What follows belongs to an exercise in optimizing a design on an open flow for small area; a production flow would make more cautious choices.
Where RTL was checked, it was by simulation tests only, not by an equivalence proof against the original.
Some runs may be left out. An edit can pass the tests and still lose a function that they never use.
For runs 4 and 5, only the layout was checked, not whether the RTL still works.

File: design.v
`timescale 1ns/10ps
module mq
     (  
	   MQ_out,
	   word_last_flag,
	   stop,
	   data_valid_pass_reg,
	   flush_over,
	   word_last_valid,
	   bit_enough_to_bpc,
	   one_codeblock_over,
	   PCXD,
	   flush,
	   clk,
	   rst,
	   rst_syn,
	   start_aga,
	   song_require,
	   block_all_bp_over);
output [15:0]MQ_out;  
output word_last_flag;
output stop;
output[1:0] data_valid_pass_reg;
output flush_over;
output[1:0]word_last_valid;
output bit_enough_to_bpc;
output one_codeblock_over;
input[7:0] PCXD;
input flush;           	
input clk,rst;
input rst_syn;
input start_aga;
input [13:0]song_require;
input block_all_bp_over;
reg flush_reg;
always @(posedge clk)
 if(!rst)
   flush_reg<=1'b0;
 else if(rst_syn)
	flush_reg<=1'b0;
 else if(start_aga) 
   flush_reg<=1'b0;
 else
   flush_reg<=flush;
reg[7:0] PCXD_reg;
always @(posedge clk)
 if(!rst)
	PCXD_reg<=8'b0;
  else if(rst_syn)
	PCXD_reg<=8'b0;
 else if(start_aga) begin
   PCXD_reg<=8'b0;
 end
 else
   PCXD_reg<=PCXD;
wire shift_judge_stop_end;
wire D=PCXD_reg[0];
wire[4:0]CX=PCXD_reg[5:1];
wire[1:0]pass=PCXD_reg[7:6];   
wire start_MQ=(pass==2'b00)? shift_judge_stop_end:1;
reg[4:0] cx_delay_for_stop;
reg[1:0] count_stop;
always @(posedge clk) begin
  if(!rst) begin
    cx_delay_for_stop <=5'b0;
  end
  else if(rst_syn)begin
	cx_delay_for_stop <=5'b0;
  end
  else if(start_aga) begin
    cx_delay_for_stop <=5'b0;
  end
  else if( flush_over==1'b1) begin
    cx_delay_for_stop <=5'b0;
  end
  else if(count_stop==1'b1) begin
    cx_delay_for_stop <= CX;
  end
end
parameter ind_cx0=6,
          ind_cx1=8,
		  ind_cx2_17=0,
		  ind_cx18=92;
reg[1:0] fsm_for_out_vlid_n;
reg[1:0] fsm_for_out_vlid;
parameter idle_out=2'b00,
          top_valid_out=2'b01,
		  normal_valid_out=2'b10;
always @(posedge clk) begin
  if(!rst) begin
    fsm_for_out_vlid <=2'b00;
  end
  else if(rst_syn)begin
	 fsm_for_out_vlid <=2'b00;
  end
  else if(start_aga) begin
    fsm_for_out_vlid <=2'b00;
  end
  else begin
    fsm_for_out_vlid <= fsm_for_out_vlid_n;
  end
end
always @(*) begin
  fsm_for_out_vlid_n = fsm_for_out_vlid;
  case(fsm_for_out_vlid)
    idle_out:             begin
	                       if({CX,D}!=6'b0) begin
						     if(pass!=2'b11) begin
							   fsm_for_out_vlid_n = normal_valid_out;
							 end
							 else begin
							   fsm_for_out_vlid_n = top_valid_out;
							 end
						   end
                           else begin
						       fsm_for_out_vlid_n = idle_out;
                           end
                         end	
    top_valid_out:        begin
                            if((pass==2'b10)||(pass==2'b01)) begin
							   fsm_for_out_vlid_n = normal_valid_out;
							end
                            else if(flush_over==1'b1) begin
                               fsm_for_out_vlid_n = idle_out;
                            end
                            else begin
                               fsm_for_out_vlid_n =  top_valid_out;
                            end
                          end	
	normal_valid_out:     begin
                            if(flush_over==1'b1) begin
                              fsm_for_out_vlid_n = idle_out;
                            end
                            else begin
                              fsm_for_out_vlid_n =  normal_valid_out;
                            end
                          end	
	default:			  begin			 
                             fsm_for_out_vlid_n =2'b11;
						  end
  endcase
end
wire top_valid;
wire normal_valid;
assign top_valid = (fsm_for_out_vlid == top_valid_out);
assign normal_valid = (fsm_for_out_vlid == normal_valid_out);
reg stop_delay;
reg flush_over;
reg [4:0] fl_D; reg fl_W;
wire fl_in=(fl_D>=5'd1)&&(fl_D<=5'd12);
reg [15:0]Qe1; 
wire MPS1;
wire D_eq_MPS1;
reg D_eq_MPS1_delay;
reg[4:0] CX1;
wire CX_eq_CX1;
reg[1:0] pass1;
wire pass_eq_pass1;
reg [6:0]NMPS1;
reg [6:0]NLPS1;
reg [6:0]index;
wire[6:0]index_next;  
wire[6:0]index_final;       
reg [6:0]index_cx0_sp,index_cx1_sp,index_cx2_sp,index_cx3_sp,index_cx4_sp,index_cx5_sp,index_cx6_sp;
reg [6:0]index_cx7_sp,index_cx8_sp,index_cx9_sp,index_cx10_sp,index_cx11_sp,index_cx12_sp,index_cx13_sp;
reg [6:0]index_cx14_sp,index_cx15_sp,index_cx16_sp,index_cx17_sp,index_cx18_sp;
reg [6:0]index_cx0_mrp,index_cx1_mrp,index_cx2_mrp,index_cx3_mrp,index_cx4_mrp,index_cx5_mrp,index_cx6_mrp;
reg [6:0]index_cx7_mrp,index_cx8_mrp,index_cx9_mrp,index_cx10_mrp,index_cx11_mrp,index_cx12_mrp,index_cx13_mrp;
reg [6:0]index_cx14_mrp,index_cx15_mrp,index_cx16_mrp,index_cx17_mrp,index_cx18_mrp;
reg [6:0]index_cx0_cp,index_cx1_cp,index_cx2_cp,index_cx3_cp,index_cx4_cp,index_cx5_cp,index_cx6_cp;
reg [6:0]index_cx7_cp,index_cx8_cp,index_cx9_cp,index_cx10_cp,index_cx11_cp,index_cx12_cp,index_cx13_cp;
reg [6:0]index_cx14_cp,index_cx15_cp,index_cx16_cp,index_cx17_cp,index_cx18_cp;
always @(*)
  begin
      case({pass,CX})
    	7'b0100000:   index=index_cx0_sp;
    	7'b0100001:   index=index_cx1_sp;
    	7'b0100010:   index=index_cx2_sp;
    	7'b0100011:   index=index_cx3_sp;
    	7'b0100100:   index=index_cx4_sp;
    	7'b0100101:   index=index_cx5_sp;   
    	7'b0100110:   index=index_cx6_sp;
    	7'b0100111:   index=index_cx7_sp;
    	7'b0101000:   index=index_cx8_sp;
    	7'b0101001:   index=index_cx9_sp;
    	7'b0101010:   index=index_cx10_sp;
    	7'b0101011:   index=index_cx11_sp;
    	7'b0101100:   index=index_cx12_sp;
    	7'b0101101:   index=index_cx13_sp;
    	7'b0101110:   index=index_cx14_sp;
    	7'b0101111:   index=index_cx15_sp;
    	7'b0110000:   index=index_cx16_sp;
    	7'b0110001:   index=index_cx17_sp;
    	7'b0110010:   index=index_cx18_sp;
		7'b1000000:   index=index_cx0_mrp;
    	7'b1000001:   index=index_cx1_mrp;
    	7'b1000010:   index=index_cx2_mrp;
    	7'b1000011:   index=index_cx3_mrp;
    	7'b1000100:   index=index_cx4_mrp;
    	7'b1000101:   index=index_cx5_mrp;   
    	7'b1000110:   index=index_cx6_mrp;
    	7'b1000111:   index=index_cx7_mrp;
    	7'b1001000:   index=index_cx8_mrp;
    	7'b1001001:   index=index_cx9_mrp;
    	7'b1001010:   index=index_cx10_mrp;
    	7'b1001011:   index=index_cx11_mrp;
    	7'b1001100:   index=index_cx12_mrp;
    	7'b1001101:   index=index_cx13_mrp;
    	7'b1001110:   index=index_cx14_mrp;
    	7'b1001111:   index=index_cx15_mrp;
    	7'b1010000:   index=index_cx16_mrp;
    	7'b1010001:   index=index_cx17_mrp;
    	7'b1010010:   index=index_cx18_mrp;
		7'b1100000:   index=index_cx0_cp;
    	7'b1100001:   index=index_cx1_cp;
    	7'b1100010:   index=index_cx2_cp;
    	7'b1100011:   index=index_cx3_cp;
    	7'b1100100:   index=index_cx4_cp;
    	7'b1100101:   index=index_cx5_cp;   
    	7'b1100110:   index=index_cx6_cp;
    	7'b1100111:   index=index_cx7_cp;
    	7'b1101000:   index=index_cx8_cp;
    	7'b1101001:   index=index_cx9_cp;
    	7'b1101010:   index=index_cx10_cp;
    	7'b1101011:   index=index_cx11_cp;
    	7'b1101100:   index=index_cx12_cp;
    	7'b1101101:   index=index_cx13_cp;
    	7'b1101110:   index=index_cx14_cp;
    	7'b1101111:   index=index_cx15_cp;
    	7'b1110000:   index=index_cx16_cp;
    	7'b1110001:   index=index_cx17_cp;
    	7'b1110010:   index=index_cx18_cp;
    	default:      index=7'b0;
      endcase
    end
 assign MPS1=(index_final[0]);
 assign D_eq_MPS1=(D==MPS1);
 always @(posedge clk)
  if(!rst)
	D_eq_MPS1_delay<=0;
   else if(rst_syn)begin
	D_eq_MPS1_delay<=0;
   end
  else if(start_aga) begin
   D_eq_MPS1_delay<=0;
  end
  else if(start_MQ&&(!stop_delay))
   D_eq_MPS1_delay<=D_eq_MPS1;
 always @(posedge clk)
	if(!rst)
		CX1<=0;
	else if(rst_syn)begin
		CX1<=0;
	end
	else if(start_aga) begin
		CX1<=0;
	end	 
	else if(shift_judge_stop_end)
		CX1<= cx_delay_for_stop;
	else if(start_MQ&&(!stop_delay))
		CX1<=CX;
 always @(posedge clk)
   if(!rst)
     pass1<=0;
	else if(rst_syn)begin
		 pass1<=0;
	end
   else if(start_aga) begin
     pass1<=0;
   end
   else if(shift_judge_stop_end)
     pass1<=pass1;
   else if(start_MQ&&(!stop_delay))
     pass1<=pass;
   else if(stop_delay==1'b1)
     pass1<= pass1;   
   else if(start_MQ==0)
     pass1<=0;
assign CX_eq_CX1=(CX1==CX);
assign pass_eq_pass1=(pass1==pass); 
wire renorm;
wire sel_index;
reg[6:0] index_delay;
always @(posedge clk) begin
  if(!rst) begin
    index_delay<=7'b0;
  end
  else if(rst_syn)begin
	index_delay<=7'b0;
  end
  else if(start_aga) begin
    index_delay<=7'b0;
  end
  else if(flush_over) begin
    index_delay<=7'b0;
  end
  else if(count_stop==1'b1) begin
    index_delay<=index_final;
  end
end
assign sel_index=(pass_eq_pass1 && CX_eq_CX1 && renorm);
assign index_final=(shift_judge_stop_end)? index_delay:(sel_index)? index_next:index;
reg[3:0] count_Qe0;
reg [6:0] idx1;
reg [15:0] Qe1_sh;
always @(posedge clk)
  if(!rst) idx1<=7'd96;
  else if(rst_syn) idx1<=7'd96;
  else if(start_aga) idx1<=7'd96;
  else if(start_MQ&&(!stop_delay)) idx1<=index_final;
always @(*) begin
  Qe1[0] = (idx1==7'd0)|(idx1==7'd1)|(idx1==7'd2)|(idx1==7'd3)|(idx1==7'd4)|(idx1==7'd5)|(idx1==7'd6)|(idx1==7'd7)|(idx1==7'd8)|(idx1==7'd9)|(idx1==7'd10)|(idx1==7'd11)|(idx1==7'd12)|(idx1==7'd13)|(idx1==7'd14)|(idx1==7'd15)|(idx1==7'd16)|(idx1==7'd17)|(idx1==7'd18)|(idx1==7'd19)|(idx1==7'd20)|(idx1==7'd21)|(idx1==7'd22)|(idx1==7'd23)|(idx1==7'd24)|(idx1==7'd25)|(idx1==7'd26)|(idx1==7'd27)|(idx1==7'd28)|(idx1==7'd29)|(idx1==7'd30)|(idx1==7'd31)|(idx1==7'd32)|(idx1==7'd33)|(idx1==7'd34)|(idx1==7'd35)|(idx1==7'd36)|(idx1==7'd37)|(idx1==7'd38)|(idx1==7'd39)|(idx1==7'd40)|(idx1==7'd41)|(idx1==7'd42)|(idx1==7'd43)|(idx1==7'd44)|(idx1==7'd45)|(idx1==7'd46)|(idx1==7'd47)|(idx1==7'd48)|(idx1==7'd49)|(idx1==7'd50)|(idx1==7'd51)|(idx1==7'd52)|(idx1==7'd53)|(idx1==7'd54)|(idx1==7'd55)|(idx1==7'd56)|(idx1==7'd57)|(idx1==7'd58)|(idx1==7'd59)|(idx1==7'd60)|(idx1==7'd61)|(idx1==7'd62)|(idx1==7'd63)|(idx1==7'd64)|(idx1==7'd65)|(idx1==7'd66)|(idx1==7'd67)|(idx1==7'd68)|(idx1==7'd69)|(idx1==7'd70)|(idx1==7'd71)|(idx1==7'd72)|(idx1==7'd73)|(idx1==7'd74)|(idx1==7'd75)|(idx1==7'd76)|(idx1==7'd77)|(idx1==7'd78)|(idx1==7'd79)|(idx1==7'd80)|(idx1==7'd81)|(idx1==7'd82)|(idx1==7'd83)|(idx1==7'd84)|(idx1==7'd85)|(idx1==7'd86)|(idx1==7'd87)|(idx1==7'd88)|(idx1==7'd89)|(idx1==7'd90)|(idx1==7'd91)|(idx1==7'd92)|(idx1==7'd93);
  Qe1[1] = 1'b0;
  Qe1[2] = (idx1==7'd78)|(idx1==7'd79)|(idx1==7'd82)|(idx1==7'd83)|(idx1==7'd84)|(idx1==7'd85)|(idx1==7'd88)|(idx1==7'd89);
  Qe1[3] = (idx1==7'd80)|(idx1==7'd81)|(idx1==7'd86)|(idx1==7'd87);
  Qe1[4] = (idx1==7'd76)|(idx1==7'd77)|(idx1==7'd84)|(idx1==7'd85);
  Qe1[5] = (idx1==7'd8)|(idx1==7'd9)|(idx1==7'd10)|(idx1==7'd11)|(idx1==7'd64)|(idx1==7'd65)|(idx1==7'd66)|(idx1==7'd67)|(idx1==7'd70)|(idx1==7'd71)|(idx1==7'd72)|(idx1==7'd73)|(idx1==7'd82)|(idx1==7'd83);
  Qe1[6] = (idx1==7'd6)|(idx1==7'd7)|(idx1==7'd60)|(idx1==7'd61)|(idx1==7'd62)|(idx1==7'd63)|(idx1==7'd68)|(idx1==7'd69)|(idx1==7'd74)|(idx1==7'd75)|(idx1==7'd80)|(idx1==7'd81);
  Qe1[7] = (idx1==7'd6)|(idx1==7'd7)|(idx1==7'd60)|(idx1==7'd61)|(idx1==7'd62)|(idx1==7'd63)|(idx1==7'd64)|(idx1==7'd65)|(idx1==7'd70)|(idx1==7'd71)|(idx1==7'd78)|(idx1==7'd79);
  Qe1[8] = (idx1==7'd8)|(idx1==7'd9)|(idx1==7'd32)|(idx1==7'd33)|(idx1==7'd58)|(idx1==7'd59)|(idx1==7'd62)|(idx1==7'd63)|(idx1==7'd66)|(idx1==7'd67)|(idx1==7'd74)|(idx1==7'd75)|(idx1==7'd76)|(idx1==7'd77);
  Qe1[9] = (idx1==7'd0)|(idx1==7'd1)|(idx1==7'd6)|(idx1==7'd7)|(idx1==7'd10)|(idx1==7'd11)|(idx1==7'd12)|(idx1==7'd13)|(idx1==7'd26)|(idx1==7'd27)|(idx1==7'd28)|(idx1==7'd29)|(idx1==7'd46)|(idx1==7'd47)|(idx1==7'd52)|(idx1==7'd53)|(idx1==7'd56)|(idx1==7'd57)|(idx1==7'd60)|(idx1==7'd61)|(idx1==7'd70)|(idx1==7'd71)|(idx1==7'd72)|(idx1==7'd73)|(idx1==7'd92)|(idx1==7'd93);
  Qe1[10] = (idx1==7'd0)|(idx1==7'd1)|(idx1==7'd2)|(idx1==7'd3)|(idx1==7'd8)|(idx1==7'd9)|(idx1==7'd12)|(idx1==7'd13)|(idx1==7'd14)|(idx1==7'd15)|(idx1==7'd22)|(idx1==7'd23)|(idx1==7'd24)|(idx1==7'd25)|(idx1==7'd26)|(idx1==7'd27)|(idx1==7'd28)|(idx1==7'd29)|(idx1==7'd30)|(idx1==7'd31)|(idx1==7'd38)|(idx1==7'd39)|(idx1==7'd44)|(idx1==7'd45)|(idx1==7'd48)|(idx1==7'd49)|(idx1==7'd52)|(idx1==7'd53)|(idx1==7'd54)|(idx1==7'd55)|(idx1==7'd66)|(idx1==7'd67)|(idx1==7'd68)|(idx1==7'd69)|(idx1==7'd92)|(idx1==7'd93);
  Qe1[11] = (idx1==7'd4)|(idx1==7'd5)|(idx1==7'd6)|(idx1==7'd7)|(idx1==7'd16)|(idx1==7'd17)|(idx1==7'd18)|(idx1==7'd19)|(idx1==7'd24)|(idx1==7'd25)|(idx1==7'd34)|(idx1==7'd35)|(idx1==7'd36)|(idx1==7'd37)|(idx1==7'd42)|(idx1==7'd43)|(idx1==7'd48)|(idx1==7'd49)|(idx1==7'd50)|(idx1==7'd51)|(idx1==7'd60)|(idx1==7'd61)|(idx1==7'd62)|(idx1==7'd63)|(idx1==7'd64)|(idx1==7'd65);
  Qe1[12] = (idx1==7'd0)|(idx1==7'd1)|(idx1==7'd2)|(idx1==7'd3)|(idx1==7'd4)|(idx1==7'd5)|(idx1==7'd12)|(idx1==7'd13)|(idx1==7'd14)|(idx1==7'd15)|(idx1==7'd18)|(idx1==7'd19)|(idx1==7'd20)|(idx1==7'd21)|(idx1==7'd24)|(idx1==7'd25)|(idx1==7'd26)|(idx1==7'd27)|(idx1==7'd28)|(idx1==7'd29)|(idx1==7'd30)|(idx1==7'd31)|(idx1==7'd32)|(idx1==7'd33)|(idx1==7'd36)|(idx1==7'd37)|(idx1==7'd38)|(idx1==7'd39)|(idx1==7'd40)|(idx1==7'd41)|(idx1==7'd48)|(idx1==7'd49)|(idx1==7'd50)|(idx1==7'd51)|(idx1==7'd52)|(idx1==7'd53)|(idx1==7'd54)|(idx1==7'd55)|(idx1==7'd56)|(idx1==7'd57)|(idx1==7'd58)|(idx1==7'd59)|(idx1==7'd92)|(idx1==7'd93);
  Qe1[13] = (idx1==7'd2)|(idx1==7'd3)|(idx1==7'd18)|(idx1==7'd19)|(idx1==7'd20)|(idx1==7'd21)|(idx1==7'd22)|(idx1==7'd23)|(idx1==7'd36)|(idx1==7'd37)|(idx1==7'd38)|(idx1==7'd39)|(idx1==7'd40)|(idx1==7'd41)|(idx1==7'd42)|(idx1==7'd43)|(idx1==7'd44)|(idx1==7'd45)|(idx1==7'd46)|(idx1==7'd47);
  Qe1[14] = (idx1==7'd0)|(idx1==7'd1)|(idx1==7'd12)|(idx1==7'd13)|(idx1==7'd14)|(idx1==7'd15)|(idx1==7'd16)|(idx1==7'd17)|(idx1==7'd28)|(idx1==7'd29)|(idx1==7'd30)|(idx1==7'd31)|(idx1==7'd32)|(idx1==7'd33)|(idx1==7'd34)|(idx1==7'd35)|(idx1==7'd92)|(idx1==7'd93);
  Qe1[15] = 1'b0;
  NMPS1[0] = (idx1==7'd1)|(idx1==7'd3)|(idx1==7'd5)|(idx1==7'd7)|(idx1==7'd9)|(idx1==7'd11)|(idx1==7'd13)|(idx1==7'd15)|(idx1==7'd17)|(idx1==7'd19)|(idx1==7'd21)|(idx1==7'd23)|(idx1==7'd25)|(idx1==7'd27)|(idx1==7'd29)|(idx1==7'd31)|(idx1==7'd33)|(idx1==7'd35)|(idx1==7'd37)|(idx1==7'd39)|(idx1==7'd41)|(idx1==7'd43)|(idx1==7'd45)|(idx1==7'd47)|(idx1==7'd49)|(idx1==7'd51)|(idx1==7'd53)|(idx1==7'd55)|(idx1==7'd57)|(idx1==7'd59)|(idx1==7'd61)|(idx1==7'd63)|(idx1==7'd65)|(idx1==7'd67)|(idx1==7'd69)|(idx1==7'd71)|(idx1==7'd73)|(idx1==7'd75)|(idx1==7'd77)|(idx1==7'd79)|(idx1==7'd81)|(idx1==7'd83)|(idx1==7'd85)|(idx1==7'd87)|(idx1==7'd89)|(idx1==7'd91)|(idx1==7'd93);
  NMPS1[1] = (idx1==7'd0)|(idx1==7'd1)|(idx1==7'd4)|(idx1==7'd5)|(idx1==7'd8)|(idx1==7'd9)|(idx1==7'd12)|(idx1==7'd13)|(idx1==7'd16)|(idx1==7'd17)|(idx1==7'd20)|(idx1==7'd21)|(idx1==7'd24)|(idx1==7'd25)|(idx1==7'd26)|(idx1==7'd27)|(idx1==7'd28)|(idx1==7'd29)|(idx1==7'd32)|(idx1==7'd33)|(idx1==7'd36)|(idx1==7'd37)|(idx1==7'd40)|(idx1==7'd41)|(idx1==7'd44)|(idx1==7'd45)|(idx1==7'd48)|(idx1==7'd49)|(idx1==7'd52)|(idx1==7'd53)|(idx1==7'd56)|(idx1==7'd57)|(idx1==7'd60)|(idx1==7'd61)|(idx1==7'd64)|(idx1==7'd65)|(idx1==7'd68)|(idx1==7'd69)|(idx1==7'd72)|(idx1==7'd73)|(idx1==7'd76)|(idx1==7'd77)|(idx1==7'd80)|(idx1==7'd81)|(idx1==7'd84)|(idx1==7'd85)|(idx1==7'd88)|(idx1==7'd89)|(idx1==7'd90)|(idx1==7'd91);
  NMPS1[2] = (idx1==7'd2)|(idx1==7'd3)|(idx1==7'd4)|(idx1==7'd5)|(idx1==7'd10)|(idx1==7'd11)|(idx1==7'd12)|(idx1==7'd13)|(idx1==7'd18)|(idx1==7'd19)|(idx1==7'd20)|(idx1==7'd21)|(idx1==7'd28)|(idx1==7'd29)|(idx1==7'd34)|(idx1==7'd35)|(idx1==7'd36)|(idx1==7'd37)|(idx1==7'd42)|(idx1==7'd43)|(idx1==7'd44)|(idx1==7'd45)|(idx1==7'd50)|(idx1==7'd51)|(idx1==7'd52)|(idx1==7'd53)|(idx1==7'd58)|(idx1==7'd59)|(idx1==7'd60)|(idx1==7'd61)|(idx1==7'd66)|(idx1==7'd67)|(idx1==7'd68)|(idx1==7'd69)|(idx1==7'd74)|(idx1==7'd75)|(idx1==7'd76)|(idx1==7'd77)|(idx1==7'd82)|(idx1==7'd83)|(idx1==7'd84)|(idx1==7'd85)|(idx1==7'd92)|(idx1==7'd93);
  NMPS1[3] = (idx1==7'd6)|(idx1==7'd7)|(idx1==7'd8)|(idx1==7'd9)|(idx1==7'd10)|(idx1==7'd11)|(idx1==7'd12)|(idx1==7'd13)|(idx1==7'd22)|(idx1==7'd23)|(idx1==7'd24)|(idx1==7'd25)|(idx1==7'd26)|(idx1==7'd27)|(idx1==7'd28)|(idx1==7'd29)|(idx1==7'd38)|(idx1==7'd39)|(idx1==7'd40)|(idx1==7'd41)|(idx1==7'd42)|(idx1==7'd43)|(idx1==7'd44)|(idx1==7'd45)|(idx1==7'd54)|(idx1==7'd55)|(idx1==7'd56)|(idx1==7'd57)|(idx1==7'd58)|(idx1==7'd59)|(idx1==7'd60)|(idx1==7'd61)|(idx1==7'd70)|(idx1==7'd71)|(idx1==7'd72)|(idx1==7'd73)|(idx1==7'd74)|(idx1==7'd75)|(idx1==7'd76)|(idx1==7'd77)|(idx1==7'd86)|(idx1==7'd87)|(idx1==7'd88)|(idx1==7'd89)|(idx1==7'd90)|(idx1==7'd91)|(idx1==7'd92)|(idx1==7'd93);
  NMPS1[4] = (idx1==7'd14)|(idx1==7'd15)|(idx1==7'd16)|(idx1==7'd17)|(idx1==7'd18)|(idx1==7'd19)|(idx1==7'd20)|(idx1==7'd21)|(idx1==7'd22)|(idx1==7'd23)|(idx1==7'd24)|(idx1==7'd25)|(idx1==7'd26)|(idx1==7'd27)|(idx1==7'd28)|(idx1==7'd29)|(idx1==7'd46)|(idx1==7'd47)|(idx1==7'd48)|(idx1==7'd49)|(idx1==7'd50)|(idx1==7'd51)|(idx1==7'd52)|(idx1==7'd53)|(idx1==7'd54)|(idx1==7'd55)|(idx1==7'd56)|(idx1==7'd57)|(idx1==7'd58)|(idx1==7'd59)|(idx1==7'd60)|(idx1==7'd61)|(idx1==7'd78)|(idx1==7'd79)|(idx1==7'd80)|(idx1==7'd81)|(idx1==7'd82)|(idx1==7'd83)|(idx1==7'd84)|(idx1==7'd85)|(idx1==7'd86)|(idx1==7'd87)|(idx1==7'd88)|(idx1==7'd89)|(idx1==7'd90)|(idx1==7'd91)|(idx1==7'd92)|(idx1==7'd93);
  NMPS1[5] = (idx1==7'd26)|(idx1==7'd27)|(idx1==7'd30)|(idx1==7'd31)|(idx1==7'd32)|(idx1==7'd33)|(idx1==7'd34)|(idx1==7'd35)|(idx1==7'd36)|(idx1==7'd37)|(idx1==7'd38)|(idx1==7'd39)|(idx1==7'd40)|(idx1==7'd41)|(idx1==7'd42)|(idx1==7'd43)|(idx1==7'd44)|(idx1==7'd45)|(idx1==7'd46)|(idx1==7'd47)|(idx1==7'd48)|(idx1==7'd49)|(idx1==7'd50)|(idx1==7'd51)|(idx1==7'd52)|(idx1==7'd53)|(idx1==7'd54)|(idx1==7'd55)|(idx1==7'd56)|(idx1==7'd57)|(idx1==7'd58)|(idx1==7'd59)|(idx1==7'd60)|(idx1==7'd61);
  NMPS1[6] = (idx1==7'd10)|(idx1==7'd11)|(idx1==7'd62)|(idx1==7'd63)|(idx1==7'd64)|(idx1==7'd65)|(idx1==7'd66)|(idx1==7'd67)|(idx1==7'd68)|(idx1==7'd69)|(idx1==7'd70)|(idx1==7'd71)|(idx1==7'd72)|(idx1==7'd73)|(idx1==7'd74)|(idx1==7'd75)|(idx1==7'd76)|(idx1==7'd77)|(idx1==7'd78)|(idx1==7'd79)|(idx1==7'd80)|(idx1==7'd81)|(idx1==7'd82)|(idx1==7'd83)|(idx1==7'd84)|(idx1==7'd85)|(idx1==7'd86)|(idx1==7'd87)|(idx1==7'd88)|(idx1==7'd89)|(idx1==7'd90)|(idx1==7'd91)|(idx1==7'd92)|(idx1==7'd93);
  NLPS1[0] = (idx1==7'd0)|(idx1==7'd3)|(idx1==7'd5)|(idx1==7'd7)|(idx1==7'd9)|(idx1==7'd11)|(idx1==7'd12)|(idx1==7'd15)|(idx1==7'd17)|(idx1==7'd19)|(idx1==7'd21)|(idx1==7'd23)|(idx1==7'd25)|(idx1==7'd27)|(idx1==7'd28)|(idx1==7'd31)|(idx1==7'd33)|(idx1==7'd35)|(idx1==7'd37)|(idx1==7'd39)|(idx1==7'd41)|(idx1==7'd43)|(idx1==7'd45)|(idx1==7'd47)|(idx1==7'd49)|(idx1==7'd51)|(idx1==7'd53)|(idx1==7'd55)|(idx1==7'd57)|(idx1==7'd59)|(idx1==7'd61)|(idx1==7'd63)|(idx1==7'd65)|(idx1==7'd67)|(idx1==7'd69)|(idx1==7'd71)|(idx1==7'd73)|(idx1==7'd75)|(idx1==7'd77)|(idx1==7'd79)|(idx1==7'd81)|(idx1==7'd83)|(idx1==7'd85)|(idx1==7'd87)|(idx1==7'd89)|(idx1==7'd91)|(idx1==7'd93);
  NLPS1[1] = (idx1==7'd0)|(idx1==7'd1)|(idx1==7'd4)|(idx1==7'd5)|(idx1==7'd8)|(idx1==7'd9)|(idx1==7'd10)|(idx1==7'd11)|(idx1==7'd20)|(idx1==7'd21)|(idx1==7'd26)|(idx1==7'd27)|(idx1==7'd32)|(idx1==7'd33)|(idx1==7'd36)|(idx1==7'd37)|(idx1==7'd40)|(idx1==7'd41)|(idx1==7'd42)|(idx1==7'd43)|(idx1==7'd46)|(idx1==7'd47)|(idx1==7'd50)|(idx1==7'd51)|(idx1==7'd54)|(idx1==7'd55)|(idx1==7'd58)|(idx1==7'd59)|(idx1==7'd62)|(idx1==7'd63)|(idx1==7'd66)|(idx1==7'd67)|(idx1==7'd70)|(idx1==7'd71)|(idx1==7'd74)|(idx1==7'd75)|(idx1==7'd78)|(idx1==7'd79)|(idx1==7'd82)|(idx1==7'd83)|(idx1==7'd86)|(idx1==7'd87)|(idx1==7'd90)|(idx1==7'd91);
  NLPS1[2] = (idx1==7'd2)|(idx1==7'd3)|(idx1==7'd12)|(idx1==7'd13)|(idx1==7'd14)|(idx1==7'd15)|(idx1==7'd16)|(idx1==7'd17)|(idx1==7'd18)|(idx1==7'd19)|(idx1==7'd22)|(idx1==7'd23)|(idx1==7'd28)|(idx1==7'd29)|(idx1==7'd30)|(idx1==7'd31)|(idx1==7'd32)|(idx1==7'd33)|(idx1==7'd38)|(idx1==7'd39)|(idx1==7'd40)|(idx1==7'd41)|(idx1==7'd42)|(idx1==7'd43)|(idx1==7'd48)|(idx1==7'd49)|(idx1==7'd50)|(idx1==7'd51)|(idx1==7'd56)|(idx1==7'd57)|(idx1==7'd58)|(idx1==7'd59)|(idx1==7'd64)|(idx1==7'd65)|(idx1==7'd66)|(idx1==7'd67)|(idx1==7'd72)|(idx1==7'd73)|(idx1==7'd74)|(idx1==7'd75)|(idx1==7'd80)|(idx1==7'd81)|(idx1==7'd82)|(idx1==7'd83)|(idx1==7'd88)|(idx1==7'd89)|(idx1==7'd90)|(idx1==7'd91)|(idx1==7'd92)|(idx1==7'd93);
  NLPS1[3] = (idx1==7'd2)|(idx1==7'd3)|(idx1==7'd6)|(idx1==7'd7)|(idx1==7'd8)|(idx1==7'd9)|(idx1==7'd12)|(idx1==7'd13)|(idx1==7'd14)|(idx1==7'd15)|(idx1==7'd16)|(idx1==7'd17)|(idx1==7'd18)|(idx1==7'd19)|(idx1==7'd24)|(idx1==7'd25)|(idx1==7'd26)|(idx1==7'd27)|(idx1==7'd28)|(idx1==7'd29)|(idx1==7'd30)|(idx1==7'd31)|(idx1==7'd32)|(idx1==7'd33)|(idx1==7'd44)|(idx1==7'd45)|(idx1==7'd46)|(idx1==7'd47)|(idx1==7'd48)|(idx1==7'd49)|(idx1==7'd50)|(idx1==7'd51)|(idx1==7'd60)|(idx1==7'd61)|(idx1==7'd62)|(idx1==7'd63)|(idx1==7'd64)|(idx1==7'd65)|(idx1==7'd66)|(idx1==7'd67)|(idx1==7'd76)|(idx1==7'd77)|(idx1==7'd78)|(idx1==7'd79)|(idx1==7'd80)|(idx1==7'd81)|(idx1==7'd82)|(idx1==7'd83)|(idx1==7'd92)|(idx1==7'd93);
  NLPS1[4] = (idx1==7'd4)|(idx1==7'd5)|(idx1==7'd6)|(idx1==7'd7)|(idx1==7'd8)|(idx1==7'd9)|(idx1==7'd14)|(idx1==7'd15)|(idx1==7'd16)|(idx1==7'd17)|(idx1==7'd18)|(idx1==7'd19)|(idx1==7'd28)|(idx1==7'd29)|(idx1==7'd30)|(idx1==7'd31)|(idx1==7'd32)|(idx1==7'd33)|(idx1==7'd52)|(idx1==7'd53)|(idx1==7'd54)|(idx1==7'd55)|(idx1==7'd56)|(idx1==7'd57)|(idx1==7'd58)|(idx1==7'd59)|(idx1==7'd60)|(idx1==7'd61)|(idx1==7'd62)|(idx1==7'd63)|(idx1==7'd64)|(idx1==7'd65)|(idx1==7'd66)|(idx1==7'd67)|(idx1==7'd84)|(idx1==7'd85)|(idx1==7'd86)|(idx1==7'd87)|(idx1==7'd88)|(idx1==7'd89)|(idx1==7'd90)|(idx1==7'd91)|(idx1==7'd92)|(idx1==7'd93);
  NLPS1[5] = (idx1==7'd8)|(idx1==7'd9)|(idx1==7'd20)|(idx1==7'd21)|(idx1==7'd22)|(idx1==7'd23)|(idx1==7'd24)|(idx1==7'd25)|(idx1==7'd26)|(idx1==7'd27)|(idx1==7'd34)|(idx1==7'd35)|(idx1==7'd36)|(idx1==7'd37)|(idx1==7'd38)|(idx1==7'd39)|(idx1==7'd40)|(idx1==7'd41)|(idx1==7'd42)|(idx1==7'd43)|(idx1==7'd44)|(idx1==7'd45)|(idx1==7'd46)|(idx1==7'd47)|(idx1==7'd48)|(idx1==7'd49)|(idx1==7'd50)|(idx1==7'd51)|(idx1==7'd52)|(idx1==7'd53)|(idx1==7'd54)|(idx1==7'd55)|(idx1==7'd56)|(idx1==7'd57)|(idx1==7'd58)|(idx1==7'd59)|(idx1==7'd60)|(idx1==7'd61)|(idx1==7'd62)|(idx1==7'd63)|(idx1==7'd64)|(idx1==7'd65)|(idx1==7'd66)|(idx1==7'd67);
  NLPS1[6] = (idx1==7'd10)|(idx1==7'd11)|(idx1==7'd68)|(idx1==7'd69)|(idx1==7'd70)|(idx1==7'd71)|(idx1==7'd72)|(idx1==7'd73)|(idx1==7'd74)|(idx1==7'd75)|(idx1==7'd76)|(idx1==7'd77)|(idx1==7'd78)|(idx1==7'd79)|(idx1==7'd80)|(idx1==7'd81)|(idx1==7'd82)|(idx1==7'd83)|(idx1==7'd84)|(idx1==7'd85)|(idx1==7'd86)|(idx1==7'd87)|(idx1==7'd88)|(idx1==7'd89)|(idx1==7'd90)|(idx1==7'd91)|(idx1==7'd92)|(idx1==7'd93);
  count_Qe0[0] = (idx1==7'd0)|(idx1==7'd1)|(idx1==7'd4)|(idx1==7'd5)|(idx1==7'd8)|(idx1==7'd9)|(idx1==7'd12)|(idx1==7'd13)|(idx1==7'd14)|(idx1==7'd15)|(idx1==7'd16)|(idx1==7'd17)|(idx1==7'd24)|(idx1==7'd25)|(idx1==7'd26)|(idx1==7'd27)|(idx1==7'd28)|(idx1==7'd29)|(idx1==7'd30)|(idx1==7'd31)|(idx1==7'd32)|(idx1==7'd33)|(idx1==7'd34)|(idx1==7'd35)|(idx1==7'd48)|(idx1==7'd49)|(idx1==7'd50)|(idx1==7'd51)|(idx1==7'd52)|(idx1==7'd53)|(idx1==7'd54)|(idx1==7'd55)|(idx1==7'd56)|(idx1==7'd57)|(idx1==7'd58)|(idx1==7'd59)|(idx1==7'd66)|(idx1==7'd67)|(idx1==7'd68)|(idx1==7'd69)|(idx1==7'd74)|(idx1==7'd75)|(idx1==7'd76)|(idx1==7'd77)|(idx1==7'd80)|(idx1==7'd81)|(idx1==7'd84)|(idx1==7'd85)|(idx1==7'd88)|(idx1==7'd89)|(idx1==7'd90)|(idx1==7'd91)|(idx1==7'd92)|(idx1==7'd93);
  count_Qe0[1] = (idx1==7'd2)|(idx1==7'd3)|(idx1==7'd4)|(idx1==7'd5)|(idx1==7'd10)|(idx1==7'd11)|(idx1==7'd18)|(idx1==7'd19)|(idx1==7'd20)|(idx1==7'd21)|(idx1==7'd22)|(idx1==7'd23)|(idx1==7'd24)|(idx1==7'd25)|(idx1==7'd26)|(idx1==7'd27)|(idx1==7'd36)|(idx1==7'd37)|(idx1==7'd38)|(idx1==7'd39)|(idx1==7'd40)|(idx1==7'd41)|(idx1==7'd42)|(idx1==7'd43)|(idx1==7'd44)|(idx1==7'd45)|(idx1==7'd46)|(idx1==7'd47)|(idx1==7'd48)|(idx1==7'd49)|(idx1==7'd50)|(idx1==7'd51)|(idx1==7'd52)|(idx1==7'd53)|(idx1==7'd54)|(idx1==7'd55)|(idx1==7'd56)|(idx1==7'd57)|(idx1==7'd58)|(idx1==7'd59)|(idx1==7'd70)|(idx1==7'd71)|(idx1==7'd72)|(idx1==7'd73)|(idx1==7'd74)|(idx1==7'd75)|(idx1==7'd76)|(idx1==7'd77)|(idx1==7'd82)|(idx1==7'd83)|(idx1==7'd84)|(idx1==7'd85)|(idx1==7'd90)|(idx1==7'd91);
  count_Qe0[2] = (idx1==7'd6)|(idx1==7'd7)|(idx1==7'd8)|(idx1==7'd9)|(idx1==7'd10)|(idx1==7'd11)|(idx1==7'd60)|(idx1==7'd61)|(idx1==7'd62)|(idx1==7'd63)|(idx1==7'd64)|(idx1==7'd65)|(idx1==7'd66)|(idx1==7'd67)|(idx1==7'd68)|(idx1==7'd69)|(idx1==7'd70)|(idx1==7'd71)|(idx1==7'd72)|(idx1==7'd73)|(idx1==7'd74)|(idx1==7'd75)|(idx1==7'd76)|(idx1==7'd77)|(idx1==7'd86)|(idx1==7'd87)|(idx1==7'd88)|(idx1==7'd89)|(idx1==7'd90)|(idx1==7'd91);
  count_Qe0[3] = (idx1==7'd78)|(idx1==7'd79)|(idx1==7'd80)|(idx1==7'd81)|(idx1==7'd82)|(idx1==7'd83)|(idx1==7'd84)|(idx1==7'd85)|(idx1==7'd86)|(idx1==7'd87)|(idx1==7'd88)|(idx1==7'd89)|(idx1==7'd90)|(idx1==7'd91);
  Qe1_sh[0] = 1'b0;
  Qe1_sh[1] = (idx1==7'd0)|(idx1==7'd1)|(idx1==7'd12)|(idx1==7'd13)|(idx1==7'd14)|(idx1==7'd15)|(idx1==7'd16)|(idx1==7'd17)|(idx1==7'd28)|(idx1==7'd29)|(idx1==7'd30)|(idx1==7'd31)|(idx1==7'd32)|(idx1==7'd33)|(idx1==7'd34)|(idx1==7'd35)|(idx1==7'd92)|(idx1==7'd93);
  Qe1_sh[2] = (idx1==7'd2)|(idx1==7'd3)|(idx1==7'd18)|(idx1==7'd19)|(idx1==7'd20)|(idx1==7'd21)|(idx1==7'd22)|(idx1==7'd23)|(idx1==7'd36)|(idx1==7'd37)|(idx1==7'd38)|(idx1==7'd39)|(idx1==7'd40)|(idx1==7'd41)|(idx1==7'd42)|(idx1==7'd43)|(idx1==7'd44)|(idx1==7'd45)|(idx1==7'd46)|(idx1==7'd47);
  Qe1_sh[3] = (idx1==7'd4)|(idx1==7'd5)|(idx1==7'd24)|(idx1==7'd25)|(idx1==7'd26)|(idx1==7'd27)|(idx1==7'd48)|(idx1==7'd49)|(idx1==7'd50)|(idx1==7'd51)|(idx1==7'd52)|(idx1==7'd53)|(idx1==7'd54)|(idx1==7'd55)|(idx1==7'd56)|(idx1==7'd57)|(idx1==7'd58)|(idx1==7'd59);
  Qe1_sh[4] = (idx1==7'd6)|(idx1==7'd7)|(idx1==7'd60)|(idx1==7'd61)|(idx1==7'd62)|(idx1==7'd63)|(idx1==7'd64)|(idx1==7'd65);
  Qe1_sh[5] = (idx1==7'd8)|(idx1==7'd9)|(idx1==7'd66)|(idx1==7'd67)|(idx1==7'd68)|(idx1==7'd69);
  Qe1_sh[6] = (idx1==7'd10)|(idx1==7'd11)|(idx1==7'd70)|(idx1==7'd71)|(idx1==7'd72)|(idx1==7'd73);
  Qe1_sh[7] = (idx1==7'd74)|(idx1==7'd75)|(idx1==7'd76)|(idx1==7'd77);
  Qe1_sh[8] = (idx1==7'd78)|(idx1==7'd79);
  Qe1_sh[9] = (idx1==7'd32)|(idx1==7'd33)|(idx1==7'd64)|(idx1==7'd65)|(idx1==7'd80)|(idx1==7'd81);
  Qe1_sh[10] = (idx1==7'd0)|(idx1==7'd1)|(idx1==7'd6)|(idx1==7'd7)|(idx1==7'd8)|(idx1==7'd9)|(idx1==7'd12)|(idx1==7'd13)|(idx1==7'd28)|(idx1==7'd29)|(idx1==7'd60)|(idx1==7'd61)|(idx1==7'd62)|(idx1==7'd63)|(idx1==7'd66)|(idx1==7'd67)|(idx1==7'd78)|(idx1==7'd79)|(idx1==7'd82)|(idx1==7'd83)|(idx1==7'd92)|(idx1==7'd93);
  Qe1_sh[11] = (idx1==7'd0)|(idx1==7'd1)|(idx1==7'd6)|(idx1==7'd7)|(idx1==7'd10)|(idx1==7'd11)|(idx1==7'd12)|(idx1==7'd13)|(idx1==7'd14)|(idx1==7'd15)|(idx1==7'd28)|(idx1==7'd29)|(idx1==7'd30)|(idx1==7'd31)|(idx1==7'd46)|(idx1==7'd47)|(idx1==7'd58)|(idx1==7'd59)|(idx1==7'd60)|(idx1==7'd61)|(idx1==7'd62)|(idx1==7'd63)|(idx1==7'd64)|(idx1==7'd65)|(idx1==7'd68)|(idx1==7'd69)|(idx1==7'd70)|(idx1==7'd71)|(idx1==7'd72)|(idx1==7'd73)|(idx1==7'd76)|(idx1==7'd77)|(idx1==7'd84)|(idx1==7'd85)|(idx1==7'd92)|(idx1==7'd93);
  Qe1_sh[12] = (idx1==7'd2)|(idx1==7'd3)|(idx1==7'd16)|(idx1==7'd17)|(idx1==7'd22)|(idx1==7'd23)|(idx1==7'd26)|(idx1==7'd27)|(idx1==7'd34)|(idx1==7'd35)|(idx1==7'd38)|(idx1==7'd39)|(idx1==7'd44)|(idx1==7'd45)|(idx1==7'd52)|(idx1==7'd53)|(idx1==7'd56)|(idx1==7'd57)|(idx1==7'd62)|(idx1==7'd63)|(idx1==7'd80)|(idx1==7'd81)|(idx1==7'd82)|(idx1==7'd83)|(idx1==7'd86)|(idx1==7'd87);
  Qe1_sh[13] = (idx1==7'd0)|(idx1==7'd1)|(idx1==7'd6)|(idx1==7'd7)|(idx1==7'd8)|(idx1==7'd9)|(idx1==7'd12)|(idx1==7'd13)|(idx1==7'd14)|(idx1==7'd15)|(idx1==7'd18)|(idx1==7'd19)|(idx1==7'd24)|(idx1==7'd25)|(idx1==7'd26)|(idx1==7'd27)|(idx1==7'd28)|(idx1==7'd29)|(idx1==7'd30)|(idx1==7'd31)|(idx1==7'd32)|(idx1==7'd33)|(idx1==7'd36)|(idx1==7'd37)|(idx1==7'd42)|(idx1==7'd43)|(idx1==7'd48)|(idx1==7'd49)|(idx1==7'd52)|(idx1==7'd53)|(idx1==7'd54)|(idx1==7'd55)|(idx1==7'd60)|(idx1==7'd61)|(idx1==7'd66)|(idx1==7'd67)|(idx1==7'd70)|(idx1==7'd71)|(idx1==7'd74)|(idx1==7'd75)|(idx1==7'd84)|(idx1==7'd85)|(idx1==7'd88)|(idx1==7'd89)|(idx1==7'd92)|(idx1==7'd93);
  Qe1_sh[14] = (idx1==7'd2)|(idx1==7'd3)|(idx1==7'd4)|(idx1==7'd5)|(idx1==7'd18)|(idx1==7'd19)|(idx1==7'd20)|(idx1==7'd21)|(idx1==7'd24)|(idx1==7'd25)|(idx1==7'd36)|(idx1==7'd37)|(idx1==7'd38)|(idx1==7'd39)|(idx1==7'd40)|(idx1==7'd41)|(idx1==7'd48)|(idx1==7'd49)|(idx1==7'd50)|(idx1==7'd51);
  Qe1_sh[15] = (idx1==7'd0)|(idx1==7'd1)|(idx1==7'd2)|(idx1==7'd3)|(idx1==7'd4)|(idx1==7'd5)|(idx1==7'd6)|(idx1==7'd7)|(idx1==7'd8)|(idx1==7'd9)|(idx1==7'd10)|(idx1==7'd11)|(idx1==7'd12)|(idx1==7'd13)|(idx1==7'd14)|(idx1==7'd15)|(idx1==7'd16)|(idx1==7'd17)|(idx1==7'd18)|(idx1==7'd19)|(idx1==7'd20)|(idx1==7'd21)|(idx1==7'd22)|(idx1==7'd23)|(idx1==7'd24)|(idx1==7'd25)|(idx1==7'd26)|(idx1==7'd27)|(idx1==7'd28)|(idx1==7'd29)|(idx1==7'd30)|(idx1==7'd31)|(idx1==7'd32)|(idx1==7'd33)|(idx1==7'd34)|(idx1==7'd35)|(idx1==7'd36)|(idx1==7'd37)|(idx1==7'd38)|(idx1==7'd39)|(idx1==7'd40)|(idx1==7'd41)|(idx1==7'd42)|(idx1==7'd43)|(idx1==7'd44)|(idx1==7'd45)|(idx1==7'd46)|(idx1==7'd47)|(idx1==7'd48)|(idx1==7'd49)|(idx1==7'd50)|(idx1==7'd51)|(idx1==7'd52)|(idx1==7'd53)|(idx1==7'd54)|(idx1==7'd55)|(idx1==7'd56)|(idx1==7'd57)|(idx1==7'd58)|(idx1==7'd59)|(idx1==7'd60)|(idx1==7'd61)|(idx1==7'd62)|(idx1==7'd63)|(idx1==7'd64)|(idx1==7'd65)|(idx1==7'd66)|(idx1==7'd67)|(idx1==7'd68)|(idx1==7'd69)|(idx1==7'd70)|(idx1==7'd71)|(idx1==7'd72)|(idx1==7'd73)|(idx1==7'd74)|(idx1==7'd75)|(idx1==7'd76)|(idx1==7'd77)|(idx1==7'd78)|(idx1==7'd79)|(idx1==7'd80)|(idx1==7'd81)|(idx1==7'd82)|(idx1==7'd83)|(idx1==7'd84)|(idx1==7'd85)|(idx1==7'd86)|(idx1==7'd87)|(idx1==7'd88)|(idx1==7'd89)|(idx1==7'd90)|(idx1==7'd91)|(idx1==7'd92)|(idx1==7'd93);
end
wire [3:0] count_flush_delay0=fl_in?(fl_D[3:0]-4'd1):4'd0;
parameter  sidle=2'b00;
parameter  s_flush_wait=2'b01;
parameter  s_flush=2'b11;
wire [1:0] state=((fl_D>=5'd1)&&(fl_D<=5'd11))?2'b11:(fl_W?2'b01:2'b00);
reg [1:0] nxstate;
always @(*)
  case(state)
  sidle:            if(flush_reg)
	                  nxstate=s_flush_wait;
			        else
			          nxstate=sidle;
  s_flush_wait:     if(!start_MQ)	
                      nxstate=s_flush;
					else
					  nxstate=s_flush_wait;
  s_flush:          if(count_flush_delay0==10)
	                  nxstate=sidle;
			        else
			          nxstate=s_flush;
  default:          nxstate=sidle;
  endcase	
wire flush_en_delay0_0=(!flush_over)?((state==s_flush)&&(count_flush_delay0==0)):0;
wire flush_en_delay0_1=(!flush_over)?(count_flush_delay0==1):0;
wire flush_en_delay0_2=(!flush_over)?(count_flush_delay0==2):0;
wire flush_en_delay0_3=(!flush_over)?(count_flush_delay0==3):0;
wire flush_en_delay0_4=(!flush_over)?(count_flush_delay0==4):0;
wire flush_en_delay0_5=(!flush_over)?(count_flush_delay0==5):0;
wire flush_en_delay0_6=(!flush_over)?(count_flush_delay0==6):0;
wire flush_en_delay0_7=(!flush_over)?(count_flush_delay0==7):0;
wire flush_en_delay0_8=(!flush_over)?(count_flush_delay0==8):0;
wire flush_en_delay0_9=(!flush_over)?(count_flush_delay0==9):0;
wire flush_en_delay0_10=(!flush_over)?(count_flush_delay0==10):0;
wire flush_en_delay0_11=(!flush_over)?(count_flush_delay0==11):0;
wire [4:0] fl_D3=fl_D-5'd3; wire [4:0] fl_D4=fl_D-5'd4;
wire [3:0] fe_E3=((fl_D3>=5'd1)&&(fl_D3<=5'd12))?fl_D3[3:0]:4'd0;
wire [3:0] fe_E4=((fl_D4>=5'd1)&&(fl_D4<=5'd12))?fl_D4[3:0]:4'd0;
wire [3:0] fe_E0=(flush_over)?4'd0:(count_flush_delay0==4'd0)?((state==s_flush)?4'd1:4'd0):(count_flush_delay0<=4'd11)?(count_flush_delay0+4'd1):4'd0;
wire flush_en_delay3_0=(fe_E3==4'd1);
wire flush_en_delay3_1=(fe_E3==4'd2);
wire flush_en_delay3_2=(fe_E3==4'd3);
wire flush_en_delay3_3=(fe_E3==4'd4);
wire flush_en_delay3_4=(fe_E3==4'd5);
wire flush_en_delay3_5=(fe_E3==4'd6);
wire flush_en_delay3_6=(fe_E3==4'd7);
wire flush_en_delay3_7=(fe_E3==4'd8);
wire flush_en_delay3_8=(fe_E3==4'd9);
wire flush_en_delay3_9=(fe_E3==4'd10);
wire flush_en_delay3_10=(fe_E3==4'd11);
wire flush_en_delay3_11=(fe_E3==4'd12);
wire flush_en_delay3_sp=flush_en_delay3_0||flush_en_delay3_2;
wire flush_en_delay3_mrp=flush_en_delay3_4||flush_en_delay3_6;
wire flush_en_delay3_cp=flush_en_delay3_8||flush_en_delay3_10;
wire flush_en_delay4_1=(fe_E4==4'd2);
wire flush_en_delay4_2=(fe_E4==4'd3);
wire flush_en_delay4_3=(fe_E4==4'd4);
wire flush_en_delay4_5=(fe_E4==4'd6);
wire flush_en_delay4_6=(fe_E4==4'd7);
wire flush_en_delay4_7=(fe_E4==4'd8);
wire flush_en_delay4_9=(fe_E4==4'd10);
wire flush_en_delay4_10=(fe_E4==4'd11);
wire flush_en_delay4_11=(fe_E4==4'd12);
reg start_MQ_delay1;
always @(posedge clk)
  if(!rst)
    start_MQ_delay1<=0;
  else if(rst_syn)
	start_MQ_delay1<=0;
  else if(start_aga)
    start_MQ_delay1<=0;
  else if((!flush_over)&&(!stop_delay))
    start_MQ_delay1<=start_MQ;
wire flush_delay1=(fl_D>=5'd2)&&(fl_D<=5'd13);
wire space_judge;
wire[15:0]A_sub_Qe;
wire[15:0]A_sub_Qe_shift_1;
wire[15:0]A_sub_Qe_shift_2;
reg [1:0]count_A0_1;
assign renorm =(space_judge)? 1:(A_sub_Qe<16'h8000);
reg [15:0]A;
wire[15:0] A_temp;
assign index_next=(D_eq_MPS1_delay)?NMPS1:NLPS1;
wire [16:0]Qe1_t2={Qe1,1'b0};
assign space_judge=(D_eq_MPS1_delay)?(A<Qe1_t2):(A>=Qe1_t2);
assign A_sub_Qe=A-Qe1;
assign A_sub_Qe_shift_1={A_sub_Qe[14:0],1'b0};
assign A_sub_Qe_shift_2={A_sub_Qe[13:0],2'b0};
reg[15:0]A_temp_1;
always @(*)
 case(count_A0_1)
     0:  A_temp_1=A_sub_Qe;
     1:  A_temp_1=A_sub_Qe_shift_1;
     2:  A_temp_1=A_sub_Qe_shift_2;
 default:  A_temp_1=15'b0;
 endcase
reg[15:0] A_temp_2;
always @(*)
  case(count_Qe0)
    1:     A_temp_2={Qe1[14:0],1'b0};
	2:     A_temp_2={Qe1[13:0],2'b0};
	3:     A_temp_2={Qe1[12:0],3'b0};
	4:     A_temp_2={Qe1[11:0],4'b0};
	5:     A_temp_2={Qe1[10:0],5'b0};
	6:     A_temp_2={Qe1[9:0],6'b0};
	7:     A_temp_2={Qe1[8:0],7'b0};
	8:     A_temp_2={Qe1[7:0],8'b0};
	9:     A_temp_2={Qe1[6:0],9'b0};
    10:    A_temp_2={Qe1[5:0],10'b0};
	11:    A_temp_2={Qe1[4:0],11'b0};
	12:    A_temp_2={Qe1[3:0],12'b0};
	13:    A_temp_2={Qe1[2:0],13'b0};
	15:    A_temp_2={Qe1[0],15'b0};
default:   A_temp_2=16'b0;
  endcase
assign A_temp=(space_judge)? Qe1_sh:A_temp_1;
always @(*)
  begin
    if(A_sub_Qe[15]==1'b1)
      count_A0_1=0;
    else if(A_sub_Qe[14]==1'b1)
      count_A0_1=1;
    else if(A_sub_Qe[13]==1'b1)
      count_A0_1=2;
    else
	  count_A0_1=2'b1;
  end
reg[3:0]count_A0; 
always @(*)
 if(space_judge)
  count_A0=count_Qe0;
 else 
  count_A0=count_A0_1;
 reg[15:0]A_sp,A_mrp,A_cp;
always @(*) 
 begin
   case(pass1)
    2'b01:     A=A_sp;
    2'b10:     A=A_mrp;
    2'b11:     A=A_cp;
    default:   A=16'b0;
   endcase
 end
wire ctx_init=(!rst)|rst_syn|start_aga|flush_over;
wire ctx_we=start_MQ_delay1&&renorm&&(!stop_delay);
wire ctx_valid=(pass1!=2'b00)&&(CX1<=5'd18);
wire ctx_zero=ctx_we&&(!ctx_valid);
wire ctx_sel_0_sp=ctx_we&&(pass1==2'd1)&&(CX1==5'd0);
wire ctx_w_0_sp=ctx_sel_0_sp&&(!ctx_init);
wire ctx_h_0_sp=!(ctx_init||ctx_zero||ctx_sel_0_sp);
always @(posedge clk) index_cx0_sp<=({7{ctx_w_0_sp}}&index_next)|({7{ctx_h_0_sp}}&index_cx0_sp)|({7{ctx_init}}&7'd6);
wire ctx_sel_1_sp=ctx_we&&(pass1==2'd1)&&(CX1==5'd1);
wire ctx_w_1_sp=ctx_sel_1_sp&&(!ctx_init);
wire ctx_h_1_sp=!(ctx_init||ctx_zero||ctx_sel_1_sp);
always @(posedge clk) index_cx1_sp<=({7{ctx_w_1_sp}}&index_next)|({7{ctx_h_1_sp}}&index_cx1_sp)|({7{ctx_init}}&7'd8);
wire ctx_sel_2_sp=ctx_we&&(pass1==2'd1)&&(CX1==5'd2);
wire ctx_w_2_sp=ctx_sel_2_sp&&(!ctx_init);
wire ctx_h_2_sp=!(ctx_init||ctx_zero||ctx_sel_2_sp);
always @(posedge clk) index_cx2_sp<=({7{ctx_w_2_sp}}&index_next)|({7{ctx_h_2_sp}}&index_cx2_sp)|({7{ctx_init}}&7'd0);
wire ctx_sel_3_sp=ctx_we&&(pass1==2'd1)&&(CX1==5'd3);
wire ctx_w_3_sp=ctx_sel_3_sp&&(!ctx_init);
wire ctx_h_3_sp=!(ctx_init||ctx_zero||ctx_sel_3_sp);
always @(posedge clk) index_cx3_sp<=({7{ctx_w_3_sp}}&index_next)|({7{ctx_h_3_sp}}&index_cx3_sp)|({7{ctx_init}}&7'd0);
wire ctx_sel_4_sp=ctx_we&&(pass1==2'd1)&&(CX1==5'd4);
wire ctx_w_4_sp=ctx_sel_4_sp&&(!ctx_init);
wire ctx_h_4_sp=!(ctx_init||ctx_zero||ctx_sel_4_sp);
always @(posedge clk) index_cx4_sp<=({7{ctx_w_4_sp}}&index_next)|({7{ctx_h_4_sp}}&index_cx4_sp)|({7{ctx_init}}&7'd0);
wire ctx_sel_5_sp=ctx_we&&(pass1==2'd1)&&(CX1==5'd5);
wire ctx_w_5_sp=ctx_sel_5_sp&&(!ctx_init);
wire ctx_h_5_sp=!(ctx_init||ctx_zero||ctx_sel_5_sp);
always @(posedge clk) index_cx5_sp<=({7{ctx_w_5_sp}}&index_next)|({7{ctx_h_5_sp}}&index_cx5_sp)|({7{ctx_init}}&7'd0);
wire ctx_sel_6_sp=ctx_we&&(pass1==2'd1)&&(CX1==5'd6);
wire ctx_w_6_sp=ctx_sel_6_sp&&(!ctx_init);
wire ctx_h_6_sp=!(ctx_init||ctx_zero||ctx_sel_6_sp);
always @(posedge clk) index_cx6_sp<=({7{ctx_w_6_sp}}&index_next)|({7{ctx_h_6_sp}}&index_cx6_sp)|({7{ctx_init}}&7'd0);
wire ctx_sel_7_sp=ctx_we&&(pass1==2'd1)&&(CX1==5'd7);
wire ctx_w_7_sp=ctx_sel_7_sp&&(!ctx_init);
wire ctx_h_7_sp=!(ctx_init||ctx_zero||ctx_sel_7_sp);
always @(posedge clk) index_cx7_sp<=({7{ctx_w_7_sp}}&index_next)|({7{ctx_h_7_sp}}&index_cx7_sp)|({7{ctx_init}}&7'd0);
wire ctx_sel_8_sp=ctx_we&&(pass1==2'd1)&&(CX1==5'd8);
wire ctx_w_8_sp=ctx_sel_8_sp&&(!ctx_init);
wire ctx_h_8_sp=!(ctx_init||ctx_zero||ctx_sel_8_sp);
always @(posedge clk) index_cx8_sp<=({7{ctx_w_8_sp}}&index_next)|({7{ctx_h_8_sp}}&index_cx8_sp)|({7{ctx_init}}&7'd0);
wire ctx_sel_9_sp=ctx_we&&(pass1==2'd1)&&(CX1==5'd9);
wire ctx_w_9_sp=ctx_sel_9_sp&&(!ctx_init);
wire ctx_h_9_sp=!(ctx_init||ctx_zero||ctx_sel_9_sp);
always @(posedge clk) index_cx9_sp<=({7{ctx_w_9_sp}}&index_next)|({7{ctx_h_9_sp}}&index_cx9_sp)|({7{ctx_init}}&7'd0);
wire ctx_sel_10_sp=ctx_we&&(pass1==2'd1)&&(CX1==5'd10);
wire ctx_w_10_sp=ctx_sel_10_sp&&(!ctx_init);
wire ctx_h_10_sp=!(ctx_init||ctx_zero||ctx_sel_10_sp);
always @(posedge clk) index_cx10_sp<=({7{ctx_w_10_sp}}&index_next)|({7{ctx_h_10_sp}}&index_cx10_sp)|({7{ctx_init}}&7'd0);
wire ctx_sel_11_sp=ctx_we&&(pass1==2'd1)&&(CX1==5'd11);
wire ctx_w_11_sp=ctx_sel_11_sp&&(!ctx_init);
wire ctx_h_11_sp=!(ctx_init||ctx_zero||ctx_sel_11_sp);
always @(posedge clk) index_cx11_sp<=({7{ctx_w_11_sp}}&index_next)|({7{ctx_h_11_sp}}&index_cx11_sp)|({7{ctx_init}}&7'd0);
wire ctx_sel_12_sp=ctx_we&&(pass1==2'd1)&&(CX1==5'd12);
wire ctx_w_12_sp=ctx_sel_12_sp&&(!ctx_init);
wire ctx_h_12_sp=!(ctx_init||ctx_zero||ctx_sel_12_sp);
always @(posedge clk) index_cx12_sp<=({7{ctx_w_12_sp}}&index_next)|({7{ctx_h_12_sp}}&index_cx12_sp)|({7{ctx_init}}&7'd0);
wire ctx_sel_13_sp=ctx_we&&(pass1==2'd1)&&(CX1==5'd13);
wire ctx_w_13_sp=ctx_sel_13_sp&&(!ctx_init);
wire ctx_h_13_sp=!(ctx_init||ctx_zero||ctx_sel_13_sp);
always @(posedge clk) index_cx13_sp<=({7{ctx_w_13_sp}}&index_next)|({7{ctx_h_13_sp}}&index_cx13_sp)|({7{ctx_init}}&7'd0);
wire ctx_sel_14_sp=ctx_we&&(pass1==2'd1)&&(CX1==5'd14);
wire ctx_w_14_sp=ctx_sel_14_sp&&(!ctx_init);
wire ctx_h_14_sp=!(ctx_init||ctx_zero||ctx_sel_14_sp);
always @(posedge clk) index_cx14_sp<=({7{ctx_w_14_sp}}&index_next)|({7{ctx_h_14_sp}}&index_cx14_sp)|({7{ctx_init}}&7'd0);
wire ctx_sel_15_sp=ctx_we&&(pass1==2'd1)&&(CX1==5'd15);
wire ctx_w_15_sp=ctx_sel_15_sp&&(!ctx_init);
wire ctx_h_15_sp=!(ctx_init||ctx_zero||ctx_sel_15_sp);
always @(posedge clk) index_cx15_sp<=({7{ctx_w_15_sp}}&index_next)|({7{ctx_h_15_sp}}&index_cx15_sp)|({7{ctx_init}}&7'd0);
wire ctx_sel_16_sp=ctx_we&&(pass1==2'd1)&&(CX1==5'd16);
wire ctx_w_16_sp=ctx_sel_16_sp&&(!ctx_init);
wire ctx_h_16_sp=!(ctx_init||ctx_zero||ctx_sel_16_sp);
always @(posedge clk) index_cx16_sp<=({7{ctx_w_16_sp}}&index_next)|({7{ctx_h_16_sp}}&index_cx16_sp)|({7{ctx_init}}&7'd0);
wire ctx_sel_17_sp=ctx_we&&(pass1==2'd1)&&(CX1==5'd17);
wire ctx_w_17_sp=ctx_sel_17_sp&&(!ctx_init);
wire ctx_h_17_sp=!(ctx_init||ctx_zero||ctx_sel_17_sp);
always @(posedge clk) index_cx17_sp<=({7{ctx_w_17_sp}}&index_next)|({7{ctx_h_17_sp}}&index_cx17_sp)|({7{ctx_init}}&7'd0);
wire ctx_sel_18_sp=ctx_we&&(pass1==2'd1)&&(CX1==5'd18);
wire ctx_w_18_sp=ctx_sel_18_sp&&(!ctx_init);
wire ctx_h_18_sp=!(ctx_init||ctx_zero||ctx_sel_18_sp);
always @(posedge clk) index_cx18_sp<=({7{ctx_w_18_sp}}&index_next)|({7{ctx_h_18_sp}}&index_cx18_sp)|({7{ctx_init}}&7'd92);
wire ctx_sel_0_mrp=ctx_we&&(pass1==2'd2)&&(CX1==5'd0);
wire ctx_w_0_mrp=ctx_sel_0_mrp&&(!ctx_init);
wire ctx_h_0_mrp=!(ctx_init||ctx_zero||ctx_sel_0_mrp);
always @(posedge clk) index_cx0_mrp<=({7{ctx_w_0_mrp}}&index_next)|({7{ctx_h_0_mrp}}&index_cx0_mrp)|({7{ctx_init}}&7'd6);
wire ctx_sel_1_mrp=ctx_we&&(pass1==2'd2)&&(CX1==5'd1);
wire ctx_w_1_mrp=ctx_sel_1_mrp&&(!ctx_init);
wire ctx_h_1_mrp=!(ctx_init||ctx_zero||ctx_sel_1_mrp);
always @(posedge clk) index_cx1_mrp<=({7{ctx_w_1_mrp}}&index_next)|({7{ctx_h_1_mrp}}&index_cx1_mrp)|({7{ctx_init}}&7'd8);
wire ctx_sel_2_mrp=ctx_we&&(pass1==2'd2)&&(CX1==5'd2);
wire ctx_w_2_mrp=ctx_sel_2_mrp&&(!ctx_init);
wire ctx_h_2_mrp=!(ctx_init||ctx_zero||ctx_sel_2_mrp);
always @(posedge clk) index_cx2_mrp<=({7{ctx_w_2_mrp}}&index_next)|({7{ctx_h_2_mrp}}&index_cx2_mrp)|({7{ctx_init}}&7'd0);
wire ctx_sel_3_mrp=ctx_we&&(pass1==2'd2)&&(CX1==5'd3);
wire ctx_w_3_mrp=ctx_sel_3_mrp&&(!ctx_init);
wire ctx_h_3_mrp=!(ctx_init||ctx_zero||ctx_sel_3_mrp);
always @(posedge clk) index_cx3_mrp<=({7{ctx_w_3_mrp}}&index_next)|({7{ctx_h_3_mrp}}&index_cx3_mrp)|({7{ctx_init}}&7'd0);
wire ctx_sel_4_mrp=ctx_we&&(pass1==2'd2)&&(CX1==5'd4);
wire ctx_w_4_mrp=ctx_sel_4_mrp&&(!ctx_init);
wire ctx_h_4_mrp=!(ctx_init||ctx_zero||ctx_sel_4_mrp);
always @(posedge clk) index_cx4_mrp<=({7{ctx_w_4_mrp}}&index_next)|({7{ctx_h_4_mrp}}&index_cx4_mrp)|({7{ctx_init}}&7'd0);
wire ctx_sel_5_mrp=ctx_we&&(pass1==2'd2)&&(CX1==5'd5);
wire ctx_w_5_mrp=ctx_sel_5_mrp&&(!ctx_init);
wire ctx_h_5_mrp=!(ctx_init||ctx_zero||ctx_sel_5_mrp);
always @(posedge clk) index_cx5_mrp<=({7{ctx_w_5_mrp}}&index_next)|({7{ctx_h_5_mrp}}&index_cx5_mrp)|({7{ctx_init}}&7'd0);
wire ctx_sel_6_mrp=ctx_we&&(pass1==2'd2)&&(CX1==5'd6);
wire ctx_w_6_mrp=ctx_sel_6_mrp&&(!ctx_init);
wire ctx_h_6_mrp=!(ctx_init||ctx_zero||ctx_sel_6_mrp);
always @(posedge clk) index_cx6_mrp<=({7{ctx_w_6_mrp}}&index_next)|({7{ctx_h_6_mrp}}&index_cx6_mrp)|({7{ctx_init}}&7'd0);
wire ctx_sel_7_mrp=ctx_we&&(pass1==2'd2)&&(CX1==5'd7);
wire ctx_w_7_mrp=ctx_sel_7_mrp&&(!ctx_init);
wire ctx_h_7_mrp=!(ctx_init||ctx_zero||ctx_sel_7_mrp);
always @(posedge clk) index_cx7_mrp<=({7{ctx_w_7_mrp}}&index_next)|({7{ctx_h_7_mrp}}&index_cx7_mrp)|({7{ctx_init}}&7'd0);
wire ctx_sel_8_mrp=ctx_we&&(pass1==2'd2)&&(CX1==5'd8);
wire ctx_w_8_mrp=ctx_sel_8_mrp&&(!ctx_init);
wire ctx_h_8_mrp=!(ctx_init||ctx_zero||ctx_sel_8_mrp);
always @(posedge clk) index_cx8_mrp<=({7{ctx_w_8_mrp}}&index_next)|({7{ctx_h_8_mrp}}&index_cx8_mrp)|({7{ctx_init}}&7'd0);
wire ctx_sel_9_mrp=ctx_we&&(pass1==2'd2)&&(CX1==5'd9);
wire ctx_w_9_mrp=ctx_sel_9_mrp&&(!ctx_init);
wire ctx_h_9_mrp=!(ctx_init||ctx_zero||ctx_sel_9_mrp);
always @(posedge clk) index_cx9_mrp<=({7{ctx_w_9_mrp}}&index_next)|({7{ctx_h_9_mrp}}&index_cx9_mrp)|({7{ctx_init}}&7'd0);
wire ctx_sel_10_mrp=ctx_we&&(pass1==2'd2)&&(CX1==5'd10);
wire ctx_w_10_mrp=ctx_sel_10_mrp&&(!ctx_init);
wire ctx_h_10_mrp=!(ctx_init||ctx_zero||ctx_sel_10_mrp);
always @(posedge clk) index_cx10_mrp<=({7{ctx_w_10_mrp}}&index_next)|({7{ctx_h_10_mrp}}&index_cx10_mrp)|({7{ctx_init}}&7'd0);
wire ctx_sel_11_mrp=ctx_we&&(pass1==2'd2)&&(CX1==5'd11);
wire ctx_w_11_mrp=ctx_sel_11_mrp&&(!ctx_init);
wire ctx_h_11_mrp=!(ctx_init||ctx_zero||ctx_sel_11_mrp);
always @(posedge clk) index_cx11_mrp<=({7{ctx_w_11_mrp}}&index_next)|({7{ctx_h_11_mrp}}&index_cx11_mrp)|({7{ctx_init}}&7'd0);
wire ctx_sel_12_mrp=ctx_we&&(pass1==2'd2)&&(CX1==5'd12);
wire ctx_w_12_mrp=ctx_sel_12_mrp&&(!ctx_init);
wire ctx_h_12_mrp=!(ctx_init||ctx_zero||ctx_sel_12_mrp);
always @(posedge clk) index_cx12_mrp<=({7{ctx_w_12_mrp}}&index_next)|({7{ctx_h_12_mrp}}&index_cx12_mrp)|({7{ctx_init}}&7'd0);
wire ctx_sel_13_mrp=ctx_we&&(pass1==2'd2)&&(CX1==5'd13);
wire ctx_w_13_mrp=ctx_sel_13_mrp&&(!ctx_init);
wire ctx_h_13_mrp=!(ctx_init||ctx_zero||ctx_sel_13_mrp);
always @(posedge clk) index_cx13_mrp<=({7{ctx_w_13_mrp}}&index_next)|({7{ctx_h_13_mrp}}&index_cx13_mrp)|({7{ctx_init}}&7'd0);
wire ctx_sel_14_mrp=ctx_we&&(pass1==2'd2)&&(CX1==5'd14);
wire ctx_w_14_mrp=ctx_sel_14_mrp&&(!ctx_init);
wire ctx_h_14_mrp=!(ctx_init||ctx_zero||ctx_sel_14_mrp);
always @(posedge clk) index_cx14_mrp<=({7{ctx_w_14_mrp}}&index_next)|({7{ctx_h_14_mrp}}&index_cx14_mrp)|({7{ctx_init}}&7'd0);
wire ctx_sel_15_mrp=ctx_we&&(pass1==2'd2)&&(CX1==5'd15);
wire ctx_w_15_mrp=ctx_sel_15_mrp&&(!ctx_init);
wire ctx_h_15_mrp=!(ctx_init||ctx_zero||ctx_sel_15_mrp);
always @(posedge clk) index_cx15_mrp<=({7{ctx_w_15_mrp}}&index_next)|({7{ctx_h_15_mrp}}&index_cx15_mrp)|({7{ctx_init}}&7'd0);
wire ctx_sel_16_mrp=ctx_we&&(pass1==2'd2)&&(CX1==5'd16);
wire ctx_w_16_mrp=ctx_sel_16_mrp&&(!ctx_init);
wire ctx_h_16_mrp=!(ctx_init||ctx_zero||ctx_sel_16_mrp);
always @(posedge clk) index_cx16_mrp<=({7{ctx_w_16_mrp}}&index_next)|({7{ctx_h_16_mrp}}&index_cx16_mrp)|({7{ctx_init}}&7'd0);
wire ctx_sel_17_mrp=ctx_we&&(pass1==2'd2)&&(CX1==5'd17);
wire ctx_w_17_mrp=ctx_sel_17_mrp&&(!ctx_init);
wire ctx_h_17_mrp=!(ctx_init||ctx_zero||ctx_sel_17_mrp);
always @(posedge clk) index_cx17_mrp<=({7{ctx_w_17_mrp}}&index_next)|({7{ctx_h_17_mrp}}&index_cx17_mrp)|({7{ctx_init}}&7'd0);
wire ctx_sel_18_mrp=ctx_we&&(pass1==2'd2)&&(CX1==5'd18);
wire ctx_w_18_mrp=ctx_sel_18_mrp&&(!ctx_init);
wire ctx_h_18_mrp=!(ctx_init||ctx_zero||ctx_sel_18_mrp);
always @(posedge clk) index_cx18_mrp<=({7{ctx_w_18_mrp}}&index_next)|({7{ctx_h_18_mrp}}&index_cx18_mrp)|({7{ctx_init}}&7'd92);
wire ctx_sel_0_cp=ctx_we&&(pass1==2'd3)&&(CX1==5'd0);
wire ctx_w_0_cp=ctx_sel_0_cp&&(!ctx_init);
wire ctx_h_0_cp=!(ctx_init||ctx_zero||ctx_sel_0_cp);
always @(posedge clk) index_cx0_cp<=({7{ctx_w_0_cp}}&index_next)|({7{ctx_h_0_cp}}&index_cx0_cp)|({7{ctx_init}}&7'd6);
wire ctx_sel_1_cp=ctx_we&&(pass1==2'd3)&&(CX1==5'd1);
wire ctx_w_1_cp=ctx_sel_1_cp&&(!ctx_init);
wire ctx_h_1_cp=!(ctx_init||ctx_zero||ctx_sel_1_cp);
always @(posedge clk) index_cx1_cp<=({7{ctx_w_1_cp}}&index_next)|({7{ctx_h_1_cp}}&index_cx1_cp)|({7{ctx_init}}&7'd8);
wire ctx_sel_2_cp=ctx_we&&(pass1==2'd3)&&(CX1==5'd2);
wire ctx_w_2_cp=ctx_sel_2_cp&&(!ctx_init);
wire ctx_h_2_cp=!(ctx_init||ctx_zero||ctx_sel_2_cp);
always @(posedge clk) index_cx2_cp<=({7{ctx_w_2_cp}}&index_next)|({7{ctx_h_2_cp}}&index_cx2_cp)|({7{ctx_init}}&7'd0);
wire ctx_sel_3_cp=ctx_we&&(pass1==2'd3)&&(CX1==5'd3);
wire ctx_w_3_cp=ctx_sel_3_cp&&(!ctx_init);
wire ctx_h_3_cp=!(ctx_init||ctx_zero||ctx_sel_3_cp);
always @(posedge clk) index_cx3_cp<=({7{ctx_w_3_cp}}&index_next)|({7{ctx_h_3_cp}}&index_cx3_cp)|({7{ctx_init}}&7'd0);
wire ctx_sel_4_cp=ctx_we&&(pass1==2'd3)&&(CX1==5'd4);
wire ctx_w_4_cp=ctx_sel_4_cp&&(!ctx_init);
wire ctx_h_4_cp=!(ctx_init||ctx_zero||ctx_sel_4_cp);
always @(posedge clk) index_cx4_cp<=({7{ctx_w_4_cp}}&index_next)|({7{ctx_h_4_cp}}&index_cx4_cp)|({7{ctx_init}}&7'd0);
wire ctx_sel_5_cp=ctx_we&&(pass1==2'd3)&&(CX1==5'd5);
wire ctx_w_5_cp=ctx_sel_5_cp&&(!ctx_init);
wire ctx_h_5_cp=!(ctx_init||ctx_zero||ctx_sel_5_cp);
always @(posedge clk) index_cx5_cp<=({7{ctx_w_5_cp}}&index_next)|({7{ctx_h_5_cp}}&index_cx5_cp)|({7{ctx_init}}&7'd0);
wire ctx_sel_6_cp=ctx_we&&(pass1==2'd3)&&(CX1==5'd6);
wire ctx_w_6_cp=ctx_sel_6_cp&&(!ctx_init);
wire ctx_h_6_cp=!(ctx_init||ctx_zero||ctx_sel_6_cp);
always @(posedge clk) index_cx6_cp<=({7{ctx_w_6_cp}}&index_next)|({7{ctx_h_6_cp}}&index_cx6_cp)|({7{ctx_init}}&7'd0);
wire ctx_sel_7_cp=ctx_we&&(pass1==2'd3)&&(CX1==5'd7);
wire ctx_w_7_cp=ctx_sel_7_cp&&(!ctx_init);
wire ctx_h_7_cp=!(ctx_init||ctx_zero||ctx_sel_7_cp);
always @(posedge clk) index_cx7_cp<=({7{ctx_w_7_cp}}&index_next)|({7{ctx_h_7_cp}}&index_cx7_cp)|({7{ctx_init}}&7'd0);
wire ctx_sel_8_cp=ctx_we&&(pass1==2'd3)&&(CX1==5'd8);
wire ctx_w_8_cp=ctx_sel_8_cp&&(!ctx_init);
wire ctx_h_8_cp=!(ctx_init||ctx_zero||ctx_sel_8_cp);
always @(posedge clk) index_cx8_cp<=({7{ctx_w_8_cp}}&index_next)|({7{ctx_h_8_cp}}&index_cx8_cp)|({7{ctx_init}}&7'd0);
wire ctx_sel_9_cp=ctx_we&&(pass1==2'd3)&&(CX1==5'd9);
wire ctx_w_9_cp=ctx_sel_9_cp&&(!ctx_init);
wire ctx_h_9_cp=!(ctx_init||ctx_zero||ctx_sel_9_cp);
always @(posedge clk) index_cx9_cp<=({7{ctx_w_9_cp}}&index_next)|({7{ctx_h_9_cp}}&index_cx9_cp)|({7{ctx_init}}&7'd0);
wire ctx_sel_10_cp=ctx_we&&(pass1==2'd3)&&(CX1==5'd10);
wire ctx_w_10_cp=ctx_sel_10_cp&&(!ctx_init);
wire ctx_h_10_cp=!(ctx_init||ctx_zero||ctx_sel_10_cp);
always @(posedge clk) index_cx10_cp<=({7{ctx_w_10_cp}}&index_next)|({7{ctx_h_10_cp}}&index_cx10_cp)|({7{ctx_init}}&7'd0);
wire ctx_sel_11_cp=ctx_we&&(pass1==2'd3)&&(CX1==5'd11);
wire ctx_w_11_cp=ctx_sel_11_cp&&(!ctx_init);
wire ctx_h_11_cp=!(ctx_init||ctx_zero||ctx_sel_11_cp);
always @(posedge clk) index_cx11_cp<=({7{ctx_w_11_cp}}&index_next)|({7{ctx_h_11_cp}}&index_cx11_cp)|({7{ctx_init}}&7'd0);
wire ctx_sel_12_cp=ctx_we&&(pass1==2'd3)&&(CX1==5'd12);
wire ctx_w_12_cp=ctx_sel_12_cp&&(!ctx_init);
wire ctx_h_12_cp=!(ctx_init||ctx_zero||ctx_sel_12_cp);
always @(posedge clk) index_cx12_cp<=({7{ctx_w_12_cp}}&index_next)|({7{ctx_h_12_cp}}&index_cx12_cp)|({7{ctx_init}}&7'd0);
wire ctx_sel_13_cp=ctx_we&&(pass1==2'd3)&&(CX1==5'd13);
wire ctx_w_13_cp=ctx_sel_13_cp&&(!ctx_init);
wire ctx_h_13_cp=!(ctx_init||ctx_zero||ctx_sel_13_cp);
always @(posedge clk) index_cx13_cp<=({7{ctx_w_13_cp}}&index_next)|({7{ctx_h_13_cp}}&index_cx13_cp)|({7{ctx_init}}&7'd0);
wire ctx_sel_14_cp=ctx_we&&(pass1==2'd3)&&(CX1==5'd14);
wire ctx_w_14_cp=ctx_sel_14_cp&&(!ctx_init);
wire ctx_h_14_cp=!(ctx_init||ctx_zero||ctx_sel_14_cp);
always @(posedge clk) index_cx14_cp<=({7{ctx_w_14_cp}}&index_next)|({7{ctx_h_14_cp}}&index_cx14_cp)|({7{ctx_init}}&7'd0);
wire ctx_sel_15_cp=ctx_we&&(pass1==2'd3)&&(CX1==5'd15);
wire ctx_w_15_cp=ctx_sel_15_cp&&(!ctx_init);
wire ctx_h_15_cp=!(ctx_init||ctx_zero||ctx_sel_15_cp);
always @(posedge clk) index_cx15_cp<=({7{ctx_w_15_cp}}&index_next)|({7{ctx_h_15_cp}}&index_cx15_cp)|({7{ctx_init}}&7'd0);
wire ctx_sel_16_cp=ctx_we&&(pass1==2'd3)&&(CX1==5'd16);
wire ctx_w_16_cp=ctx_sel_16_cp&&(!ctx_init);
wire ctx_h_16_cp=!(ctx_init||ctx_zero||ctx_sel_16_cp);
always @(posedge clk) index_cx16_cp<=({7{ctx_w_16_cp}}&index_next)|({7{ctx_h_16_cp}}&index_cx16_cp)|({7{ctx_init}}&7'd0);
wire ctx_sel_17_cp=ctx_we&&(pass1==2'd3)&&(CX1==5'd17);
wire ctx_w_17_cp=ctx_sel_17_cp&&(!ctx_init);
wire ctx_h_17_cp=!(ctx_init||ctx_zero||ctx_sel_17_cp);
always @(posedge clk) index_cx17_cp<=({7{ctx_w_17_cp}}&index_next)|({7{ctx_h_17_cp}}&index_cx17_cp)|({7{ctx_init}}&7'd0);
wire ctx_sel_18_cp=ctx_we&&(pass1==2'd3)&&(CX1==5'd18);
wire ctx_w_18_cp=ctx_sel_18_cp&&(!ctx_init);
wire ctx_h_18_cp=!(ctx_init||ctx_zero||ctx_sel_18_cp);
always @(posedge clk) index_cx18_cp<=({7{ctx_w_18_cp}}&index_next)|({7{ctx_h_18_cp}}&index_cx18_cp)|({7{ctx_init}}&7'd92);
 reg start_MQ_delay2;
always @(posedge clk)
  if(!rst)
    start_MQ_delay2<=0;
  else if(rst_syn)
	start_MQ_delay2<=0;
  else if(start_aga) 
    start_MQ_delay2<=0;
  else if((!flush_over)&&(!stop_delay))
    start_MQ_delay2<=start_MQ_delay1;
reg[1:0] pass2;
always @(posedge clk)
  if(!rst)
    pass2<=0;
  else if(rst_syn)
	pass2<=0;
  else if(start_aga)
    pass2<=0;
  else if(start_MQ_delay1&&(!stop_delay))
    pass2<=pass1;
  else if(start_MQ_delay1==0)
    pass2<=0;
reg space_judge_delay;
always @(posedge clk)
  if(!rst)
    space_judge_delay<=0;
  else if(rst_syn)
	space_judge_delay<=0;
  else if(start_aga)
    space_judge_delay<=0;
  else if(start_MQ_delay1&&(!stop_delay))
    space_judge_delay<=space_judge;
reg[15:0] Qe1_delay;
always @(posedge clk)
  if(!rst)
    Qe1_delay<=0;
  else if(rst_syn)
	Qe1_delay<=0;
  else if(start_aga) 
    Qe1_delay<=0;
  else if(start_MQ_delay1&&(!stop_delay))
    Qe1_delay<=Qe1;
reg[3:0] count_A0_delay1;
always @(posedge clk)
 if(!rst)
   count_A0_delay1<=0;
 else if(rst_syn)
	count_A0_delay1<=0;
 else if(start_aga) 
   count_A0_delay1<=0;
 else if(start_MQ_delay1&&(!stop_delay))
   count_A0_delay1<=count_A0;
wire flush_delay2=(fl_D>=5'd3)&&(fl_D<=5'd14);
reg [15:0]C16,C16_temp,C16_temp_reg;
reg carry_C16,carry_C16_reg; 
always @(*)
  begin
	C16_temp=C16;
	carry_C16=0;
	if(start_MQ_delay2)
		begin
		  if(space_judge_delay)
			begin
			  C16_temp=C16;
			end
		  else if(!space_judge_delay)
			begin
			  {carry_C16,C16_temp}=C16+Qe1_delay;
			end
		end
	else
	  begin
		C16_temp=16'b0;
		carry_C16=1'b0;
	  end
	end
reg[15:0] C16_temp_shift;
always @(*)
  case(count_A0_delay1)
    0:    C16_temp_shift=C16_temp;
	1:    C16_temp_shift={C16_temp[14:0],1'b0};
	2:    C16_temp_shift={C16_temp[13:0],2'b0};
	3:    C16_temp_shift={C16_temp[12:0],3'b0};
	4:    C16_temp_shift={C16_temp[11:0],4'b0};
	5:    C16_temp_shift={C16_temp[10:0],5'b0};
	6:    C16_temp_shift={C16_temp[9:0],6'b0};
	7:    C16_temp_shift={C16_temp[8:0],7'b0};
	8:    C16_temp_shift={C16_temp[7:0],8'b0};
	9:    C16_temp_shift={C16_temp[6:0],9'b0};
    10:   C16_temp_shift={C16_temp[5:0],10'b0};
	11:   C16_temp_shift={C16_temp[4:0],11'b0};
	12:   C16_temp_shift={C16_temp[3:0],12'b0};
	13:   C16_temp_shift={C16_temp[2:0],13'b0};
	15:   C16_temp_shift={C16_temp[0],15'b0};
default:  C16_temp_shift=16'b0;
  endcase  
reg[15:0]C16_sp,C16_mrp,C16_cp;
always @(*)
  begin
   case(pass2)
     2'b01:     C16=C16_sp;
     2'b10:     C16=C16_mrp;
     2'b11:     C16=C16_cp;
     default:   C16=16'b0;
   endcase
  end
always @(posedge clk)
  if(!rst)
    C16_temp_reg<=0;
  else if(rst_syn)
	C16_temp_reg<=0;
  else if(start_aga) 
    C16_temp_reg<=0;
  else if(start_MQ_delay2&&(!stop_delay))
    C16_temp_reg<=C16_temp;
always @(posedge clk)
  begin
    if(!rst)
      carry_C16_reg<=0;
	else if(rst_syn)
	  carry_C16_reg<=0;
	else if(start_aga) 
      carry_C16_reg<=0;
    else if(start_MQ_delay2&&(!stop_delay))
      carry_C16_reg<=carry_C16;
  end
reg[3:0] count_A0_reg;
always @(posedge clk)
 if(!rst)
   count_A0_reg<=0;
 else if(rst_syn)
   count_A0_reg<=0;
 else if(start_aga) 
   count_A0_reg<=0;
 else if(start_MQ_delay2&&(!stop_delay))
   count_A0_reg<=count_A0_delay1;
reg start_MQ_delay3;
always @(posedge clk)
  if(!rst)
    start_MQ_delay3<=0;
  else if(rst_syn)
	start_MQ_delay3<=0;	
  else if(start_aga) 
    start_MQ_delay3<=0;
  else if((!flush_over)&&(!stop_delay))
    start_MQ_delay3<=start_MQ_delay2;
reg[1:0] pass3;
always @(posedge clk)
  if(!rst)
    pass3<=0;
  else if(rst_syn)
	pass3<=0;
  else if(start_aga) 
    pass3<=0;
  else if(start_MQ_delay2&&(!stop_delay))
    pass3<=pass2;
  else if(start_MQ_delay2==0)
    pass3<=0;
wire flush_delay3=(fl_D>=5'd4)&&(fl_D<=5'd15);
reg [27:0]C,C_temp;
reg [7:0]B;
reg [3:0]CT;
wire[11:0]C12_temp;
assign C12_temp=C[27:16]+carry_C16_reg;
reg [16:0]Temp;
always @(*)
   case({flush_en_delay3_0,flush_en_delay3_4,flush_en_delay3_8})
     3'b100:    Temp=C[15:0]+A_sp;
     3'b010:    Temp=C[15:0]+A_mrp;
     3'b001:    Temp=C[15:0]+A_cp;
	 default:   Temp=16'b0;
   endcase
 wire C_lt_Temp=(Temp>17'hffff);
 wire [27:0]C_set1={C[27:16],16'hffff};
 wire [27:0]C_temp_flush=(C_lt_Temp)?C_set1:(C_set1-16'h8000);
reg [11:0] ctf_hi; reg ctf_b15, ctf_lo;
always @(posedge clk)
  if(!rst) begin ctf_hi<=0; ctf_b15<=0; ctf_lo<=0; end
  else if(rst_syn) begin ctf_hi<=0; ctf_b15<=0; ctf_lo<=0; end
  else if(start_aga) begin ctf_hi<=0; ctf_b15<=0; ctf_lo<=0; end
  else begin ctf_hi<=C[27:16]; ctf_b15<=C_lt_Temp; ctf_lo<=1'b1; end
wire [27:0] C_temp_flush_reg={ctf_hi,ctf_b15&ctf_lo,{15{ctf_lo}}};
wire [3:0]num_shift;
assign num_shift=(flush_delay3)?CT:count_A0_reg;
always @(*)
  if(start_MQ_delay3)
    C_temp={C12_temp,C16_temp_reg};
  else if(flush_en_delay3_1||flush_en_delay3_5||flush_en_delay3_9)
    C_temp=C_temp_flush_reg;
  else if(flush_en_delay3_2||flush_en_delay3_6||flush_en_delay3_10)
    C_temp=C;
  else 
    C_temp=28'b0;
wire B_eq_ff=(B==8'hff);
wire B_eq_fe=(B==8'hfe);
reg [3:0]CT_add_1;
reg [7:0]B1;
reg B_add1;
always@(*)
  begin
    CT_add_1=7;B_add1=0;  
  case(CT)
    1:if(B_eq_ff) 
        begin
          B1=C_temp[26:19]; 
        end
      else if(C_temp[26]==1)
        begin
          B_add1=1;    
          if(B_eq_fe)
            B1={1'b0,C_temp[25:19]};
          else
            begin
              CT_add_1=8;
              B1=C_temp[25:18];
            end
        end
      else
        begin
          CT_add_1=8;
          B1=C_temp[25:18];
        end
    2:if(B_eq_ff) 
        begin
          B1=C_temp[25:18]; 
        end
      else if(C_temp[25]==1)
        begin
          B_add1=1;   
          if(B_eq_fe)
            B1={1'b0,C_temp[24:18]};
          else
            begin
              CT_add_1=8;
              B1=C_temp[24:17];
            end
        end
      else
        begin
          CT_add_1=8;
          B1=C_temp[24:17];
        end
    3:if(B_eq_ff) 
        begin
          B1=C_temp[24:17]; 
        end
      else if(C_temp[24]==1)
        begin
          B_add1=1;   
          if(B_eq_fe)
            B1={1'b0,C_temp[23:17]};
          else
            begin
              CT_add_1=8;
              B1=C_temp[23:16];
            end
        end
      else
        begin
          CT_add_1=8;
          B1=C_temp[23:16];
        end
    4:if(B_eq_ff) 
        begin
          B1=C_temp[23:16]; 
        end
      else if(C_temp[23]==1)
        begin
          B_add1=1;   
          if(B_eq_fe)
            B1={1'b0,C_temp[22:16]};
          else
            begin
              CT_add_1=8;
              B1=C_temp[22:15];
            end
        end
      else
        begin
          CT_add_1=8;
          B1=C_temp[22:15];
        end
    5:if(B_eq_ff) 
        begin
          B1=C_temp[22:15]; 
        end
      else if(C_temp[22]==1)
        begin
          B_add1=1;   
          if(B_eq_fe)
            B1={1'b0,C_temp[21:15]};
          else
            begin
              CT_add_1=8;
              B1=C_temp[21:14];
            end
        end
      else
        begin
          CT_add_1=8;
          B1=C_temp[21:14];
        end
    6:if(B_eq_ff) 
        begin
          B1=C_temp[21:14]; 
        end
      else if(C_temp[21]==1)
        begin
          B_add1=1;   
          if(B_eq_fe)
            B1={1'b0,C_temp[20:14]};
          else
            begin
              CT_add_1=8;
              B1=C_temp[20:13];
            end
        end
      else
        begin
          CT_add_1=8;
          B1=C_temp[20:13];
        end
    7:if(B_eq_ff) 
        begin
          B1=C_temp[20:13]; 
        end
      else if(C_temp[20]==1)
        begin
          B_add1=1;   
          if(B_eq_fe)
            B1={1'b0,C_temp[19:13]};
          else
            begin
              CT_add_1=8;
              B1=C_temp[19:12];
            end
        end
      else
        begin
          CT_add_1=8;
          B1=C_temp[19:12];
        end
    8:if(B_eq_ff) 
        begin
          B1=C_temp[19:12]; 
        end
      else if(C_temp[19]==1)
        begin
          B_add1=1;   
          if(B_eq_fe)
            B1={1'b0,C_temp[18:12]};
          else
            begin
              CT_add_1=8;
              B1=C_temp[18:11];
            end
        end
      else
        begin
          CT_add_1=8;
          B1=C_temp[18:11];
        end
    9:if(B_eq_ff) 
        begin
          B1=C_temp[18:11]; 
        end
      else if(C_temp[18]==1)
        begin
          B_add1=1;   
          if(B_eq_fe)
            B1={1'b0,C_temp[17:11]};
          else
            begin
              CT_add_1=8;
              B1=C_temp[17:10];
            end
        end
      else
        begin
          CT_add_1=8;
          B1=C_temp[17:10];
        end
    10:if(B_eq_ff) 
        begin
          B1=C_temp[17:10]; 
        end
      else if(C_temp[17]==1)
        begin
          B_add1=1;   
          if(B_eq_fe)
            B1={1'b0,C_temp[16:10]};
          else
            begin
              CT_add_1=8;
              B1=C_temp[16:9];
            end
        end
      else
        begin
          CT_add_1=8;
          B1=C_temp[16:9];
        end
    11:if(B_eq_ff) 
        begin
          B1=C_temp[16:9]; 
        end
      else if(C_temp[16]==1)
        begin
          B_add1=1;   
          if(B_eq_fe)
            B1={1'b0,C_temp[15:9]};
          else
            begin
              CT_add_1=8;
              B1=C_temp[15:8];
            end
        end
      else
        begin
          CT_add_1=8;
          B1=C_temp[15:8];
        end
    12:if(B_eq_ff) 
        begin
          B1=C_temp[15:8]; 
        end
      else if(C_temp[15]==1)
        begin
          B_add1=1;   
          if(B_eq_fe)
            B1={1'b0,C_temp[14:8]};
          else
            begin
              CT_add_1=8;
              B1=C_temp[14:7];
            end
        end
      else
        begin
          CT_add_1=8;
          B1=C_temp[14:7];
        end
     default:
        begin
          CT_add_1=4'b0;
          B_add1=1'b0;
          B1=8'b0;
        end 
  endcase
  end
wire [4:0]CT_plus_add_1_7=CT+7;
wire [4:0]CT_plus_add_1_8=CT+8;
wire SA_st_CT=(count_A0_reg<CT);
wire Bout_flag_flush;
assign Bout_flag_flush=(flush_delay3)? 1:0;
reg[1:0] Bout_flag_normal_f;
always @(*)
  if(SA_st_CT)
   Bout_flag_normal_f=0;
  else if(count_A0_reg>=CT+8)
   Bout_flag_normal_f=2;
  else if(count_A0_reg<CT+7)
   Bout_flag_normal_f=1;
  else if(CT_add_1[3])
   Bout_flag_normal_f=1;  
  else 
   Bout_flag_normal_f=2; 
reg fsm_for_first_sp;
reg fsm_for_first_sp_n;
always @(posedge clk) begin
  if(!rst) begin
    fsm_for_first_sp <=1'b0;
  end
  else if(rst_syn)begin
	fsm_for_first_sp <=1'b0;
  end
  else if(start_aga) begin
    fsm_for_first_sp <=1'b0;
  end
  else begin
    fsm_for_first_sp <= fsm_for_first_sp_n;
  end
end
always @(*) begin
  fsm_for_first_sp_n = fsm_for_first_sp;
  case(fsm_for_first_sp)
    0:             begin
	                 if((Bout_flag_normal_f!=0)&&(start_MQ_delay3==1)&&(pass3==2'b01)) begin
					  fsm_for_first_sp_n =1;
					 end
					 else begin
					  fsm_for_first_sp_n =0;
					 end
				   end
    1:             begin
	                if(flush_over==1) begin
					  fsm_for_first_sp_n =0;
					end
					else begin
					  fsm_for_first_sp_n =1;
					end
				   end
  endcase
end
reg fsm_for_first_mrp;
reg fsm_for_first_mrp_n;
always @(posedge clk) begin
  if(!rst) begin
    fsm_for_first_mrp <=1'b0;
  end
  else if(rst_syn)begin
	fsm_for_first_mrp <=1'b0;
  end
  else if(start_aga) begin
    fsm_for_first_mrp <=1'b0;
  end
  else begin
    fsm_for_first_mrp <= fsm_for_first_mrp_n;
  end
end
always @(*) begin
  fsm_for_first_mrp_n = fsm_for_first_mrp;
  case(fsm_for_first_mrp)
    0:             begin
	                 if((Bout_flag_normal_f!=0)&&(start_MQ_delay3==1)&&(pass3==2'b10)) begin
					  fsm_for_first_mrp_n =1;
					 end
					 else begin
					  fsm_for_first_mrp_n =0;
					 end
				   end
    1:             begin
	                if(flush_over==1) begin
					  fsm_for_first_mrp_n =0;
					end
					else begin
					  fsm_for_first_mrp_n =1;
					end
				   end
  endcase
end
reg fsm_for_first_cp;
reg fsm_for_first_cp_n;
always @(posedge clk) begin
  if(!rst) begin
    fsm_for_first_cp <=1'b0;
  end
  else if(rst_syn)begin
	fsm_for_first_cp <=1'b0;
  end
  else if(start_aga) begin
    fsm_for_first_cp <=1'b0;
  end
  else begin
    fsm_for_first_cp <= fsm_for_first_cp_n;
  end
end
always @(*) begin
  fsm_for_first_cp_n = fsm_for_first_cp;
  case(fsm_for_first_cp)
    0:             begin
	                 if((Bout_flag_normal_f!=0)&&(start_MQ_delay3==1)&&(pass3==2'b11)) begin
					  fsm_for_first_cp_n =1;
					 end
					 else begin
					  fsm_for_first_cp_n =0;
					 end
				   end
    1:             begin
	                if(flush_over==1) begin
					  fsm_for_first_cp_n =0;
					end
					else begin
					  fsm_for_first_cp_n =1;
					end
				   end
  endcase
end
reg stop_en;
wire[1:0] Bout_flag_normal;
assign Bout_flag_normal=(((fsm_for_first_sp==0)&&(pass3==2'b01))||((fsm_for_first_mrp==0)&&(pass3==2'b10))||((fsm_for_first_cp==0)&&(pass3==2'b11)))? ((stop_en==1'b1)? 3:0):Bout_flag_normal_f;
 reg[27:0] MASK_1,MASK_2;
 wire[3:0] SA_sub_CT=count_A0_reg-CT;
reg[1:0] sel_mask;
always @(*)begin
 case(CT_add_1)
  4'b0111:    sel_mask=2'b01;
  4'b1000:    sel_mask=2'b10;
  default: sel_mask=2'b00;
 endcase
 end
 always @(*)
   begin
     MASK_1=28'b0000000011111111111111111111;
	 MASK_2=28'b0000000001111111111111111111;
	 if(Bout_flag_flush)
	  begin
	    MASK_1=28'b0000000011111111111111111111;
	    MASK_2=28'b0000000001111111111111111111;
	  end
	 else if(!SA_st_CT)
	   begin
	    MASK_1=MASK_1<<(SA_sub_CT);
		MASK_2=MASK_2<<(SA_sub_CT);
	   end
	 else 
	  begin
	    MASK_1=28'b1;
		MASK_2=28'b1;
	  end	  
   end
reg[27:0] MASK;
always @(*)
 if(sel_mask==2'b01)
	MASK=MASK_1;
 else if(sel_mask==2'b10)
	MASK=MASK_2;
 else 
    MASK=28'b1;
 wire[27:0] C_temp_shift;
 assign C_temp_shift=C_temp<<num_shift;
 wire[27:0] C_temp_shift_fill0;
 assign C_temp_shift_fill0=C_temp_shift&MASK;
 reg[27:0] C_updated_1;
 always @(*)
  if(num_shift==0)
   C_updated_1=C_temp;
  else if(SA_st_CT&&(!flush_delay3)) 
   C_updated_1=C_temp_shift;
  else 
   C_updated_1=C_temp_shift_fill0;
 wire[27:0] C_aux;
 assign C_aux=C_temp<<CT;
wire[3:0] CT_f_1= CT-count_A0_reg; 
wire[3:0] CT_f_2_1= CT_plus_add_1_7-num_shift; 
wire[3:0] CT_f_2_2= CT_plus_add_1_8-num_shift; 
reg[3:0]CT_f;
always @(*)
    begin	   
	  if(SA_st_CT&&(!flush_delay3))  
        CT_f=CT_f_1;
      else if(CT_add_1[3])
        CT_f=CT_f_2_2;
	  else
	    CT_f=CT_f_2_1;
    end
always @(*)
  if(count_A0_reg>=CT+8)
    stop_en=1;
  else if(count_A0_reg<CT+7)
    stop_en=0;
  else if(CT_add_1==7)
    stop_en=1;
  else stop_en=0;
always @(posedge clk)
   if(!rst)
    count_stop<=0;
  else if(rst_syn)
	count_stop<=0;	
  else if(start_aga) 
    count_stop<=0;
  else if(flush_over)
    count_stop<=0;
  else if((count_stop!=0)||((stop_en)&&(count_stop==0)))
    count_stop<=count_stop+1;
wire stop_for_pipline4;
assign stop_for_pipline4=((count_stop==0)&&(stop_en))||(count_stop==1);
wire stop;
assign stop=(((count_stop==0)&&(stop_en))||(count_stop==1)||(count_stop==2));
always @(posedge clk)
  if(!rst)
   stop_delay<=0;
  else if(rst_syn)
   stop_delay<=0;
  else if(start_aga) 
   stop_delay<=0;
  else if(flush_over)
   stop_delay<=0;
  else 
   stop_delay<=stop;
reg stop_delay_delay;   
always @(posedge clk) begin
  if(!rst) begin
   stop_delay_delay <=0;
  end
  else if(rst_syn)begin
	stop_delay_delay <=0;
  end
  else if(start_aga) begin
   stop_delay_delay <=0;
  end
  else if(flush_over) begin
   stop_delay_delay <=0;
  end
  else begin
   stop_delay_delay <=stop_delay;
  end
end
assign shift_judge_stop_end = ((stop_delay_delay==1'b1)&&(stop_delay==1'b0));
reg stop_for_pipline4_delay;
always @(posedge clk)
  if(!rst)
   stop_for_pipline4_delay<=0;
   else if(rst_syn)begin
	stop_for_pipline4_delay<=0;
   end
  else if(start_aga) begin
   stop_for_pipline4_delay<=0;
  end
  else if(flush_over)
   stop_for_pipline4_delay<=0;
  else 
   stop_for_pipline4_delay<=stop_for_pipline4;
reg[1:0] pass3_delay;
always @(posedge clk)
  if(!rst)
    pass3_delay<=0;
  else if(rst_syn)
	pass3_delay<=0;
  else if(start_aga)
    pass3_delay<=0;
  else if(flush)
    pass3_delay<=0;
  else if(count_stop==0)
    pass3_delay<=pass3;
reg[27:0] MASK_S;
always @(*)
 if(sel_mask_S==2'b01)
	MASK_S=28'b0000000011111111111111111111;
 else if(sel_mask_S==2'b10)
	MASK_S=28'b0000000001111111111111111111;
 else 
    MASK_S=28'b1;
reg [1:0] sel_mask_S; reg [19:0] C_aux_M; reg [3:0] SA_sub_CT_S_1, CT_add_1_S_1; reg [7:0] B1_S_1;
always @(posedge clk)
  if(!rst) begin sel_mask_S<=0; C_aux_M<=0; SA_sub_CT_S_1<=0; CT_add_1_S_1<=0; B1_S_1<=0; end
  else if(rst_syn) begin sel_mask_S<=0; C_aux_M<=0; SA_sub_CT_S_1<=0; CT_add_1_S_1<=0; B1_S_1<=0; end
  else if(start_aga) begin sel_mask_S<=0; C_aux_M<=0; SA_sub_CT_S_1<=0; CT_add_1_S_1<=0; B1_S_1<=0; end
  else if(count_stop==0) begin
    if(flush) begin sel_mask_S<=0; C_aux_M<=0; SA_sub_CT_S_1<=0; CT_add_1_S_1<=0; B1_S_1<=0; end
    else begin sel_mask_S<=sel_mask; C_aux_M<=C_aux[19:0]; SA_sub_CT_S_1<=SA_sub_CT; CT_add_1_S_1<=CT_add_1; B1_S_1<=B1; end
  end
wire [27:0] C_aux_S_1={8'b0,C_aux_M};
wire[27:0] C_temp_S_1;
assign C_temp_S_1=C_aux_S_1 & MASK_S;
wire[27:0] C_temp_shift_S_1;
assign C_temp_shift_S_1=C_temp_S_1 << CT_add_1_S_1 ;
wire[4:0] Sub_2_S;
assign Sub_2_S=SA_sub_CT_S_1 - CT_add_1_S_1 ;
wire [4:0] Sub_2_S_2=Sub_2_S;
wire [3:0] CT_add_1_S_2=CT_add_1_S_1;
wire [3:0] SA_sub_CT_S_2=SA_sub_CT_S_1;
wire [27:0] C_temp_shift_S_2=C_temp_shift_S_1;
wire [27:0] C_temp_S_2=C_temp_S_1;
wire [7:0] B1_S_2=B1_S_1;
reg[27:0] MASK_C2;
reg [3:0]CT_add_2;
wire sel_mask_2=(CT_add_2== 7);
always @(*)
 if(sel_mask_2)
	MASK_C2=28'b0000000011111111111111111111;
 else 
	MASK_C2=28'b0000000001111111111111111111;
wire[27:0] C_updated_2;
assign C_updated_2=((C_temp_shift_S_2 & MASK_C2) << Sub_2_S_2);
wire[27:0] C_mux;
assign C_mux=(count_stop==3)? C_updated_2:C_updated_1;
reg[27:0] C_sp,C_mrp,C_cp;
 always @(*)
 if((pass3==2'b01)||(flush_en_delay3_sp))
   C=C_sp;
  else if((pass3==2'b10)||(flush_en_delay3_mrp))
   C=C_mrp;
  else if((pass3==2'b11)||(flush_en_delay3_cp))
   C=C_cp;
  else 
   C=28'b0;
wire B1_eq_ff=(B1_S_2==8'hff);
wire B1_eq_fe=(B1_S_2==8'hfe);
reg [7:0]B2;
always@(*)
  begin
    CT_add_2=7; 
  case(CT_add_1_S_2)
	7:if(B1_eq_ff) 
        begin
          B2=C_temp_S_2[20:13]; 
        end
      else if(C_temp_S_2[20]==1)
        begin
          if(B1_eq_fe)
            B2={1'b0,C_temp_S_2[19:13]};
          else
            begin
              CT_add_2=8;
              B2=C_temp_S_2[19:12];
            end
        end
      else
        begin
          CT_add_2=8;
          B2=C_temp_S_2[19:12];
        end
    8:if(B1_eq_ff) 
        begin
          B2=C_temp_S_2[19:12]; 
        end
      else if(C_temp_S_2[19]==1)
        begin
          if(B1_eq_fe)
            B2={1'b0,C_temp_S_2[18:12]};
          else
            begin
              CT_add_2=8;
              B2=C_temp_S_2[18:11];
            end
        end
      else
        begin
          CT_add_2=8;
          B2=C_temp_S_2[18:11];
        end
	default:
        begin
          CT_add_2=4'b0;
          B2=8'b0;
        end 
  endcase
  end
wire [3:0] CT_s;
wire [4:0] CT_add_all=CT_add_1_S_2 + CT_add_2; 
assign CT_s=CT_add_all-SA_sub_CT_S_2;
wire[3:0] CT_mux;
wire sel_CT=(count_stop==3);
assign CT_mux=(sel_CT)? CT_s:CT_f;
reg[3:0] CT_sp,CT_mrp,CT_cp;
 always @(*)
  if((pass3==2'b01)||(flush_en_delay3_1)||(flush_en_delay3_2))
   CT=CT_sp;
  else if((pass3==2'b10)||(flush_en_delay3_5)||(flush_en_delay3_6))
   CT=CT_mrp;
  else if((pass3==2'b11)||(flush_en_delay3_9)||(flush_en_delay3_10))
   CT=CT_cp;
  else
   CT=4'b0;
wire sel_B=(count_stop==3);
wire[7:0] B_mux;
assign B_mux=(sel_B)? B2:B1;
reg[7:0] B_sp,B_mrp,B_cp;
 always @(*)
  if((pass3==2'b01)||(flush_en_delay3_1)||(flush_en_delay3_2)||(flush_en_delay3_3))
   B=B_sp;
  else if((pass3==2'b10)||(flush_en_delay3_5)||(flush_en_delay3_6)||(flush_en_delay3_7))
   B=B_mrp;
  else if((pass3==2'b11)||(flush_en_delay3_9)||(flush_en_delay3_10)||(flush_en_delay3_11))
   B=B_cp;
  else
   B=8'b0;
wire clr_fo=(!rst)|rst_syn|start_aga|flush_over;
wire A_sp_we=start_MQ_delay1&&(!stop_delay)&&(pass1==2'b01);
always @(posedge clk) A_sp<=({16{A_sp_we&&!(clr_fo)}}&A_temp)|({16{!A_sp_we&&!(clr_fo)}}&A_sp)|({16{clr_fo}}&16'd32768);
wire A_mrp_we=start_MQ_delay1&&(!stop_delay)&&(pass1==2'b10);
always @(posedge clk) A_mrp<=({16{A_mrp_we&&!(clr_fo)}}&A_temp)|({16{!A_mrp_we&&!(clr_fo)}}&A_mrp)|({16{clr_fo}}&16'd32768);
wire A_cp_we=start_MQ_delay1&&(!stop_delay)&&(pass1==2'b11);
always @(posedge clk) A_cp<=({16{A_cp_we&&!(clr_fo)}}&A_temp)|({16{!A_cp_we&&!(clr_fo)}}&A_cp)|({16{clr_fo}}&16'd32768);
wire C16_sp_we=start_MQ_delay2&&(!stop_delay)&&(pass2==2'b01);
always @(posedge clk) C16_sp<=({16{C16_sp_we&&!(clr_fo)}}&C16_temp_shift)|({16{!C16_sp_we&&!(clr_fo)}}&C16_sp)|({16{clr_fo}}&16'd0);
wire C16_mrp_we=start_MQ_delay2&&(!stop_delay)&&(pass2==2'b10);
always @(posedge clk) C16_mrp<=({16{C16_mrp_we&&!(clr_fo)}}&C16_temp_shift)|({16{!C16_mrp_we&&!(clr_fo)}}&C16_mrp)|({16{clr_fo}}&16'd0);
wire C16_cp_we=start_MQ_delay2&&(!stop_delay)&&(pass2==2'b11);
always @(posedge clk) C16_cp<=({16{C16_cp_we&&!(clr_fo)}}&C16_temp_shift)|({16{!C16_cp_we&&!(clr_fo)}}&C16_cp)|({16{clr_fo}}&16'd0);
wire c4_wr=(start_MQ_delay3&&(!stop_for_pipline4_delay))||flush_delay3;
wire c4_s3=(count_stop==3);
wire c4_sp=(pass3==2'b01)||(flush_en_delay3_1);
wire c4_mrp=(!c4_sp)&&((pass3==2'b10)||(flush_en_delay3_5));
wire c4_cp=(!c4_sp)&&(!c4_mrp)&&((pass3==2'b11)||(flush_en_delay3_9));
wire C_sp_we=c4_wr&&(c4_s3?(pass3_delay==2'b01):c4_sp);
always @(posedge clk) C_sp<=({28{C_sp_we&&!(clr_fo)}}&C_mux)|({28{!C_sp_we&&!(clr_fo)}}&C_sp)|({28{clr_fo}}&28'd0);
wire C_mrp_we=c4_wr&&(c4_s3?(pass3_delay==2'b10):c4_mrp);
always @(posedge clk) C_mrp<=({28{C_mrp_we&&!(clr_fo)}}&C_mux)|({28{!C_mrp_we&&!(clr_fo)}}&C_mrp)|({28{clr_fo}}&28'd0);
wire C_cp_we=c4_wr&&(c4_s3?(pass3_delay==2'b11):c4_cp);
always @(posedge clk) C_cp<=({28{C_cp_we&&!(clr_fo)}}&C_mux)|({28{!C_cp_we&&!(clr_fo)}}&C_cp)|({28{clr_fo}}&28'd0);
wire CT_sp_we=c4_wr&&(c4_s3?(pass3_delay==2'b01):c4_sp);
always @(posedge clk) CT_sp<=({4{CT_sp_we&&!(clr_fo)}}&CT_mux)|({4{!CT_sp_we&&!(clr_fo)}}&CT_sp)|({4{clr_fo}}&4'd12);
wire CT_mrp_we=c4_wr&&(c4_s3?(pass3_delay==2'b10):c4_mrp);
always @(posedge clk) CT_mrp<=({4{CT_mrp_we&&!(clr_fo)}}&CT_mux)|({4{!CT_mrp_we&&!(clr_fo)}}&CT_mrp)|({4{clr_fo}}&4'd12);
wire CT_cp_we=c4_wr&&(c4_s3?(pass3_delay==2'b11):c4_cp);
always @(posedge clk) CT_cp<=({4{CT_cp_we&&!(clr_fo)}}&CT_mux)|({4{!CT_cp_we&&!(clr_fo)}}&CT_cp)|({4{clr_fo}}&4'd12);
wire b4_sp=((pass3==2'b01)&&(Bout_flag_normal_f[0]==1))||(flush_en_delay3_1)||(flush_en_delay3_2);
wire b4_mrp=(!b4_sp)&&(((pass3==2'b10)&&(Bout_flag_normal_f[0]==1))||(flush_en_delay3_5)||(flush_en_delay3_6));
wire b4_cp=(!b4_sp)&&(!b4_mrp)&&(((pass3==2'b11)&&(Bout_flag_normal_f[0]==1))||(flush_en_delay3_9)||(flush_en_delay3_10));
wire B_sp_we=c4_wr&&(c4_s3?(pass3_delay==2'b01):b4_sp);
always @(posedge clk) B_sp<=({8{B_sp_we&&!(clr_fo)}}&B_mux)|({8{!B_sp_we&&!(clr_fo)}}&B_sp)|({8{clr_fo}}&8'd0);
wire B_mrp_we=c4_wr&&(c4_s3?(pass3_delay==2'b10):b4_mrp);
always @(posedge clk) B_mrp<=({8{B_mrp_we&&!(clr_fo)}}&B_mux)|({8{!B_mrp_we&&!(clr_fo)}}&B_mrp)|({8{clr_fo}}&8'd0);
wire B_cp_we=c4_wr&&(c4_s3?(pass3_delay==2'b11):b4_cp);
always @(posedge clk) B_cp<=({8{B_cp_we&&!(clr_fo)}}&B_mux)|({8{!B_cp_we&&!(clr_fo)}}&B_cp)|({8{clr_fo}}&8'd0);
wire work_en=(start_MQ_delay3&&(count_stop==0));
reg work_en_reg;
always @(posedge clk)
 if(!rst)
   work_en_reg<=0;
 else if(rst_syn)
	work_en_reg<=0;
 else work_en_reg<=work_en;
reg [1:0]Bout_flag_reg;
always @(posedge clk)
   if(!rst)
     Bout_flag_reg<=2'b00;
   else if(rst_syn)
	 Bout_flag_reg<=2'b00;
   else if(start_aga) 
     Bout_flag_reg<=2'b00;
   else 
     case({work_en,flush_delay3})
        2'b10:  Bout_flag_reg<=Bout_flag_normal;
        2'b01:	begin
		         if(((flush_en_delay3_1)&&(fsm_for_first_sp==0))||((flush_en_delay3_5)&&(fsm_for_first_mrp==0))||((flush_en_delay3_9)&&(fsm_for_first_cp==0))) begin
		          Bout_flag_reg<=0;
				 end
				 else begin
				  Bout_flag_reg<=Bout_flag_flush;	
				 end
				end	
       default: Bout_flag_reg<=2'b00;
	 endcase
reg[7:0] B_reg;
always @(posedge clk)
   if(!rst)
     B_reg<=8'b0;
   else if(rst_syn)
	 B_reg<=8'b0;
   else if(start_aga) 
     B_reg<=8'b0;
   else if(flush_over)
     B_reg<=8'b0;
   else if(work_en||flush_delay3)
     B_reg<=B;
reg[7:0] B1_reg;
always @(posedge clk)
   if(!rst)
     B1_reg<=8'b0;
   else if(rst_syn)
	 B1_reg<=8'b0;
   else if(start_aga) 
     B1_reg<=8'b0;
   else if(flush_over)
     B1_reg<=8'b0;
   else if(work_en)
     B1_reg<=B1;
reg B_add1_reg;
always @(posedge clk)
  if(!rst)
    begin
      B_add1_reg<=0; 
    end
	else if(rst_syn)begin
		B_add1_reg<=0; 
	end
  else if(start_aga) begin
     B_add1_reg<=0;
   end
  else if(flush_over)
    begin
      B_add1_reg<=0; 
    end
  else if(work_en||flush_en_delay3_1||flush_en_delay3_2||flush_en_delay3_5||flush_en_delay3_6||flush_en_delay3_9||flush_en_delay3_10)
    begin
      B_add1_reg<=B_add1; 
    end
 else  
    begin
      B_add1_reg<=0;
	end
wire flush_delay4=(fl_D>=5'd5)&&(fl_D<=5'd16);
reg[1:0] pass4;
always @(posedge clk)
  if(!rst)
    pass4<=0;
  else if(rst_syn)
	pass4<=0;
  else if(start_aga) 
    pass4<=0;
  else if(work_en)
    pass4<=pass3;
  else if(start_MQ_delay3==0)
    pass4<=0;
reg [7:0]cache_sp,cache_mrp,cache_cp;
reg cache_flag_sp,cache_flag_mrp,cache_flag_cp;
wire en_sp,en_mrp,en_cp;
assign en_sp=((pass4==2'b01)||((flush_en_delay4_1)&&(fsm_for_first_sp==1))||flush_en_delay4_2);
assign en_mrp=((pass4==2'b10)||((flush_en_delay4_5)&&(fsm_for_first_mrp==1))||flush_en_delay4_6);
assign en_cp=((pass4==2'b11)||((flush_en_delay4_9)&&(fsm_for_first_cp==1))||flush_en_delay4_10);
wire [7:0]B_to_fifo=B_add1_reg?(B_reg+1):B_reg; 
always @(posedge clk)
  if(!rst)
     begin
      cache_sp<=8'b0;
	  cache_mrp<=8'b0;
	  cache_cp<=8'b0;
      cache_flag_sp<=0;
	  cache_flag_mrp<=0;
	  cache_flag_cp<=0;
     end 
	else if(rst_syn)
		begin
			cache_sp<=8'b0;
		    cache_mrp<=8'b0;
		    cache_cp<=8'b0;
		    cache_flag_sp<=0;
		    cache_flag_mrp<=0;
		    cache_flag_cp<=0;
		end
   else if(start_aga) begin
      cache_sp<=8'b0;
	  cache_mrp<=8'b0;
	  cache_cp<=8'b0;
      cache_flag_sp<=0;
	  cache_flag_mrp<=0;
	  cache_flag_cp<=0;
   end
   else if(flush_over)
     begin
      cache_sp<=8'b0;
	  cache_mrp<=8'b0;
	  cache_cp<=8'b0;
      cache_flag_sp<=0;
	  cache_flag_mrp<=0;
	  cache_flag_cp<=0;    
     end 
   else if(work_en_reg||flush_delay4)
     begin
      if(en_sp) 
	   begin
	     if(Bout_flag_reg==3) begin
		   cache_sp<=B1_reg;
		   cache_flag_sp<=1;
		 end
		 else if(cache_flag_sp==0)
          begin
	       if(Bout_flag_reg==1)
	        begin
	         cache_sp<=B_to_fifo;
	         cache_flag_sp<=1;
            end
	       else if(Bout_flag_reg==2)
		     cache_flag_sp<=0;
          end
         else if(cache_flag_sp==1)
          begin
           if(Bout_flag_reg==1)
              cache_flag_sp<=0;
	       else if(Bout_flag_reg==2)
	          begin
		       cache_sp<=B1_reg;
		       cache_flag_sp<=1;
       	      end   
          end
	   end  
	  else if(en_mrp)
	   begin
	    if(Bout_flag_reg==3) begin
		   cache_mrp<=B1_reg;
		   cache_flag_mrp<=1;
		 end
		else if(cache_flag_mrp==0)
          begin
	       if(Bout_flag_reg==1)
	        begin
	         cache_mrp<=B_to_fifo;
	         cache_flag_mrp<=1;
            end
	       else if(Bout_flag_reg==2)
		     cache_flag_mrp<=0;
          end
         else if(cache_flag_mrp==1)
          begin
           if(Bout_flag_reg==1)
              cache_flag_mrp<=0;
	       else if(Bout_flag_reg==2)
	          begin
		       cache_mrp<=B1_reg;
		       cache_flag_mrp<=1;
       	      end   
          end
	   end  
	  else if(en_cp)
	   begin
	    if(Bout_flag_reg==3) begin
		   cache_cp<=B1_reg;
		   cache_flag_cp<=1;
		 end
		else if(cache_flag_cp==0)
          begin
	       if(Bout_flag_reg==1)
	        begin
	         cache_cp<=B_to_fifo;
	         cache_flag_cp<=1;
            end
	       else if(Bout_flag_reg==2)
		     cache_flag_cp<=0;
          end
         else if(cache_flag_cp==1)
          begin
           if(Bout_flag_reg==1)
              cache_flag_cp<=0;
	       else if(Bout_flag_reg==2)
	          begin
		       cache_cp<=B1_reg;
		       cache_flag_cp<=1;
       	      end   
          end
	   end  
	 end	 
reg [2:0]sel3;
reg [15:0]data_to_fifo;
always @(*)
  if(en_sp||flush_en_delay4_3)
    case(sel3)  
      0:data_to_fifo={B_to_fifo,cache_sp};
      1:data_to_fifo={B1_reg,B_to_fifo};
      2:data_to_fifo={8'b0,cache_sp};
      3:data_to_fifo={8'b0,B_to_fifo};
      default:data_to_fifo=16'b0;
    endcase
  else if(en_mrp||flush_en_delay4_7)
    case(sel3)  
      0:data_to_fifo={B_to_fifo,cache_mrp};
      1:data_to_fifo={B1_reg,B_to_fifo};
      2:data_to_fifo={8'b0,cache_mrp};
      3:data_to_fifo={8'b0,B_to_fifo};
      default:data_to_fifo=16'b0;
    endcase
  else if(en_cp||flush_en_delay4_11)
    case(sel3)  
      0:data_to_fifo={B_to_fifo,cache_cp};
      1:data_to_fifo={B1_reg,B_to_fifo};
      2:data_to_fifo={8'b0,cache_cp};
      3:data_to_fifo={8'b0,B_to_fifo};
      default:data_to_fifo=16'b0;
    endcase
  else 
     data_to_fifo=16'b0;
reg [15:0] MQ_out; 
always @(posedge clk)
  if(!rst)
     MQ_out<=16'b0;
  else if(rst_syn)
	MQ_out<=16'b0;
  else if(start_aga) 
     MQ_out<=16'b0;
  else
     MQ_out<=data_to_fifo;
wire[1:0]  Bout_flag_reg_sp;
wire[1:0]  Bout_flag_reg_mrp;
wire[1:0]  Bout_flag_reg_cp;
assign Bout_flag_reg_sp=((pass4==2'b01)||((flush_en_delay4_1)&&(fsm_for_first_sp==1))||flush_en_delay4_2)? Bout_flag_reg:2'b0;
assign Bout_flag_reg_mrp=((pass4==2'b10)||((flush_en_delay4_5)&&(fsm_for_first_mrp==1))||flush_en_delay4_6)? Bout_flag_reg:2'b0;
assign Bout_flag_reg_cp=((pass4==2'b11)||((flush_en_delay4_9)&&(fsm_for_first_cp==1))||flush_en_delay4_10)? Bout_flag_reg:2'b0;
wire [1:0]sum_flag_sp=(Bout_flag_reg_sp==3)? 1:(cache_flag_sp+Bout_flag_reg_sp); 
wire [1:0]sum_flag_mrp=(Bout_flag_reg_mrp==3)? 1:(cache_flag_mrp+Bout_flag_reg_mrp); 
wire [1:0]sum_flag_cp=(Bout_flag_reg_cp==3)? 1:(cache_flag_cp+Bout_flag_reg_cp); 
reg word_last_flag;   
always @(posedge clk)
  if(!rst)
    word_last_flag<=0;
  else if(rst_syn)
	word_last_flag<=0;
  else if(start_aga) 
    word_last_flag<=0;
  else if(flush_en_delay4_2||flush_en_delay4_6||flush_en_delay4_10)
         case({flush_en_delay4_2,flush_en_delay4_6,flush_en_delay4_10})
		   3'b100:  word_last_flag<=(sum_flag_sp>1)?1:0;
		   3'b010:  word_last_flag<=(sum_flag_mrp>1)?1:0;
		   3'b001:  word_last_flag<=(sum_flag_cp>1)?1:0;
           default: word_last_flag<=1'b0;
         endcase
  else if(flush_en_delay4_3||flush_en_delay4_7||flush_en_delay4_11)  
         case({flush_en_delay4_3,flush_en_delay4_7,flush_en_delay4_11})
		   3'b100:  if(cache_flag_sp==1)
                          begin
                            if(B_to_fifo!=8'hff)
                              word_last_flag<=1;
                            else
                              word_last_flag<=0;
                          end
                    else if(B_to_fifo!=8'hff)
                              word_last_flag<=0; 
		   3'b010:  if(cache_flag_mrp==1)
                          begin
                            if(B_to_fifo!=8'hff)
                              word_last_flag<=1;
                            else
                              word_last_flag<=0;
                          end
                    else if(B_to_fifo!=8'hff)
                              word_last_flag<=0; 
		   3'b001:  if(cache_flag_cp==1)
                          begin
                            if(B_to_fifo!=8'hff)
                              word_last_flag<=1;
                            else
                              word_last_flag<=0;
                          end
                    else if(B_to_fifo!=8'hff)
                              word_last_flag<=0; 
		   default: word_last_flag<=1'b0;
         endcase
reg[1:0]word_last_valid;
always @(posedge clk)
  if(!rst)
    word_last_valid<=2'b00;
	else if(rst_syn)
	  word_last_valid<=2'b00;
  else if(start_aga)
    word_last_valid<=2'b00;
  else if(flush_en_delay4_2||flush_en_delay4_6||flush_en_delay4_10||flush_en_delay4_3||flush_en_delay4_7||flush_en_delay4_11)
    case({(flush_en_delay4_2||flush_en_delay4_3),(flush_en_delay4_6||flush_en_delay4_7),(flush_en_delay4_10||flush_en_delay4_11)})
     3'b100:  word_last_valid<=2'b01;
     3'b010:  word_last_valid<=2'b10;
     3'b001:  word_last_valid<=2'b11;
     default: word_last_valid<=2'b00;
    endcase
  else
    word_last_valid<=2'b00;
always @(*)
  begin
    sel3=7;
    if(flush_en_delay4_3)
	    begin
          if((cache_flag_sp==1)&&(B_to_fifo!=8'hff))
            sel3=0;
          else if((cache_flag_sp==1)&&(B_to_fifo==8'hff))
            sel3=2;
          else if((cache_flag_sp==0)&&(B_to_fifo!=8'hff))
            sel3=3;
        end
	else if(flush_en_delay4_7)
	    begin
          if((cache_flag_mrp==1)&&(B_to_fifo!=8'hff))
            sel3=0;
          else if((cache_flag_mrp==1)&&(B_to_fifo==8'hff))
            sel3=2;
          else if((cache_flag_mrp==0)&&(B_to_fifo!=8'hff))
            sel3=3;
        end
	else if(flush_en_delay4_11)
	    begin
          if((cache_flag_cp==1)&&(B_to_fifo!=8'hff))
            sel3=0;
          else if((cache_flag_cp==1)&&(B_to_fifo==8'hff))
            sel3=2;
          else if((cache_flag_cp==0)&&(B_to_fifo!=8'hff))
            sel3=3;
        end
    else if(((cache_flag_sp==1)&&(Bout_flag_reg)&&en_sp)||((cache_flag_mrp==1)&&(Bout_flag_reg)&&en_mrp)||((cache_flag_cp==1)&&(Bout_flag_reg)&&en_cp))
      sel3=0;
    else if(((cache_flag_sp==0)&&(Bout_flag_reg==2)&&(pass4==2'b01))||((cache_flag_mrp==0)&&(Bout_flag_reg==2)&&(pass4==2'b10))||((cache_flag_cp==0)&&(Bout_flag_reg==2)&&(pass4==2'b11)))
      sel3=1;
  end
wire data_valid_usual=(!flush_over)&&((sum_flag_sp>1)||(sum_flag_mrp>1)||(sum_flag_cp>1))&&((work_en_reg)||flush_delay4);
wire data_valid;
assign data_valid=(flush_en_delay4_3||flush_en_delay4_7||flush_en_delay4_11)?(flush_en_delay4_3&&((cache_flag_sp==1)||(B_to_fifo!=8'hff)))||(flush_en_delay4_7&&((cache_flag_mrp==1)||(B_to_fifo!=8'hff)))||(flush_en_delay4_11&&((cache_flag_cp==1)||(B_to_fifo!=8'hff))):data_valid_usual;
reg[1:0] data_valid_pass;
always @(*) begin
  if(data_valid_usual)
     case({en_sp,en_mrp,en_cp})   
      3'b100:    begin
	              if(normal_valid) begin
				    data_valid_pass=2'b01;
                  end
                  else begin
                    data_valid_pass=2'b00;
                  end
                 end
      3'b010:    begin
	              if(normal_valid) begin
				    data_valid_pass=2'b10;
                  end
                  else begin
                    data_valid_pass=2'b00;
                  end
                 end
      3'b001:    begin
	              if((top_valid)||(normal_valid)) begin
				    data_valid_pass=2'b11;
                  end
                  else begin
                    data_valid_pass=2'b00;
                  end
                 end
     default:    data_valid_pass=2'b00;
    endcase
  else if((flush_en_delay4_3||flush_en_delay4_7||flush_en_delay4_11)&& data_valid)
    case({flush_en_delay4_3,flush_en_delay4_7,flush_en_delay4_11})
      3'b100:   begin
	              if(normal_valid) begin
				    data_valid_pass=2'b01;
                  end
                  else begin
                    data_valid_pass=2'b00;
                  end
                 end
      3'b010:   begin
	              if(normal_valid) begin
				    data_valid_pass=2'b10;
                  end
                  else begin
                    data_valid_pass=2'b00;
                  end
                 end
      3'b001:   begin
	              if((top_valid)||(normal_valid)) begin
				    data_valid_pass=2'b11;
                  end
                  else begin
                    data_valid_pass=2'b00;
                  end
                 end
      default:  data_valid_pass=2'b00;
    endcase
  else 
    data_valid_pass=2'b00;
end
reg[1:0] data_valid_pass_reg;
always @(posedge clk)
  if(!rst)
     data_valid_pass_reg<=2'b00;
  else if(rst_syn)
	data_valid_pass_reg<=2'b00;
  else
     data_valid_pass_reg<=data_valid_pass;
always @(posedge clk)
  if((!rst)||rst_syn||start_aga) begin fl_D<=5'd0; fl_W<=1'b0; flush_over<=1'b0; end
  else begin
    flush_over<=(fl_D==5'd18);
    if(fl_D==5'd19) fl_D<=5'd0;
    else if(fl_D!=5'd0) fl_D<=fl_D+5'd1;
    else if(fl_W&&(!start_MQ)) fl_D<=5'd1;
    if(fl_W) fl_W<=start_MQ;
    else if(fl_D==5'd0) fl_W<=flush_reg;
  end
reg [13:0]count_mq_out;
wire flush_delay5=(fl_D>=5'd6)&&(fl_D<=5'd17);
reg one_codeblock_over;
always @(posedge clk)begin
	if(!rst)begin
		one_codeblock_over<=0;
	end
	else if(rst_syn)begin
		one_codeblock_over<=0;
	end
	else if((block_all_bp_over&&flush_over)||(start_aga==1'b1))begin
		one_codeblock_over<=1;
	end
	else begin
		one_codeblock_over<=0;
	end
end	
always @(posedge clk)begin
	if(!rst)begin
		count_mq_out<=0;
	end
	else if(rst_syn)begin
		count_mq_out<=0;
	end
	else if((block_all_bp_over&&flush_over)||(start_aga==1'b1))begin
		count_mq_out<=0;
	end
	else if(flush_delay5==0)begin
		if(data_valid_pass_reg!=0)begin
			count_mq_out<=count_mq_out+2;
		end
	end
	else if(flush_delay5==1)begin
		if(word_last_valid==0)begin
			if(data_valid_pass_reg!=0)begin
				count_mq_out<=count_mq_out+2;				
			end
		end
		else if(word_last_valid!=0)begin
			if((data_valid_pass_reg!=0)&&(word_last_flag==1'b1))begin
				count_mq_out<=count_mq_out+2;				
			end
			else if((data_valid_pass_reg!=0)&&(word_last_flag==1'b0))begin
				count_mq_out<=count_mq_out+1;
			end
		end
	end
end
reg bit_enough_to_bpc;
always @(posedge clk)begin
	if(!rst)begin
		bit_enough_to_bpc<=0;
	end
	else if(rst_syn)begin
		bit_enough_to_bpc<=0;
	end
	else if(flush_over)begin
		if(count_mq_out>=song_require)begin
			bit_enough_to_bpc<=1;
		end
		else begin
			bit_enough_to_bpc<=0;
		end
	end
	else begin
			bit_enough_to_bpc<=0;
	end	
end	
endmodule
File: config.mk
export PLATFORM = sky130hd
export DESIGN_NAME = mq
export DESIGN_NICKNAME = mq
export VERILOG_FILES = /design/flow/design.v
export SDC_FILE = /design/flow/constraint.sdc
export NUM_CORES = 4
export LEC_CHECK = 0
export ABC_AREA = 1
export CAP_MARGIN = 20
export CORE_MARGIN = 2
export CORE_UTILIZATION = 45
export CTS_BUF_LIST = sky130_fd_sc_hd__clkbuf_4
export PLACE_DENSITY = 0.6
export SLEW_MARGIN = 20
File: constraint.sdc
create_clock -name core_clock -period 12.0 [get_ports {clk}]
set_input_delay 2.4000 -clock core_clock [delete_from_list [all_inputs] [get_ports {clk}]]
set_output_delay 2.4000 -clock core_clock [all_outputs]
set_load 0.01 [all_outputs]
File: run.sh
#!/bin/bash
# synth_recipe.tcl (not shown) runs the flow's synth.tcl, then flattens the netlist and writes it again
# the make line also repeats each setting of config.mk as NAME=value (left out here)
make -C /OpenROAD-flow-scripts/flow DESIGN_CONFIG=/design/flow/config.mk WORK_HOME=/design/flow/orfs CLKGATE_MAP_FILE= SYNTH_SCRIPT=/design/flow/synth_recipe.tcl finish
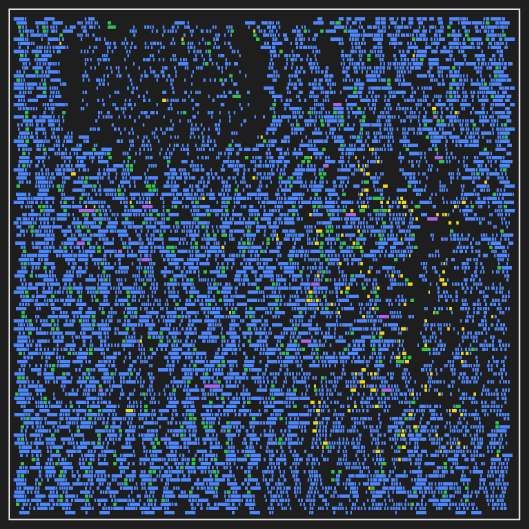
run_1/drive_strength.png
Scale: 1.5 px per um.
[drive 2] yellow | cells: 147 | share: 1.9%
[drive 3 to 4] green | cells: 449 | share: 5.7%
[drive 1 or less] blue | cells: 7283 | share: 92%
[drive 6 and up] purple | cells: 17 | share: 0.22%

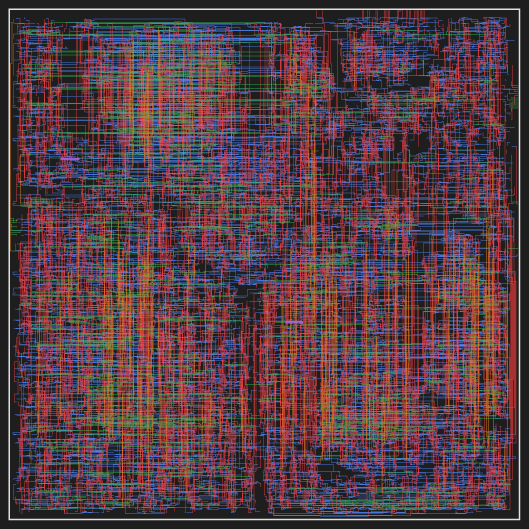
run_1/metal_stack.png
Scale: 1.5 px per um.
[met4] orange | wire length: 12000 um
[met5] purple | wire length: 21.2 um
[met1] blue | wire length: 89.9 mm
[met3] green | wire length: 20.8 mm
[met2] red | wire length: 95.3 mm

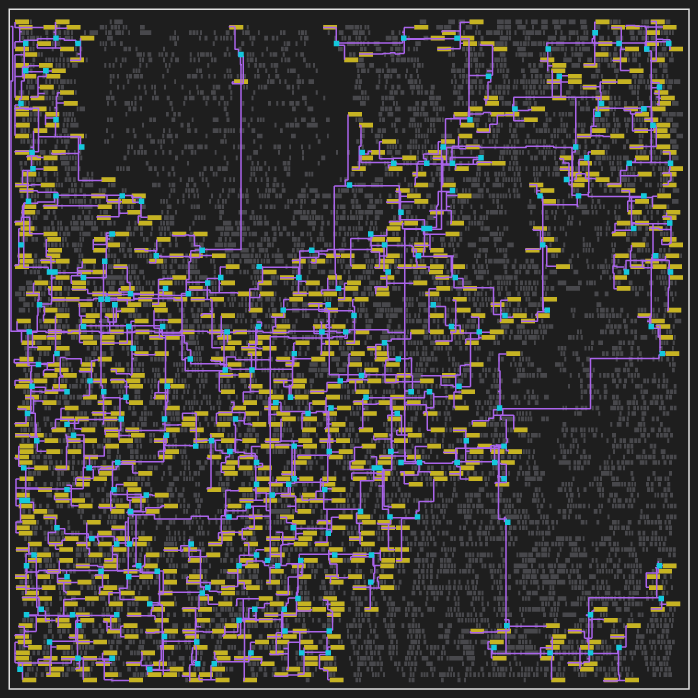
run_1/clock_map.png
Scale: 2 px per um.
[clock wires] purple | length: 12600 um
[flip-flops] yellow | count: 849
[cells driving clock nets] cyan | count: 228
flops lie: spread over the die

## run 1: stage by stage
step	worst slack [ns]	hold WS (ns)	std cells	instance area, sq um
after floorplan	5.24	0.418	7683	50500
after global placement	2.87	0.436	8989	52300
after detailed placement	2.77	0.442	8990	52300
after CTS	1.48	0.454	9384	55300
after global routing	0.934	0.464	9386	55300
final	1.48	0.453	9388	55300
## run 1: layout by cell type (no fill, tap or decap), types with 19 or more instances in the layout
cell	Yosys	final
a211oi_1	68	68
a21oi_1	370	369
a221oi_1	57	57
a22o_1	19	19
a22oi_1	26	26
a31oi_1	23	23
buf_4	7	95
clkbuf_4	0	332
clkdlybuf4s50_1	0	52
clkinv_1	16	53
dfxtp_1	849	849
ha_1	133	133
inv_1	980	975
inv_2	23	26
nand2_1	1560	1560
nand2_2	33	33
nand3_1	625	625
nand4_1	103	103
nor2_1	765	759
nor2_2	18	21
nor3_1	83	82
nor4_1	54	54
o2111ai_1	24	24
o211ai_1	103	103
o21ai_0	717	712
o21ai_1	62	60
o221ai_1	65	65
o22ai_1	364	364
xor2_1	32	32
==> summary.md, run 1 <==
| Metric | Value |
|---|---|
| Largest cell class by area | multi-input combinational cells |
| Final Hold Fails | 0 |
| Clk slew on worst S/H paths | ~0.07 ns |
| Starting Density | 0.455 |
| Layout cells sized above 1 | 0.0776 |
| Post-DP HPWL | 162000 um |
| CTS tree | built |
| Via/cell ratio | 5.95 |
| EDFF count, synth | 0 |
| Setup violators final | 0 |
| Fraction of area in multi-input gates | 0.514 |
| Levels on crit path | 33 |
| # nets final | 7901 |
| Async S/R FF share, synth | 0 |
| Die area | 115000 sq um |
| Slowest cell delay on critical path | 0.72 ns |
| GRT overflow | 0 |
| Hold Path Class | flop to flop |
| Syn Inst Count | 7683 |
| Final min period | 10.52 ns |
| Die Span X | 339 um |
| Rows | 122 |
| Post-synthesis cell type count | 75 |
| Critical Path End | stop |
| NonClk Buf Share | 0.0224 |
| Vias in the first global route | approximately 51k |
| Met2 wire length | 95300 um |
| Mean Syn Cell Area | 6.58 sq um |
| Largest family of logic cells by synthesized area | simple AND/OR/NAND/NOR gates |
| Bufs on Longest Clock Path | 3 |
| Final Cycle Share | 0.876 |
| Grt peak-use layer | met2 |
| Fraction of area in registers | 0.307 |
| Highest metal used | met5 |
| Synthesis-to-layout area growth | 9.41% |
| Post-layout util | 0.498 |
| Compound-cell area share of the yosys netlist | 0.232 |
| I/O Buffers | 52 |
| Main synth FF type | dfxtp_1 |
| Critical path type | flop to output port |
| Layout clock area frac | 0.0532 |
| Met3 Usage GRT | 0.0808 |
| # fillers | 11.8k |
| CTS Buf Count | 228 |
| Multiplexer area fraction after synthesis | 0.00357 |
| Hold path endpoint | C_sp[21] |
| Die Y | roughly 340 um |
| Multi-input gate area | between 20000 and 30000 sq um |
| CTS root buf | clkbuf_4 |
| First-pass GRT wire length | 323000 um |
| Clock latency (worst-skew pair) | 1.20 ns |
| CP max stage cell | dfxtp_1 |
| GRT Overall Usage | 0.363 |
| Max Slew Vio Count | 0 |
| CLK BUF | 332 |
| WL final | 218000 um |
| FFs & Latches | 849 |
| Sequential cell area | roughly 17000 sq um |
| Worst Setup Start Kind | flop |
| Synth Area in Simple Gates | 0.279 |
| Vias | 55.9k |
| Mapped Area | between 50000 and 60000 sq um |
| Synth top area cells | dfxtp_1, nand2_1, inv_1, o21ai_0, nand3_1 |
| Hold Crit Depth | 2 |
| Syn Nets | 7852 |
| CTS Sinks | between 800 and 900 |
| Met1 usage | 0.473 |
| Critical Path AT | 8.12 ns |
| Met2 usage | 0.562 |
| Biggest regs | C_cp (27), C_mrp (27), C_sp (27) |
| Worst Skew | 0.0929 ns |
| Worst reg2reg path endpoint | index_cx2_sp[1] |
| Total setup buffers inserted after CTS | 0 |
| CP max FO | 38 |
| #FFs+latches synth | between 800 and 900 |
| Core area | 111000 sq um |
| DRC errors left | 0 |
| Nonclk inv count | 1021 |
| Sequential fraction of the synthesis area | 0.336 |
| Crit-path most repeated cell | nand2_1 |
| CP required | roughly 9.6 ns |
| Worst-case reg-to-reg path depth | 35 |
| WL met3 | approximately 21000 um |
| Initial antenna violation count | 9 |
| CP endpoint kind | output port |
| Slew margin rel. | 0.222 |
| Iter 0 DRT Violations | 6257 |
| Max-Cap Viols | 0 |
| Hold path start | C_sp[21] |
| CP bufs+invs | 9 |
| Final setup TNS | 0 ns |
| # diodes | 4 |
| Post-cts gate resize count | 0 |
| Synth top area share | 0.336 |
| Crit path from | fl_D[0] |
| Tap cells | 1488 |
| Outcome | no timing/DRC/antenna violations |
| Multi-input combinational gate total | 5484 |
| R2r setup slk | 4.07 ns |
| Per-cell routed wire length | roughly 23 um |
| Ports | 53 |
| Max H-tree Level | 4 |
| Worst path top cell family by delay | simple AND/OR/NAND/NOR gates |
| Met1 WL | ~90000 um |
| Area share of fa/ha/maj cells after synthesis | 0.0361 |
| Highest clock rate | 95.1 MHz |
| Commonest cells in the netlist | nand2_1, inv_1, dfxtp_1 |
| TritonRoute pass-1 iters | 9 |
| ANT nets after route | 0 |
| Reg2Reg Launch Point | idx1[0] |
| Largest net degree at the start of global routing | 88 |
| Placer Congestion | 1.06 |
| Hold_buf cts | 0 |
| YS warnings | 1 |
| Worst Max-Slew Pin Slew | roughly 1.2 ns |
| Signal buffers | 148 |
| XOR/XNOR share of the synthesized area | 0.00867 |
run_1/layout.png
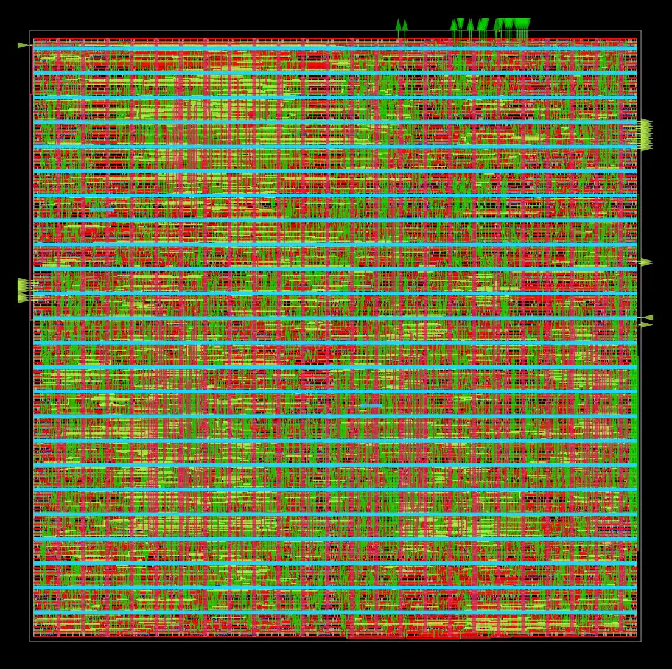

==> run 1 -> run 2 <==
--- a/config.mk
+++ b/config.mk
@@ -9,6 +9,5 @@
 export CAP_MARGIN = 20
 export CORE_MARGIN = 2
 export CORE_UTILIZATION = 45
-export CTS_BUF_LIST = sky130_fd_sc_hd__clkbuf_4
 export PLACE_DENSITY = 0.6
 export SLEW_MARGIN = 20
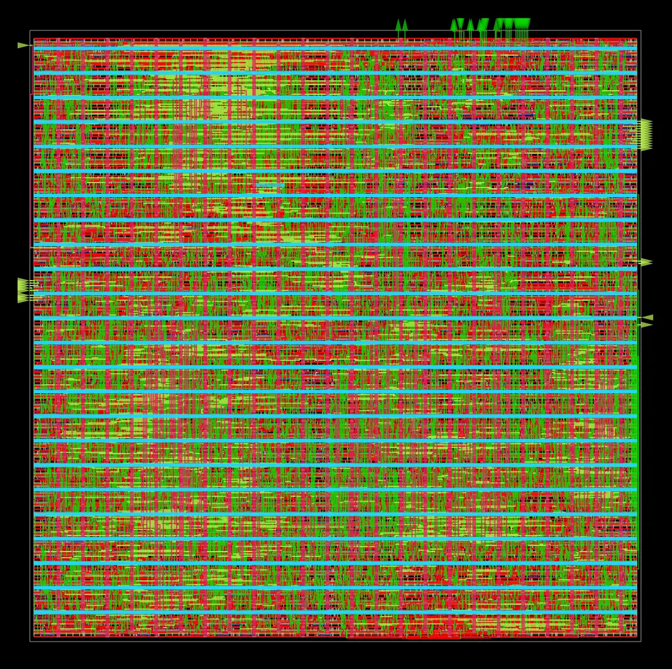
run_2/layout.png
Die Y: 339 um
Die Span X: 339 um
non-filler instance count after layout: 9162
die area: 115000 sq um
WL final: 217000 um

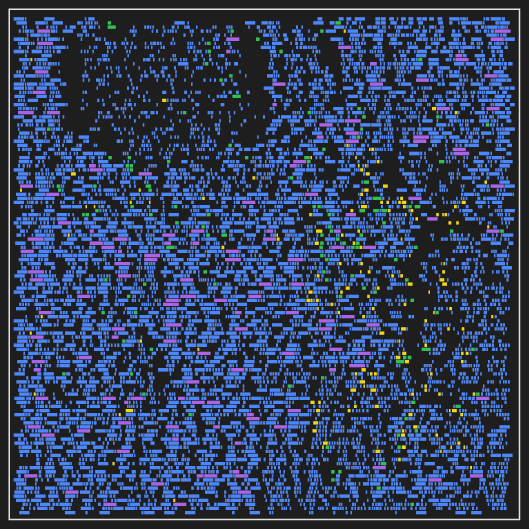
run_2/drive_strength.png
Scale: 1.5 px per um.
[drive 3 to 4] green | cells: 124 | share: 1.6%
[drive 2] yellow | cells: 153 | share: 2.0%
[drive 6 and up] purple | cells: 137 | share: 1.8%
[drive 1 or less] blue | cells: 7259 | share: 95%

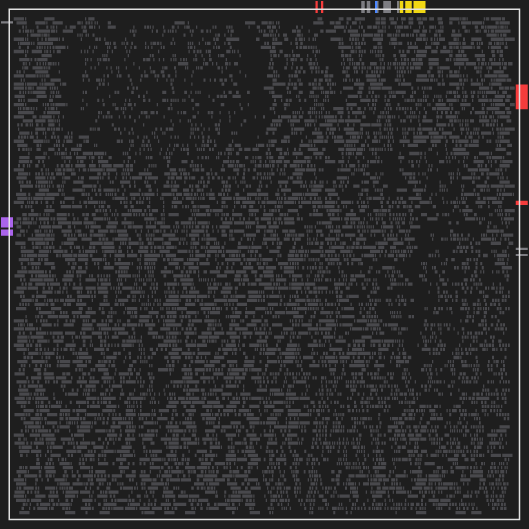
run_2/pins.png
Scale: 1.5 px per um. Pins as bars across the die edge, other pins in grey.
[`word_last_flag`] blue | pins: 1 | direction: output | edge: north
[`PCXD`] purple | pins: 8 | direction: input | edge: west
[`song_require`] yellow | pins: 14 | direction: input | edge: north
[`MQ_out`] red | pins: 16 | direction: output | edge: 14 east, 2 north

==> summary.md, run 2 <==
| Metric | Value |
|---|---|
| Max Slew Vio Count | 0 |
| CP max stage cell | dfxtp_1 |
| Post-route setup slack | 1.95 ns |
| Clock latency (worst-skew pair) | 0.71 ns |
| Total setup buffers inserted after CTS | 0 |
| WL met3 | 18700 um |
| GRT overflow | 0 |
| GRT Overall Usage | 0.360 |
| Synth top area cells | dfxtp_1, nand2_1, inv_1, o21ai_0, nand3_1 |
| Core area | 111000 sq um |
| FFs & Latches | 849 |
| Vias in the first global route | 50.1k |
| Post-layout util | 0.502 |
| Mean Syn Cell Area | 6.58 sq um |
| Final min period | 10.05 ns |
| Signal buffers | around 150 |
| Highest clock rate | 99.5 MHz |
| NonClk Buf Share | 0.0222 |
| Tap cells | 1488 |
| Final Cycle Share | 0.838 |
| Per-cell routed wire length | 23.7 um |
| ANT nets after route | 0 |
| Synthesis-to-layout area growth | 10.2% |
| Commonest non-fill, non-tap cell in the layout | nand2_1 |
| Syn Nets | 7852 |
| Largest cell class by area | multi-input combinational cells |
| Outcome | no timing/DRC/antenna violations |
| Slowest cell delay on critical path | 0.71 ns |
| Ports | 53 |
| Inst Count DP | 8990 |
| CP bufs+invs | 9 |
| DRC errors left | 0 |
| Iter 0 DRT Violations | 6256 |
| Worst Setup Start Kind | flop |
| Commonest non-fill, non-tap cells in the layout | nand2_1, inv_1, dfxtp_1 |
| CTS tree | built |
| Sequential fraction of the synthesis area | 0.336 |
| DP Area | between 50000 and 60000 sq um |
| Post-cts gate resize count | 0 |
| # nets final | a little under 8k |
| Biggest regs | C_cp (27), C_mrp (27), C_sp (27) |
| Setup violators final | 0 |
| Synth top area share | 0.336 |
| Worst Skew | between 0.06 and 0.07 ns |
| Final Hold Fails | 0 |
| CTS Buf Count | 93 |
| Hold path start | C_cp[5] |
| I/O Buffers | 52 |
| Multi-input gate area | 28400 sq um |
| Post-DP HPWL | 162000 um |
| Max H-tree Level | 3 |
| Syn Inst Count | 7683 |
| Largest net degree at the start of global routing | 88 |
| Worst hold slack | 0.451 ns |
| # fillers | approximately 12k |
| CTS Sinks | roughly 850 |
| Worst path top cell family by delay | simple AND/OR/NAND/NOR gates |
| Grt peak-use layer | met2 |
| Fraction of area in multi-input gates | 0.510 |
| CLK BUF | 127 |
| Highest metal used | met5 |
| Hold Path Class | flop to flop |
| Critical Path AT | 7.65 ns |
| Reg2Reg Launch Point | idx1[1] |
| Met2 usage | 0.562 |
==> run 2: cell types whose count changed in the layout (fill, tap and decap cells not counted), moves of 6 or more <==
cell,previous run,this run
bufinv_16,2,12
clkbuf_1,0,14
clkbuf_16,0,93
clkbuf_4,332,0
clkbuf_8,0,20
clkinv_1,53,15
clkinv_2,10,16
==> run 2: kinds of logic (layout without fill, tap and decap cells) <==
family / Yosys count / count (layout) / share of synthesized area
and+or+nand+nor: 3304 / 3304 / 0.279
xor gates and xnor gates: 50 / 50 / 0.00867
muxes: 18 / 18 / 0.00357
AOI/OAI and AO/OA: 1971 / 1971 / 0.232
DFF: 849 / 849 / 0.336
other: 0 / 1 / 0
buffers and inverters: 1350 / 1340 / 0.103
adders and majority gates: 141 / 141 / 0.0361
==> run 2: path summary, 6_finish.rpt <==
kind	to	slack (ns)	cells past startpoint
hold reg to reg	C_cp[5]	0.45	2
setup reg to reg	index_cx6_cp[6]	4.01	34
setup / recovery	stop	1.95	33
hold / removal	C_cp[5]	0.45	2
run_2/metal_stack.png
Scale: 1.5 px per um.
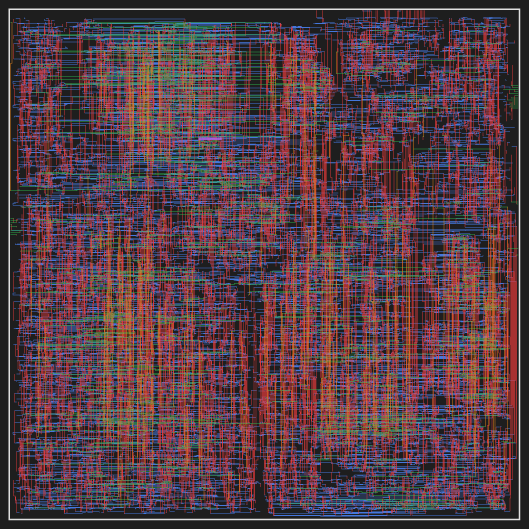

==> run 2 -> run 3 <==
--- a/config.mk
+++ b/config.mk
@@ -9,5 +9,6 @@
 export CAP_MARGIN = 20
 export CORE_MARGIN = 2
 export CORE_UTILIZATION = 45
+export CTS_BUF_LIST = sky130_fd_sc_hd__clkbuf_8
 export PLACE_DENSITY = 0.6
 export SLEW_MARGIN = 20
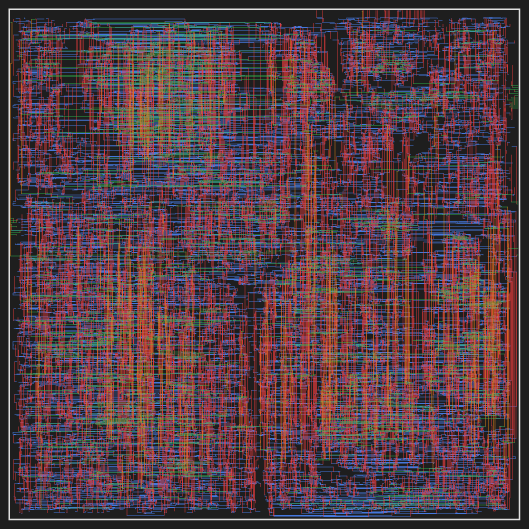
run_3/metal_stack.png
Scale: 1.5 px per um.
[met1] blue | wire length: 91.4 mm
[met4] orange | wire length: 12200 um
[met3] green | wire length: 19800 um
[met2] red | wire length: 94.5 mm

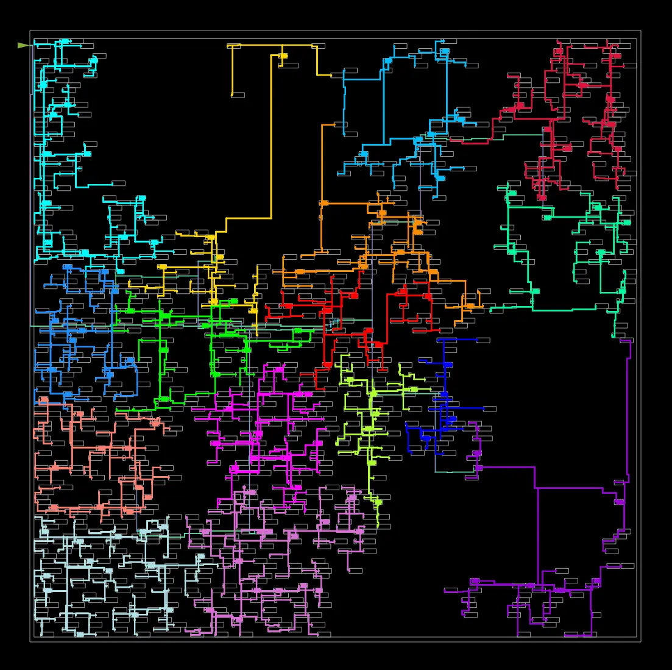
run_3/cts_layout.png
FFs & Latches: 849
CTS Sinks: 849

==> summary.md, run 3 <==
| Metric | Value |
|---|---|
| DRC errors left | 0 |
| Inst Count DP | 8990 |
| # nets final | 7825 |
| YS warnings | 1 |
| Bufs on Longest Clock Path | 3 |
| Placement Setup Slack | about 2.8 ns |
| Final Cell Area | 55500 sq um |
| Layout cells sized above 1 | 0.0606 |
| Total setup buffers inserted after CTS | 0 |
| Max Slew Vio Count | 0 |
| Final setup TNS | 0 ns |
| Highest clock rate | between 90 and 100 MHz |
| Unrepaired setup endpoints after global routing | false |
| Main synth FF type | dfxtp_1 |
| CTS Buf Count | 152 |
| CP max FO | 38 |
| Core area | 111000 sq um |
| Worst path top cell family by delay | simple AND/OR/NAND/NOR gates |
| Via/cell ratio | 5.97 |
| Worst-case reg-to-reg path depth | 34 |
| Worst Max-Slew Pin Slew | about 1.2 ns |
| Vias in the first global route | 50.6k |
| Critical Path End | stop |
| Worst Skew | 0.0947 ns |
| Max H-tree Level | 4 |
| Slew margin rel. | 0.190 |
| Levels on crit path | 33 |
| Initial antenna violation count | 5 |
| Worst hold slack | 0.452 ns |
| Post-synthesis cell type count | 75 |
| Syn Inst Count | 7683 |
| Mean Syn Cell Area | 6.58 sq um |
| CP max stage cell | dfxtp_1 |
| Max-Cap Viols | 0 |
| Met1 WL | 91400 um |
| Worst reg2reg path endpoint | index_cx6_cp[6] |
| Die area | about 110000 sq um |
| CP required | 9.60 ns |
| EDFF count, synth | 0 |
| Setup violators final | 0 |
| GRT overflow | 0 |
| ANT nets after route | 0 |
| Biggest regs | C_cp (27), C_mrp (27), C_sp (27) |
| Critical path type | flop to output port |
| CTS tree | built |
| Die Span X | between 300 and 400 um |
| Met3 Usage GRT | 0.0735 |
| Most common cell in the netlist | nand2_1 |
| Post-DP HPWL | 162000 um |
| TritonRoute pass-1 iters | 6 |
| #FFs+latches synth | about 850 |
| First-pass GRT wire length | approximately 320000 um |
| Ports | 53 |
| Met2 usage | 0.561 |
| Largest net degree at the start of global routing | around 90 |
| Crit path from | fl_D[0] |
| R2r setup slk | approximately 4.0 ns |
| Clock latency (worst-skew pair) | 0.88 ns |
| Outcome | no timing/DRC/antenna violations |
| Critical Path AT | 7.82 ns |
| Vias | between 50k and 60k |
| GRT Overall Usage | 0.363 |
| Hold_buf cts | 0 |
| Slowest cell delay on critical path | 0.71 ns |
| Synth top area cells | dfxtp_1, nand2_1, inv_1, o21ai_0, nand3_1 |
| I/O Buffers | 52 |
| Clk slew on worst S/H paths | roughly 0.060 ns |
| Crit-path most repeated cell | nand2_1 |
| WL final | 218000 um |
| Sequential fraction of the synthesis area | 0.336 |
| Reg2Reg Launch Point | idx1[1] |
| Syn Nets | 7852 |
| Async S/R FF share, synth | 0 |
| Commonest cells in the netlist | nand2_1, inv_1, dfxtp_1 |
| Per-cell routed wire length | 23.5 um |
| Placer Congestion | 1.06 |
| Post-cts gate resize count | 0 |
| WL met3 | 19800 um |
| Final Cycle Share | 0.852 |
| Post-layout util | 0.500 |
| Commonest non-fill, non-tap cells in the layout | nand2_1, inv_1, dfxtp_1 |
| Die Y | 339 um |
| Met2 wire length | 94500 um |
| Hold Path Class | flop to flop |
| Synthesis-to-layout area growth | 9.77% |
| CP endpoint kind | output port |
| Starting Density | 0.455 |
| Worst Setup Start Kind | flop |
| Met1 usage | 0.477 |
| Iter 0 DRT Violations | 6196 |
| Mapped Area | 50500 sq um |
| CTS root buf | clkbuf_8 |
| Synth top area share | 0.336 |
| Final Hold Fails | 0 |
| Final min period | 10.22 ns |
| Hold Crit Depth | 2 |
| Commonest non-fill, non-tap cell in the layout | nand2_1 |
| Synth area leader | dfxtp_1 |
| Post-route setup slack | 1.78 ns |
| Grt peak-use layer | met2 |
| Highest metal used | met4 |
| CP bufs+invs | 9 |
| DP Area | roughly 52000 sq um |
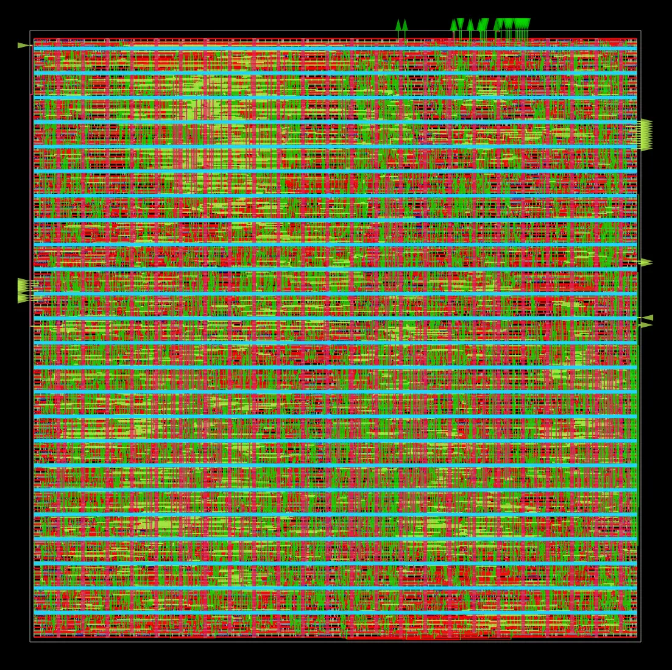
run_3/layout.png
Rows: 122
non-filler instance count after layout: 9253

[run 3: cells by family after synthesis]
| logic type | count (synthesis) | synth area share |
|---|---|---|
| simple gates | 3304 | 0.279 |
| compound gates | 1971 | 0.232 |
| buf+inv | 1350 | 0.103 |
| flops | 849 | 0.336 |
| fa+ha+maj | 141 | 0.0361 |
| xor+xnor | 50 | 0.00867 |
| mux | 18 | 0.00357 |
[run 3: worst min path at each step]
stage / from / end / slack (ns)
finish: C_cp[5] / C_cp[5] / 0.45
floorplan: C_sp[19] / C_sp[19] / 0.42
global placement: index_cx0_sp[6] / index_cx0_sp[6] / 0.44
CTS: C_mrp[21] / C_mrp[21] / 0.45
global route: C_cp[18] / C_cp[18] / 0.46
detailed placement: C_sp[26] / C_sp[26] / 0.44
[run 3: cell type report]
type / instances / area [sq um]
Timing Repair Buffer: 148 / 1240
Sequential cell: 849 / 17000
Multi-Input combinational cell: 5484 / 28400
Clock buffer: 182 / 2500
Clock inverter: 78 / 621
Inverter: 1021 / 3850
Antenna cell: 3 / 7.51
Tap cell: 1488 / 1860
Fill cell: 11600 / 55500
run_3/drive_strength.png
Scale: 1.5 px per um.
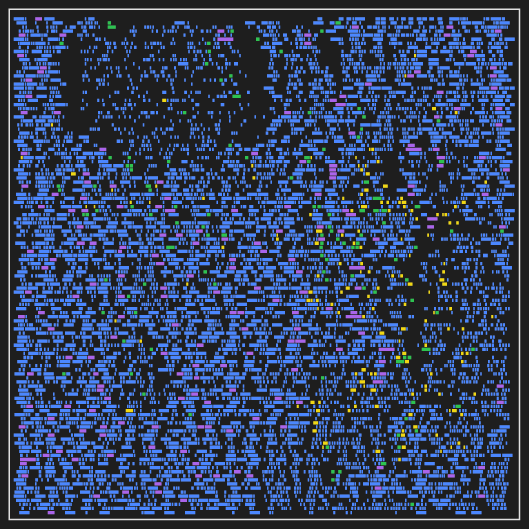

==> run 3 -> run 4 <==
--- a/design.v
+++ b/design.v
@@ -932,257 +932,20 @@
 reg [3:0]CT_add_1;
 reg [7:0]B1;
 reg B_add1;
+wire[27:0] C_aux;
+assign C_aux=C_temp<<CT;
+wire ct_ok=(CT!=4'd0)&&(CT<=4'd12);
 always@(*)
   begin
-    CT_add_1=7;B_add1=0;  
-  case(CT)
-    1:if(B_eq_ff) 
-        begin
-          B1=C_temp[26:19]; 
-        end
-      else if(C_temp[26]==1)
-        begin
-          B_add1=1;    
-          if(B_eq_fe)
-            B1={1'b0,C_temp[25:19]};
-          else
-            begin
-              CT_add_1=8;
-              B1=C_temp[25:18];
-            end
-        end
-      else
-        begin
-          CT_add_1=8;
-          B1=C_temp[25:18];
-        end
-    2:if(B_eq_ff) 
-        begin
-          B1=C_temp[25:18]; 
-        end
-      else if(C_temp[25]==1)
-        begin
-          B_add1=1;   
-          if(B_eq_fe)
-            B1={1'b0,C_temp[24:18]};
-          else
-            begin
-              CT_add_1=8;
-              B1=C_temp[24:17];
-            end
-        end
-      else
-        begin
-          CT_add_1=8;
-          B1=C_temp[24:17];
-        end
-    3:if(B_eq_ff) 
-        begin
-          B1=C_temp[24:17]; 
-        end
-      else if(C_temp[24]==1)
-        begin
-          B_add1=1;   
-          if(B_eq_fe)
-            B1={1'b0,C_temp[23:17]};
-          else
-            begin
-              CT_add_1=8;
-              B1=C_temp[23:16];
-            end
-        end
-      else
-        begin
-          CT_add_1=8;
-          B1=C_temp[23:16];
-        end
-    4:if(B_eq_ff) 
-        begin
-          B1=C_temp[23:16]; 
-        end
-      else if(C_temp[23]==1)
-        begin
-          B_add1=1;   
-          if(B_eq_fe)
-            B1={1'b0,C_temp[22:16]};
-          else
-            begin
-              CT_add_1=8;
-              B1=C_temp[22:15];
-            end
-        end
-      else
-        begin
-          CT_add_1=8;
-          B1=C_temp[22:15];
-        end
-    5:if(B_eq_ff) 
-        begin
-          B1=C_temp[22:15]; 
-        end
-      else if(C_temp[22]==1)
-        begin
-          B_add1=1;   
-          if(B_eq_fe)
-            B1={1'b0,C_temp[21:15]};
-          else
-            begin
-              CT_add_1=8;
-              B1=C_temp[21:14];
-            end
-        end
-      else
-        begin
-          CT_add_1=8;
-          B1=C_temp[21:14];
-        end
-    6:if(B_eq_ff) 
-        begin
-          B1=C_temp[21:14]; 
-        end
-      else if(C_temp[21]==1)
-        begin
-          B_add1=1;   
-          if(B_eq_fe)
-            B1={1'b0,C_temp[20:14]};
-          else
-            begin
-              CT_add_1=8;
-              B1=C_temp[20:13];
-            end
-        end
-      else
-        begin
-          CT_add_1=8;
-          B1=C_temp[20:13];
-        end
-    7:if(B_eq_ff) 
-        begin
-          B1=C_temp[20:13]; 
-        end
-      else if(C_temp[20]==1)
-        begin
-          B_add1=1;   
-          if(B_eq_fe)
-            B1={1'b0,C_temp[19:13]};
-          else
-            begin
-              CT_add_1=8;
-              B1=C_temp[19:12];
-            end
-        end
-      else
-        begin
-          CT_add_1=8;
-          B1=C_temp[19:12];
-        end
-    8:if(B_eq_ff) 
-        begin
-          B1=C_temp[19:12]; 
-        end
-      else if(C_temp[19]==1)
-        begin
-          B_add1=1;   
-          if(B_eq_fe)
-            B1={1'b0,C_temp[18:12]};
-          else
-            begin
-              CT_add_1=8;
-              B1=C_temp[18:11];
-            end
-        end
-      else
-        begin
-          CT_add_1=8;
-          B1=C_temp[18:11];
-        end
-    9:if(B_eq_ff) 
-        begin
-          B1=C_temp[18:11]; 
-        end
-      else if(C_temp[18]==1)
-        begin
-          B_add1=1;   
-          if(B_eq_fe)
-            B1={1'b0,C_temp[17:11]};
-          else
-            begin
-              CT_add_1=8;
-              B1=C_temp[17:10];
-            end
-        end
-      else
-        begin
-          CT_add_1=8;
-          B1=C_temp[17:10];
-        end
-    10:if(B_eq_ff) 
-        begin
-          B1=C_temp[17:10]; 
-        end
-      else if(C_temp[17]==1)
-        begin
-          B_add1=1;   
-          if(B_eq_fe)
-            B1={1'b0,C_temp[16:10]};
-          else
-            begin
-              CT_add_1=8;
-              B1=C_temp[16:9];
-            end
-        end
-      else
-        begin
-          CT_add_1=8;
-          B1=C_temp[16:9];
-        end
-    11:if(B_eq_ff) 
-        begin
-          B1=C_temp[16:9]; 
-        end
-      else if(C_temp[16]==1)
-        begin
-          B_add1=1;   
-          if(B_eq_fe)
-            B1={1'b0,C_temp[15:9]};
-          else
-            begin
-              CT_add_1=8;
-              B1=C_temp[15:8];
-            end
-        end
-      else
-        begin
-          CT_add_1=8;
-          B1=C_temp[15:8];
-        end
-    12:if(B_eq_ff) 
-        begin
-          B1=C_temp[15:8]; 
-        end
-      else if(C_temp[15]==1)
-        begin
-          B_add1=1;   
-          if(B_eq_fe)
-            B1={1'b0,C_temp[14:8]};
-          else
-            begin
-              CT_add_1=8;
-              B1=C_temp[14:7];
-            end
-        end
-      else
-        begin
-          CT_add_1=8;
-          B1=C_temp[14:7];
-        end
-     default:
-        begin
-          CT_add_1=4'b0;
-          B_add1=1'b0;
-          B1=8'b0;
-        end 
-  endcase
+    CT_add_1=7;B_add1=0;B1=8'b0;
+    if(!ct_ok) begin CT_add_1=4'b0; B_add1=1'b0; B1=8'b0; end
+    else if(B_eq_ff) B1=C_aux[27:20];
+    else if(C_aux[27]==1) begin
+      B_add1=1;
+      if(B_eq_fe) B1={1'b0,C_aux[26:20]};
+      else begin CT_add_1=8; B1=C_aux[26:19]; end
+    end
+    else begin CT_add_1=8; B1=C_aux[26:19]; end
   end
 wire [4:0]CT_plus_add_1_7=CT+7;
 wire [4:0]CT_plus_add_1_8=CT+8;
@@ -1354,7 +1117,6 @@
  else 
     MASK=28'b1;
  wire[27:0] C_temp_shift;
- assign C_temp_shift=C_temp<<num_shift;
  wire[27:0] C_temp_shift_fill0;
  assign C_temp_shift_fill0=C_temp_shift&MASK;
  reg[27:0] C_updated_1;
@@ -1365,8 +1127,6 @@
    C_updated_1=C_temp_shift;
   else 
    C_updated_1=C_temp_shift_fill0;
- wire[27:0] C_aux;
- assign C_aux=C_temp<<CT;
 wire[3:0] CT_f_1= CT-count_A0_reg; 
 wire[3:0] CT_f_2_1= CT_plus_add_1_7-num_shift; 
 wire[3:0] CT_f_2_2= CT_plus_add_1_8-num_shift; 
@@ -1498,7 +1258,17 @@
  else 
 	MASK_C2=28'b0000000001111111111111111111;
 wire[27:0] C_updated_2;
-assign C_updated_2=((C_temp_shift_S_2 & MASK_C2) << Sub_2_S_2);
+wire [19:0] s2_mask_s=(sel_mask_S==2'b01)?20'hfffff:(sel_mask_S==2'b10)?20'h7ffff:20'h00001;
+wire [19:0] s2_mask_c2=(sel_mask_2)?20'hfffff:20'h7ffff;
+wire [19:0] s2_mask_c2k=(CT_add_1_S_1[3])?(s2_mask_c2>>8):(CT_add_1_S_1[0])?(s2_mask_c2>>7):s2_mask_c2;
+wire [19:0] s2_z=C_aux_M&s2_mask_s&s2_mask_c2k;
+wire s2_ok=(SA_sub_CT_S_1>=CT_add_1_S_1);
+wire sh_s3=(count_stop==3);
+wire [27:0] sh_in=sh_s3?(s2_ok?{8'b0,s2_z}:28'd0):C_temp;
+wire [3:0] sh_amt=sh_s3?SA_sub_CT_S_1:num_shift;
+wire [27:0] sh_out=sh_in<<sh_amt;
+assign C_temp_shift=sh_out;
+assign C_updated_2=sh_out;
 wire[27:0] C_mux;
 assign C_mux=(count_stop==3)? C_updated_2:C_updated_1;
 reg[27:0] C_sp,C_mrp,C_cp;
--- a/config.mk
+++ b/config.mk
@@ -9,6 +9,7 @@
 export CAP_MARGIN = 20
 export CORE_MARGIN = 2
 export CORE_UTILIZATION = 45
-export CTS_BUF_LIST = sky130_fd_sc_hd__clkbuf_8
+export CTS_CLUSTER_DIAMETER = 80
+export CTS_CLUSTER_SIZE = 18
 export PLACE_DENSITY = 0.6
 export SLEW_MARGIN = 20
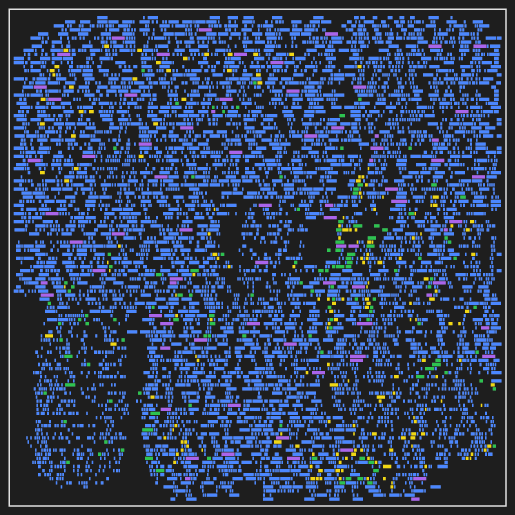
run_4/drive_strength.png
Scale: 1.5 px per um.
[drive 2] yellow | cells: 173 | share: 2.5%
[drive 3 to 4] green | cells: 123 | share: 1.8%
[drive 6 and up] purple | cells: 76 | share: 1.1%
[drive 1 or less] blue | cells: 6480 | share: 95%

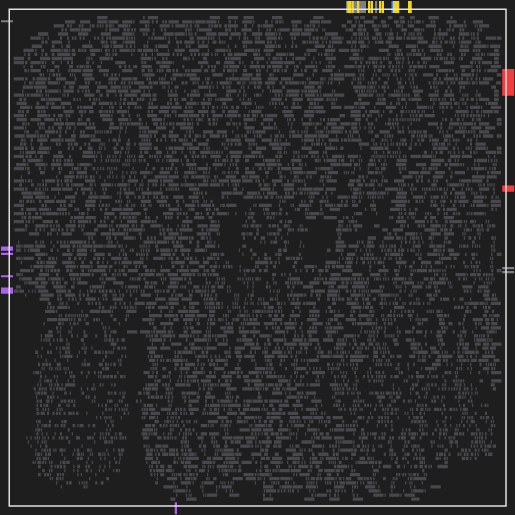
run_4/pins.png
Scale: 1.5 px per um. Pins as bars across the die edge, other pins in grey.
[`song_require`] yellow | pins: 14 | direction: input | edge: north
[`word_last_flag`] blue | pins: 1 | direction: output | edge: north
[`PCXD`] purple | pins: 8 | direction: input | edge: 7 west, 1 south
[`MQ_out`] red | pins: 16 | direction: output | edge: east
all pins by edge: 26 north, 18 east, 8 west, 1 south

==> summary.md, run 4 <==
| Metric | Value |
|---|---|
| TritonRoute pass-1 iters | 30 |
| Multi-input gate area | approximately 26000 sq um |
| CTS Sinks | 853 |
| Max H-tree Level | 2 |
| Clk slew on worst S/H paths | 0.07 ns |
| Multi-input combinational gate total | 4843 |
| Commonest non-fill, non-tap cell in the layout | nand2_1 |
| Fraction of area in multi-input gates | 0.507 |
| Initial antenna violation count | 2 |
| Iter 0 DRT Violations | slightly below 6k |
| Mapped Area | 47900 sq um |
| GRT overflow | 0 |
| FFs & Latches | 853 |
| Main synth FF type | dfxtp_1 |
| Core area | ~110000 sq um |
| Final setup TNS | 0 ns |
| Post-cts gate resize count | 0 |
| CP required | 9.60 ns |
| Syn Inst Count | 6935 |
| Hold Crit Depth | 2 |
| Post-synthesis cell type count | 82 |
| Slowest cell delay on critical path | 0.81 ns |
| Signal buffers | 123 |
| Vias in the first global route | 45.4k |
| Inst Count DP | 8171 |
| Via/cell ratio | 5.94 |
| Starting Density | 0.454 |
| Critical Path AT | 6.79 ns |
| Placement Setup Slack | 3.57 ns |
| Layout cells sized above 1 | 0.0543 |
| Synthesis-to-layout area growth | 6.70% |
| Largest net degree at the start of global routing | 83 |
| ANT nets after route | 0 |
| Hold_buf cts | 0 |
| Tap cells | 1391 |
| Nonclk inv count | 961 |
| GRT Overall Usage | 0.332 |
| Worst Skew | 0.0618 ns |
| Bufs on Longest Clock Path | 3 |
| CTS Buf Count | 57 |
| CTS tree | built |
| Clock latency (worst-skew pair) | ~0.73 ns |
| Max Slew Vio Count | 0 |
| Worst Setup Start Kind | flop |
| NonClk Buf Share | 0.0206 |
| Rows | 119 |
| Critical path type | flop to output port |
| CP max FO | 25 |
| # nets final | 7006 |
| Worst Max-Slew Pin Slew | 1.09 ns |
| Final Cycle Share | 0.766 |
| Async S/R FF share, synth | 0 |
| Post-route setup slack | 2.81 ns |
| CLK BUF | 60 |
| EDFF count, synth | 0 |
| Hold Path Class | flop to flop |
| CP max stage cell | dfxtp_1 |
| Sequential fraction of the synthesis area | 0.357 |
| #FFs+latches synth | 853 |
| Most common cell in the netlist | nand2_1 |
| Crit-path most repeated cell | nand2_1 |
| Commonest non-fill, non-tap cells in the layout | nand2_1, inv_1, dfxtp_1 |
| I/O Buffers | 52 |
| Total setup buffers inserted after CTS | 0 |
| First-pass GRT wire length | 281000 um |
| WL final | 186000 um |
| Commonest cells in the netlist | nand2_1, inv_1, dfxtp_1 |
| Synth area leader | dfxtp_1 |
| Final min period | 9.19 ns |
| Fraction of area in registers | 0.334 |
| Ports | 53 |
| Max-Cap Viols | 0 |
| Mean Syn Cell Area | 6.90 sq um |
| Highest clock rate | 109 MHz |
| Synth top area cells | dfxtp_1, nand2_1, inv_1, nor2_1, o21ai_0 |
| Sequential cell area | 17100 sq um |
| Per-cell routed wire length | 22.5 um |
| Final Cell Area | 51100 sq um |
| # diodes | 1 |
| Unrepaired setup endpoints after global routing | false |
| DP Area | 49400 sq um |
| Vias | 49.0k |
| Setup violators final | 0 |
| Synth top area share | 0.357 |
| # fillers | 11.0k |
| Placer Congestion | 1.01 |
| CP endpoint kind | output port |
| Syn Nets | approximately 7.1k |
| Outcome | no timing/DRC/antenna violations |
| Largest cell class by area | multi-input combinational cells |
| YS warnings | 1 |
| Post-DP HPWL | roughly 140000 um |
| Slew margin rel. | 0.254 |
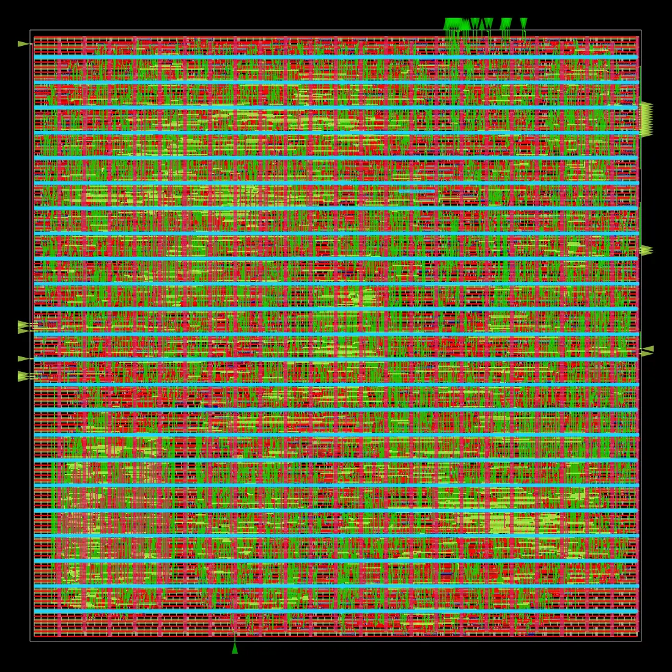
run_4/layout.png
die area: 109000 sq um
Die Y: 330 um
post-layout util: 0.485
non-filler instance count after layout: 8244

==> run 4: worst max-delay path: cells and delay by family, from the launching register on <==
kind                     cells  cell delay [ns]
buffers and inverters        6             1.09
flip-flops                   1             0.81
AO/OA/AOI/OAI                4             1.04
AND/OR/NAND/NOR             18             2.07
adder cells (fa/ha/maj)      3             1.05
==> run 4: path summary, 6_finish.rpt <==
check | start | endpoint | slack [ns]
setup / recovery | fl_D[0] | stop | 2.81
hold / removal | A_sp[9] | A_sp[9] | 0.45
setup reg to reg | idx1[6] | index_cx8_mrp[0] | 4.49
hold reg to reg | A_sp[9] | A_sp[9] | 0.45
==> run 4: kinds of logic after synthesis <==
family,count (synthesis),synth area share
buf+inv,1239,0.104
simple gates,2820,0.259
flops,853,0.357
compound gates,1820,0.231
fa+ha+maj,139,0.0374
xor+xnor,51,0.00949
mux,13,0.00272
==> run 4: layer usage <==
| metal | GRT usage | wire length [um] |
|---|---|---|
| met1 | 0.448 | 80700 |
| met2 | 0.537 | 84100 |
| met3 | 0.0470 | 13300 |
| met4 | 0.121 | 7620 |
| met5 | 0 | 17 |
run_4/metal_stack.png
Scale: 1.5 px per um.
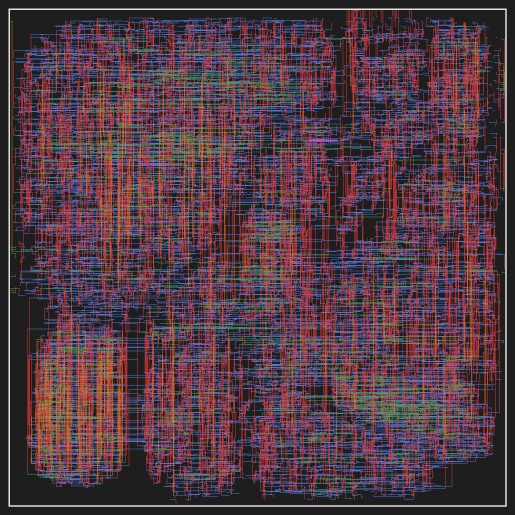

==> run 4 -> run 5 <==
--- a/config.mk
+++ b/config.mk
@@ -9,7 +9,7 @@
 export CAP_MARGIN = 20
 export CORE_MARGIN = 2
 export CORE_UTILIZATION = 45
-export CTS_CLUSTER_DIAMETER = 80
-export CTS_CLUSTER_SIZE = 18
+export CTS_CLUSTER_DIAMETER = 100
+export CTS_CLUSTER_SIZE = 25
 export PLACE_DENSITY = 0.6
 export SLEW_MARGIN = 20
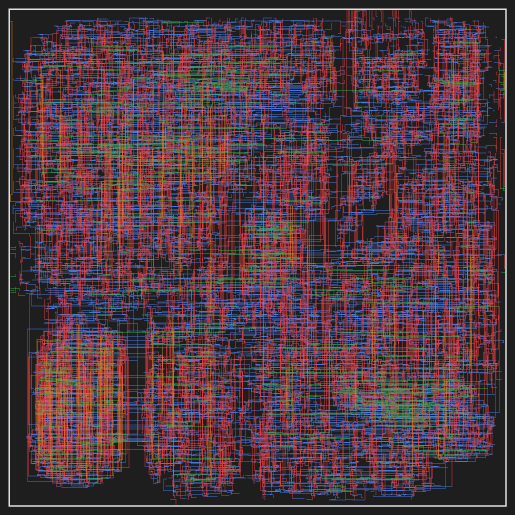
run_5/metal_stack.png
Scale: 1.5 px per um.
[met2] red | wire length: 84.0 mm
[met1] blue | wire length: 80.2 mm
[met3] green | wire length: 13600 um
[met4] orange | wire length: 7210 um

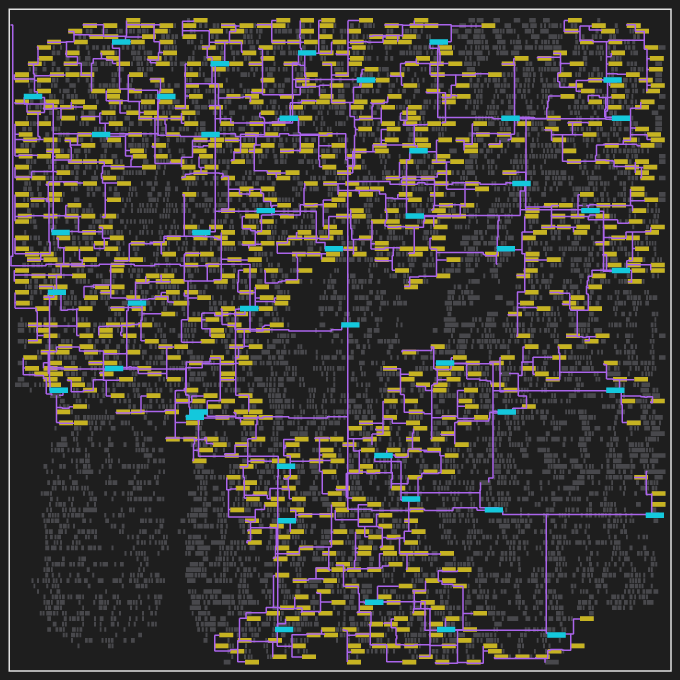
run_5/clock_map.png
Scale: 2 px per um.
[cells driving clock nets] cyan | count: 44
[clock wires] purple | length: 10300 um
[flip-flops] yellow | count: 853
flops lie: spread over the die
routed clock nets: 45

==> summary.md, run 5 <==
| Metric | Value |
|---|---|
| Outcome | no timing/DRC/antenna violations |
| YS warnings | 1 |
| Core area | ~110000 sq um |
| ANT nets after route | 0 |
| Synth top area share | 0.357 |
| Clk slew on worst S/H paths | 0.10 ns |
| Sequential fraction of the synthesis area | 0.357 |
| Bufs on Longest Clock Path | 3 |
| CTS tree | built |
| Post-layout util | 0.481 |
| CTS root buf | clkbuf_16 |
| Max-Cap Viols | 0 |
| Final Hold Fails | 0 |
| Total setup buffers inserted after CTS | 0 |
| Mapped Area | approximately 48000 sq um |
| Non-filler instance count after layout | approximately 8.2k |
| Setup violators final | 0 |
| Ports | 53 |
| Synthesis-to-layout area growth | 5.94% |
| Commonest non-fill, non-tap cells in the layout | nand2_1, inv_1, dfxtp_1 |
| #FFs+latches synth | ~850 |
| Reg2Reg Launch Point | idx1[6] |
| CP max FO | 25 |
| Die area | 109000 sq um |
| Worst Skew | 0.0614 ns |
| # diodes | 0 |
| Worst Max-Slew Pin Slew | 1.21 ns |
| Max H-tree Level | 2 |
| WL final | 185000 um |
| Hold path start | A_sp[9] |
| Met2 usage | 0.536 |
| Synth top area cells | dfxtp_1, nand2_1, inv_1, nor2_1, o21ai_0 |
| Vias in the first global route | around 45k |
| Hold_buf cts | 0 |
| First-pass GRT wire length | 281000 um |
| CP max stage cell | dfxtp_1 |
| DRC errors left | 0 |
| Crit path from | fl_D[0] |
| Met1 WL | 80200 um |
| Final min period | 9.21 ns |
| Rows | 119 |
| Syn Inst Count | 6935 |
| Die Y | ~330 um |
| CTS Buf Count | 44 |
| Worst Setup Start Kind | flop |
| Vias | 48.9k |
| DP Area | 49400 sq um |
| Main synth FF type | dfxtp_1 |
| Critical path type | flop to output port |
| Placer Congestion | 1.01 |
| Biggest regs | C_cp (28), C_mrp (28), C_sp (28) |
| EDFF count, synth | 0 |
| Hold Path Class | flop to flop |
| Highest clock rate | 109 MHz |
| CP required | 9.60 ns |
| Mean Syn Cell Area | slightly below 7 sq um |
| Initial antenna violation count | 0 |
| Hold Crit Depth | 2 |
| Via/cell ratio | between 5 and 6 |
| CP endpoint kind | output port |
| Max Slew Vio Count | 0 |
| Iter 0 DRT Violations | 5708 |
| Grt peak-use layer | met2 |
| Most common cell in the netlist | nand2_1 |
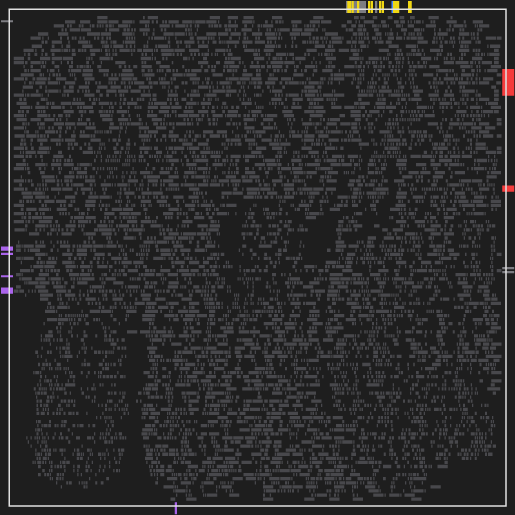
run_5/pins.png
Scale: 1.5 px per um. Pins as bars across the die edge, other pins in grey.
[`MQ_out`] red | pins: 16 | direction: output | edge: east
[`song_require`] yellow | pins: 14 | direction: input | edge: north
[`word_last_flag`] blue | pins: 1 | direction: output | edge: north
[`PCXD`] purple | pins: 8 | direction: input | edge: 7 west, 1 south
all pins by edge: 26 north, 18 east, 8 west, 1 south

run 5: layout make-up:
type,instances,area [sq um]
fillers,11000,54700
clock inverters,12,193
well taps,1391,1740
repair buffers,123,1050
multi-input cells,4843,25900
clock buffers,46,1120
flip-flops and latches,853,17100
inverters,961,3630
run 5: kinds of logic (layout without fill, tap and decap cells):
kind of cell             Yosys count  count (layout)  synth area share
multiplexers                      13              13           0.00272
adder cells (fa/ha/maj)          139             139            0.0374
flip-flops                       853             853             0.357
AND/OR/NAND/NOR                 2820            2820             0.259
XOR/XNOR                          51              51           0.00949
buffers and inverters           1239            1142             0.104
AO/OA/AOI/OAI                   1820            1820             0.231
run 5: path summary, 6_finish.rpt:
path	end	slack (ns)
setup reg to reg	index_cx8_mrp[0]	4.43
hold / removal	A_sp[9]	0.45
setup / recovery	stop	2.79
hold reg to reg	A_sp[9]	0.45
run 5: worst max-delay path, delay by kind of cell, from the launching register on:
family / cells / cell delay, ns
DFF: 1 / 0.82
adders and majority gates: 3 / 1.06
AOI/OAI and AO/OA: 4 / 1.03
buffers and inverters: 6 / 1.09
and+or+nand+nor: 18 / 2.07
run_5/drive_strength.png
Scale: 1.5 px per um.
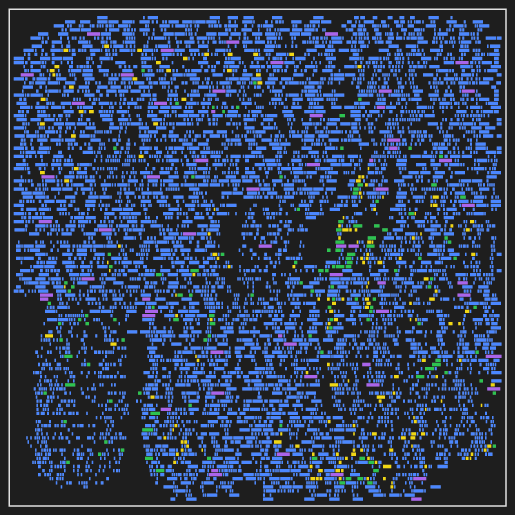

--- run 6: outline of the changes from run 5 ---
design.v: 1917 -> 1787 lines; modules unchanged: 0
  mq: edited, 1916 -> 1786 lines
--- a/config.mk
+++ b/config.mk
@@ -10,6 +10,6 @@
 export CORE_MARGIN = 2
 export CORE_UTILIZATION = 45
-export CTS_CLUSTER_DIAMETER = 100
-export CTS_CLUSTER_SIZE = 25
+export CTS_CLUSTER_DIAMETER = 80
+export CTS_CLUSTER_SIZE = 18
 export PLACE_DENSITY = 0.6
 export SLEW_MARGIN = 20
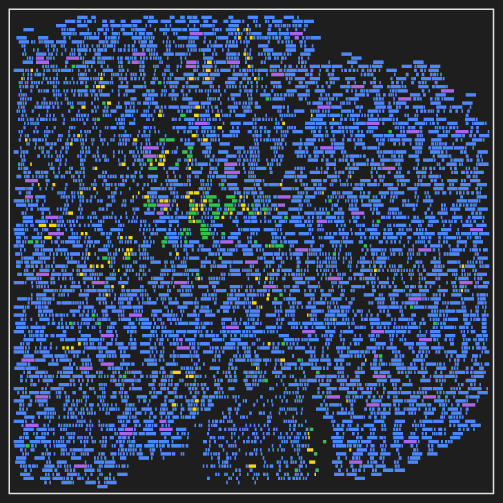
run_6/drive_strength.png
Scale: 1.5 px per um.
[drive 6 and up] purple | cells: 74 | share: 1.1%
[drive 2] yellow | cells: 144 | share: 2.2%
[drive 3 to 4] green | cells: 85 | share: 1.3%
[drive 1 or less] blue | cells: 6132 | share: 95%

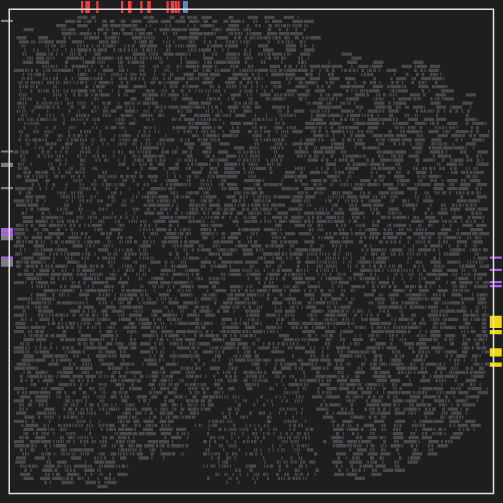
run_6/pins.png
Scale: 1.5 px per um. Pins as bars across the die edge, other pins in grey.
[`word_last_flag`] blue | pins: 1 | direction: output | edge: north
[`MQ_out`] red | pins: 16 | direction: output | edge: north
[`song_require`] yellow | pins: 14 | direction: input | edge: east
[`PCXD`] purple | pins: 8 | direction: input | edge: 4 east, 4 west
all pins by edge: 19 north, 18 east, 16 west

==> summary.md, run 6 <==
| Metric | Value |
|---|---|
| Core area | 100000 sq um |
| Worst Skew | 0.0268 ns |
| Final setup TNS | 0 ns |
| Highest clock rate | around 96 MHz |
| Worst hold slack | around 0.45 ns |
| #FFs+latches synth | between 800 and 900 |
| Inst Count DP | 7658 |
| Critical Path End | stop |
| Syn Inst Count | 6517 |
| Met3 Usage GRT | 0.0438 |
| Unrepaired setup endpoints after global routing | false |
| Commonest cells in the netlist | nand2_1, inv_1, dfxtp_1 |
| Layout cells sized above 1 | 0.0471 |
| Per-cell routed wire length | between 20 and 25 um |
| Clk slew on worst S/H paths | around 0.080 ns |
| Commonest non-fill, non-tap cell in the layout | nand2_1 |
| Crit path from | fl_D[0] |
| Critical Path AT | 8.06 ns |
| Hold Crit Depth | 2 |
| TritonRoute pass-1 iters | 9 |
| # fillers | 10.4k |
| Met1 usage | 0.418 |
| Final Cycle Share | 0.872 |
| Compound-cell area share of the yosys netlist | 0.229 |
| Iter 0 DRT Violations | 4880 |
| Async S/R FF share, synth | 0 |
| Starting Density | 0.454 |
| Commonest non-fill, non-tap cells in the layout | nand2_1, inv_1, dfxtp_1 |
| Post-layout util | 0.485 |
| Vias in the first global route | 41.9k |
| Reg2Reg Launch Point | fl_D[0] |
| Bufs on Longest Clock Path | 3 |
| CTS tree | built |
| Mean Syn Cell Area | roughly 7.0 sq um |
| Post-route setup slack | about 1.5 ns |
| Area share of fa/ha/maj cells after synthesis | 0.0382 |
| Setup violators final | 0 |
| DRC errors left | 0 |
| Highest metal used | met5 |
| Placement Setup Slack | 2.44 ns |
| Multi-input gate area | 23700 sq um |
| Worst Max-Slew Pin Slew | between 1 and 1.5 ns |
| Outcome | no timing/DRC/antenna violations |
| Worst Setup Start Kind | flop |
| CTS root buf | clkbuf_16 |
| YS warnings | 1 |
| GRT overflow | 0 |
| CP max FO | 34 |
| Sequential cell area | 17100 sq um |
| Initial antenna violation count | 2 |
| Max-Cap Viols | 0 |
| Synthesis-to-layout area growth | 6.92% |
| DP Area | 46900 sq um |
| XOR/XNOR share of the synthesized area | 0.00845 |
| # nets final | 6582 |
| Max Slew Vio Count | 0 |
| CTS Buf Count | 57 |
| Post-cts gate resize count | 0 |
| I/O Buffers | 52 |
| Biggest regs | C_cp (28), C_mrp (28), C_sp (28) |
| Placer Congestion | 1.07 |
| Via/cell ratio | 5.83 |
| Met2 usage | 0.510 |
| Vias | 45.1k |
| Slew margin rel. | 0.127 |
| Syn Nets | 6680 |
| R2r setup slk | about 4.3 ns |
| CP endpoint kind | output port |
| Synth top area cells | dfxtp_1, nand2_1, inv_1, o21ai_0, o22ai_1 |
| WL met3 | 12300 um |
| Main synth FF type | dfxtp_1 |
| Synth Area in Simple Gates | 0.241 |
| Final min period | 10.46 ns |
| Critical path type | flop to output port |
| Sequential fraction of the synthesis area | 0.376 |
| Ports | 53 |
| Clock latency (worst-skew pair) | approximately 0.71 ns |
| Worst-case reg-to-reg path depth | 26 |
| Largest net degree at the start of global routing | 120 |
| Total setup buffers inserted after CTS | 0 |
| Met1 WL | 71600 um |
| Most common cell in the netlist | nand2_1 |
| Synth top area share | 0.376 |
| GRT Overall Usage | 0.319 |
| ANT nets after route | 0 |
| Mapped Area | 45400 sq um |
| EDFF count, synth | 0 |
| Max H-tree Level | 2 |
| Hold path endpoint | cache_sp[5] |
| Post-synthesis cell type count | 82 |
| Grt peak-use layer | met2 |
| Met2 wire length | 74900 um |
| Hold path start | cache_sp[5] |
| Hold_buf cts | 0 |
| Multiplexer area fraction after synthesis | 0.00286 |
| Final Hold Fails | 0 |
| Die area | between 100000 and 150000 sq um |
| CP required | roughly 9.6 ns |
| Post-DP HPWL | around 130000 um |
| Hold Path Class | flop to flop |
| Worst reg2reg path endpoint | C_mrp[6] |
| First-pass GRT wire length | between 200000 and 300000 um |
| Largest family of logic cells by synthesized area | simple AND/OR/NAND/NOR gates |
| CTS Sinks | 853 |
| Synth area leader | dfxtp_1 |
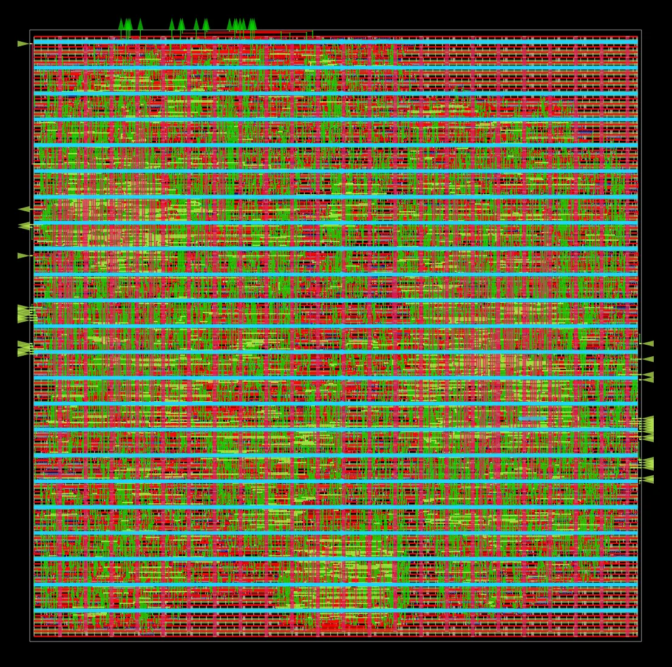
run_6/layout.png
WL final: 169000 um
Rows: 116
Die Span X: 322 um
Final Cell Area: 48600 sq um
non-filler instance count after layout: 7734

-- run 6: worst max-delay path, stage by stage, from the launching register on --
cell and delay, ns:
dfxtp_1 0.84, inv_1 0.31, ha_1 0.47, nor3_1 0.07
nand2_1 0.08, nor2_2 0.05, nor3_4 0.23, nand2_2 0.10
nand2_2 0.13, inv_2 0.11, o21ai_2 0.80, inv_1 0.78
ha_1 0.52, a21o_1 0.17, a21oi_1 0.15, xor2_1 0.63
inv_1 0.32, o21ai_0 0.38, a21oi_2 0.08, inv_1 0.09
o21ai_1 0.11, or2_1 0.37, clkdlybuf4s50_1 0.53
-- run 6: layout make-up --
cell class	instances	area share
repair buffers	102	0.0187
well taps	1298	0.0334
multi-input cells	4442	0.487
flip-flops and latches	853	0.351
clock buffers	63	0.0311
diodes	1	0.0000515
inverters	963	0.0745
clock inverters	12	0.00379
run_6/metal_stack.png
Scale: 1.5 px per um.
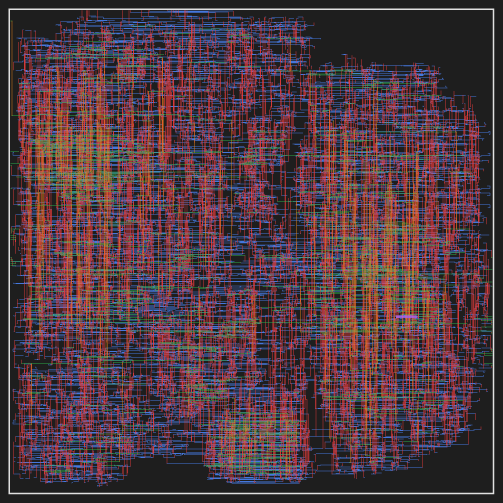

==> run 6 -> run 7 <==
--- a/design.v
+++ b/design.v
@@ -1504,32 +1504,20 @@
   end
 reg [2:0]sel3;
 reg [15:0]data_to_fifo;
+wire dm_sp=en_sp||flush_en_delay4_3;
+wire dm_mrp=(!dm_sp)&&(en_mrp||flush_en_delay4_7);
+wire dm_cp=(!dm_sp)&&(!dm_mrp)&&(en_cp||flush_en_delay4_11);
+wire [7:0] dm_cache=({8{dm_sp}}&cache_sp)|({8{dm_mrp}}&cache_mrp)|({8{dm_cp}}&cache_cp);
 always @(*)
-  if(en_sp||flush_en_delay4_3)
-    case(sel3)  
-      0:data_to_fifo={B_to_fifo,cache_sp};
+  if(dm_sp||dm_mrp||dm_cp)
+    case(sel3)
+      0:data_to_fifo={B_to_fifo,dm_cache};
       1:data_to_fifo={B1_reg,B_to_fifo};
-      2:data_to_fifo={8'b0,cache_sp};
+      2:data_to_fifo={8'b0,dm_cache};
       3:data_to_fifo={8'b0,B_to_fifo};
       default:data_to_fifo=16'b0;
     endcase
-  else if(en_mrp||flush_en_delay4_7)
-    case(sel3)  
-      0:data_to_fifo={B_to_fifo,cache_mrp};
-      1:data_to_fifo={B1_reg,B_to_fifo};
-      2:data_to_fifo={8'b0,cache_mrp};
-      3:data_to_fifo={8'b0,B_to_fifo};
-      default:data_to_fifo=16'b0;
-    endcase
-  else if(en_cp||flush_en_delay4_11)
-    case(sel3)  
-      0:data_to_fifo={B_to_fifo,cache_cp};
-      1:data_to_fifo={B1_reg,B_to_fifo};
-      2:data_to_fifo={8'b0,cache_cp};
-      3:data_to_fifo={8'b0,B_to_fifo};
-      default:data_to_fifo=16'b0;
-    endcase
-  else 
+  else
      data_to_fifo=16'b0;
 reg [15:0] MQ_out; 
 always @(posedge clk)
--- a/config.mk
+++ b/config.mk
@@ -9,7 +9,7 @@
 export CAP_MARGIN = 20
 export CORE_MARGIN = 2
 export CORE_UTILIZATION = 45
-export CTS_CLUSTER_DIAMETER = 80
-export CTS_CLUSTER_SIZE = 18
+export CTS_CLUSTER_DIAMETER = 100
+export CTS_CLUSTER_SIZE = 25
 export PLACE_DENSITY = 0.6
 export SLEW_MARGIN = 20
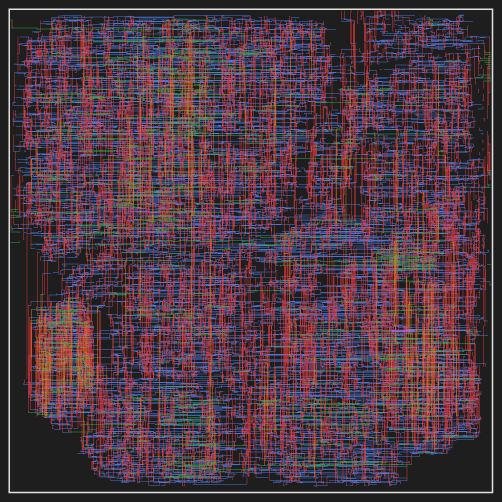
run_7/metal_stack.png
Scale: 1.5 px per um.
[met2] red | wire length: 74.6 mm
[met3] green | wire length: 11300 um
[met4] orange | wire length: 5750 um
[met5] purple | wire length: 13.8 um
[met1] blue | wire length: 75.8 mm

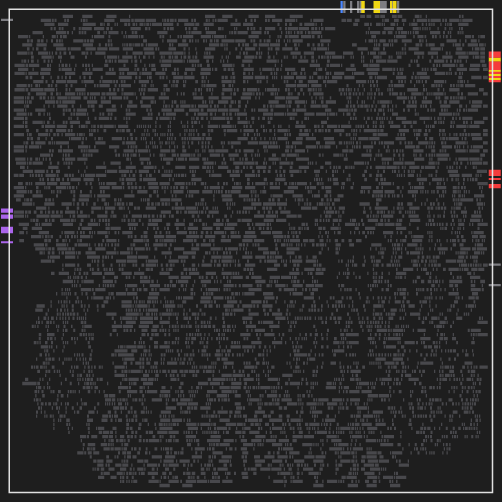
run_7/pins.png
Scale: 1.5 px per um. Pins as bars across the die edge, other pins in grey.
[`song_require`] yellow | pins: 14 | direction: input | edge: 9 north, 5 east
[`MQ_out`] red | pins: 16 | direction: output | edge: east
[`PCXD`] purple | pins: 8 | direction: input | edge: west
[`word_last_flag`] blue | pins: 1 | direction: output | edge: north
all pins by edge: 23 east, 21 north, 9 west

==> summary.md, run 7 <==
| Metric | Value |
|---|---|
| Outcome | no timing/DRC/antenna violations |
| # fillers | 10.4k |
| Syn Inst Count | 6530 |
| Commonest non-fill, non-tap cell in the layout | nand2_1 |
| Post-route setup slack | 2.77 ns |
| CP bufs+invs | 5 |
| Critical Path AT | 6.83 ns |
| Hold Path Class | flop to flop |
| Worst Max-Slew Pin Slew | 1.03 ns |
| Main synth FF type | dfxtp_1 |
| Core area | 99900 sq um |
| Hold path start | cache_sp[6] |
| Final Hold Fails | 0 |
| Setup violators final | 0 |
| Layout cells sized above 1 | 0.0389 |
| Via/cell ratio | about 5.9 |
| Die Span X | 321 um |
| Syn Nets | 6692 |
| Worst reg2reg path endpoint | index_cx4_sp[3] |
| CTS tree | built |
| YS warnings | 1 |
| Sequential fraction of the synthesis area | 0.377 |
| Final setup TNS | 0 ns |
| Worst Skew | 0.0418 ns |
| CP max FO | 26 |
| Sequential cell area | 17100 sq um |
| Vias | 45.2k |
| Max-Cap Viols | 0 |
| Slew margin rel. | 0.296 |
| Post-layout util | 0.481 |
| Worst Setup Start Kind | flop |
| ANT nets after route | 0 |
| Commonest cells in the netlist | nand2_1, inv_1, dfxtp_1 |
| Placer Congestion | 0.976 |
| Multi-input gate area | 23600 sq um |
| Mapped Area | 45200 sq um |
| Synth top area share | 0.377 |
| Largest net degree at the start of global routing | 78 |
| Hold path endpoint | cache_sp[6] |
| Ports | 53 |
| Async S/R FF share, synth | 0 |
| Critical Path End | stop |
| CTS root buf | clkbuf_16 |
| # nets final | 6569 |
| DRC errors left | 0 |
| Synth area leader | dfxtp_1 |
| Post-synthesis cell type count | 77 |
| Final Cycle Share | 0.769 |
| DP Area | 46700 sq um |
| Post-cts gate resize count | 0 |
| Die Y | 321 um |
| Non-filler instance count after layout | 7721 |
| Synth top area cells | dfxtp_1, nand2_1, inv_1, o21ai_0, o22ai_1 |
| WL final | 167000 um |
| Mean Syn Cell Area | 6.93 sq um |
| Reg2Reg Launch Point | idx1[6] |
| Synthesis-to-layout area growth | 6.16% |
| Hold_buf cts | 0 |
| Rows | 116 |
| CP required | 9.60 ns |
| EDFF count, synth | 0 |
| Max Slew Vio Count | 0 |
| Post-DP HPWL | 123000 um |
| Highest clock rate | 108 MHz |
| Unrepaired setup endpoints after global routing | false |
| Starting Density | 0.453 |
| GRT Overall Usage | 0.315 |
| Final Cell Area | 48000 sq um |
| Total setup buffers inserted after CTS | 0 |
| Per-cell routed wire length | 21.7 um |
| Initial antenna violation count | 4 |
| Slowest cell delay on critical path | 0.72 ns |
| GRT overflow | 0 |
| Commonest non-fill, non-tap cells in the layout | nand2_1, inv_1, dfxtp_1 |
| CP max stage cell | dfxtp_1 |
| Most common cell in the netlist | nand2_1 |
| Clock latency (worst-skew pair) | 0.67 ns |
| I/O Buffers | between 50 and 60 |
| Critical path type | flop to output port |
| Clk slew on worst S/H paths | 0.11 ns |
| Worst path top cell family by delay | simple AND/OR/NAND/NOR gates |
| Crit path from | fl_D[0] |
| Final min period | between 9 and 10 ns |
| R2r setup slk | roughly 4.6 ns |
| First-pass GRT wire length | 255000 um |
| Vias in the first global route | 41.8k |
| TritonRoute pass-1 iters | 10 |
| Placement Setup Slack | between 3 and 4 ns |
| Levels on crit path | 29 |
| Hold Crit Depth | 2 |
| #FFs+latches synth | 853 |
| Inst Count DP | 7659 |
| CP endpoint kind | output port |
| Worst hold slack | 0.452 ns |
| Iter 0 DRT Violations | between 4k and 5k |
| Biggest regs | C_cp (28), C_mrp (28), C_sp (28) |
| Bufs on Longest Clock Path | 3 |
| Die area | 103000 sq um |
| Worst-case reg-to-reg path depth | 24 |
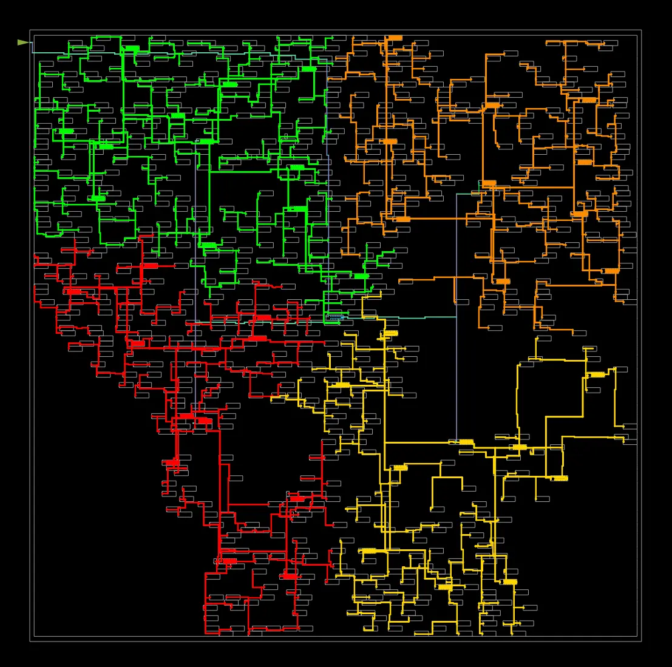
run_7/cts_layout.png
CTS Buf Count: 44
CTS Sinks: 853
Max H-tree Level: 2
FFs & Latches: 853

==> run 7: cell type report <==
cell class	count	area share
Sequential cell	853	0.356
Antenna cell	2	0.000104
Timing Repair Buffer	96	0.0177
Tap cell	1298	0.0338
Clock inverter	11	0.00328
Multi-Input combinational cell	4455	0.491
Clock buffer	49	0.0240
Inverter	957	0.0750
==> run 7: routing by layer <==
| layer | global-route usage | share of wire | vias up |
|---|---|---|---|
| li1 | - | - | 21800 |
| met1 | 0.446 | 0.45 | 21300 |
| met2 | 0.501 | 0.45 | 1756 |
| met3 | 0.0323 | 0.068 | 299 |
| met4 | 0.104 | 0.034 | 2 |
| met5 | 0 | 0.000078 | - |
==> run 7: logic make-up (layout without fill, tap and decap cells) <==
kind of cell | count (synthesis) | after routing | synth area share
multiplexers | 19 | 19 | 0.00420
AND/OR/NAND/NOR | 2543 | 2543 | 0.240
XOR/XNOR | 45 | 45 | 0.00871
buffers and inverters | 1222 | 1113 | 0.105
flip-flops | 853 | 853 | 0.377
other | 0 | 2 | 0
adder cells (fa/ha/maj) | 134 | 134 | 0.0381
AO/OA/AOI/OAI | 1714 | 1714 | 0.227
run_7/layout.png
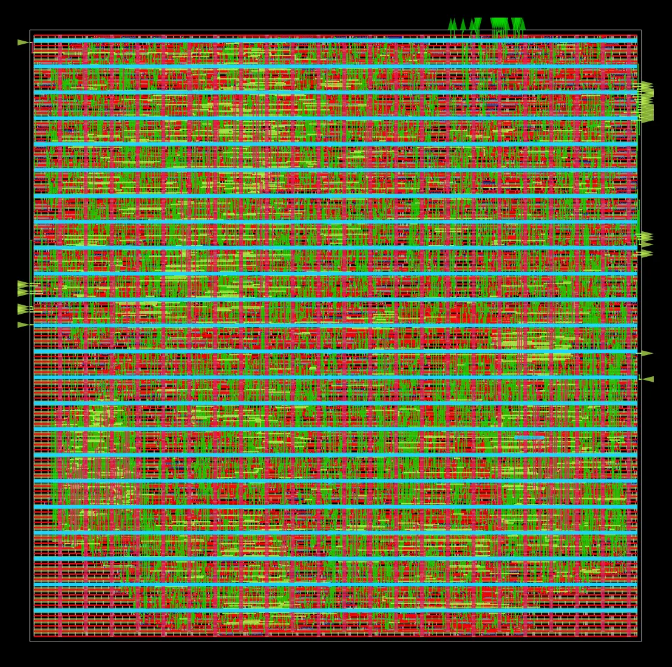

--- run 8: outline of the changes from run 7 ---
design.v: 1775 -> 1841 lines; modules unchanged: 0
  mq: edited, 1774 -> 1840 lines
--- a/config.mk
+++ b/config.mk
@@ -10,6 +10,6 @@
 export CORE_MARGIN = 2
 export CORE_UTILIZATION = 45
-export CTS_CLUSTER_DIAMETER = 100
-export CTS_CLUSTER_SIZE = 25
+export CTS_CLUSTER_DIAMETER = 120
+export CTS_CLUSTER_SIZE = 30
 export PLACE_DENSITY = 0.6
 export SLEW_MARGIN = 20
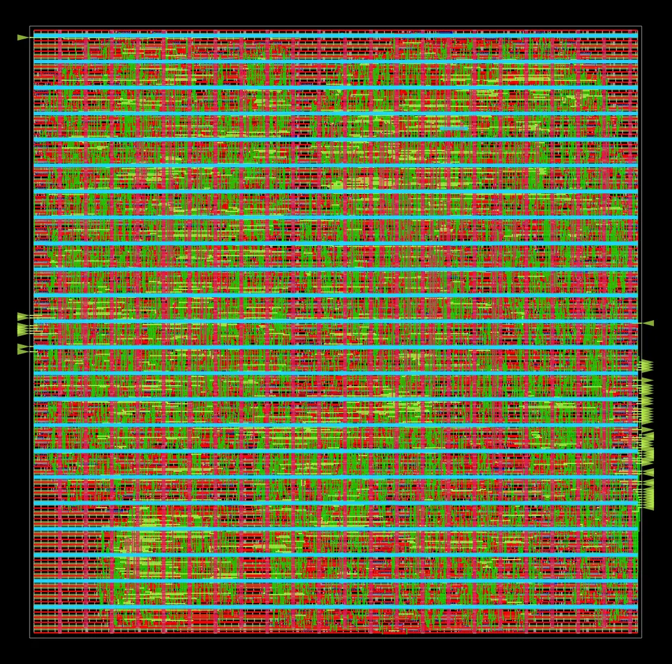
run_8/layout.png
Final Cell Area: 47700 sq um
Die Span X: 321 um
post-layout util: 0.479
non-filler instance count after layout: 7645

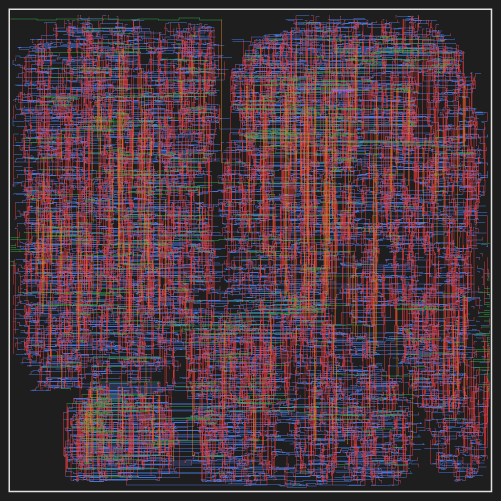
run_8/metal_stack.png
Scale: 1.5 px per um.
[met2] red | wire length: 75.5 mm
[met1] blue | wire length: 72.3 mm
[met5] purple | wire length: 12.9 um
[met4] orange | wire length: 7700 um
[met3] green | wire length: 10600 um

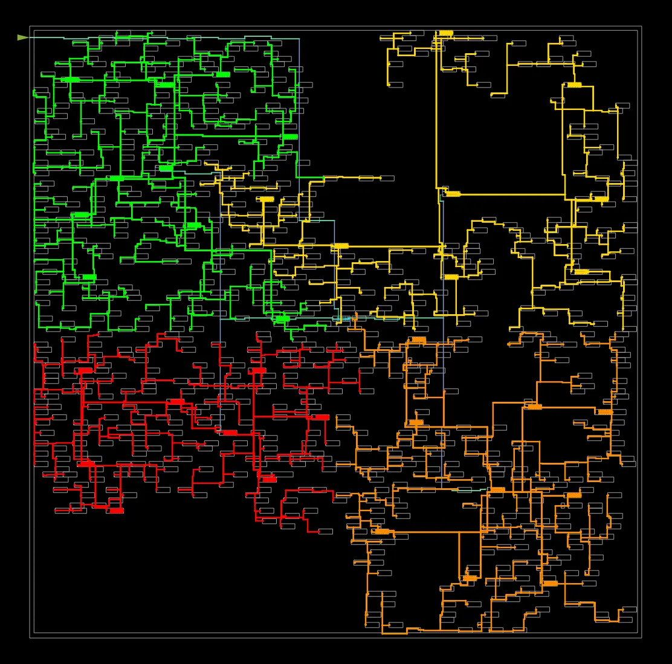
run_8/cts_layout.png
CTS Buf Count: 36
CTS root buf: clkbuf_16

==> summary.md, run 8 <==
| Metric | Value |
|---|---|
| CP max FO | 33 |
| Total setup buffers inserted after CTS | 0 |
| Main synth FF type | dfxtp_1 |
| Slowest cell delay on critical path | approximately 0.73 ns |
| Multiplexer area fraction after synthesis | 0.00444 |
| Syn Nets | ~6.6k |
| Worst Max-Slew Pin Slew | approximately 1.1 ns |
| Placer Congestion | ~1 |
| Final Cycle Share | 0.761 |
| Synth top area share | 0.379 |
| Core area | 99700 sq um |
| WL met3 | around 11000 um |
| ANT nets after route | 0 |
| Commonest cells in the netlist | nand2_1, inv_1, dfxtp_1 |
| Hold Path Class | flop to flop |
| Sequential fraction of the synthesis area | 0.379 |
| Hold Crit Depth | 2 |
| Setup violators final | 0 |
| Met2 usage | 0.511 |
| GRT overflow | 0 |
| CP max stage cell | o21ai_4 |
| Grt peak-use layer | met2 |
| Syn Inst Count | 6452 |
| Initial antenna violation count | 1 |
| Synthesis-to-layout area growth | 5.88% |
| GRT Overall Usage | 0.313 |
| Worst-case reg-to-reg path depth | 23 |
| Async S/R FF share, synth | 0 |
| Worst Setup Start Kind | flop |
| Max Slew Vio Count | 0 |
| #FFs+latches synth | 853 |
| Hold_buf cts | 0 |
| Commonest non-fill, non-tap cell in the layout | nand2_1 |
| Mean Syn Cell Area | ~7.0 sq um |
| Area share of fa/ha/maj cells after synthesis | 0.0382 |
| # diodes | 0 |
| CTS Sinks | 853 |
| Die area | 103000 sq um |
| YS warnings | 1 |
| Highest clock rate | 110 MHz |
| I/O Buffers | 52 |
| Mapped Area | 45100 sq um |
| Rows | about 120 |
| Synth Area in Simple Gates | 0.225 |
| # nets final | 6497 |
| DRC errors left | 0 |
| Synth area leader | dfxtp_1 |
| Largest family of logic cells by synthesized area | compound AO/OA/AOI/OAI gates |
| Layout cells sized above 1 | 0.0403 |
| Final Hold Fails | 0 |
| Placement Setup Slack | 3.56 ns |
| Critical path type | flop to output port |
| Synth top area cells | dfxtp_1, nand2_1, o22ai_1, inv_1, o21ai_0 |
| Met1 WL | 72300 um |
| Unrepaired setup endpoints after global routing | false |
| CP required | between 9 and 10 ns |
| XOR/XNOR share of the synthesized area | 0.00910 |
| Worst Skew | 0.0535 ns |
| Biggest regs | C_cp (28), C_mrp (28), C_sp (28) |
| Final setup TNS | 0 ns |
| Post-route setup slack | 2.87 ns |
| Vias in the first global route | 41.1k |
| Max-Cap Viols | 0 |
| Commonest non-fill, non-tap cells in the layout | nand2_1, inv_1, dfxtp_1 |
| Iter 0 DRT Violations | 4350 |
| Post-cts gate resize count | 0 |
| Largest net degree at the start of global routing | 67 |
| Clock latency (worst-skew pair) | 0.67 ns |
| First-pass GRT wire length | 251000 um |
| Levels on crit path | 27 |
| Ports | 53 |
| Critical Path AT | about 6.7 ns |
| Clk slew on worst S/H paths | 0.11 ns |
| WL final | 166000 um |
| Outcome | no timing/DRC/antenna violations |
| Via/cell ratio | 5.83 |
==> run 8: layout make-up <==
type                            count  area, sq um
Multi-Input combinational cell   4272        23000
Tap cell                         1298         1620
Inverter                         1075         4040
Sequential cell                   853        17100
Timing Repair Buffer               97          878
Clock buffer                       38          940
Clock inverter                     12          135
Fill cell                       10400        52000
==> run 8: stage by stage <==
step	utilization	instances	hold WS (ns)	area (sq um)
global placement	0.468	7594	0.438	46600
finish	0.479	7645	0.460	47700
floorplan	-	6452	0.420	45100
CTS	0.478	7644	0.462	47700
global route	0.479	7645	0.479	47700
detailed placement	0.468	7594	0.440	46600
==> run 8: final timing paths <==
check	startpoint	endpoint	slack [ns]
hold reg to reg	C_cp[27]	C_cp[27]	0.46
setup reg to reg	idx1[6]	n_index_cx18_cp[4]	4.83
setup / recovery	fl_D[2]	stop	2.87
hold / removal	C_cp[27]	C_cp[27]	0.46
run_8/clock_map.png
Scale: 2 px per um.
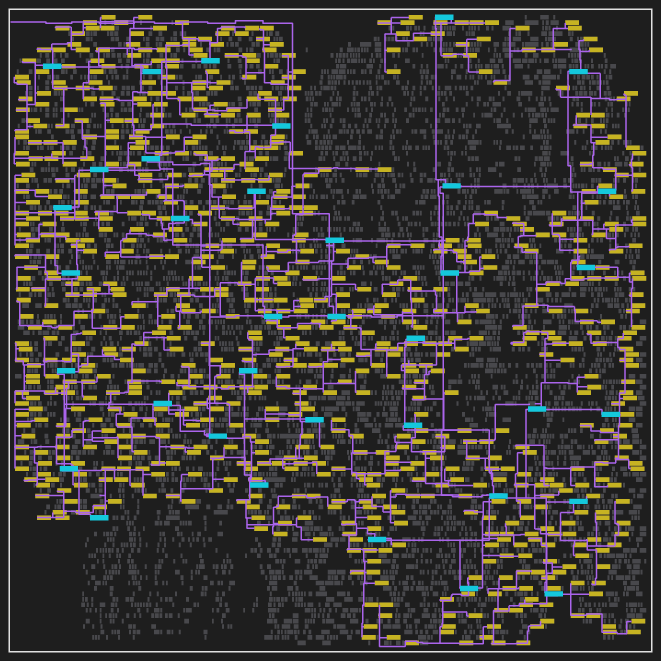

==> run 8 -> run 9 <==
--- a/config.mk
+++ b/config.mk
@@ -9,7 +9,7 @@
 export CAP_MARGIN = 20
 export CORE_MARGIN = 2
 export CORE_UTILIZATION = 45
-export CTS_CLUSTER_DIAMETER = 120
-export CTS_CLUSTER_SIZE = 30
+export CTS_CLUSTER_DIAMETER = 100
+export CTS_CLUSTER_SIZE = 25
 export PLACE_DENSITY = 0.6
 export SLEW_MARGIN = 20
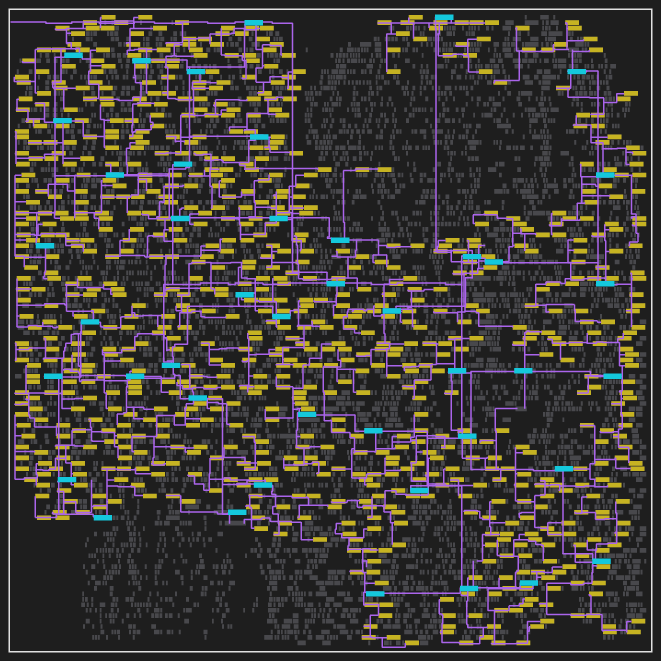
run_9/clock_map.png
Scale: 2 px per um.
[flip-flops] yellow | count: 853
[cells driving clock nets] cyan | count: 43
[clock wires] purple | length: 10400 um
flops lie: spread over the die
routed clock nets: 44

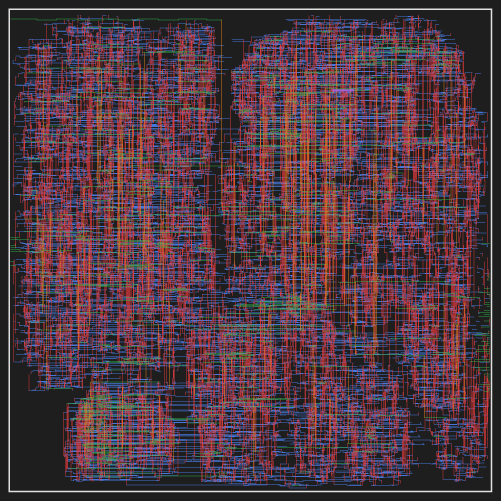
run_9/metal_stack.png
Scale: 1.5 px per um.
[met1] blue | wire length: 72.9 mm
[met4] orange | wire length: 7630 um
[met2] red | wire length: 75.7 mm
[met5] purple | wire length: 12.9 um
[met3] green | wire length: 9840 um

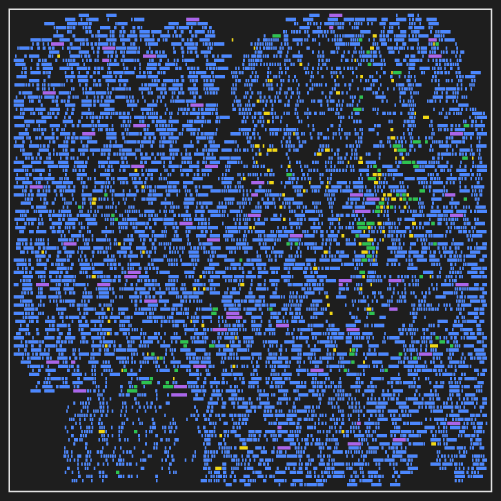
run_9/drive_strength.png
Scale: 1.5 px per um.
[drive 2] yellow | cells: 124 | share: 2.0%
[drive 1 or less] blue | cells: 6093 | share: 96%
[drive 3 to 4] green | cells: 80 | share: 1.3%
[drive 6 and up] purple | cells: 58 | share: 0.91%

==> summary.md, run 9 <==
| Metric | Value |
|---|---|
| Outcome | no timing/DRC/antenna violations |
| Clock latency (worst-skew pair) | 0.65 ns |
| Die area | 103000 sq um |
| Worst path top cell family by delay | simple AND/OR/NAND/NOR gates |
| Worst Max-Slew Pin Slew | 1.26 ns |
| Worst Skew | roughly 0.035 ns |
| Critical Path End | stop |
| TritonRoute pass-1 iters | 6 |
| CTS root buf | clkbuf_16 |
| Critical path type | flop to output port |
| Final min period | 9.10 ns |
| R2r setup slk | 4.88 ns |
| Synthesis-to-layout area growth | 6.39% |
| YS warnings | 1 |
| Async S/R FF share, synth | 0 |
| Final Cell Area | 48000 sq um |
| Post-route setup slack | between 2 and 3 ns |
| Biggest regs | C_cp (28), C_mrp (28), C_sp (28) |
| Die Y | ~320 um |
| Total setup buffers inserted after CTS | 0 |
| Per-cell routed wire length | between 20 and 25 um |
| Commonest cells in the netlist | nand2_1, inv_1, dfxtp_1 |
| Initial antenna violation count | 1 |
| First-pass GRT wire length | between 200000 and 300000 um |
| Slowest cell delay on critical path | 0.55 ns |
| Layout cells sized above 1 | 0.0412 |
| CP max FO | 15 |
| Final Hold Fails | 0 |
| Synth top area share | 0.379 |
| Placement Setup Slack | 3.56 ns |
| Hold path start | C_cp[27] |
| GRT Overall Usage | 0.312 |
| Vias in the first global route | 41.1k |
| Worst Setup Start Kind | flop |
| Via/cell ratio | 5.81 |
| Levels on crit path | 30 |
| Mean Syn Cell Area | about 7 sq um |
| Max-Cap Viols | 0 |
| Syn Inst Count | approximately 6.5k |
| I/O Buffers | 52 |
| Starting Density | 0.452 |
| CTS Sinks | 853 |
| Main synth FF type | dfxtp_1 |
| DRC errors left | 0 |
| CP endpoint kind | output port |
| # nets final | around 6.5k |
| ANT nets after route | 0 |
| Sequential fraction of the synthesis area | 0.379 |
| Setup violators final | 0 |
| Non-filler instance count after layout | 7653 |
| Highest clock rate | 110 MHz |
| CTS Buf Count | 43 |
| Rows | 116 |
| Post-layout util | 0.481 |
| CTS tree | built |
| Inst Count DP | 7594 |
| Critical Path AT | approximately 6.7 ns |
| Crit path from | fl_D[2] |
| Clk slew on worst S/H paths | 0.10 ns |
| Hold Path Class | flop to flop |
| EDFF count, synth | 0 |
| Synth area leader | dfxtp_1 |
| Post-DP HPWL | 121000 um |
| Mapped Area | 45100 sq um |
| Post-cts gate resize count | 0 |
| Syn Nets | roughly 6.6k |
| Worst-case reg-to-reg path depth | 23 |
| Commonest non-fill, non-tap cells in the layout | nand2_1, inv_1, dfxtp_1 |
| Bufs on Longest Clock Path | 3 |
| CP required | 9.60 ns |
| DP Area | between 40000 and 50000 sq um |
## run 9: cell counts after synthesis
No cell type changed its count.
## run 9: cell type report
cell class,count,area [sq um]
clock buffers,48,1140
clock inverters,10,166
fillers,10400,51800
inverters,1075,4040
multi-input cells,4272,23000
flip-flops and latches,853,17100
well taps,1298,1620
repair buffers,97,878
## run 9: layer usage
metal	vias up	routed length, um	share of wire	global-route usage
met1	21000	72900	0.44	0.420
met5	-	12	0.000072	0
li1	21600	-	-	-
met3	301	9840	0.059	0.0308
met4	2	7630	0.046	0.129
met2	1596	75700	0.46	0.512
## run 9: cell families after synthesis
kind of cell / count (synthesis) / share of synthesized area
AND/OR/NAND/NOR: 2355 / 0.225
AO/OA/AOI/OAI: 1717 / 0.232
buffers and inverters: 1327 / 0.113
flip-flops: 853 / 0.379
adder cells (fa/ha/maj): 134 / 0.0382
XOR/XNOR: 46 / 0.00910
multiplexers: 20 / 0.00444
run_9/layout.png
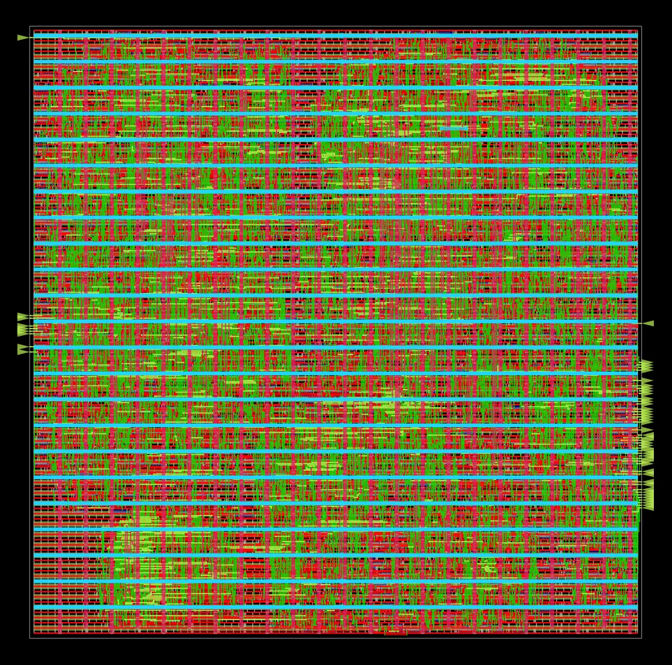

==> run 9 -> run 10 <==
--- a/config.mk
+++ b/config.mk
@@ -8,8 +8,8 @@
 export ABC_AREA = 1
 export CAP_MARGIN = 20
 export CORE_MARGIN = 2
-export CORE_UTILIZATION = 45
+export CORE_UTILIZATION = 60
 export CTS_CLUSTER_DIAMETER = 100
 export CTS_CLUSTER_SIZE = 25
-export PLACE_DENSITY = 0.6
+export PLACE_DENSITY = 0.72
 export SLEW_MARGIN = 20
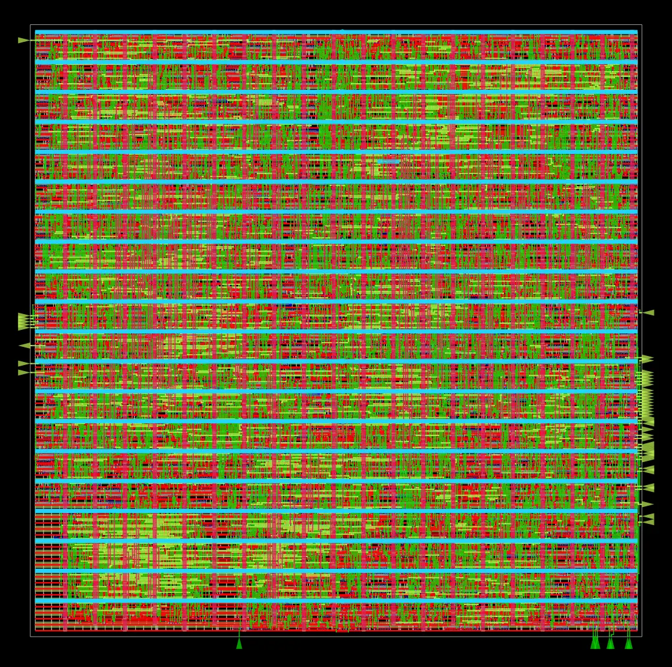
run_10/layout.png
non-filler instance count after layout: 7315
Rows: 100
Ports: 53
WL final: 155000 um
Die Y: 278 um

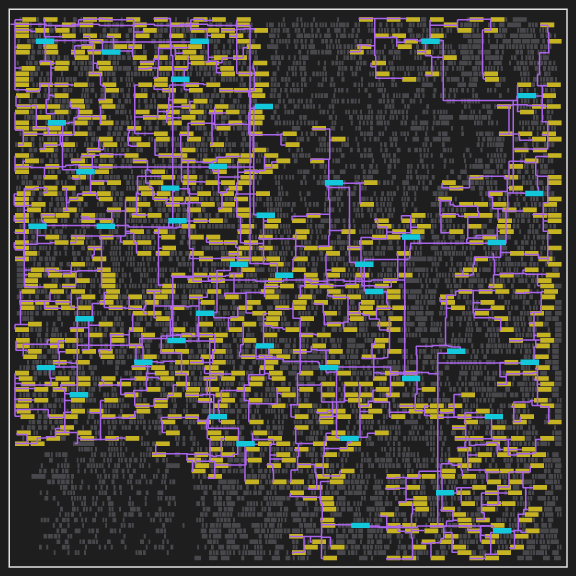
run_10/clock_map.png
Scale: 2 px per um.
[flip-flops] yellow | count: 853
[cells driving clock nets] cyan | count: 41
[clock wires] purple | length: 9010 um
flops lie: spread over the die

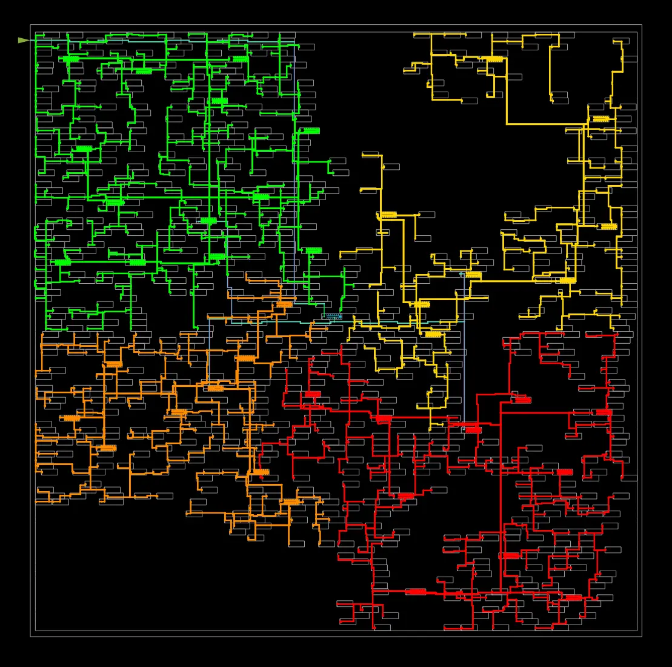
run_10/cts_layout.png
CTS Buf Count: 41

==> summary.md, run 10 <==
| Metric | Value |
|---|---|
| Highest clock rate | roughly 110 MHz |
| Outcome | no timing/DRC/antenna violations |
| Starting Density | 0.606 |
| I/O Buffers | 52 |
| # nets final | between 6k and 7k |
| GRT Overall Usage | 0.387 |
| Critical Path AT | 6.96 ns |
| Via/cell ratio | 6.19 |
| Syn Inst Count | around 6.5k |
| Worst hold slack | 0.458 ns |
| Final Cycle Share | 0.780 |
| WL met3 | around 14000 um |
| YS warnings | 1 |
| Unrepaired setup endpoints after global routing | false |
| Max Slew Vio Count | 0 |
| Highest metal used | met5 |
| Met1 WL | ~63000 um |
| Max H-tree Level | 2 |
| Max-Cap Viols | 0 |
| Synth area leader | dfxtp_1 |
| Sequential fraction of the synthesis area | 0.379 |
| Synth top area share | 0.379 |
| Die area | 77300 sq um |
| Slowest cell delay on critical path | 0.56 ns |
| Post-synthesis cell type count | 70 |
| Final Hold Fails | 0 |
| Worst path top cell family by delay | simple AND/OR/NAND/NOR gates |
| First-pass GRT wire length | 237000 um |
| TritonRoute pass-1 iters | 6 |
| Final setup TNS | 0 ns |
| Total setup buffers inserted after CTS | 0 |
| DRC errors left | 0 |
| Biggest regs | C_cp (28), C_mrp (28), C_sp (28) |
| Crit-path most repeated cell | nand2_1 |
| Worst Max-Slew Pin Slew | 1.28 ns |
| Layout cells sized above 1 | 0.0397 |
| Slew margin rel. | 0.139 |
| Initial antenna violation count | 2 |
| Hold Path Class | flop to flop |
| Bufs on Longest Clock Path | 3 |
| Met2 usage | 0.606 |
| Commonest non-fill, non-tap cell in the layout | nand2_1 |
| Hold_buf cts | 0 |
| Met3 Usage GRT | 0.0599 |
| # diodes | 0 |
| Async S/R FF share, synth | 0 |
| Final min period | 9.36 ns |
| Post-DP HPWL | 113000 um |
| Vias | 45.3k |
| ANT nets after route | 0 |
| GRT overflow | 0 |
| CTS root buf | clkbuf_16 |
| CP max FO | 15 |
| Met2 wire length | 68000 um |
| Commonest non-fill, non-tap cells in the layout | nand2_1, inv_1, dfxtp_1 |
| Most common cell in the netlist | nand2_1 |
| CP required | 9.60 ns |
| Final Cell Area | 47400 sq um |
| Setup violators final | 0 |
| Post-route setup slack | 2.64 ns |
| Die Span X | 278 um |
| Post-cts gate resize count | 0 |
| Clock latency (worst-skew pair) | 0.65 ns |
| Clk slew on worst S/H paths | 0.10 ns |
| Inst Count DP | 7264 |
| CP bufs+invs | 5 |
| CTS Sinks | 853 |
| Met1 usage | 0.508 |
| Critical path type | flop to output port |
| Mean Syn Cell Area | 6.99 sq um |
| Worst Skew | 0.0456 ns |
| Synth top area cells | dfxtp_1, nand2_1, o22ai_1, inv_1, o21ai_0 |
| Placement Setup Slack | ~3.4 ns |
| Per-cell routed wire length | 21.1 um |
| Core area | 74400 sq um |
| CP endpoint kind | output port |
| Worst Setup Start Kind | flop |
| Synthesis-to-layout area growth | 5.13% |
| Syn Nets | 6614 |
| Largest net degree at the start of global routing | 177 |
| EDFF count, synth | 0 |
| Placer Congestion | 1.04 |
| Iter 0 DRT Violations | 5631 |
| Mapped Area | 45100 sq um |
| Main synth FF type | dfxtp_1 |
| #FFs+latches synth | around 850 |
| CTS tree | built |
| DP Area | 46200 sq um |
| CP max stage cell | nor2_2 |
| Post-layout util | 0.637 |
| Vias in the first global route | 41.2k |
| Grt peak-use layer | met2 |
| Commonest cells in the netlist | nand2_1, inv_1, dfxtp_1 |
-- run 10: path summary, 6_finish.rpt --
path	depth (start not counted)	slack (ns)	endpoint	from
min	2	0.46	C_sp[11]	C_sp[11]
max reg2reg	25	4.86	n_index_cx18_mrp[4]	idx1[6]
max	33	2.64	stop	fl_D[2]
min reg2reg	2	0.46	C_sp[11]	C_sp[11]
-- run 10: logic make-up after synthesis --
| group | Yosys count | share of synthesized area |
|---|---|---|
| and+or+nand+nor | 2355 | 0.225 |
| AOI/OAI and AO/OA | 1717 | 0.232 |
| buffers and inverters | 1327 | 0.113 |
| DFF | 853 | 0.379 |
| adders and majority gates | 134 | 0.0382 |
| xor gates and xnor gates | 46 | 0.00910 |
| muxes | 20 | 0.00444 |
-- run 10: layout make-up --
class | instances | area [sq um]
well taps | 969 | 1210
fillers | 6996 | 27100
clock buffers | 42 | 1030
repair buffers | 95 | 856
multi-input cells | 4272 | 23000
flip-flops and latches | 853 | 17100
clock inverters | 9 | 145
inverters | 1075 | 4040
-- run 10: tightest hold or removal path, stage by stage (launching register included) --
cell and delay [ns]:
dfxtp_1 0.32, nand2_1 0.06, nand2_1 0.04
run_10/metal_stack.png
Scale: 1.5 px per um.
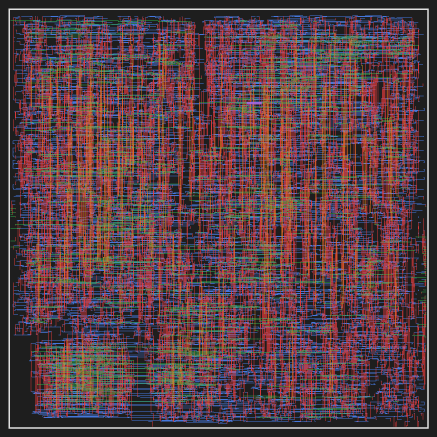

==> run 10 -> run 11 <==
--- a/config.mk
+++ b/config.mk
@@ -10,6 +10,6 @@
 export CORE_MARGIN = 2
 export CORE_UTILIZATION = 60
 export CTS_CLUSTER_DIAMETER = 100
-export CTS_CLUSTER_SIZE = 25
+export CTS_CLUSTER_SIZE = 28
 export PLACE_DENSITY = 0.72
 export SLEW_MARGIN = 20
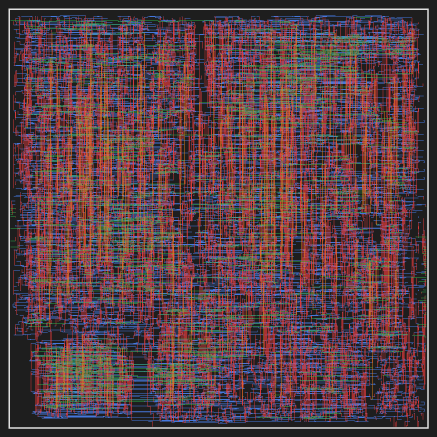
run_11/metal_stack.png
Scale: 1.5 px per um.
[met4] orange | wire length: 10100 um
[met3] green | wire length: 14100 um
[met1] blue | wire length: 62.7 mm
[met2] red | wire length: 67.8 mm

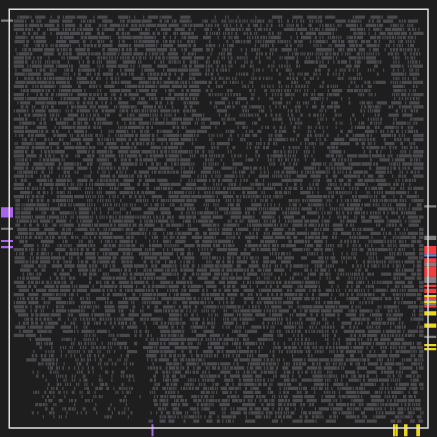
run_11/pins.png
Scale: 1.5 px per um. Pins as bars across the die edge, other pins in grey.
[`MQ_out`] red | pins: 16 | direction: output | edge: east
[`song_require`] yellow | pins: 14 | direction: input | edge: 8 east, 6 south
[`PCXD`] purple | pins: 8 | direction: input | edge: 7 west, 1 south
[`word_last_flag`] blue | pins: 1 | direction: output | edge: east
all pins by edge: 36 east, 9 west, 8 south

==> summary.md, run 11 <==
| Metric | Value |
|---|---|
| Non-filler instance count after layout | 7309 |
| Iter 0 DRT Violations | ~5.4k |
| Hold path start | C_cp[20] |
| Final Hold Fails | 0 |
| Highest metal used | met4 |
| Via/cell ratio | 6.20 |
| First-pass GRT wire length | 237000 um |
| GRT Overall Usage | 0.386 |
| Grt peak-use layer | met2 |
| Final Cycle Share | 0.784 |
| Slowest cell delay on critical path | 0.58 ns |
| Mapped Area | roughly 45000 sq um |
| Clk slew on worst S/H paths | 0.11 ns |
| Met2 usage | 0.607 |
| Met1 usage | 0.508 |
| Final setup TNS | 0 ns |
| CP endpoint kind | output port |
| DRC errors left | 0 |
| Worst reg2reg path endpoint | n_index_cx18_mrp[4] |
| Critical path type | flop to output port |
| CP max stage cell | nor2_2 |
| Worst Setup Start Kind | flop |
| Post-synthesis cell type count | 70 |
| Synth top area cells | dfxtp_1, nand2_1, o22ai_1, inv_1, o21ai_0 |
| GRT overflow | 0 |
| Die area | 77300 sq um |
| Synthesis-to-layout area growth | 4.96% |
| Syn Nets | 6614 |
| Levels on crit path | 31 |
| # fillers | 7010 |
| Crit path from | fl_D[2] |
| Multiplexer area fraction after synthesis | 0.00444 |
| Async S/R FF share, synth | 0 |
| Setup violators final | 0 |
| Synth top area share | 0.379 |
| Largest net degree at the start of global routing | around 180 |
| Die Span X | 278 um |
| Total setup buffers inserted after CTS | 0 |
| I/O Buffers | 52 |
| Outcome | no timing/DRC/antenna violations |
| Vias | approximately 45k |
| CP bufs+invs | 4 |
| Syn Inst Count | 6452 |
| Per-cell routed wire length | roughly 21 um |
| # nets final | about 6.5k |
| Layout cells sized above 1 | 0.0390 |
| Commonest non-fill, non-tap cell in the layout | nand2_1 |
| Commonest cells in the netlist | nand2_1, inv_1, dfxtp_1 |
| Final min period | 9.41 ns |
| Starting Density | 0.606 |
| CTS Sinks | 853 |
| XOR/XNOR share of the synthesized area | 0.00910 |
| Critical Path End | stop |
| Post-cts gate resize count | 0 |
| R2r setup slk | 4.93 ns |
| ANT nets after route | 0 |
| Die Y | 278 um |
| Inst Count DP | 7264 |
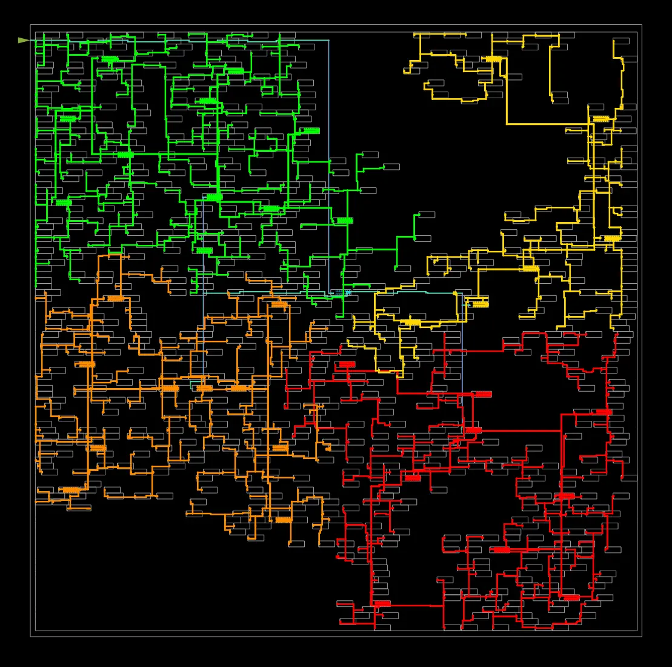
run_11/cts_layout.png
CTS Buf Count: 37

[run 11: area by class of cell]
class,instances,area [sq um],share of cell area
multi-input combinational,4272,23000,0.487
sequential,853,17100,0.361
inverter,1075,4040,0.0854
tap,969,1210,0.0256
clock buffer,38,951,0.0201
timing repair buffer,95,856,0.0181
clock inverter,7,150,0.00317
[run 11: worst min-delay path, cell delays in order, from the launching register on]
cell	delay, ns
dfxtp_1	0.33
nand2_1	0.06
nand2_1	0.04
[run 11: stage by stage]
stage | utilization | setup slack, ns | cell area [sq um]
after global routing | 0.636 | 2.10 | 47300
after floorplan | - | 5.22 | 45100
after CTS | 0.636 | 2.71 | 47300
final | 0.636 | 2.59 | 47300
after global placement | 0.621 | 3.47 | 46200
after detailed placement | 0.621 | 3.43 | 46200
run_11/layout.png
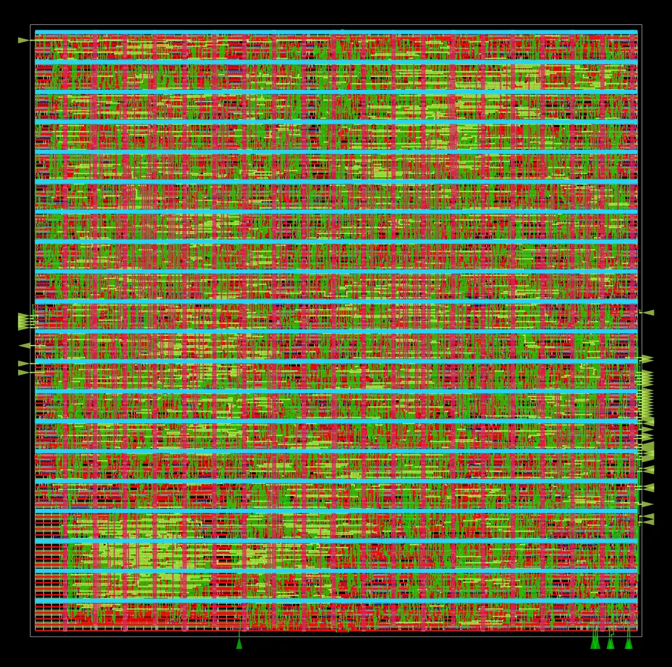

==> run 11 -> run 12 <==
--- a/config.mk
+++ b/config.mk
@@ -8,8 +8,8 @@
 export ABC_AREA = 1
 export CAP_MARGIN = 20
 export CORE_MARGIN = 2
-export CORE_UTILIZATION = 60
+export CORE_UTILIZATION = 70
 export CTS_CLUSTER_DIAMETER = 100
-export CTS_CLUSTER_SIZE = 28
-export PLACE_DENSITY = 0.72
+export CTS_CLUSTER_SIZE = 25
+export PLACE_DENSITY = 0.8
 export SLEW_MARGIN = 20
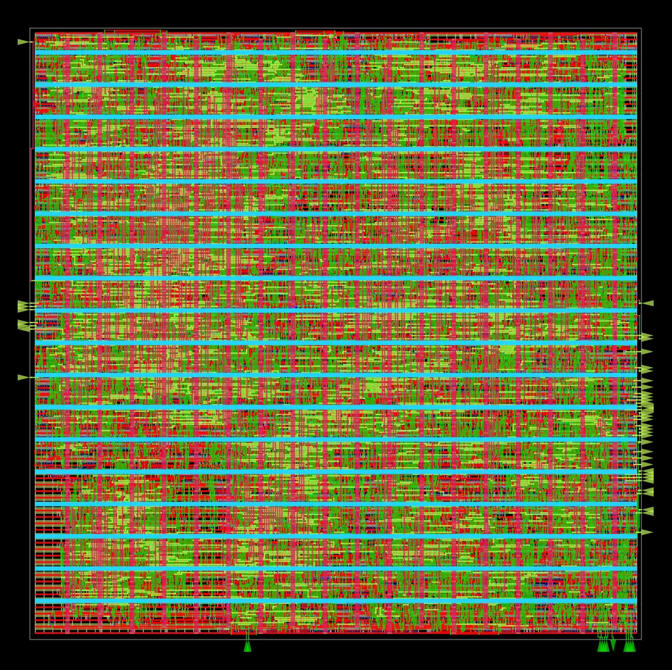
run_12/layout.png
Die Y: 258 um
non-filler instance count after layout: 7197
WL final: 156000 um
Die Span X: 258 um

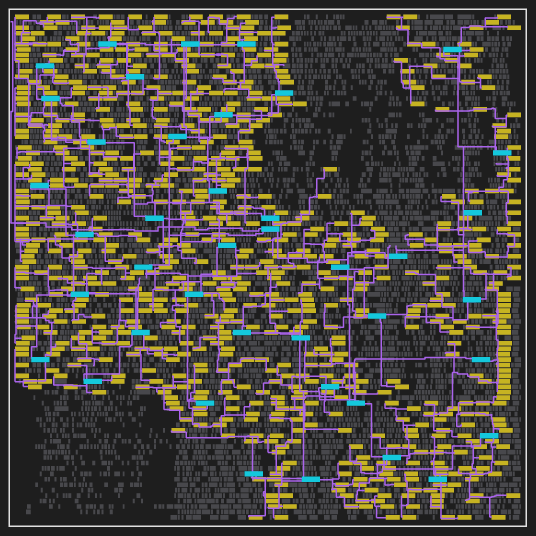
run_12/clock_map.png
Scale: 2 px per um.
[flip-flops] yellow | count: 853
[cells driving clock nets] cyan | count: 41
[clock wires] purple | length: 8580 um
flops lie: spread over the die
routed clock nets: 42

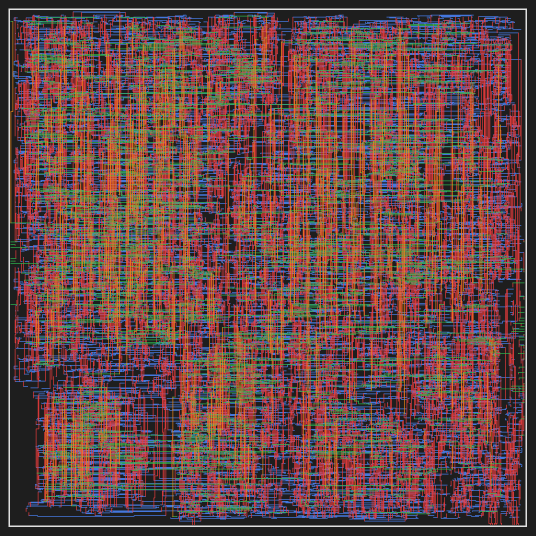
run_12/metal_stack.png
Scale: 2 px per um.
[met4] orange | wire length: 13100 um
[met3] green | wire length: 18700 um
[met1] blue | wire length: 56.7 mm
[met2] red | wire length: 67.3 mm

==> summary.md, run 12 <==
| Metric | Value |
|---|---|
| Total setup buffers inserted after CTS | 0 |
| Synth Area in Simple Gates | 0.225 |
| Layout cells sized above 1 | 0.0393 |
| Post-DP HPWL | 112000 um |
| Slowest cell delay on critical path | 0.63 ns |
| XOR/XNOR share of the synthesized area | 0.00910 |
| Met2 wire length | 67300 um |
| Via/cell ratio | 6.60 |
| Synthesis-to-layout area growth | 4.70% |
| CTS root buf | clkbuf_16 |
| Final Hold Fails | 0 |
| TritonRoute pass-1 iters | 9 |
| Final Cell Area | 47200 sq um |
| Biggest regs | C_cp (28), C_mrp (28), C_sp (28) |
| Outcome | no timing/DRC/antenna violations |
| Placement Setup Slack | 3.55 ns |
| Iter 0 DRT Violations | between 6k and 7k |
| Final setup TNS | 0 ns |
| Worst hold slack | 0.459 ns |
| Max-Cap Viols | 0 |
| Vias | 47.5k |
| Critical Path AT | roughly 7 ns |
| Critical path type | flop to output port |
| Post-layout util | 0.736 |
| Core area | 64100 sq um |
| Met1 WL | roughly 57000 um |
| YS warnings | 1 |
| I/O Buffers | 52 |
| Largest net degree at the start of global routing | 74 |
| CP max FO | 15 |
| Starting Density | 0.703 |
| Highest clock rate | 107 MHz |
| Worst Setup Start Kind | flop |
| CTS Buf Count | 41 |
| CP endpoint kind | output port |
| Setup violators final | 0 |
| CP required | about 9.6 ns |
| First-pass GRT wire length | 241000 um |
| Compound-cell area share of the yosys netlist | 0.232 |
| Commonest non-fill, non-tap cells in the layout | nand2_1, inv_1, dfxtp_1 |
| Post-cts gate resize count | 0 |
| Synth area leader | dfxtp_1 |
| Clock latency (worst-skew pair) | 0.66 ns |
| Synth top area cells | dfxtp_1, nand2_1, o22ai_1, inv_1, o21ai_0 |
| Syn Inst Count | 6452 |
| #FFs+latches synth | 853 |
| Multi-input gate area | 23000 sq um |
| CTS tree | built |
| Synth top area share | 0.379 |
| Final Cycle Share | 0.781 |
| Unrepaired setup endpoints after global routing | false |
| Most common cell in the netlist | nand2_1 |
| Placer Congestion | around 1.1 |
| ANT nets after route | 0 |
| Initial antenna violation count | 0 |
| GRT Overall Usage | 0.452 |
| Largest family of logic cells by synthesized area | compound AO/OA/AOI/OAI gates |
| Post-route setup slack | ~2.6 ns |
| DRC errors left | 0 |
| CP bufs+invs | 4 |
| Final min period | 9.38 ns |
| Max H-tree Level | 2 |
| Clk slew on worst S/H paths | 0.11 ns |
| Inst Count DP | between 7k and 8k |
| WL met3 | 18700 um |
| CTS Sinks | around 850 |
| Max Slew Vio Count | 0 |
| Sequential fraction of the synthesis area | 0.379 |
| Area share of fa/ha/maj cells after synthesis | 0.0382 |
| Main synth FF type | dfxtp_1 |
| Multiplexer area fraction after synthesis | 0.00444 |
| Commonest non-fill, non-tap cell in the layout | nand2_1 |
| Sequential cell area | about 17000 sq um |
| Worst Max-Slew Pin Slew | approximately 1.3 ns |
| Hold Path Class | flop to flop |
| Commonest cells in the netlist | nand2_1, inv_1, dfxtp_1 |
| DP Area | 46000 sq um |
| Die area | 66400 sq um |
| Ports | 53 |
| Worst Skew | 0.0549 ns |
| Syn Nets | between 6k and 7k |
| # fillers | 4937 |
| GRT overflow | 0 |
| Mapped Area | 45100 sq um |
| EDFF count, synth | 0 |
| Vias in the first global route | approximately 44k |
| Hold_buf cts | 0 |
| # diodes | 0 |
| Highest metal used | met4 |
| Async S/R FF share, synth | 0 |
| Mean Syn Cell Area | 6.99 sq um |
| CP max stage cell | clkdlybuf4s50_1 |
| Worst path top cell family by delay | simple AND/OR/NAND/NOR gates |
| Slew margin rel. | 0.124 |
| Bufs on Longest Clock Path | 3 |
| Post-synthesis cell type count | 70 |
| # nets final | 6498 |
| Rows | between 90 and 100 |
| Per-cell routed wire length | 21.6 um |
-- run 12: path summary, 6_finish.rpt --
check / cells past startpoint / from / end / slack [ns]
worst min register to register: 2 / C_cp[25] / C_cp[25] / 0.46
worst max register to register: 24 / idx1[6] / n_index_cx11_cp[1] / 5.20
worst max-delay path: 30 / fl_D[2] / stop / 2.62
worst min-delay path: 2 / C_cp[25] / C_cp[25] / 0.46
-- run 12: area by class of cell --
class	instances	area share
well taps	855	0.0227
multi-input cells	4272	0.488
repair buffers	93	0.0175
clock inverters	7	0.00244
clock buffers	42	0.0220
inverters	1075	0.0856
flip-flops and latches	853	0.362
-- run 12: layer usage --
metal	global-route usage	vias up
met3	0.0884	837
met1	0.566	21500
met2	0.702	3526
met5	0	-
li1	-	21600
met4	0.321	0
==> run 12 -> run 13 <==
--- a/config.mk
+++ b/config.mk
@@ -9,6 +9,7 @@
 export CAP_MARGIN = 20
 export CORE_MARGIN = 2
 export CORE_UTILIZATION = 70
+export CTS_BUF_LIST = sky130_fd_sc_hd__clkbuf_8 sky130_fd_sc_hd__clkbuf_16
 export CTS_CLUSTER_DIAMETER = 100
 export CTS_CLUSTER_SIZE = 25
 export PLACE_DENSITY = 0.8
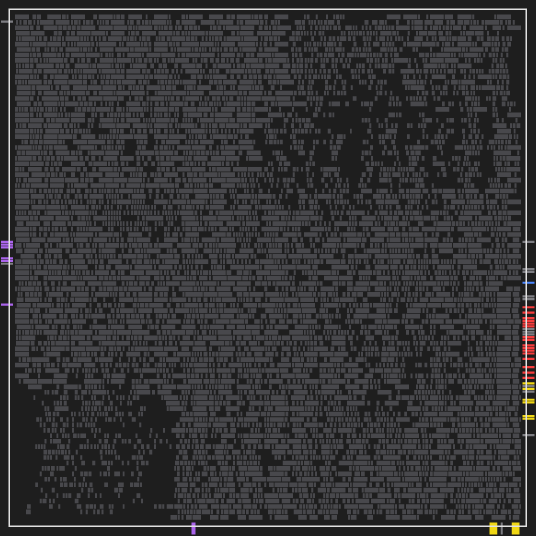
run_13/pins.png
Scale: 2 px per um. Pins as bars across the die edge, other pins in grey.
[`MQ_out`] red | pins: 16 | direction: output | edge: east
[`song_require`] yellow | pins: 14 | direction: input | edge: 8 south, 6 east
[`PCXD`] purple | pins: 8 | direction: input | edge: 6 west, 2 south
[`word_last_flag`] blue | pins: 1 | direction: output | edge: east

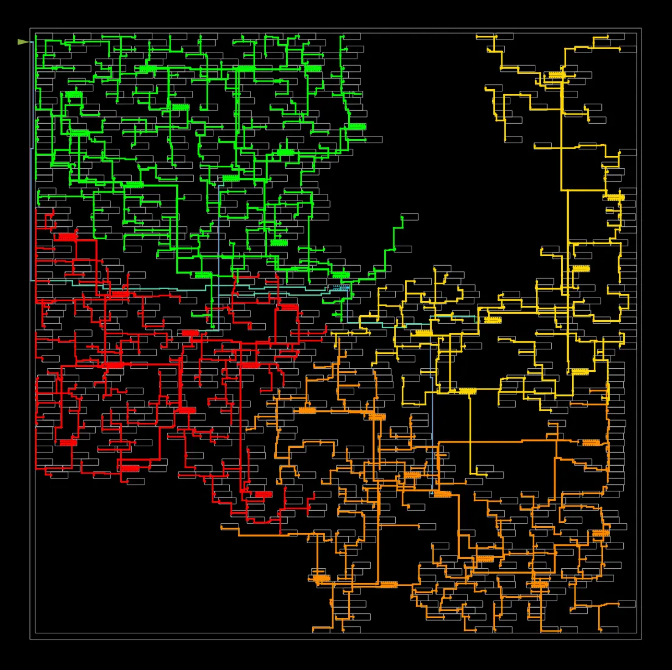
run_13/cts_layout.png
CTS Buf Count: 41

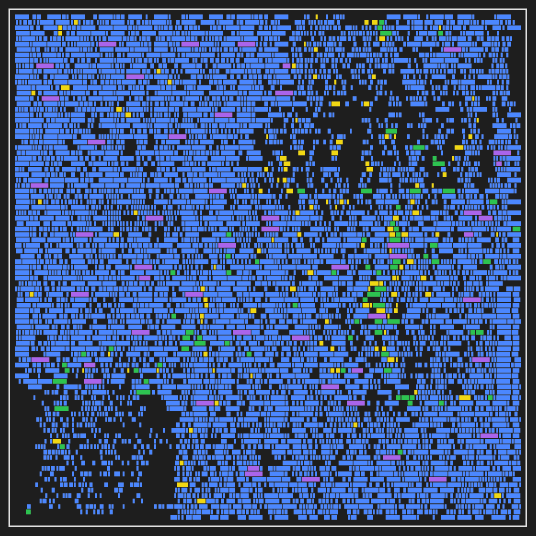
run_13/drive_strength.png
Scale: 2 px per um.
[drive 1 or less] blue | cells: 6093 | share: 96%
[drive 3 to 4] green | cells: 76 | share: 1.2%
[drive 6 and up] purple | cells: 50 | share: 0.79%
[drive 2] yellow | cells: 123 | share: 1.9%

==> summary.md, run 13 <==
| Metric | Value |
|---|---|
| Met2 wire length | about 67000 um |
| GRT Overall Usage | 0.452 |
| Slowest cell delay on critical path | 0.63 ns |
| Largest net degree at the start of global routing | 74 |
| Hold Path Class | flop to flop |
| ANT nets after route | 0 |
| Syn Nets | 6614 |
| Critical path type | flop to output port |
| Fraction of area in multi-input gates | 0.488 |
| Met1 WL | 56700 um |
| Total setup buffers inserted after CTS | 0 |
| CP endpoint kind | output port |
| CP max FO | 15 |
| Synthesis-to-layout area growth | 4.70% |
| R2r setup slk | between 5 and 6 ns |
| CTS tree | built |
| Bufs on Longest Clock Path | 3 |
| Outcome | no timing/DRC/antenna violations |
| Hold Crit Depth | 2 |
| Initial antenna violation count | 0 |
| Final Cycle Share | 0.781 |
| CP bufs+invs | 4 |
| DRC errors left | 0 |
| Placer Congestion | 1.08 |
| Worst-case reg-to-reg path depth | 24 |
| Setup violators final | 0 |
| Highest clock rate | ~110 MHz |
| #FFs+latches synth | 853 |
| Hold path start | C_cp[25] |
| YS warnings | 1 |
| Largest cell class by area | multi-input combinational cells |
| Met1 usage | 0.566 |
| Ports | 53 |
| Levels on crit path | 30 |
| Synth top area share | 0.379 |
| Die Y | 258 um |
| Biggest regs | C_cp (28), C_mrp (28), C_sp (28) |
| Reg2Reg Launch Point | idx1[6] |
| I/O Buffers | 52 |
| TritonRoute pass-1 iters | 9 |
| Met3 Usage GRT | 0.0884 |
| CP max stage cell | clkdlybuf4s50_1 |
| Max H-tree Level | 2 |
| Nonclk inv count | 1075 |
| Post-layout util | 0.736 |
| Worst Skew | 0.0549 ns |
| Most common cell in the netlist | nand2_1 |
| Async S/R FF share, synth | 0 |
| Mapped Area | ~45000 sq um |
| Layout cells sized above 1 | 0.0393 |
| Core area | around 64000 sq um |
| Post-route setup slack | around 2.6 ns |
| Final min period | 9.38 ns |
| Sequential fraction of the synthesis area | 0.379 |
| GRT overflow | 0 |
| WL final | 156000 um |
| Critical Path AT | 6.98 ns |
| Slew margin rel. | 0.124 |
| Signal buffers | 93 |
| FFs & Latches | between 800 and 900 |
| Placement Setup Slack | approximately 3.5 ns |
| WL met3 | between 15000 and 20000 um |
| Final setup TNS | 0 ns |
| Clock latency (worst-skew pair) | 0.66 ns |
| Post-synthesis cell type count | 70 |
| CTS root buf | clkbuf_16 |
| Fraction of area in registers | 0.362 |
| First-pass GRT wire length | 241000 um |
| Iter 0 DRT Violations | 6969 |
| Commonest non-fill, non-tap cell in the layout | nand2_1 |
| Worst reg2reg path endpoint | n_index_cx11_cp[1] |
| Worst Setup Start Kind | flop |
| Syn Inst Count | roughly 6.5k |
| Crit path from | fl_D[2] |
| # diodes | 0 |
| Multi-input gate area | 23000 sq um |
| Per-cell routed wire length | 21.6 um |
| Unrepaired setup endpoints after global routing | false |
| Commonest cells in the netlist | nand2_1, inv_1, dfxtp_1 |
| EDFF count, synth | 0 |
| CTS Sinks | about 850 |
| Synth area leader | dfxtp_1 |
| CP required | between 9 and 10 ns |
| Vias | 47.5k |
| Post-cts gate resize count | 0 |
| NonClk Buf Share | 0.0175 |
| Highest metal used | met4 |
| CLK BUF | 42 |
| Tap cells | between 800 and 900 |
| Grt peak-use layer | met2 |
| Final Hold Fails | 0 |
| # nets final | 6498 |
| Main synth FF type | dfxtp_1 |
| Mean Syn Cell Area | around 7.0 sq um |
| Max-Cap Viols | 0 |
| Max Slew Vio Count | 0 |
| Worst Max-Slew Pin Slew | 1.30 ns |
| Layout clock area frac | 0.0245 |
| Met2 usage | 0.702 |
| # fillers | 4937 |
| Hold_buf cts | 0 |
| Synth top area cells | dfxtp_1, nand2_1, o22ai_1, inv_1, o21ai_0 |
| Rows | between 90 and 100 |
| Critical Path End | stop |
| Post-DP HPWL | around 110000 um |
| Worst path top cell family by delay | simple AND/OR/NAND/NOR gates |
| Sequential cell area | 17100 sq um |
| Clk slew on worst S/H paths | 0.11 ns |
| Multi-input combinational gate total | 4272 |
| Hold path endpoint | C_cp[25] |
| Via/cell ratio | 6.60 |
| Die area | ~66000 sq um |
| Worst hold slack | about 0.46 ns |
| Vias in the first global route | 44.1k |
| Die Span X | about 260 um |
| Starting Density | 0.703 |
| Commonest non-fill, non-tap cells in the layout | nand2_1, inv_1, dfxtp_1 |
[run 13: stage by stage]
stage                     instances  area, sq um
after floorplan                6452        45100
after global placement         7147        46000
after detailed placement       7147        46000
after CTS                      7196        47200
after global routing           7197        47200
final                          7197        47200
[run 13: worst reg2reg max path: stages (launching register included)]
cell	delay [ns]
dfxtp_1	0.41
nor2_1	0.13
inv_1	0.39
nor2_1	0.10
inv_1	0.18
nand2_1	0.07
inv_1	0.20
nand2_1	0.11
nor3_1	0.15
nand4_1	0.14
nor3_1	0.71
ha_1	0.28
nand4_1	0.13
nor3_1	0.23
nand2_1	0.08
o2111ai_1	0.14
a21oi_1	0.11
nand2_1	0.07
nand2_1	0.37
inv_1	0.64
nor2_2	0.26
nor2_4	0.78
nand3_1	0.59
o22ai_1	0.35
inv_1	0.08
[run 13: kinds of logic after synthesis]
kind of cell | share of synthesized area
buffers and inverters | 0.113
and+or+nand+nor | 0.225
AOI/OAI and AO/OA | 0.232
muxes | 0.00444
adders and majority gates | 0.0382
xor gates and xnor gates | 0.00910
DFF | 0.379

## Gallery

CTS result over the die.
(a)
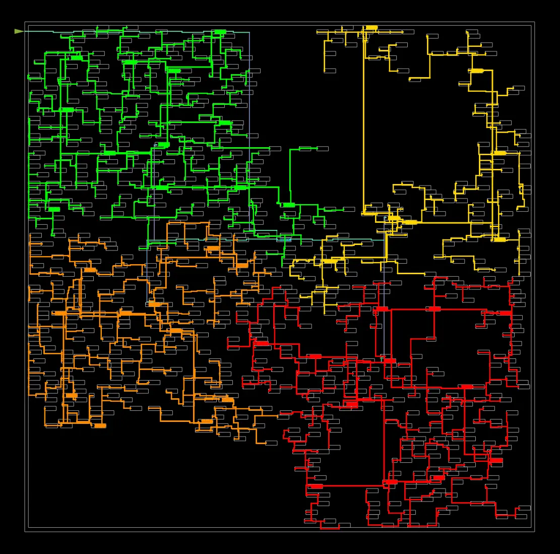
(b)
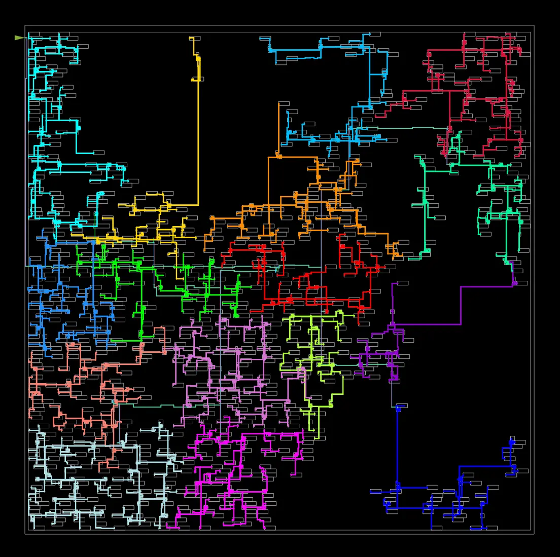
(c)
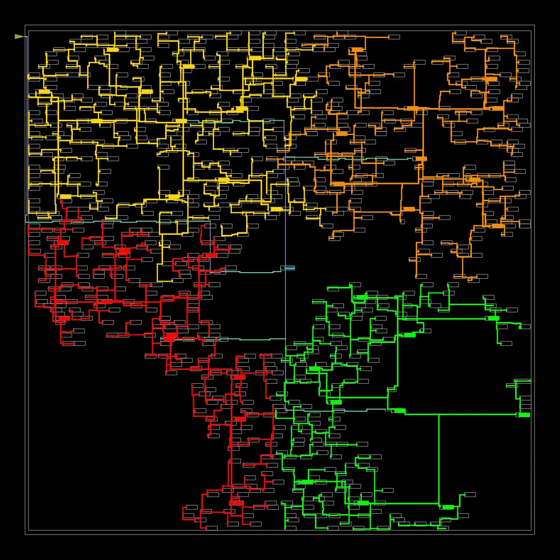
(d)
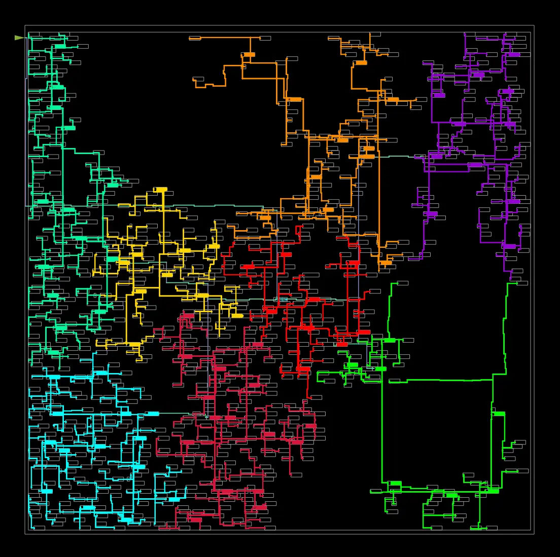
(e)
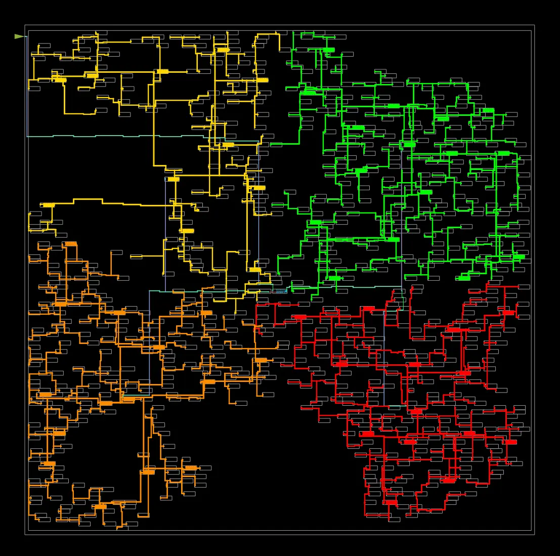
| from | picture |
|---|---|
| run 6 | (e) |
| run 9 | (a) |
| run 5 | (c) |
| run 1 | (b) |
| run 2 | (d) |


==> layout pictures side by side <==
Cells by drive strength.
Scale: 1.5 px per um.
Plate I
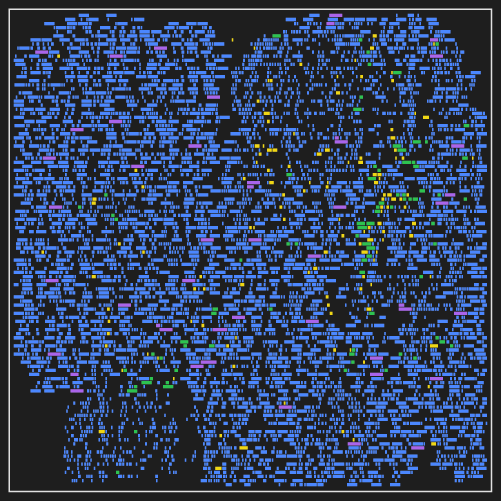
Plate II
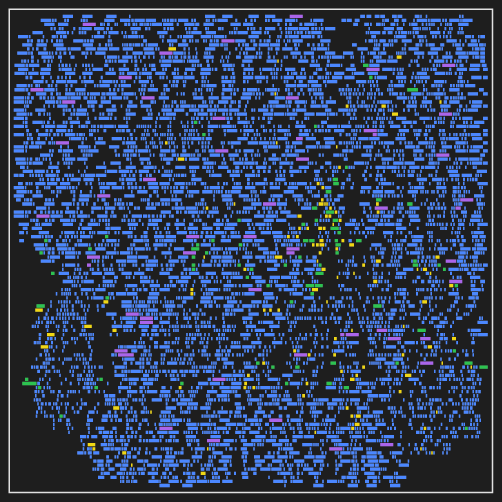
- run 7 = Plate II
- run 8 = Plate I

Key to Plate I:
[drive 3 to 4] green | cells: 81 | share: 1.3%
[drive 1 or less] blue | cells: 6091 | share: 96%
[drive 6 and up] purple | cells: 47 | share: 0.74%
[drive 2] yellow | cells: 128 | share: 2.0%

-- static timing again, ports no longer ideal --
How much do the figures lean on ideal ports? The routed layouts below were timed once more, with nothing changed but the port constraints.
Step 1 assumes that a clkbuf_16 drives the clock port and a buf_2 every other input.
Step 2 times the ports against the registers' clock, not the clock port: input delays grow and output delays shrink by t, the midpoint of the rising clock arrivals with the driver on.
Three values: ideal ports, drivers, drivers and shift; two values: the first two.
| run | shift t [ns] | slack for setup (ns) | hold WS [ns] |
|---|---|---|---|
| run 1 | 1.213 | 1.482 / 1.414 / 2.627 | 0.453 / 0.453 / 0.453 |
| run 2 | 0.758 | 1.950 / 1.872 / 2.630 | 0.451 / 0.451 / 0.451 |
| run 3 | 0.901 | 1.777 / 1.709 / 2.610 | 0.452 / 0.452 / 0.452 |
| run 4 | 0.770 | 2.810 / 2.740 / 3.510 | 0.450 / 0.450 / 0.450 |
| run 5 | 0.748 | 2.788 / 2.717 / 3.465 | 0.454 / 0.454 / 0.454 |
| run 6 | 0.772 | 1.542 / 1.469 / 2.241 | 0.447 / 0.447 / 0.447 |
| run 7 | 0.730 | 2.773 / 2.696 / 3.426 | 0.452 / 0.452 / 0.452 |
| run 8 | 0.713 | 2.868 / 2.799 / 3.512 | 0.460 / 0.460 / 0.460 |
| run 9 | 0.701 | 2.896 / 2.832 / 3.533 | 0.458 / 0.458 / 0.458 |
| run 10 | 0.699 | 2.639 / 2.572 / 3.270 | 0.458 / 0.458 / 0.458 |
| run 11 | 0.681 | 2.588 / 2.520 / 3.201 | 0.461 / 0.461 / 0.461 |
| run 12 | 0.698 | 2.622 / 2.559 / 3.256 | 0.459 / 0.459 / 0.459 |
| run 13 | 0.698 | 2.622 / 2.559 / 3.256 | 0.459 / 0.459 / 0.459 |
After both steps every run listed still meets setup and hold.
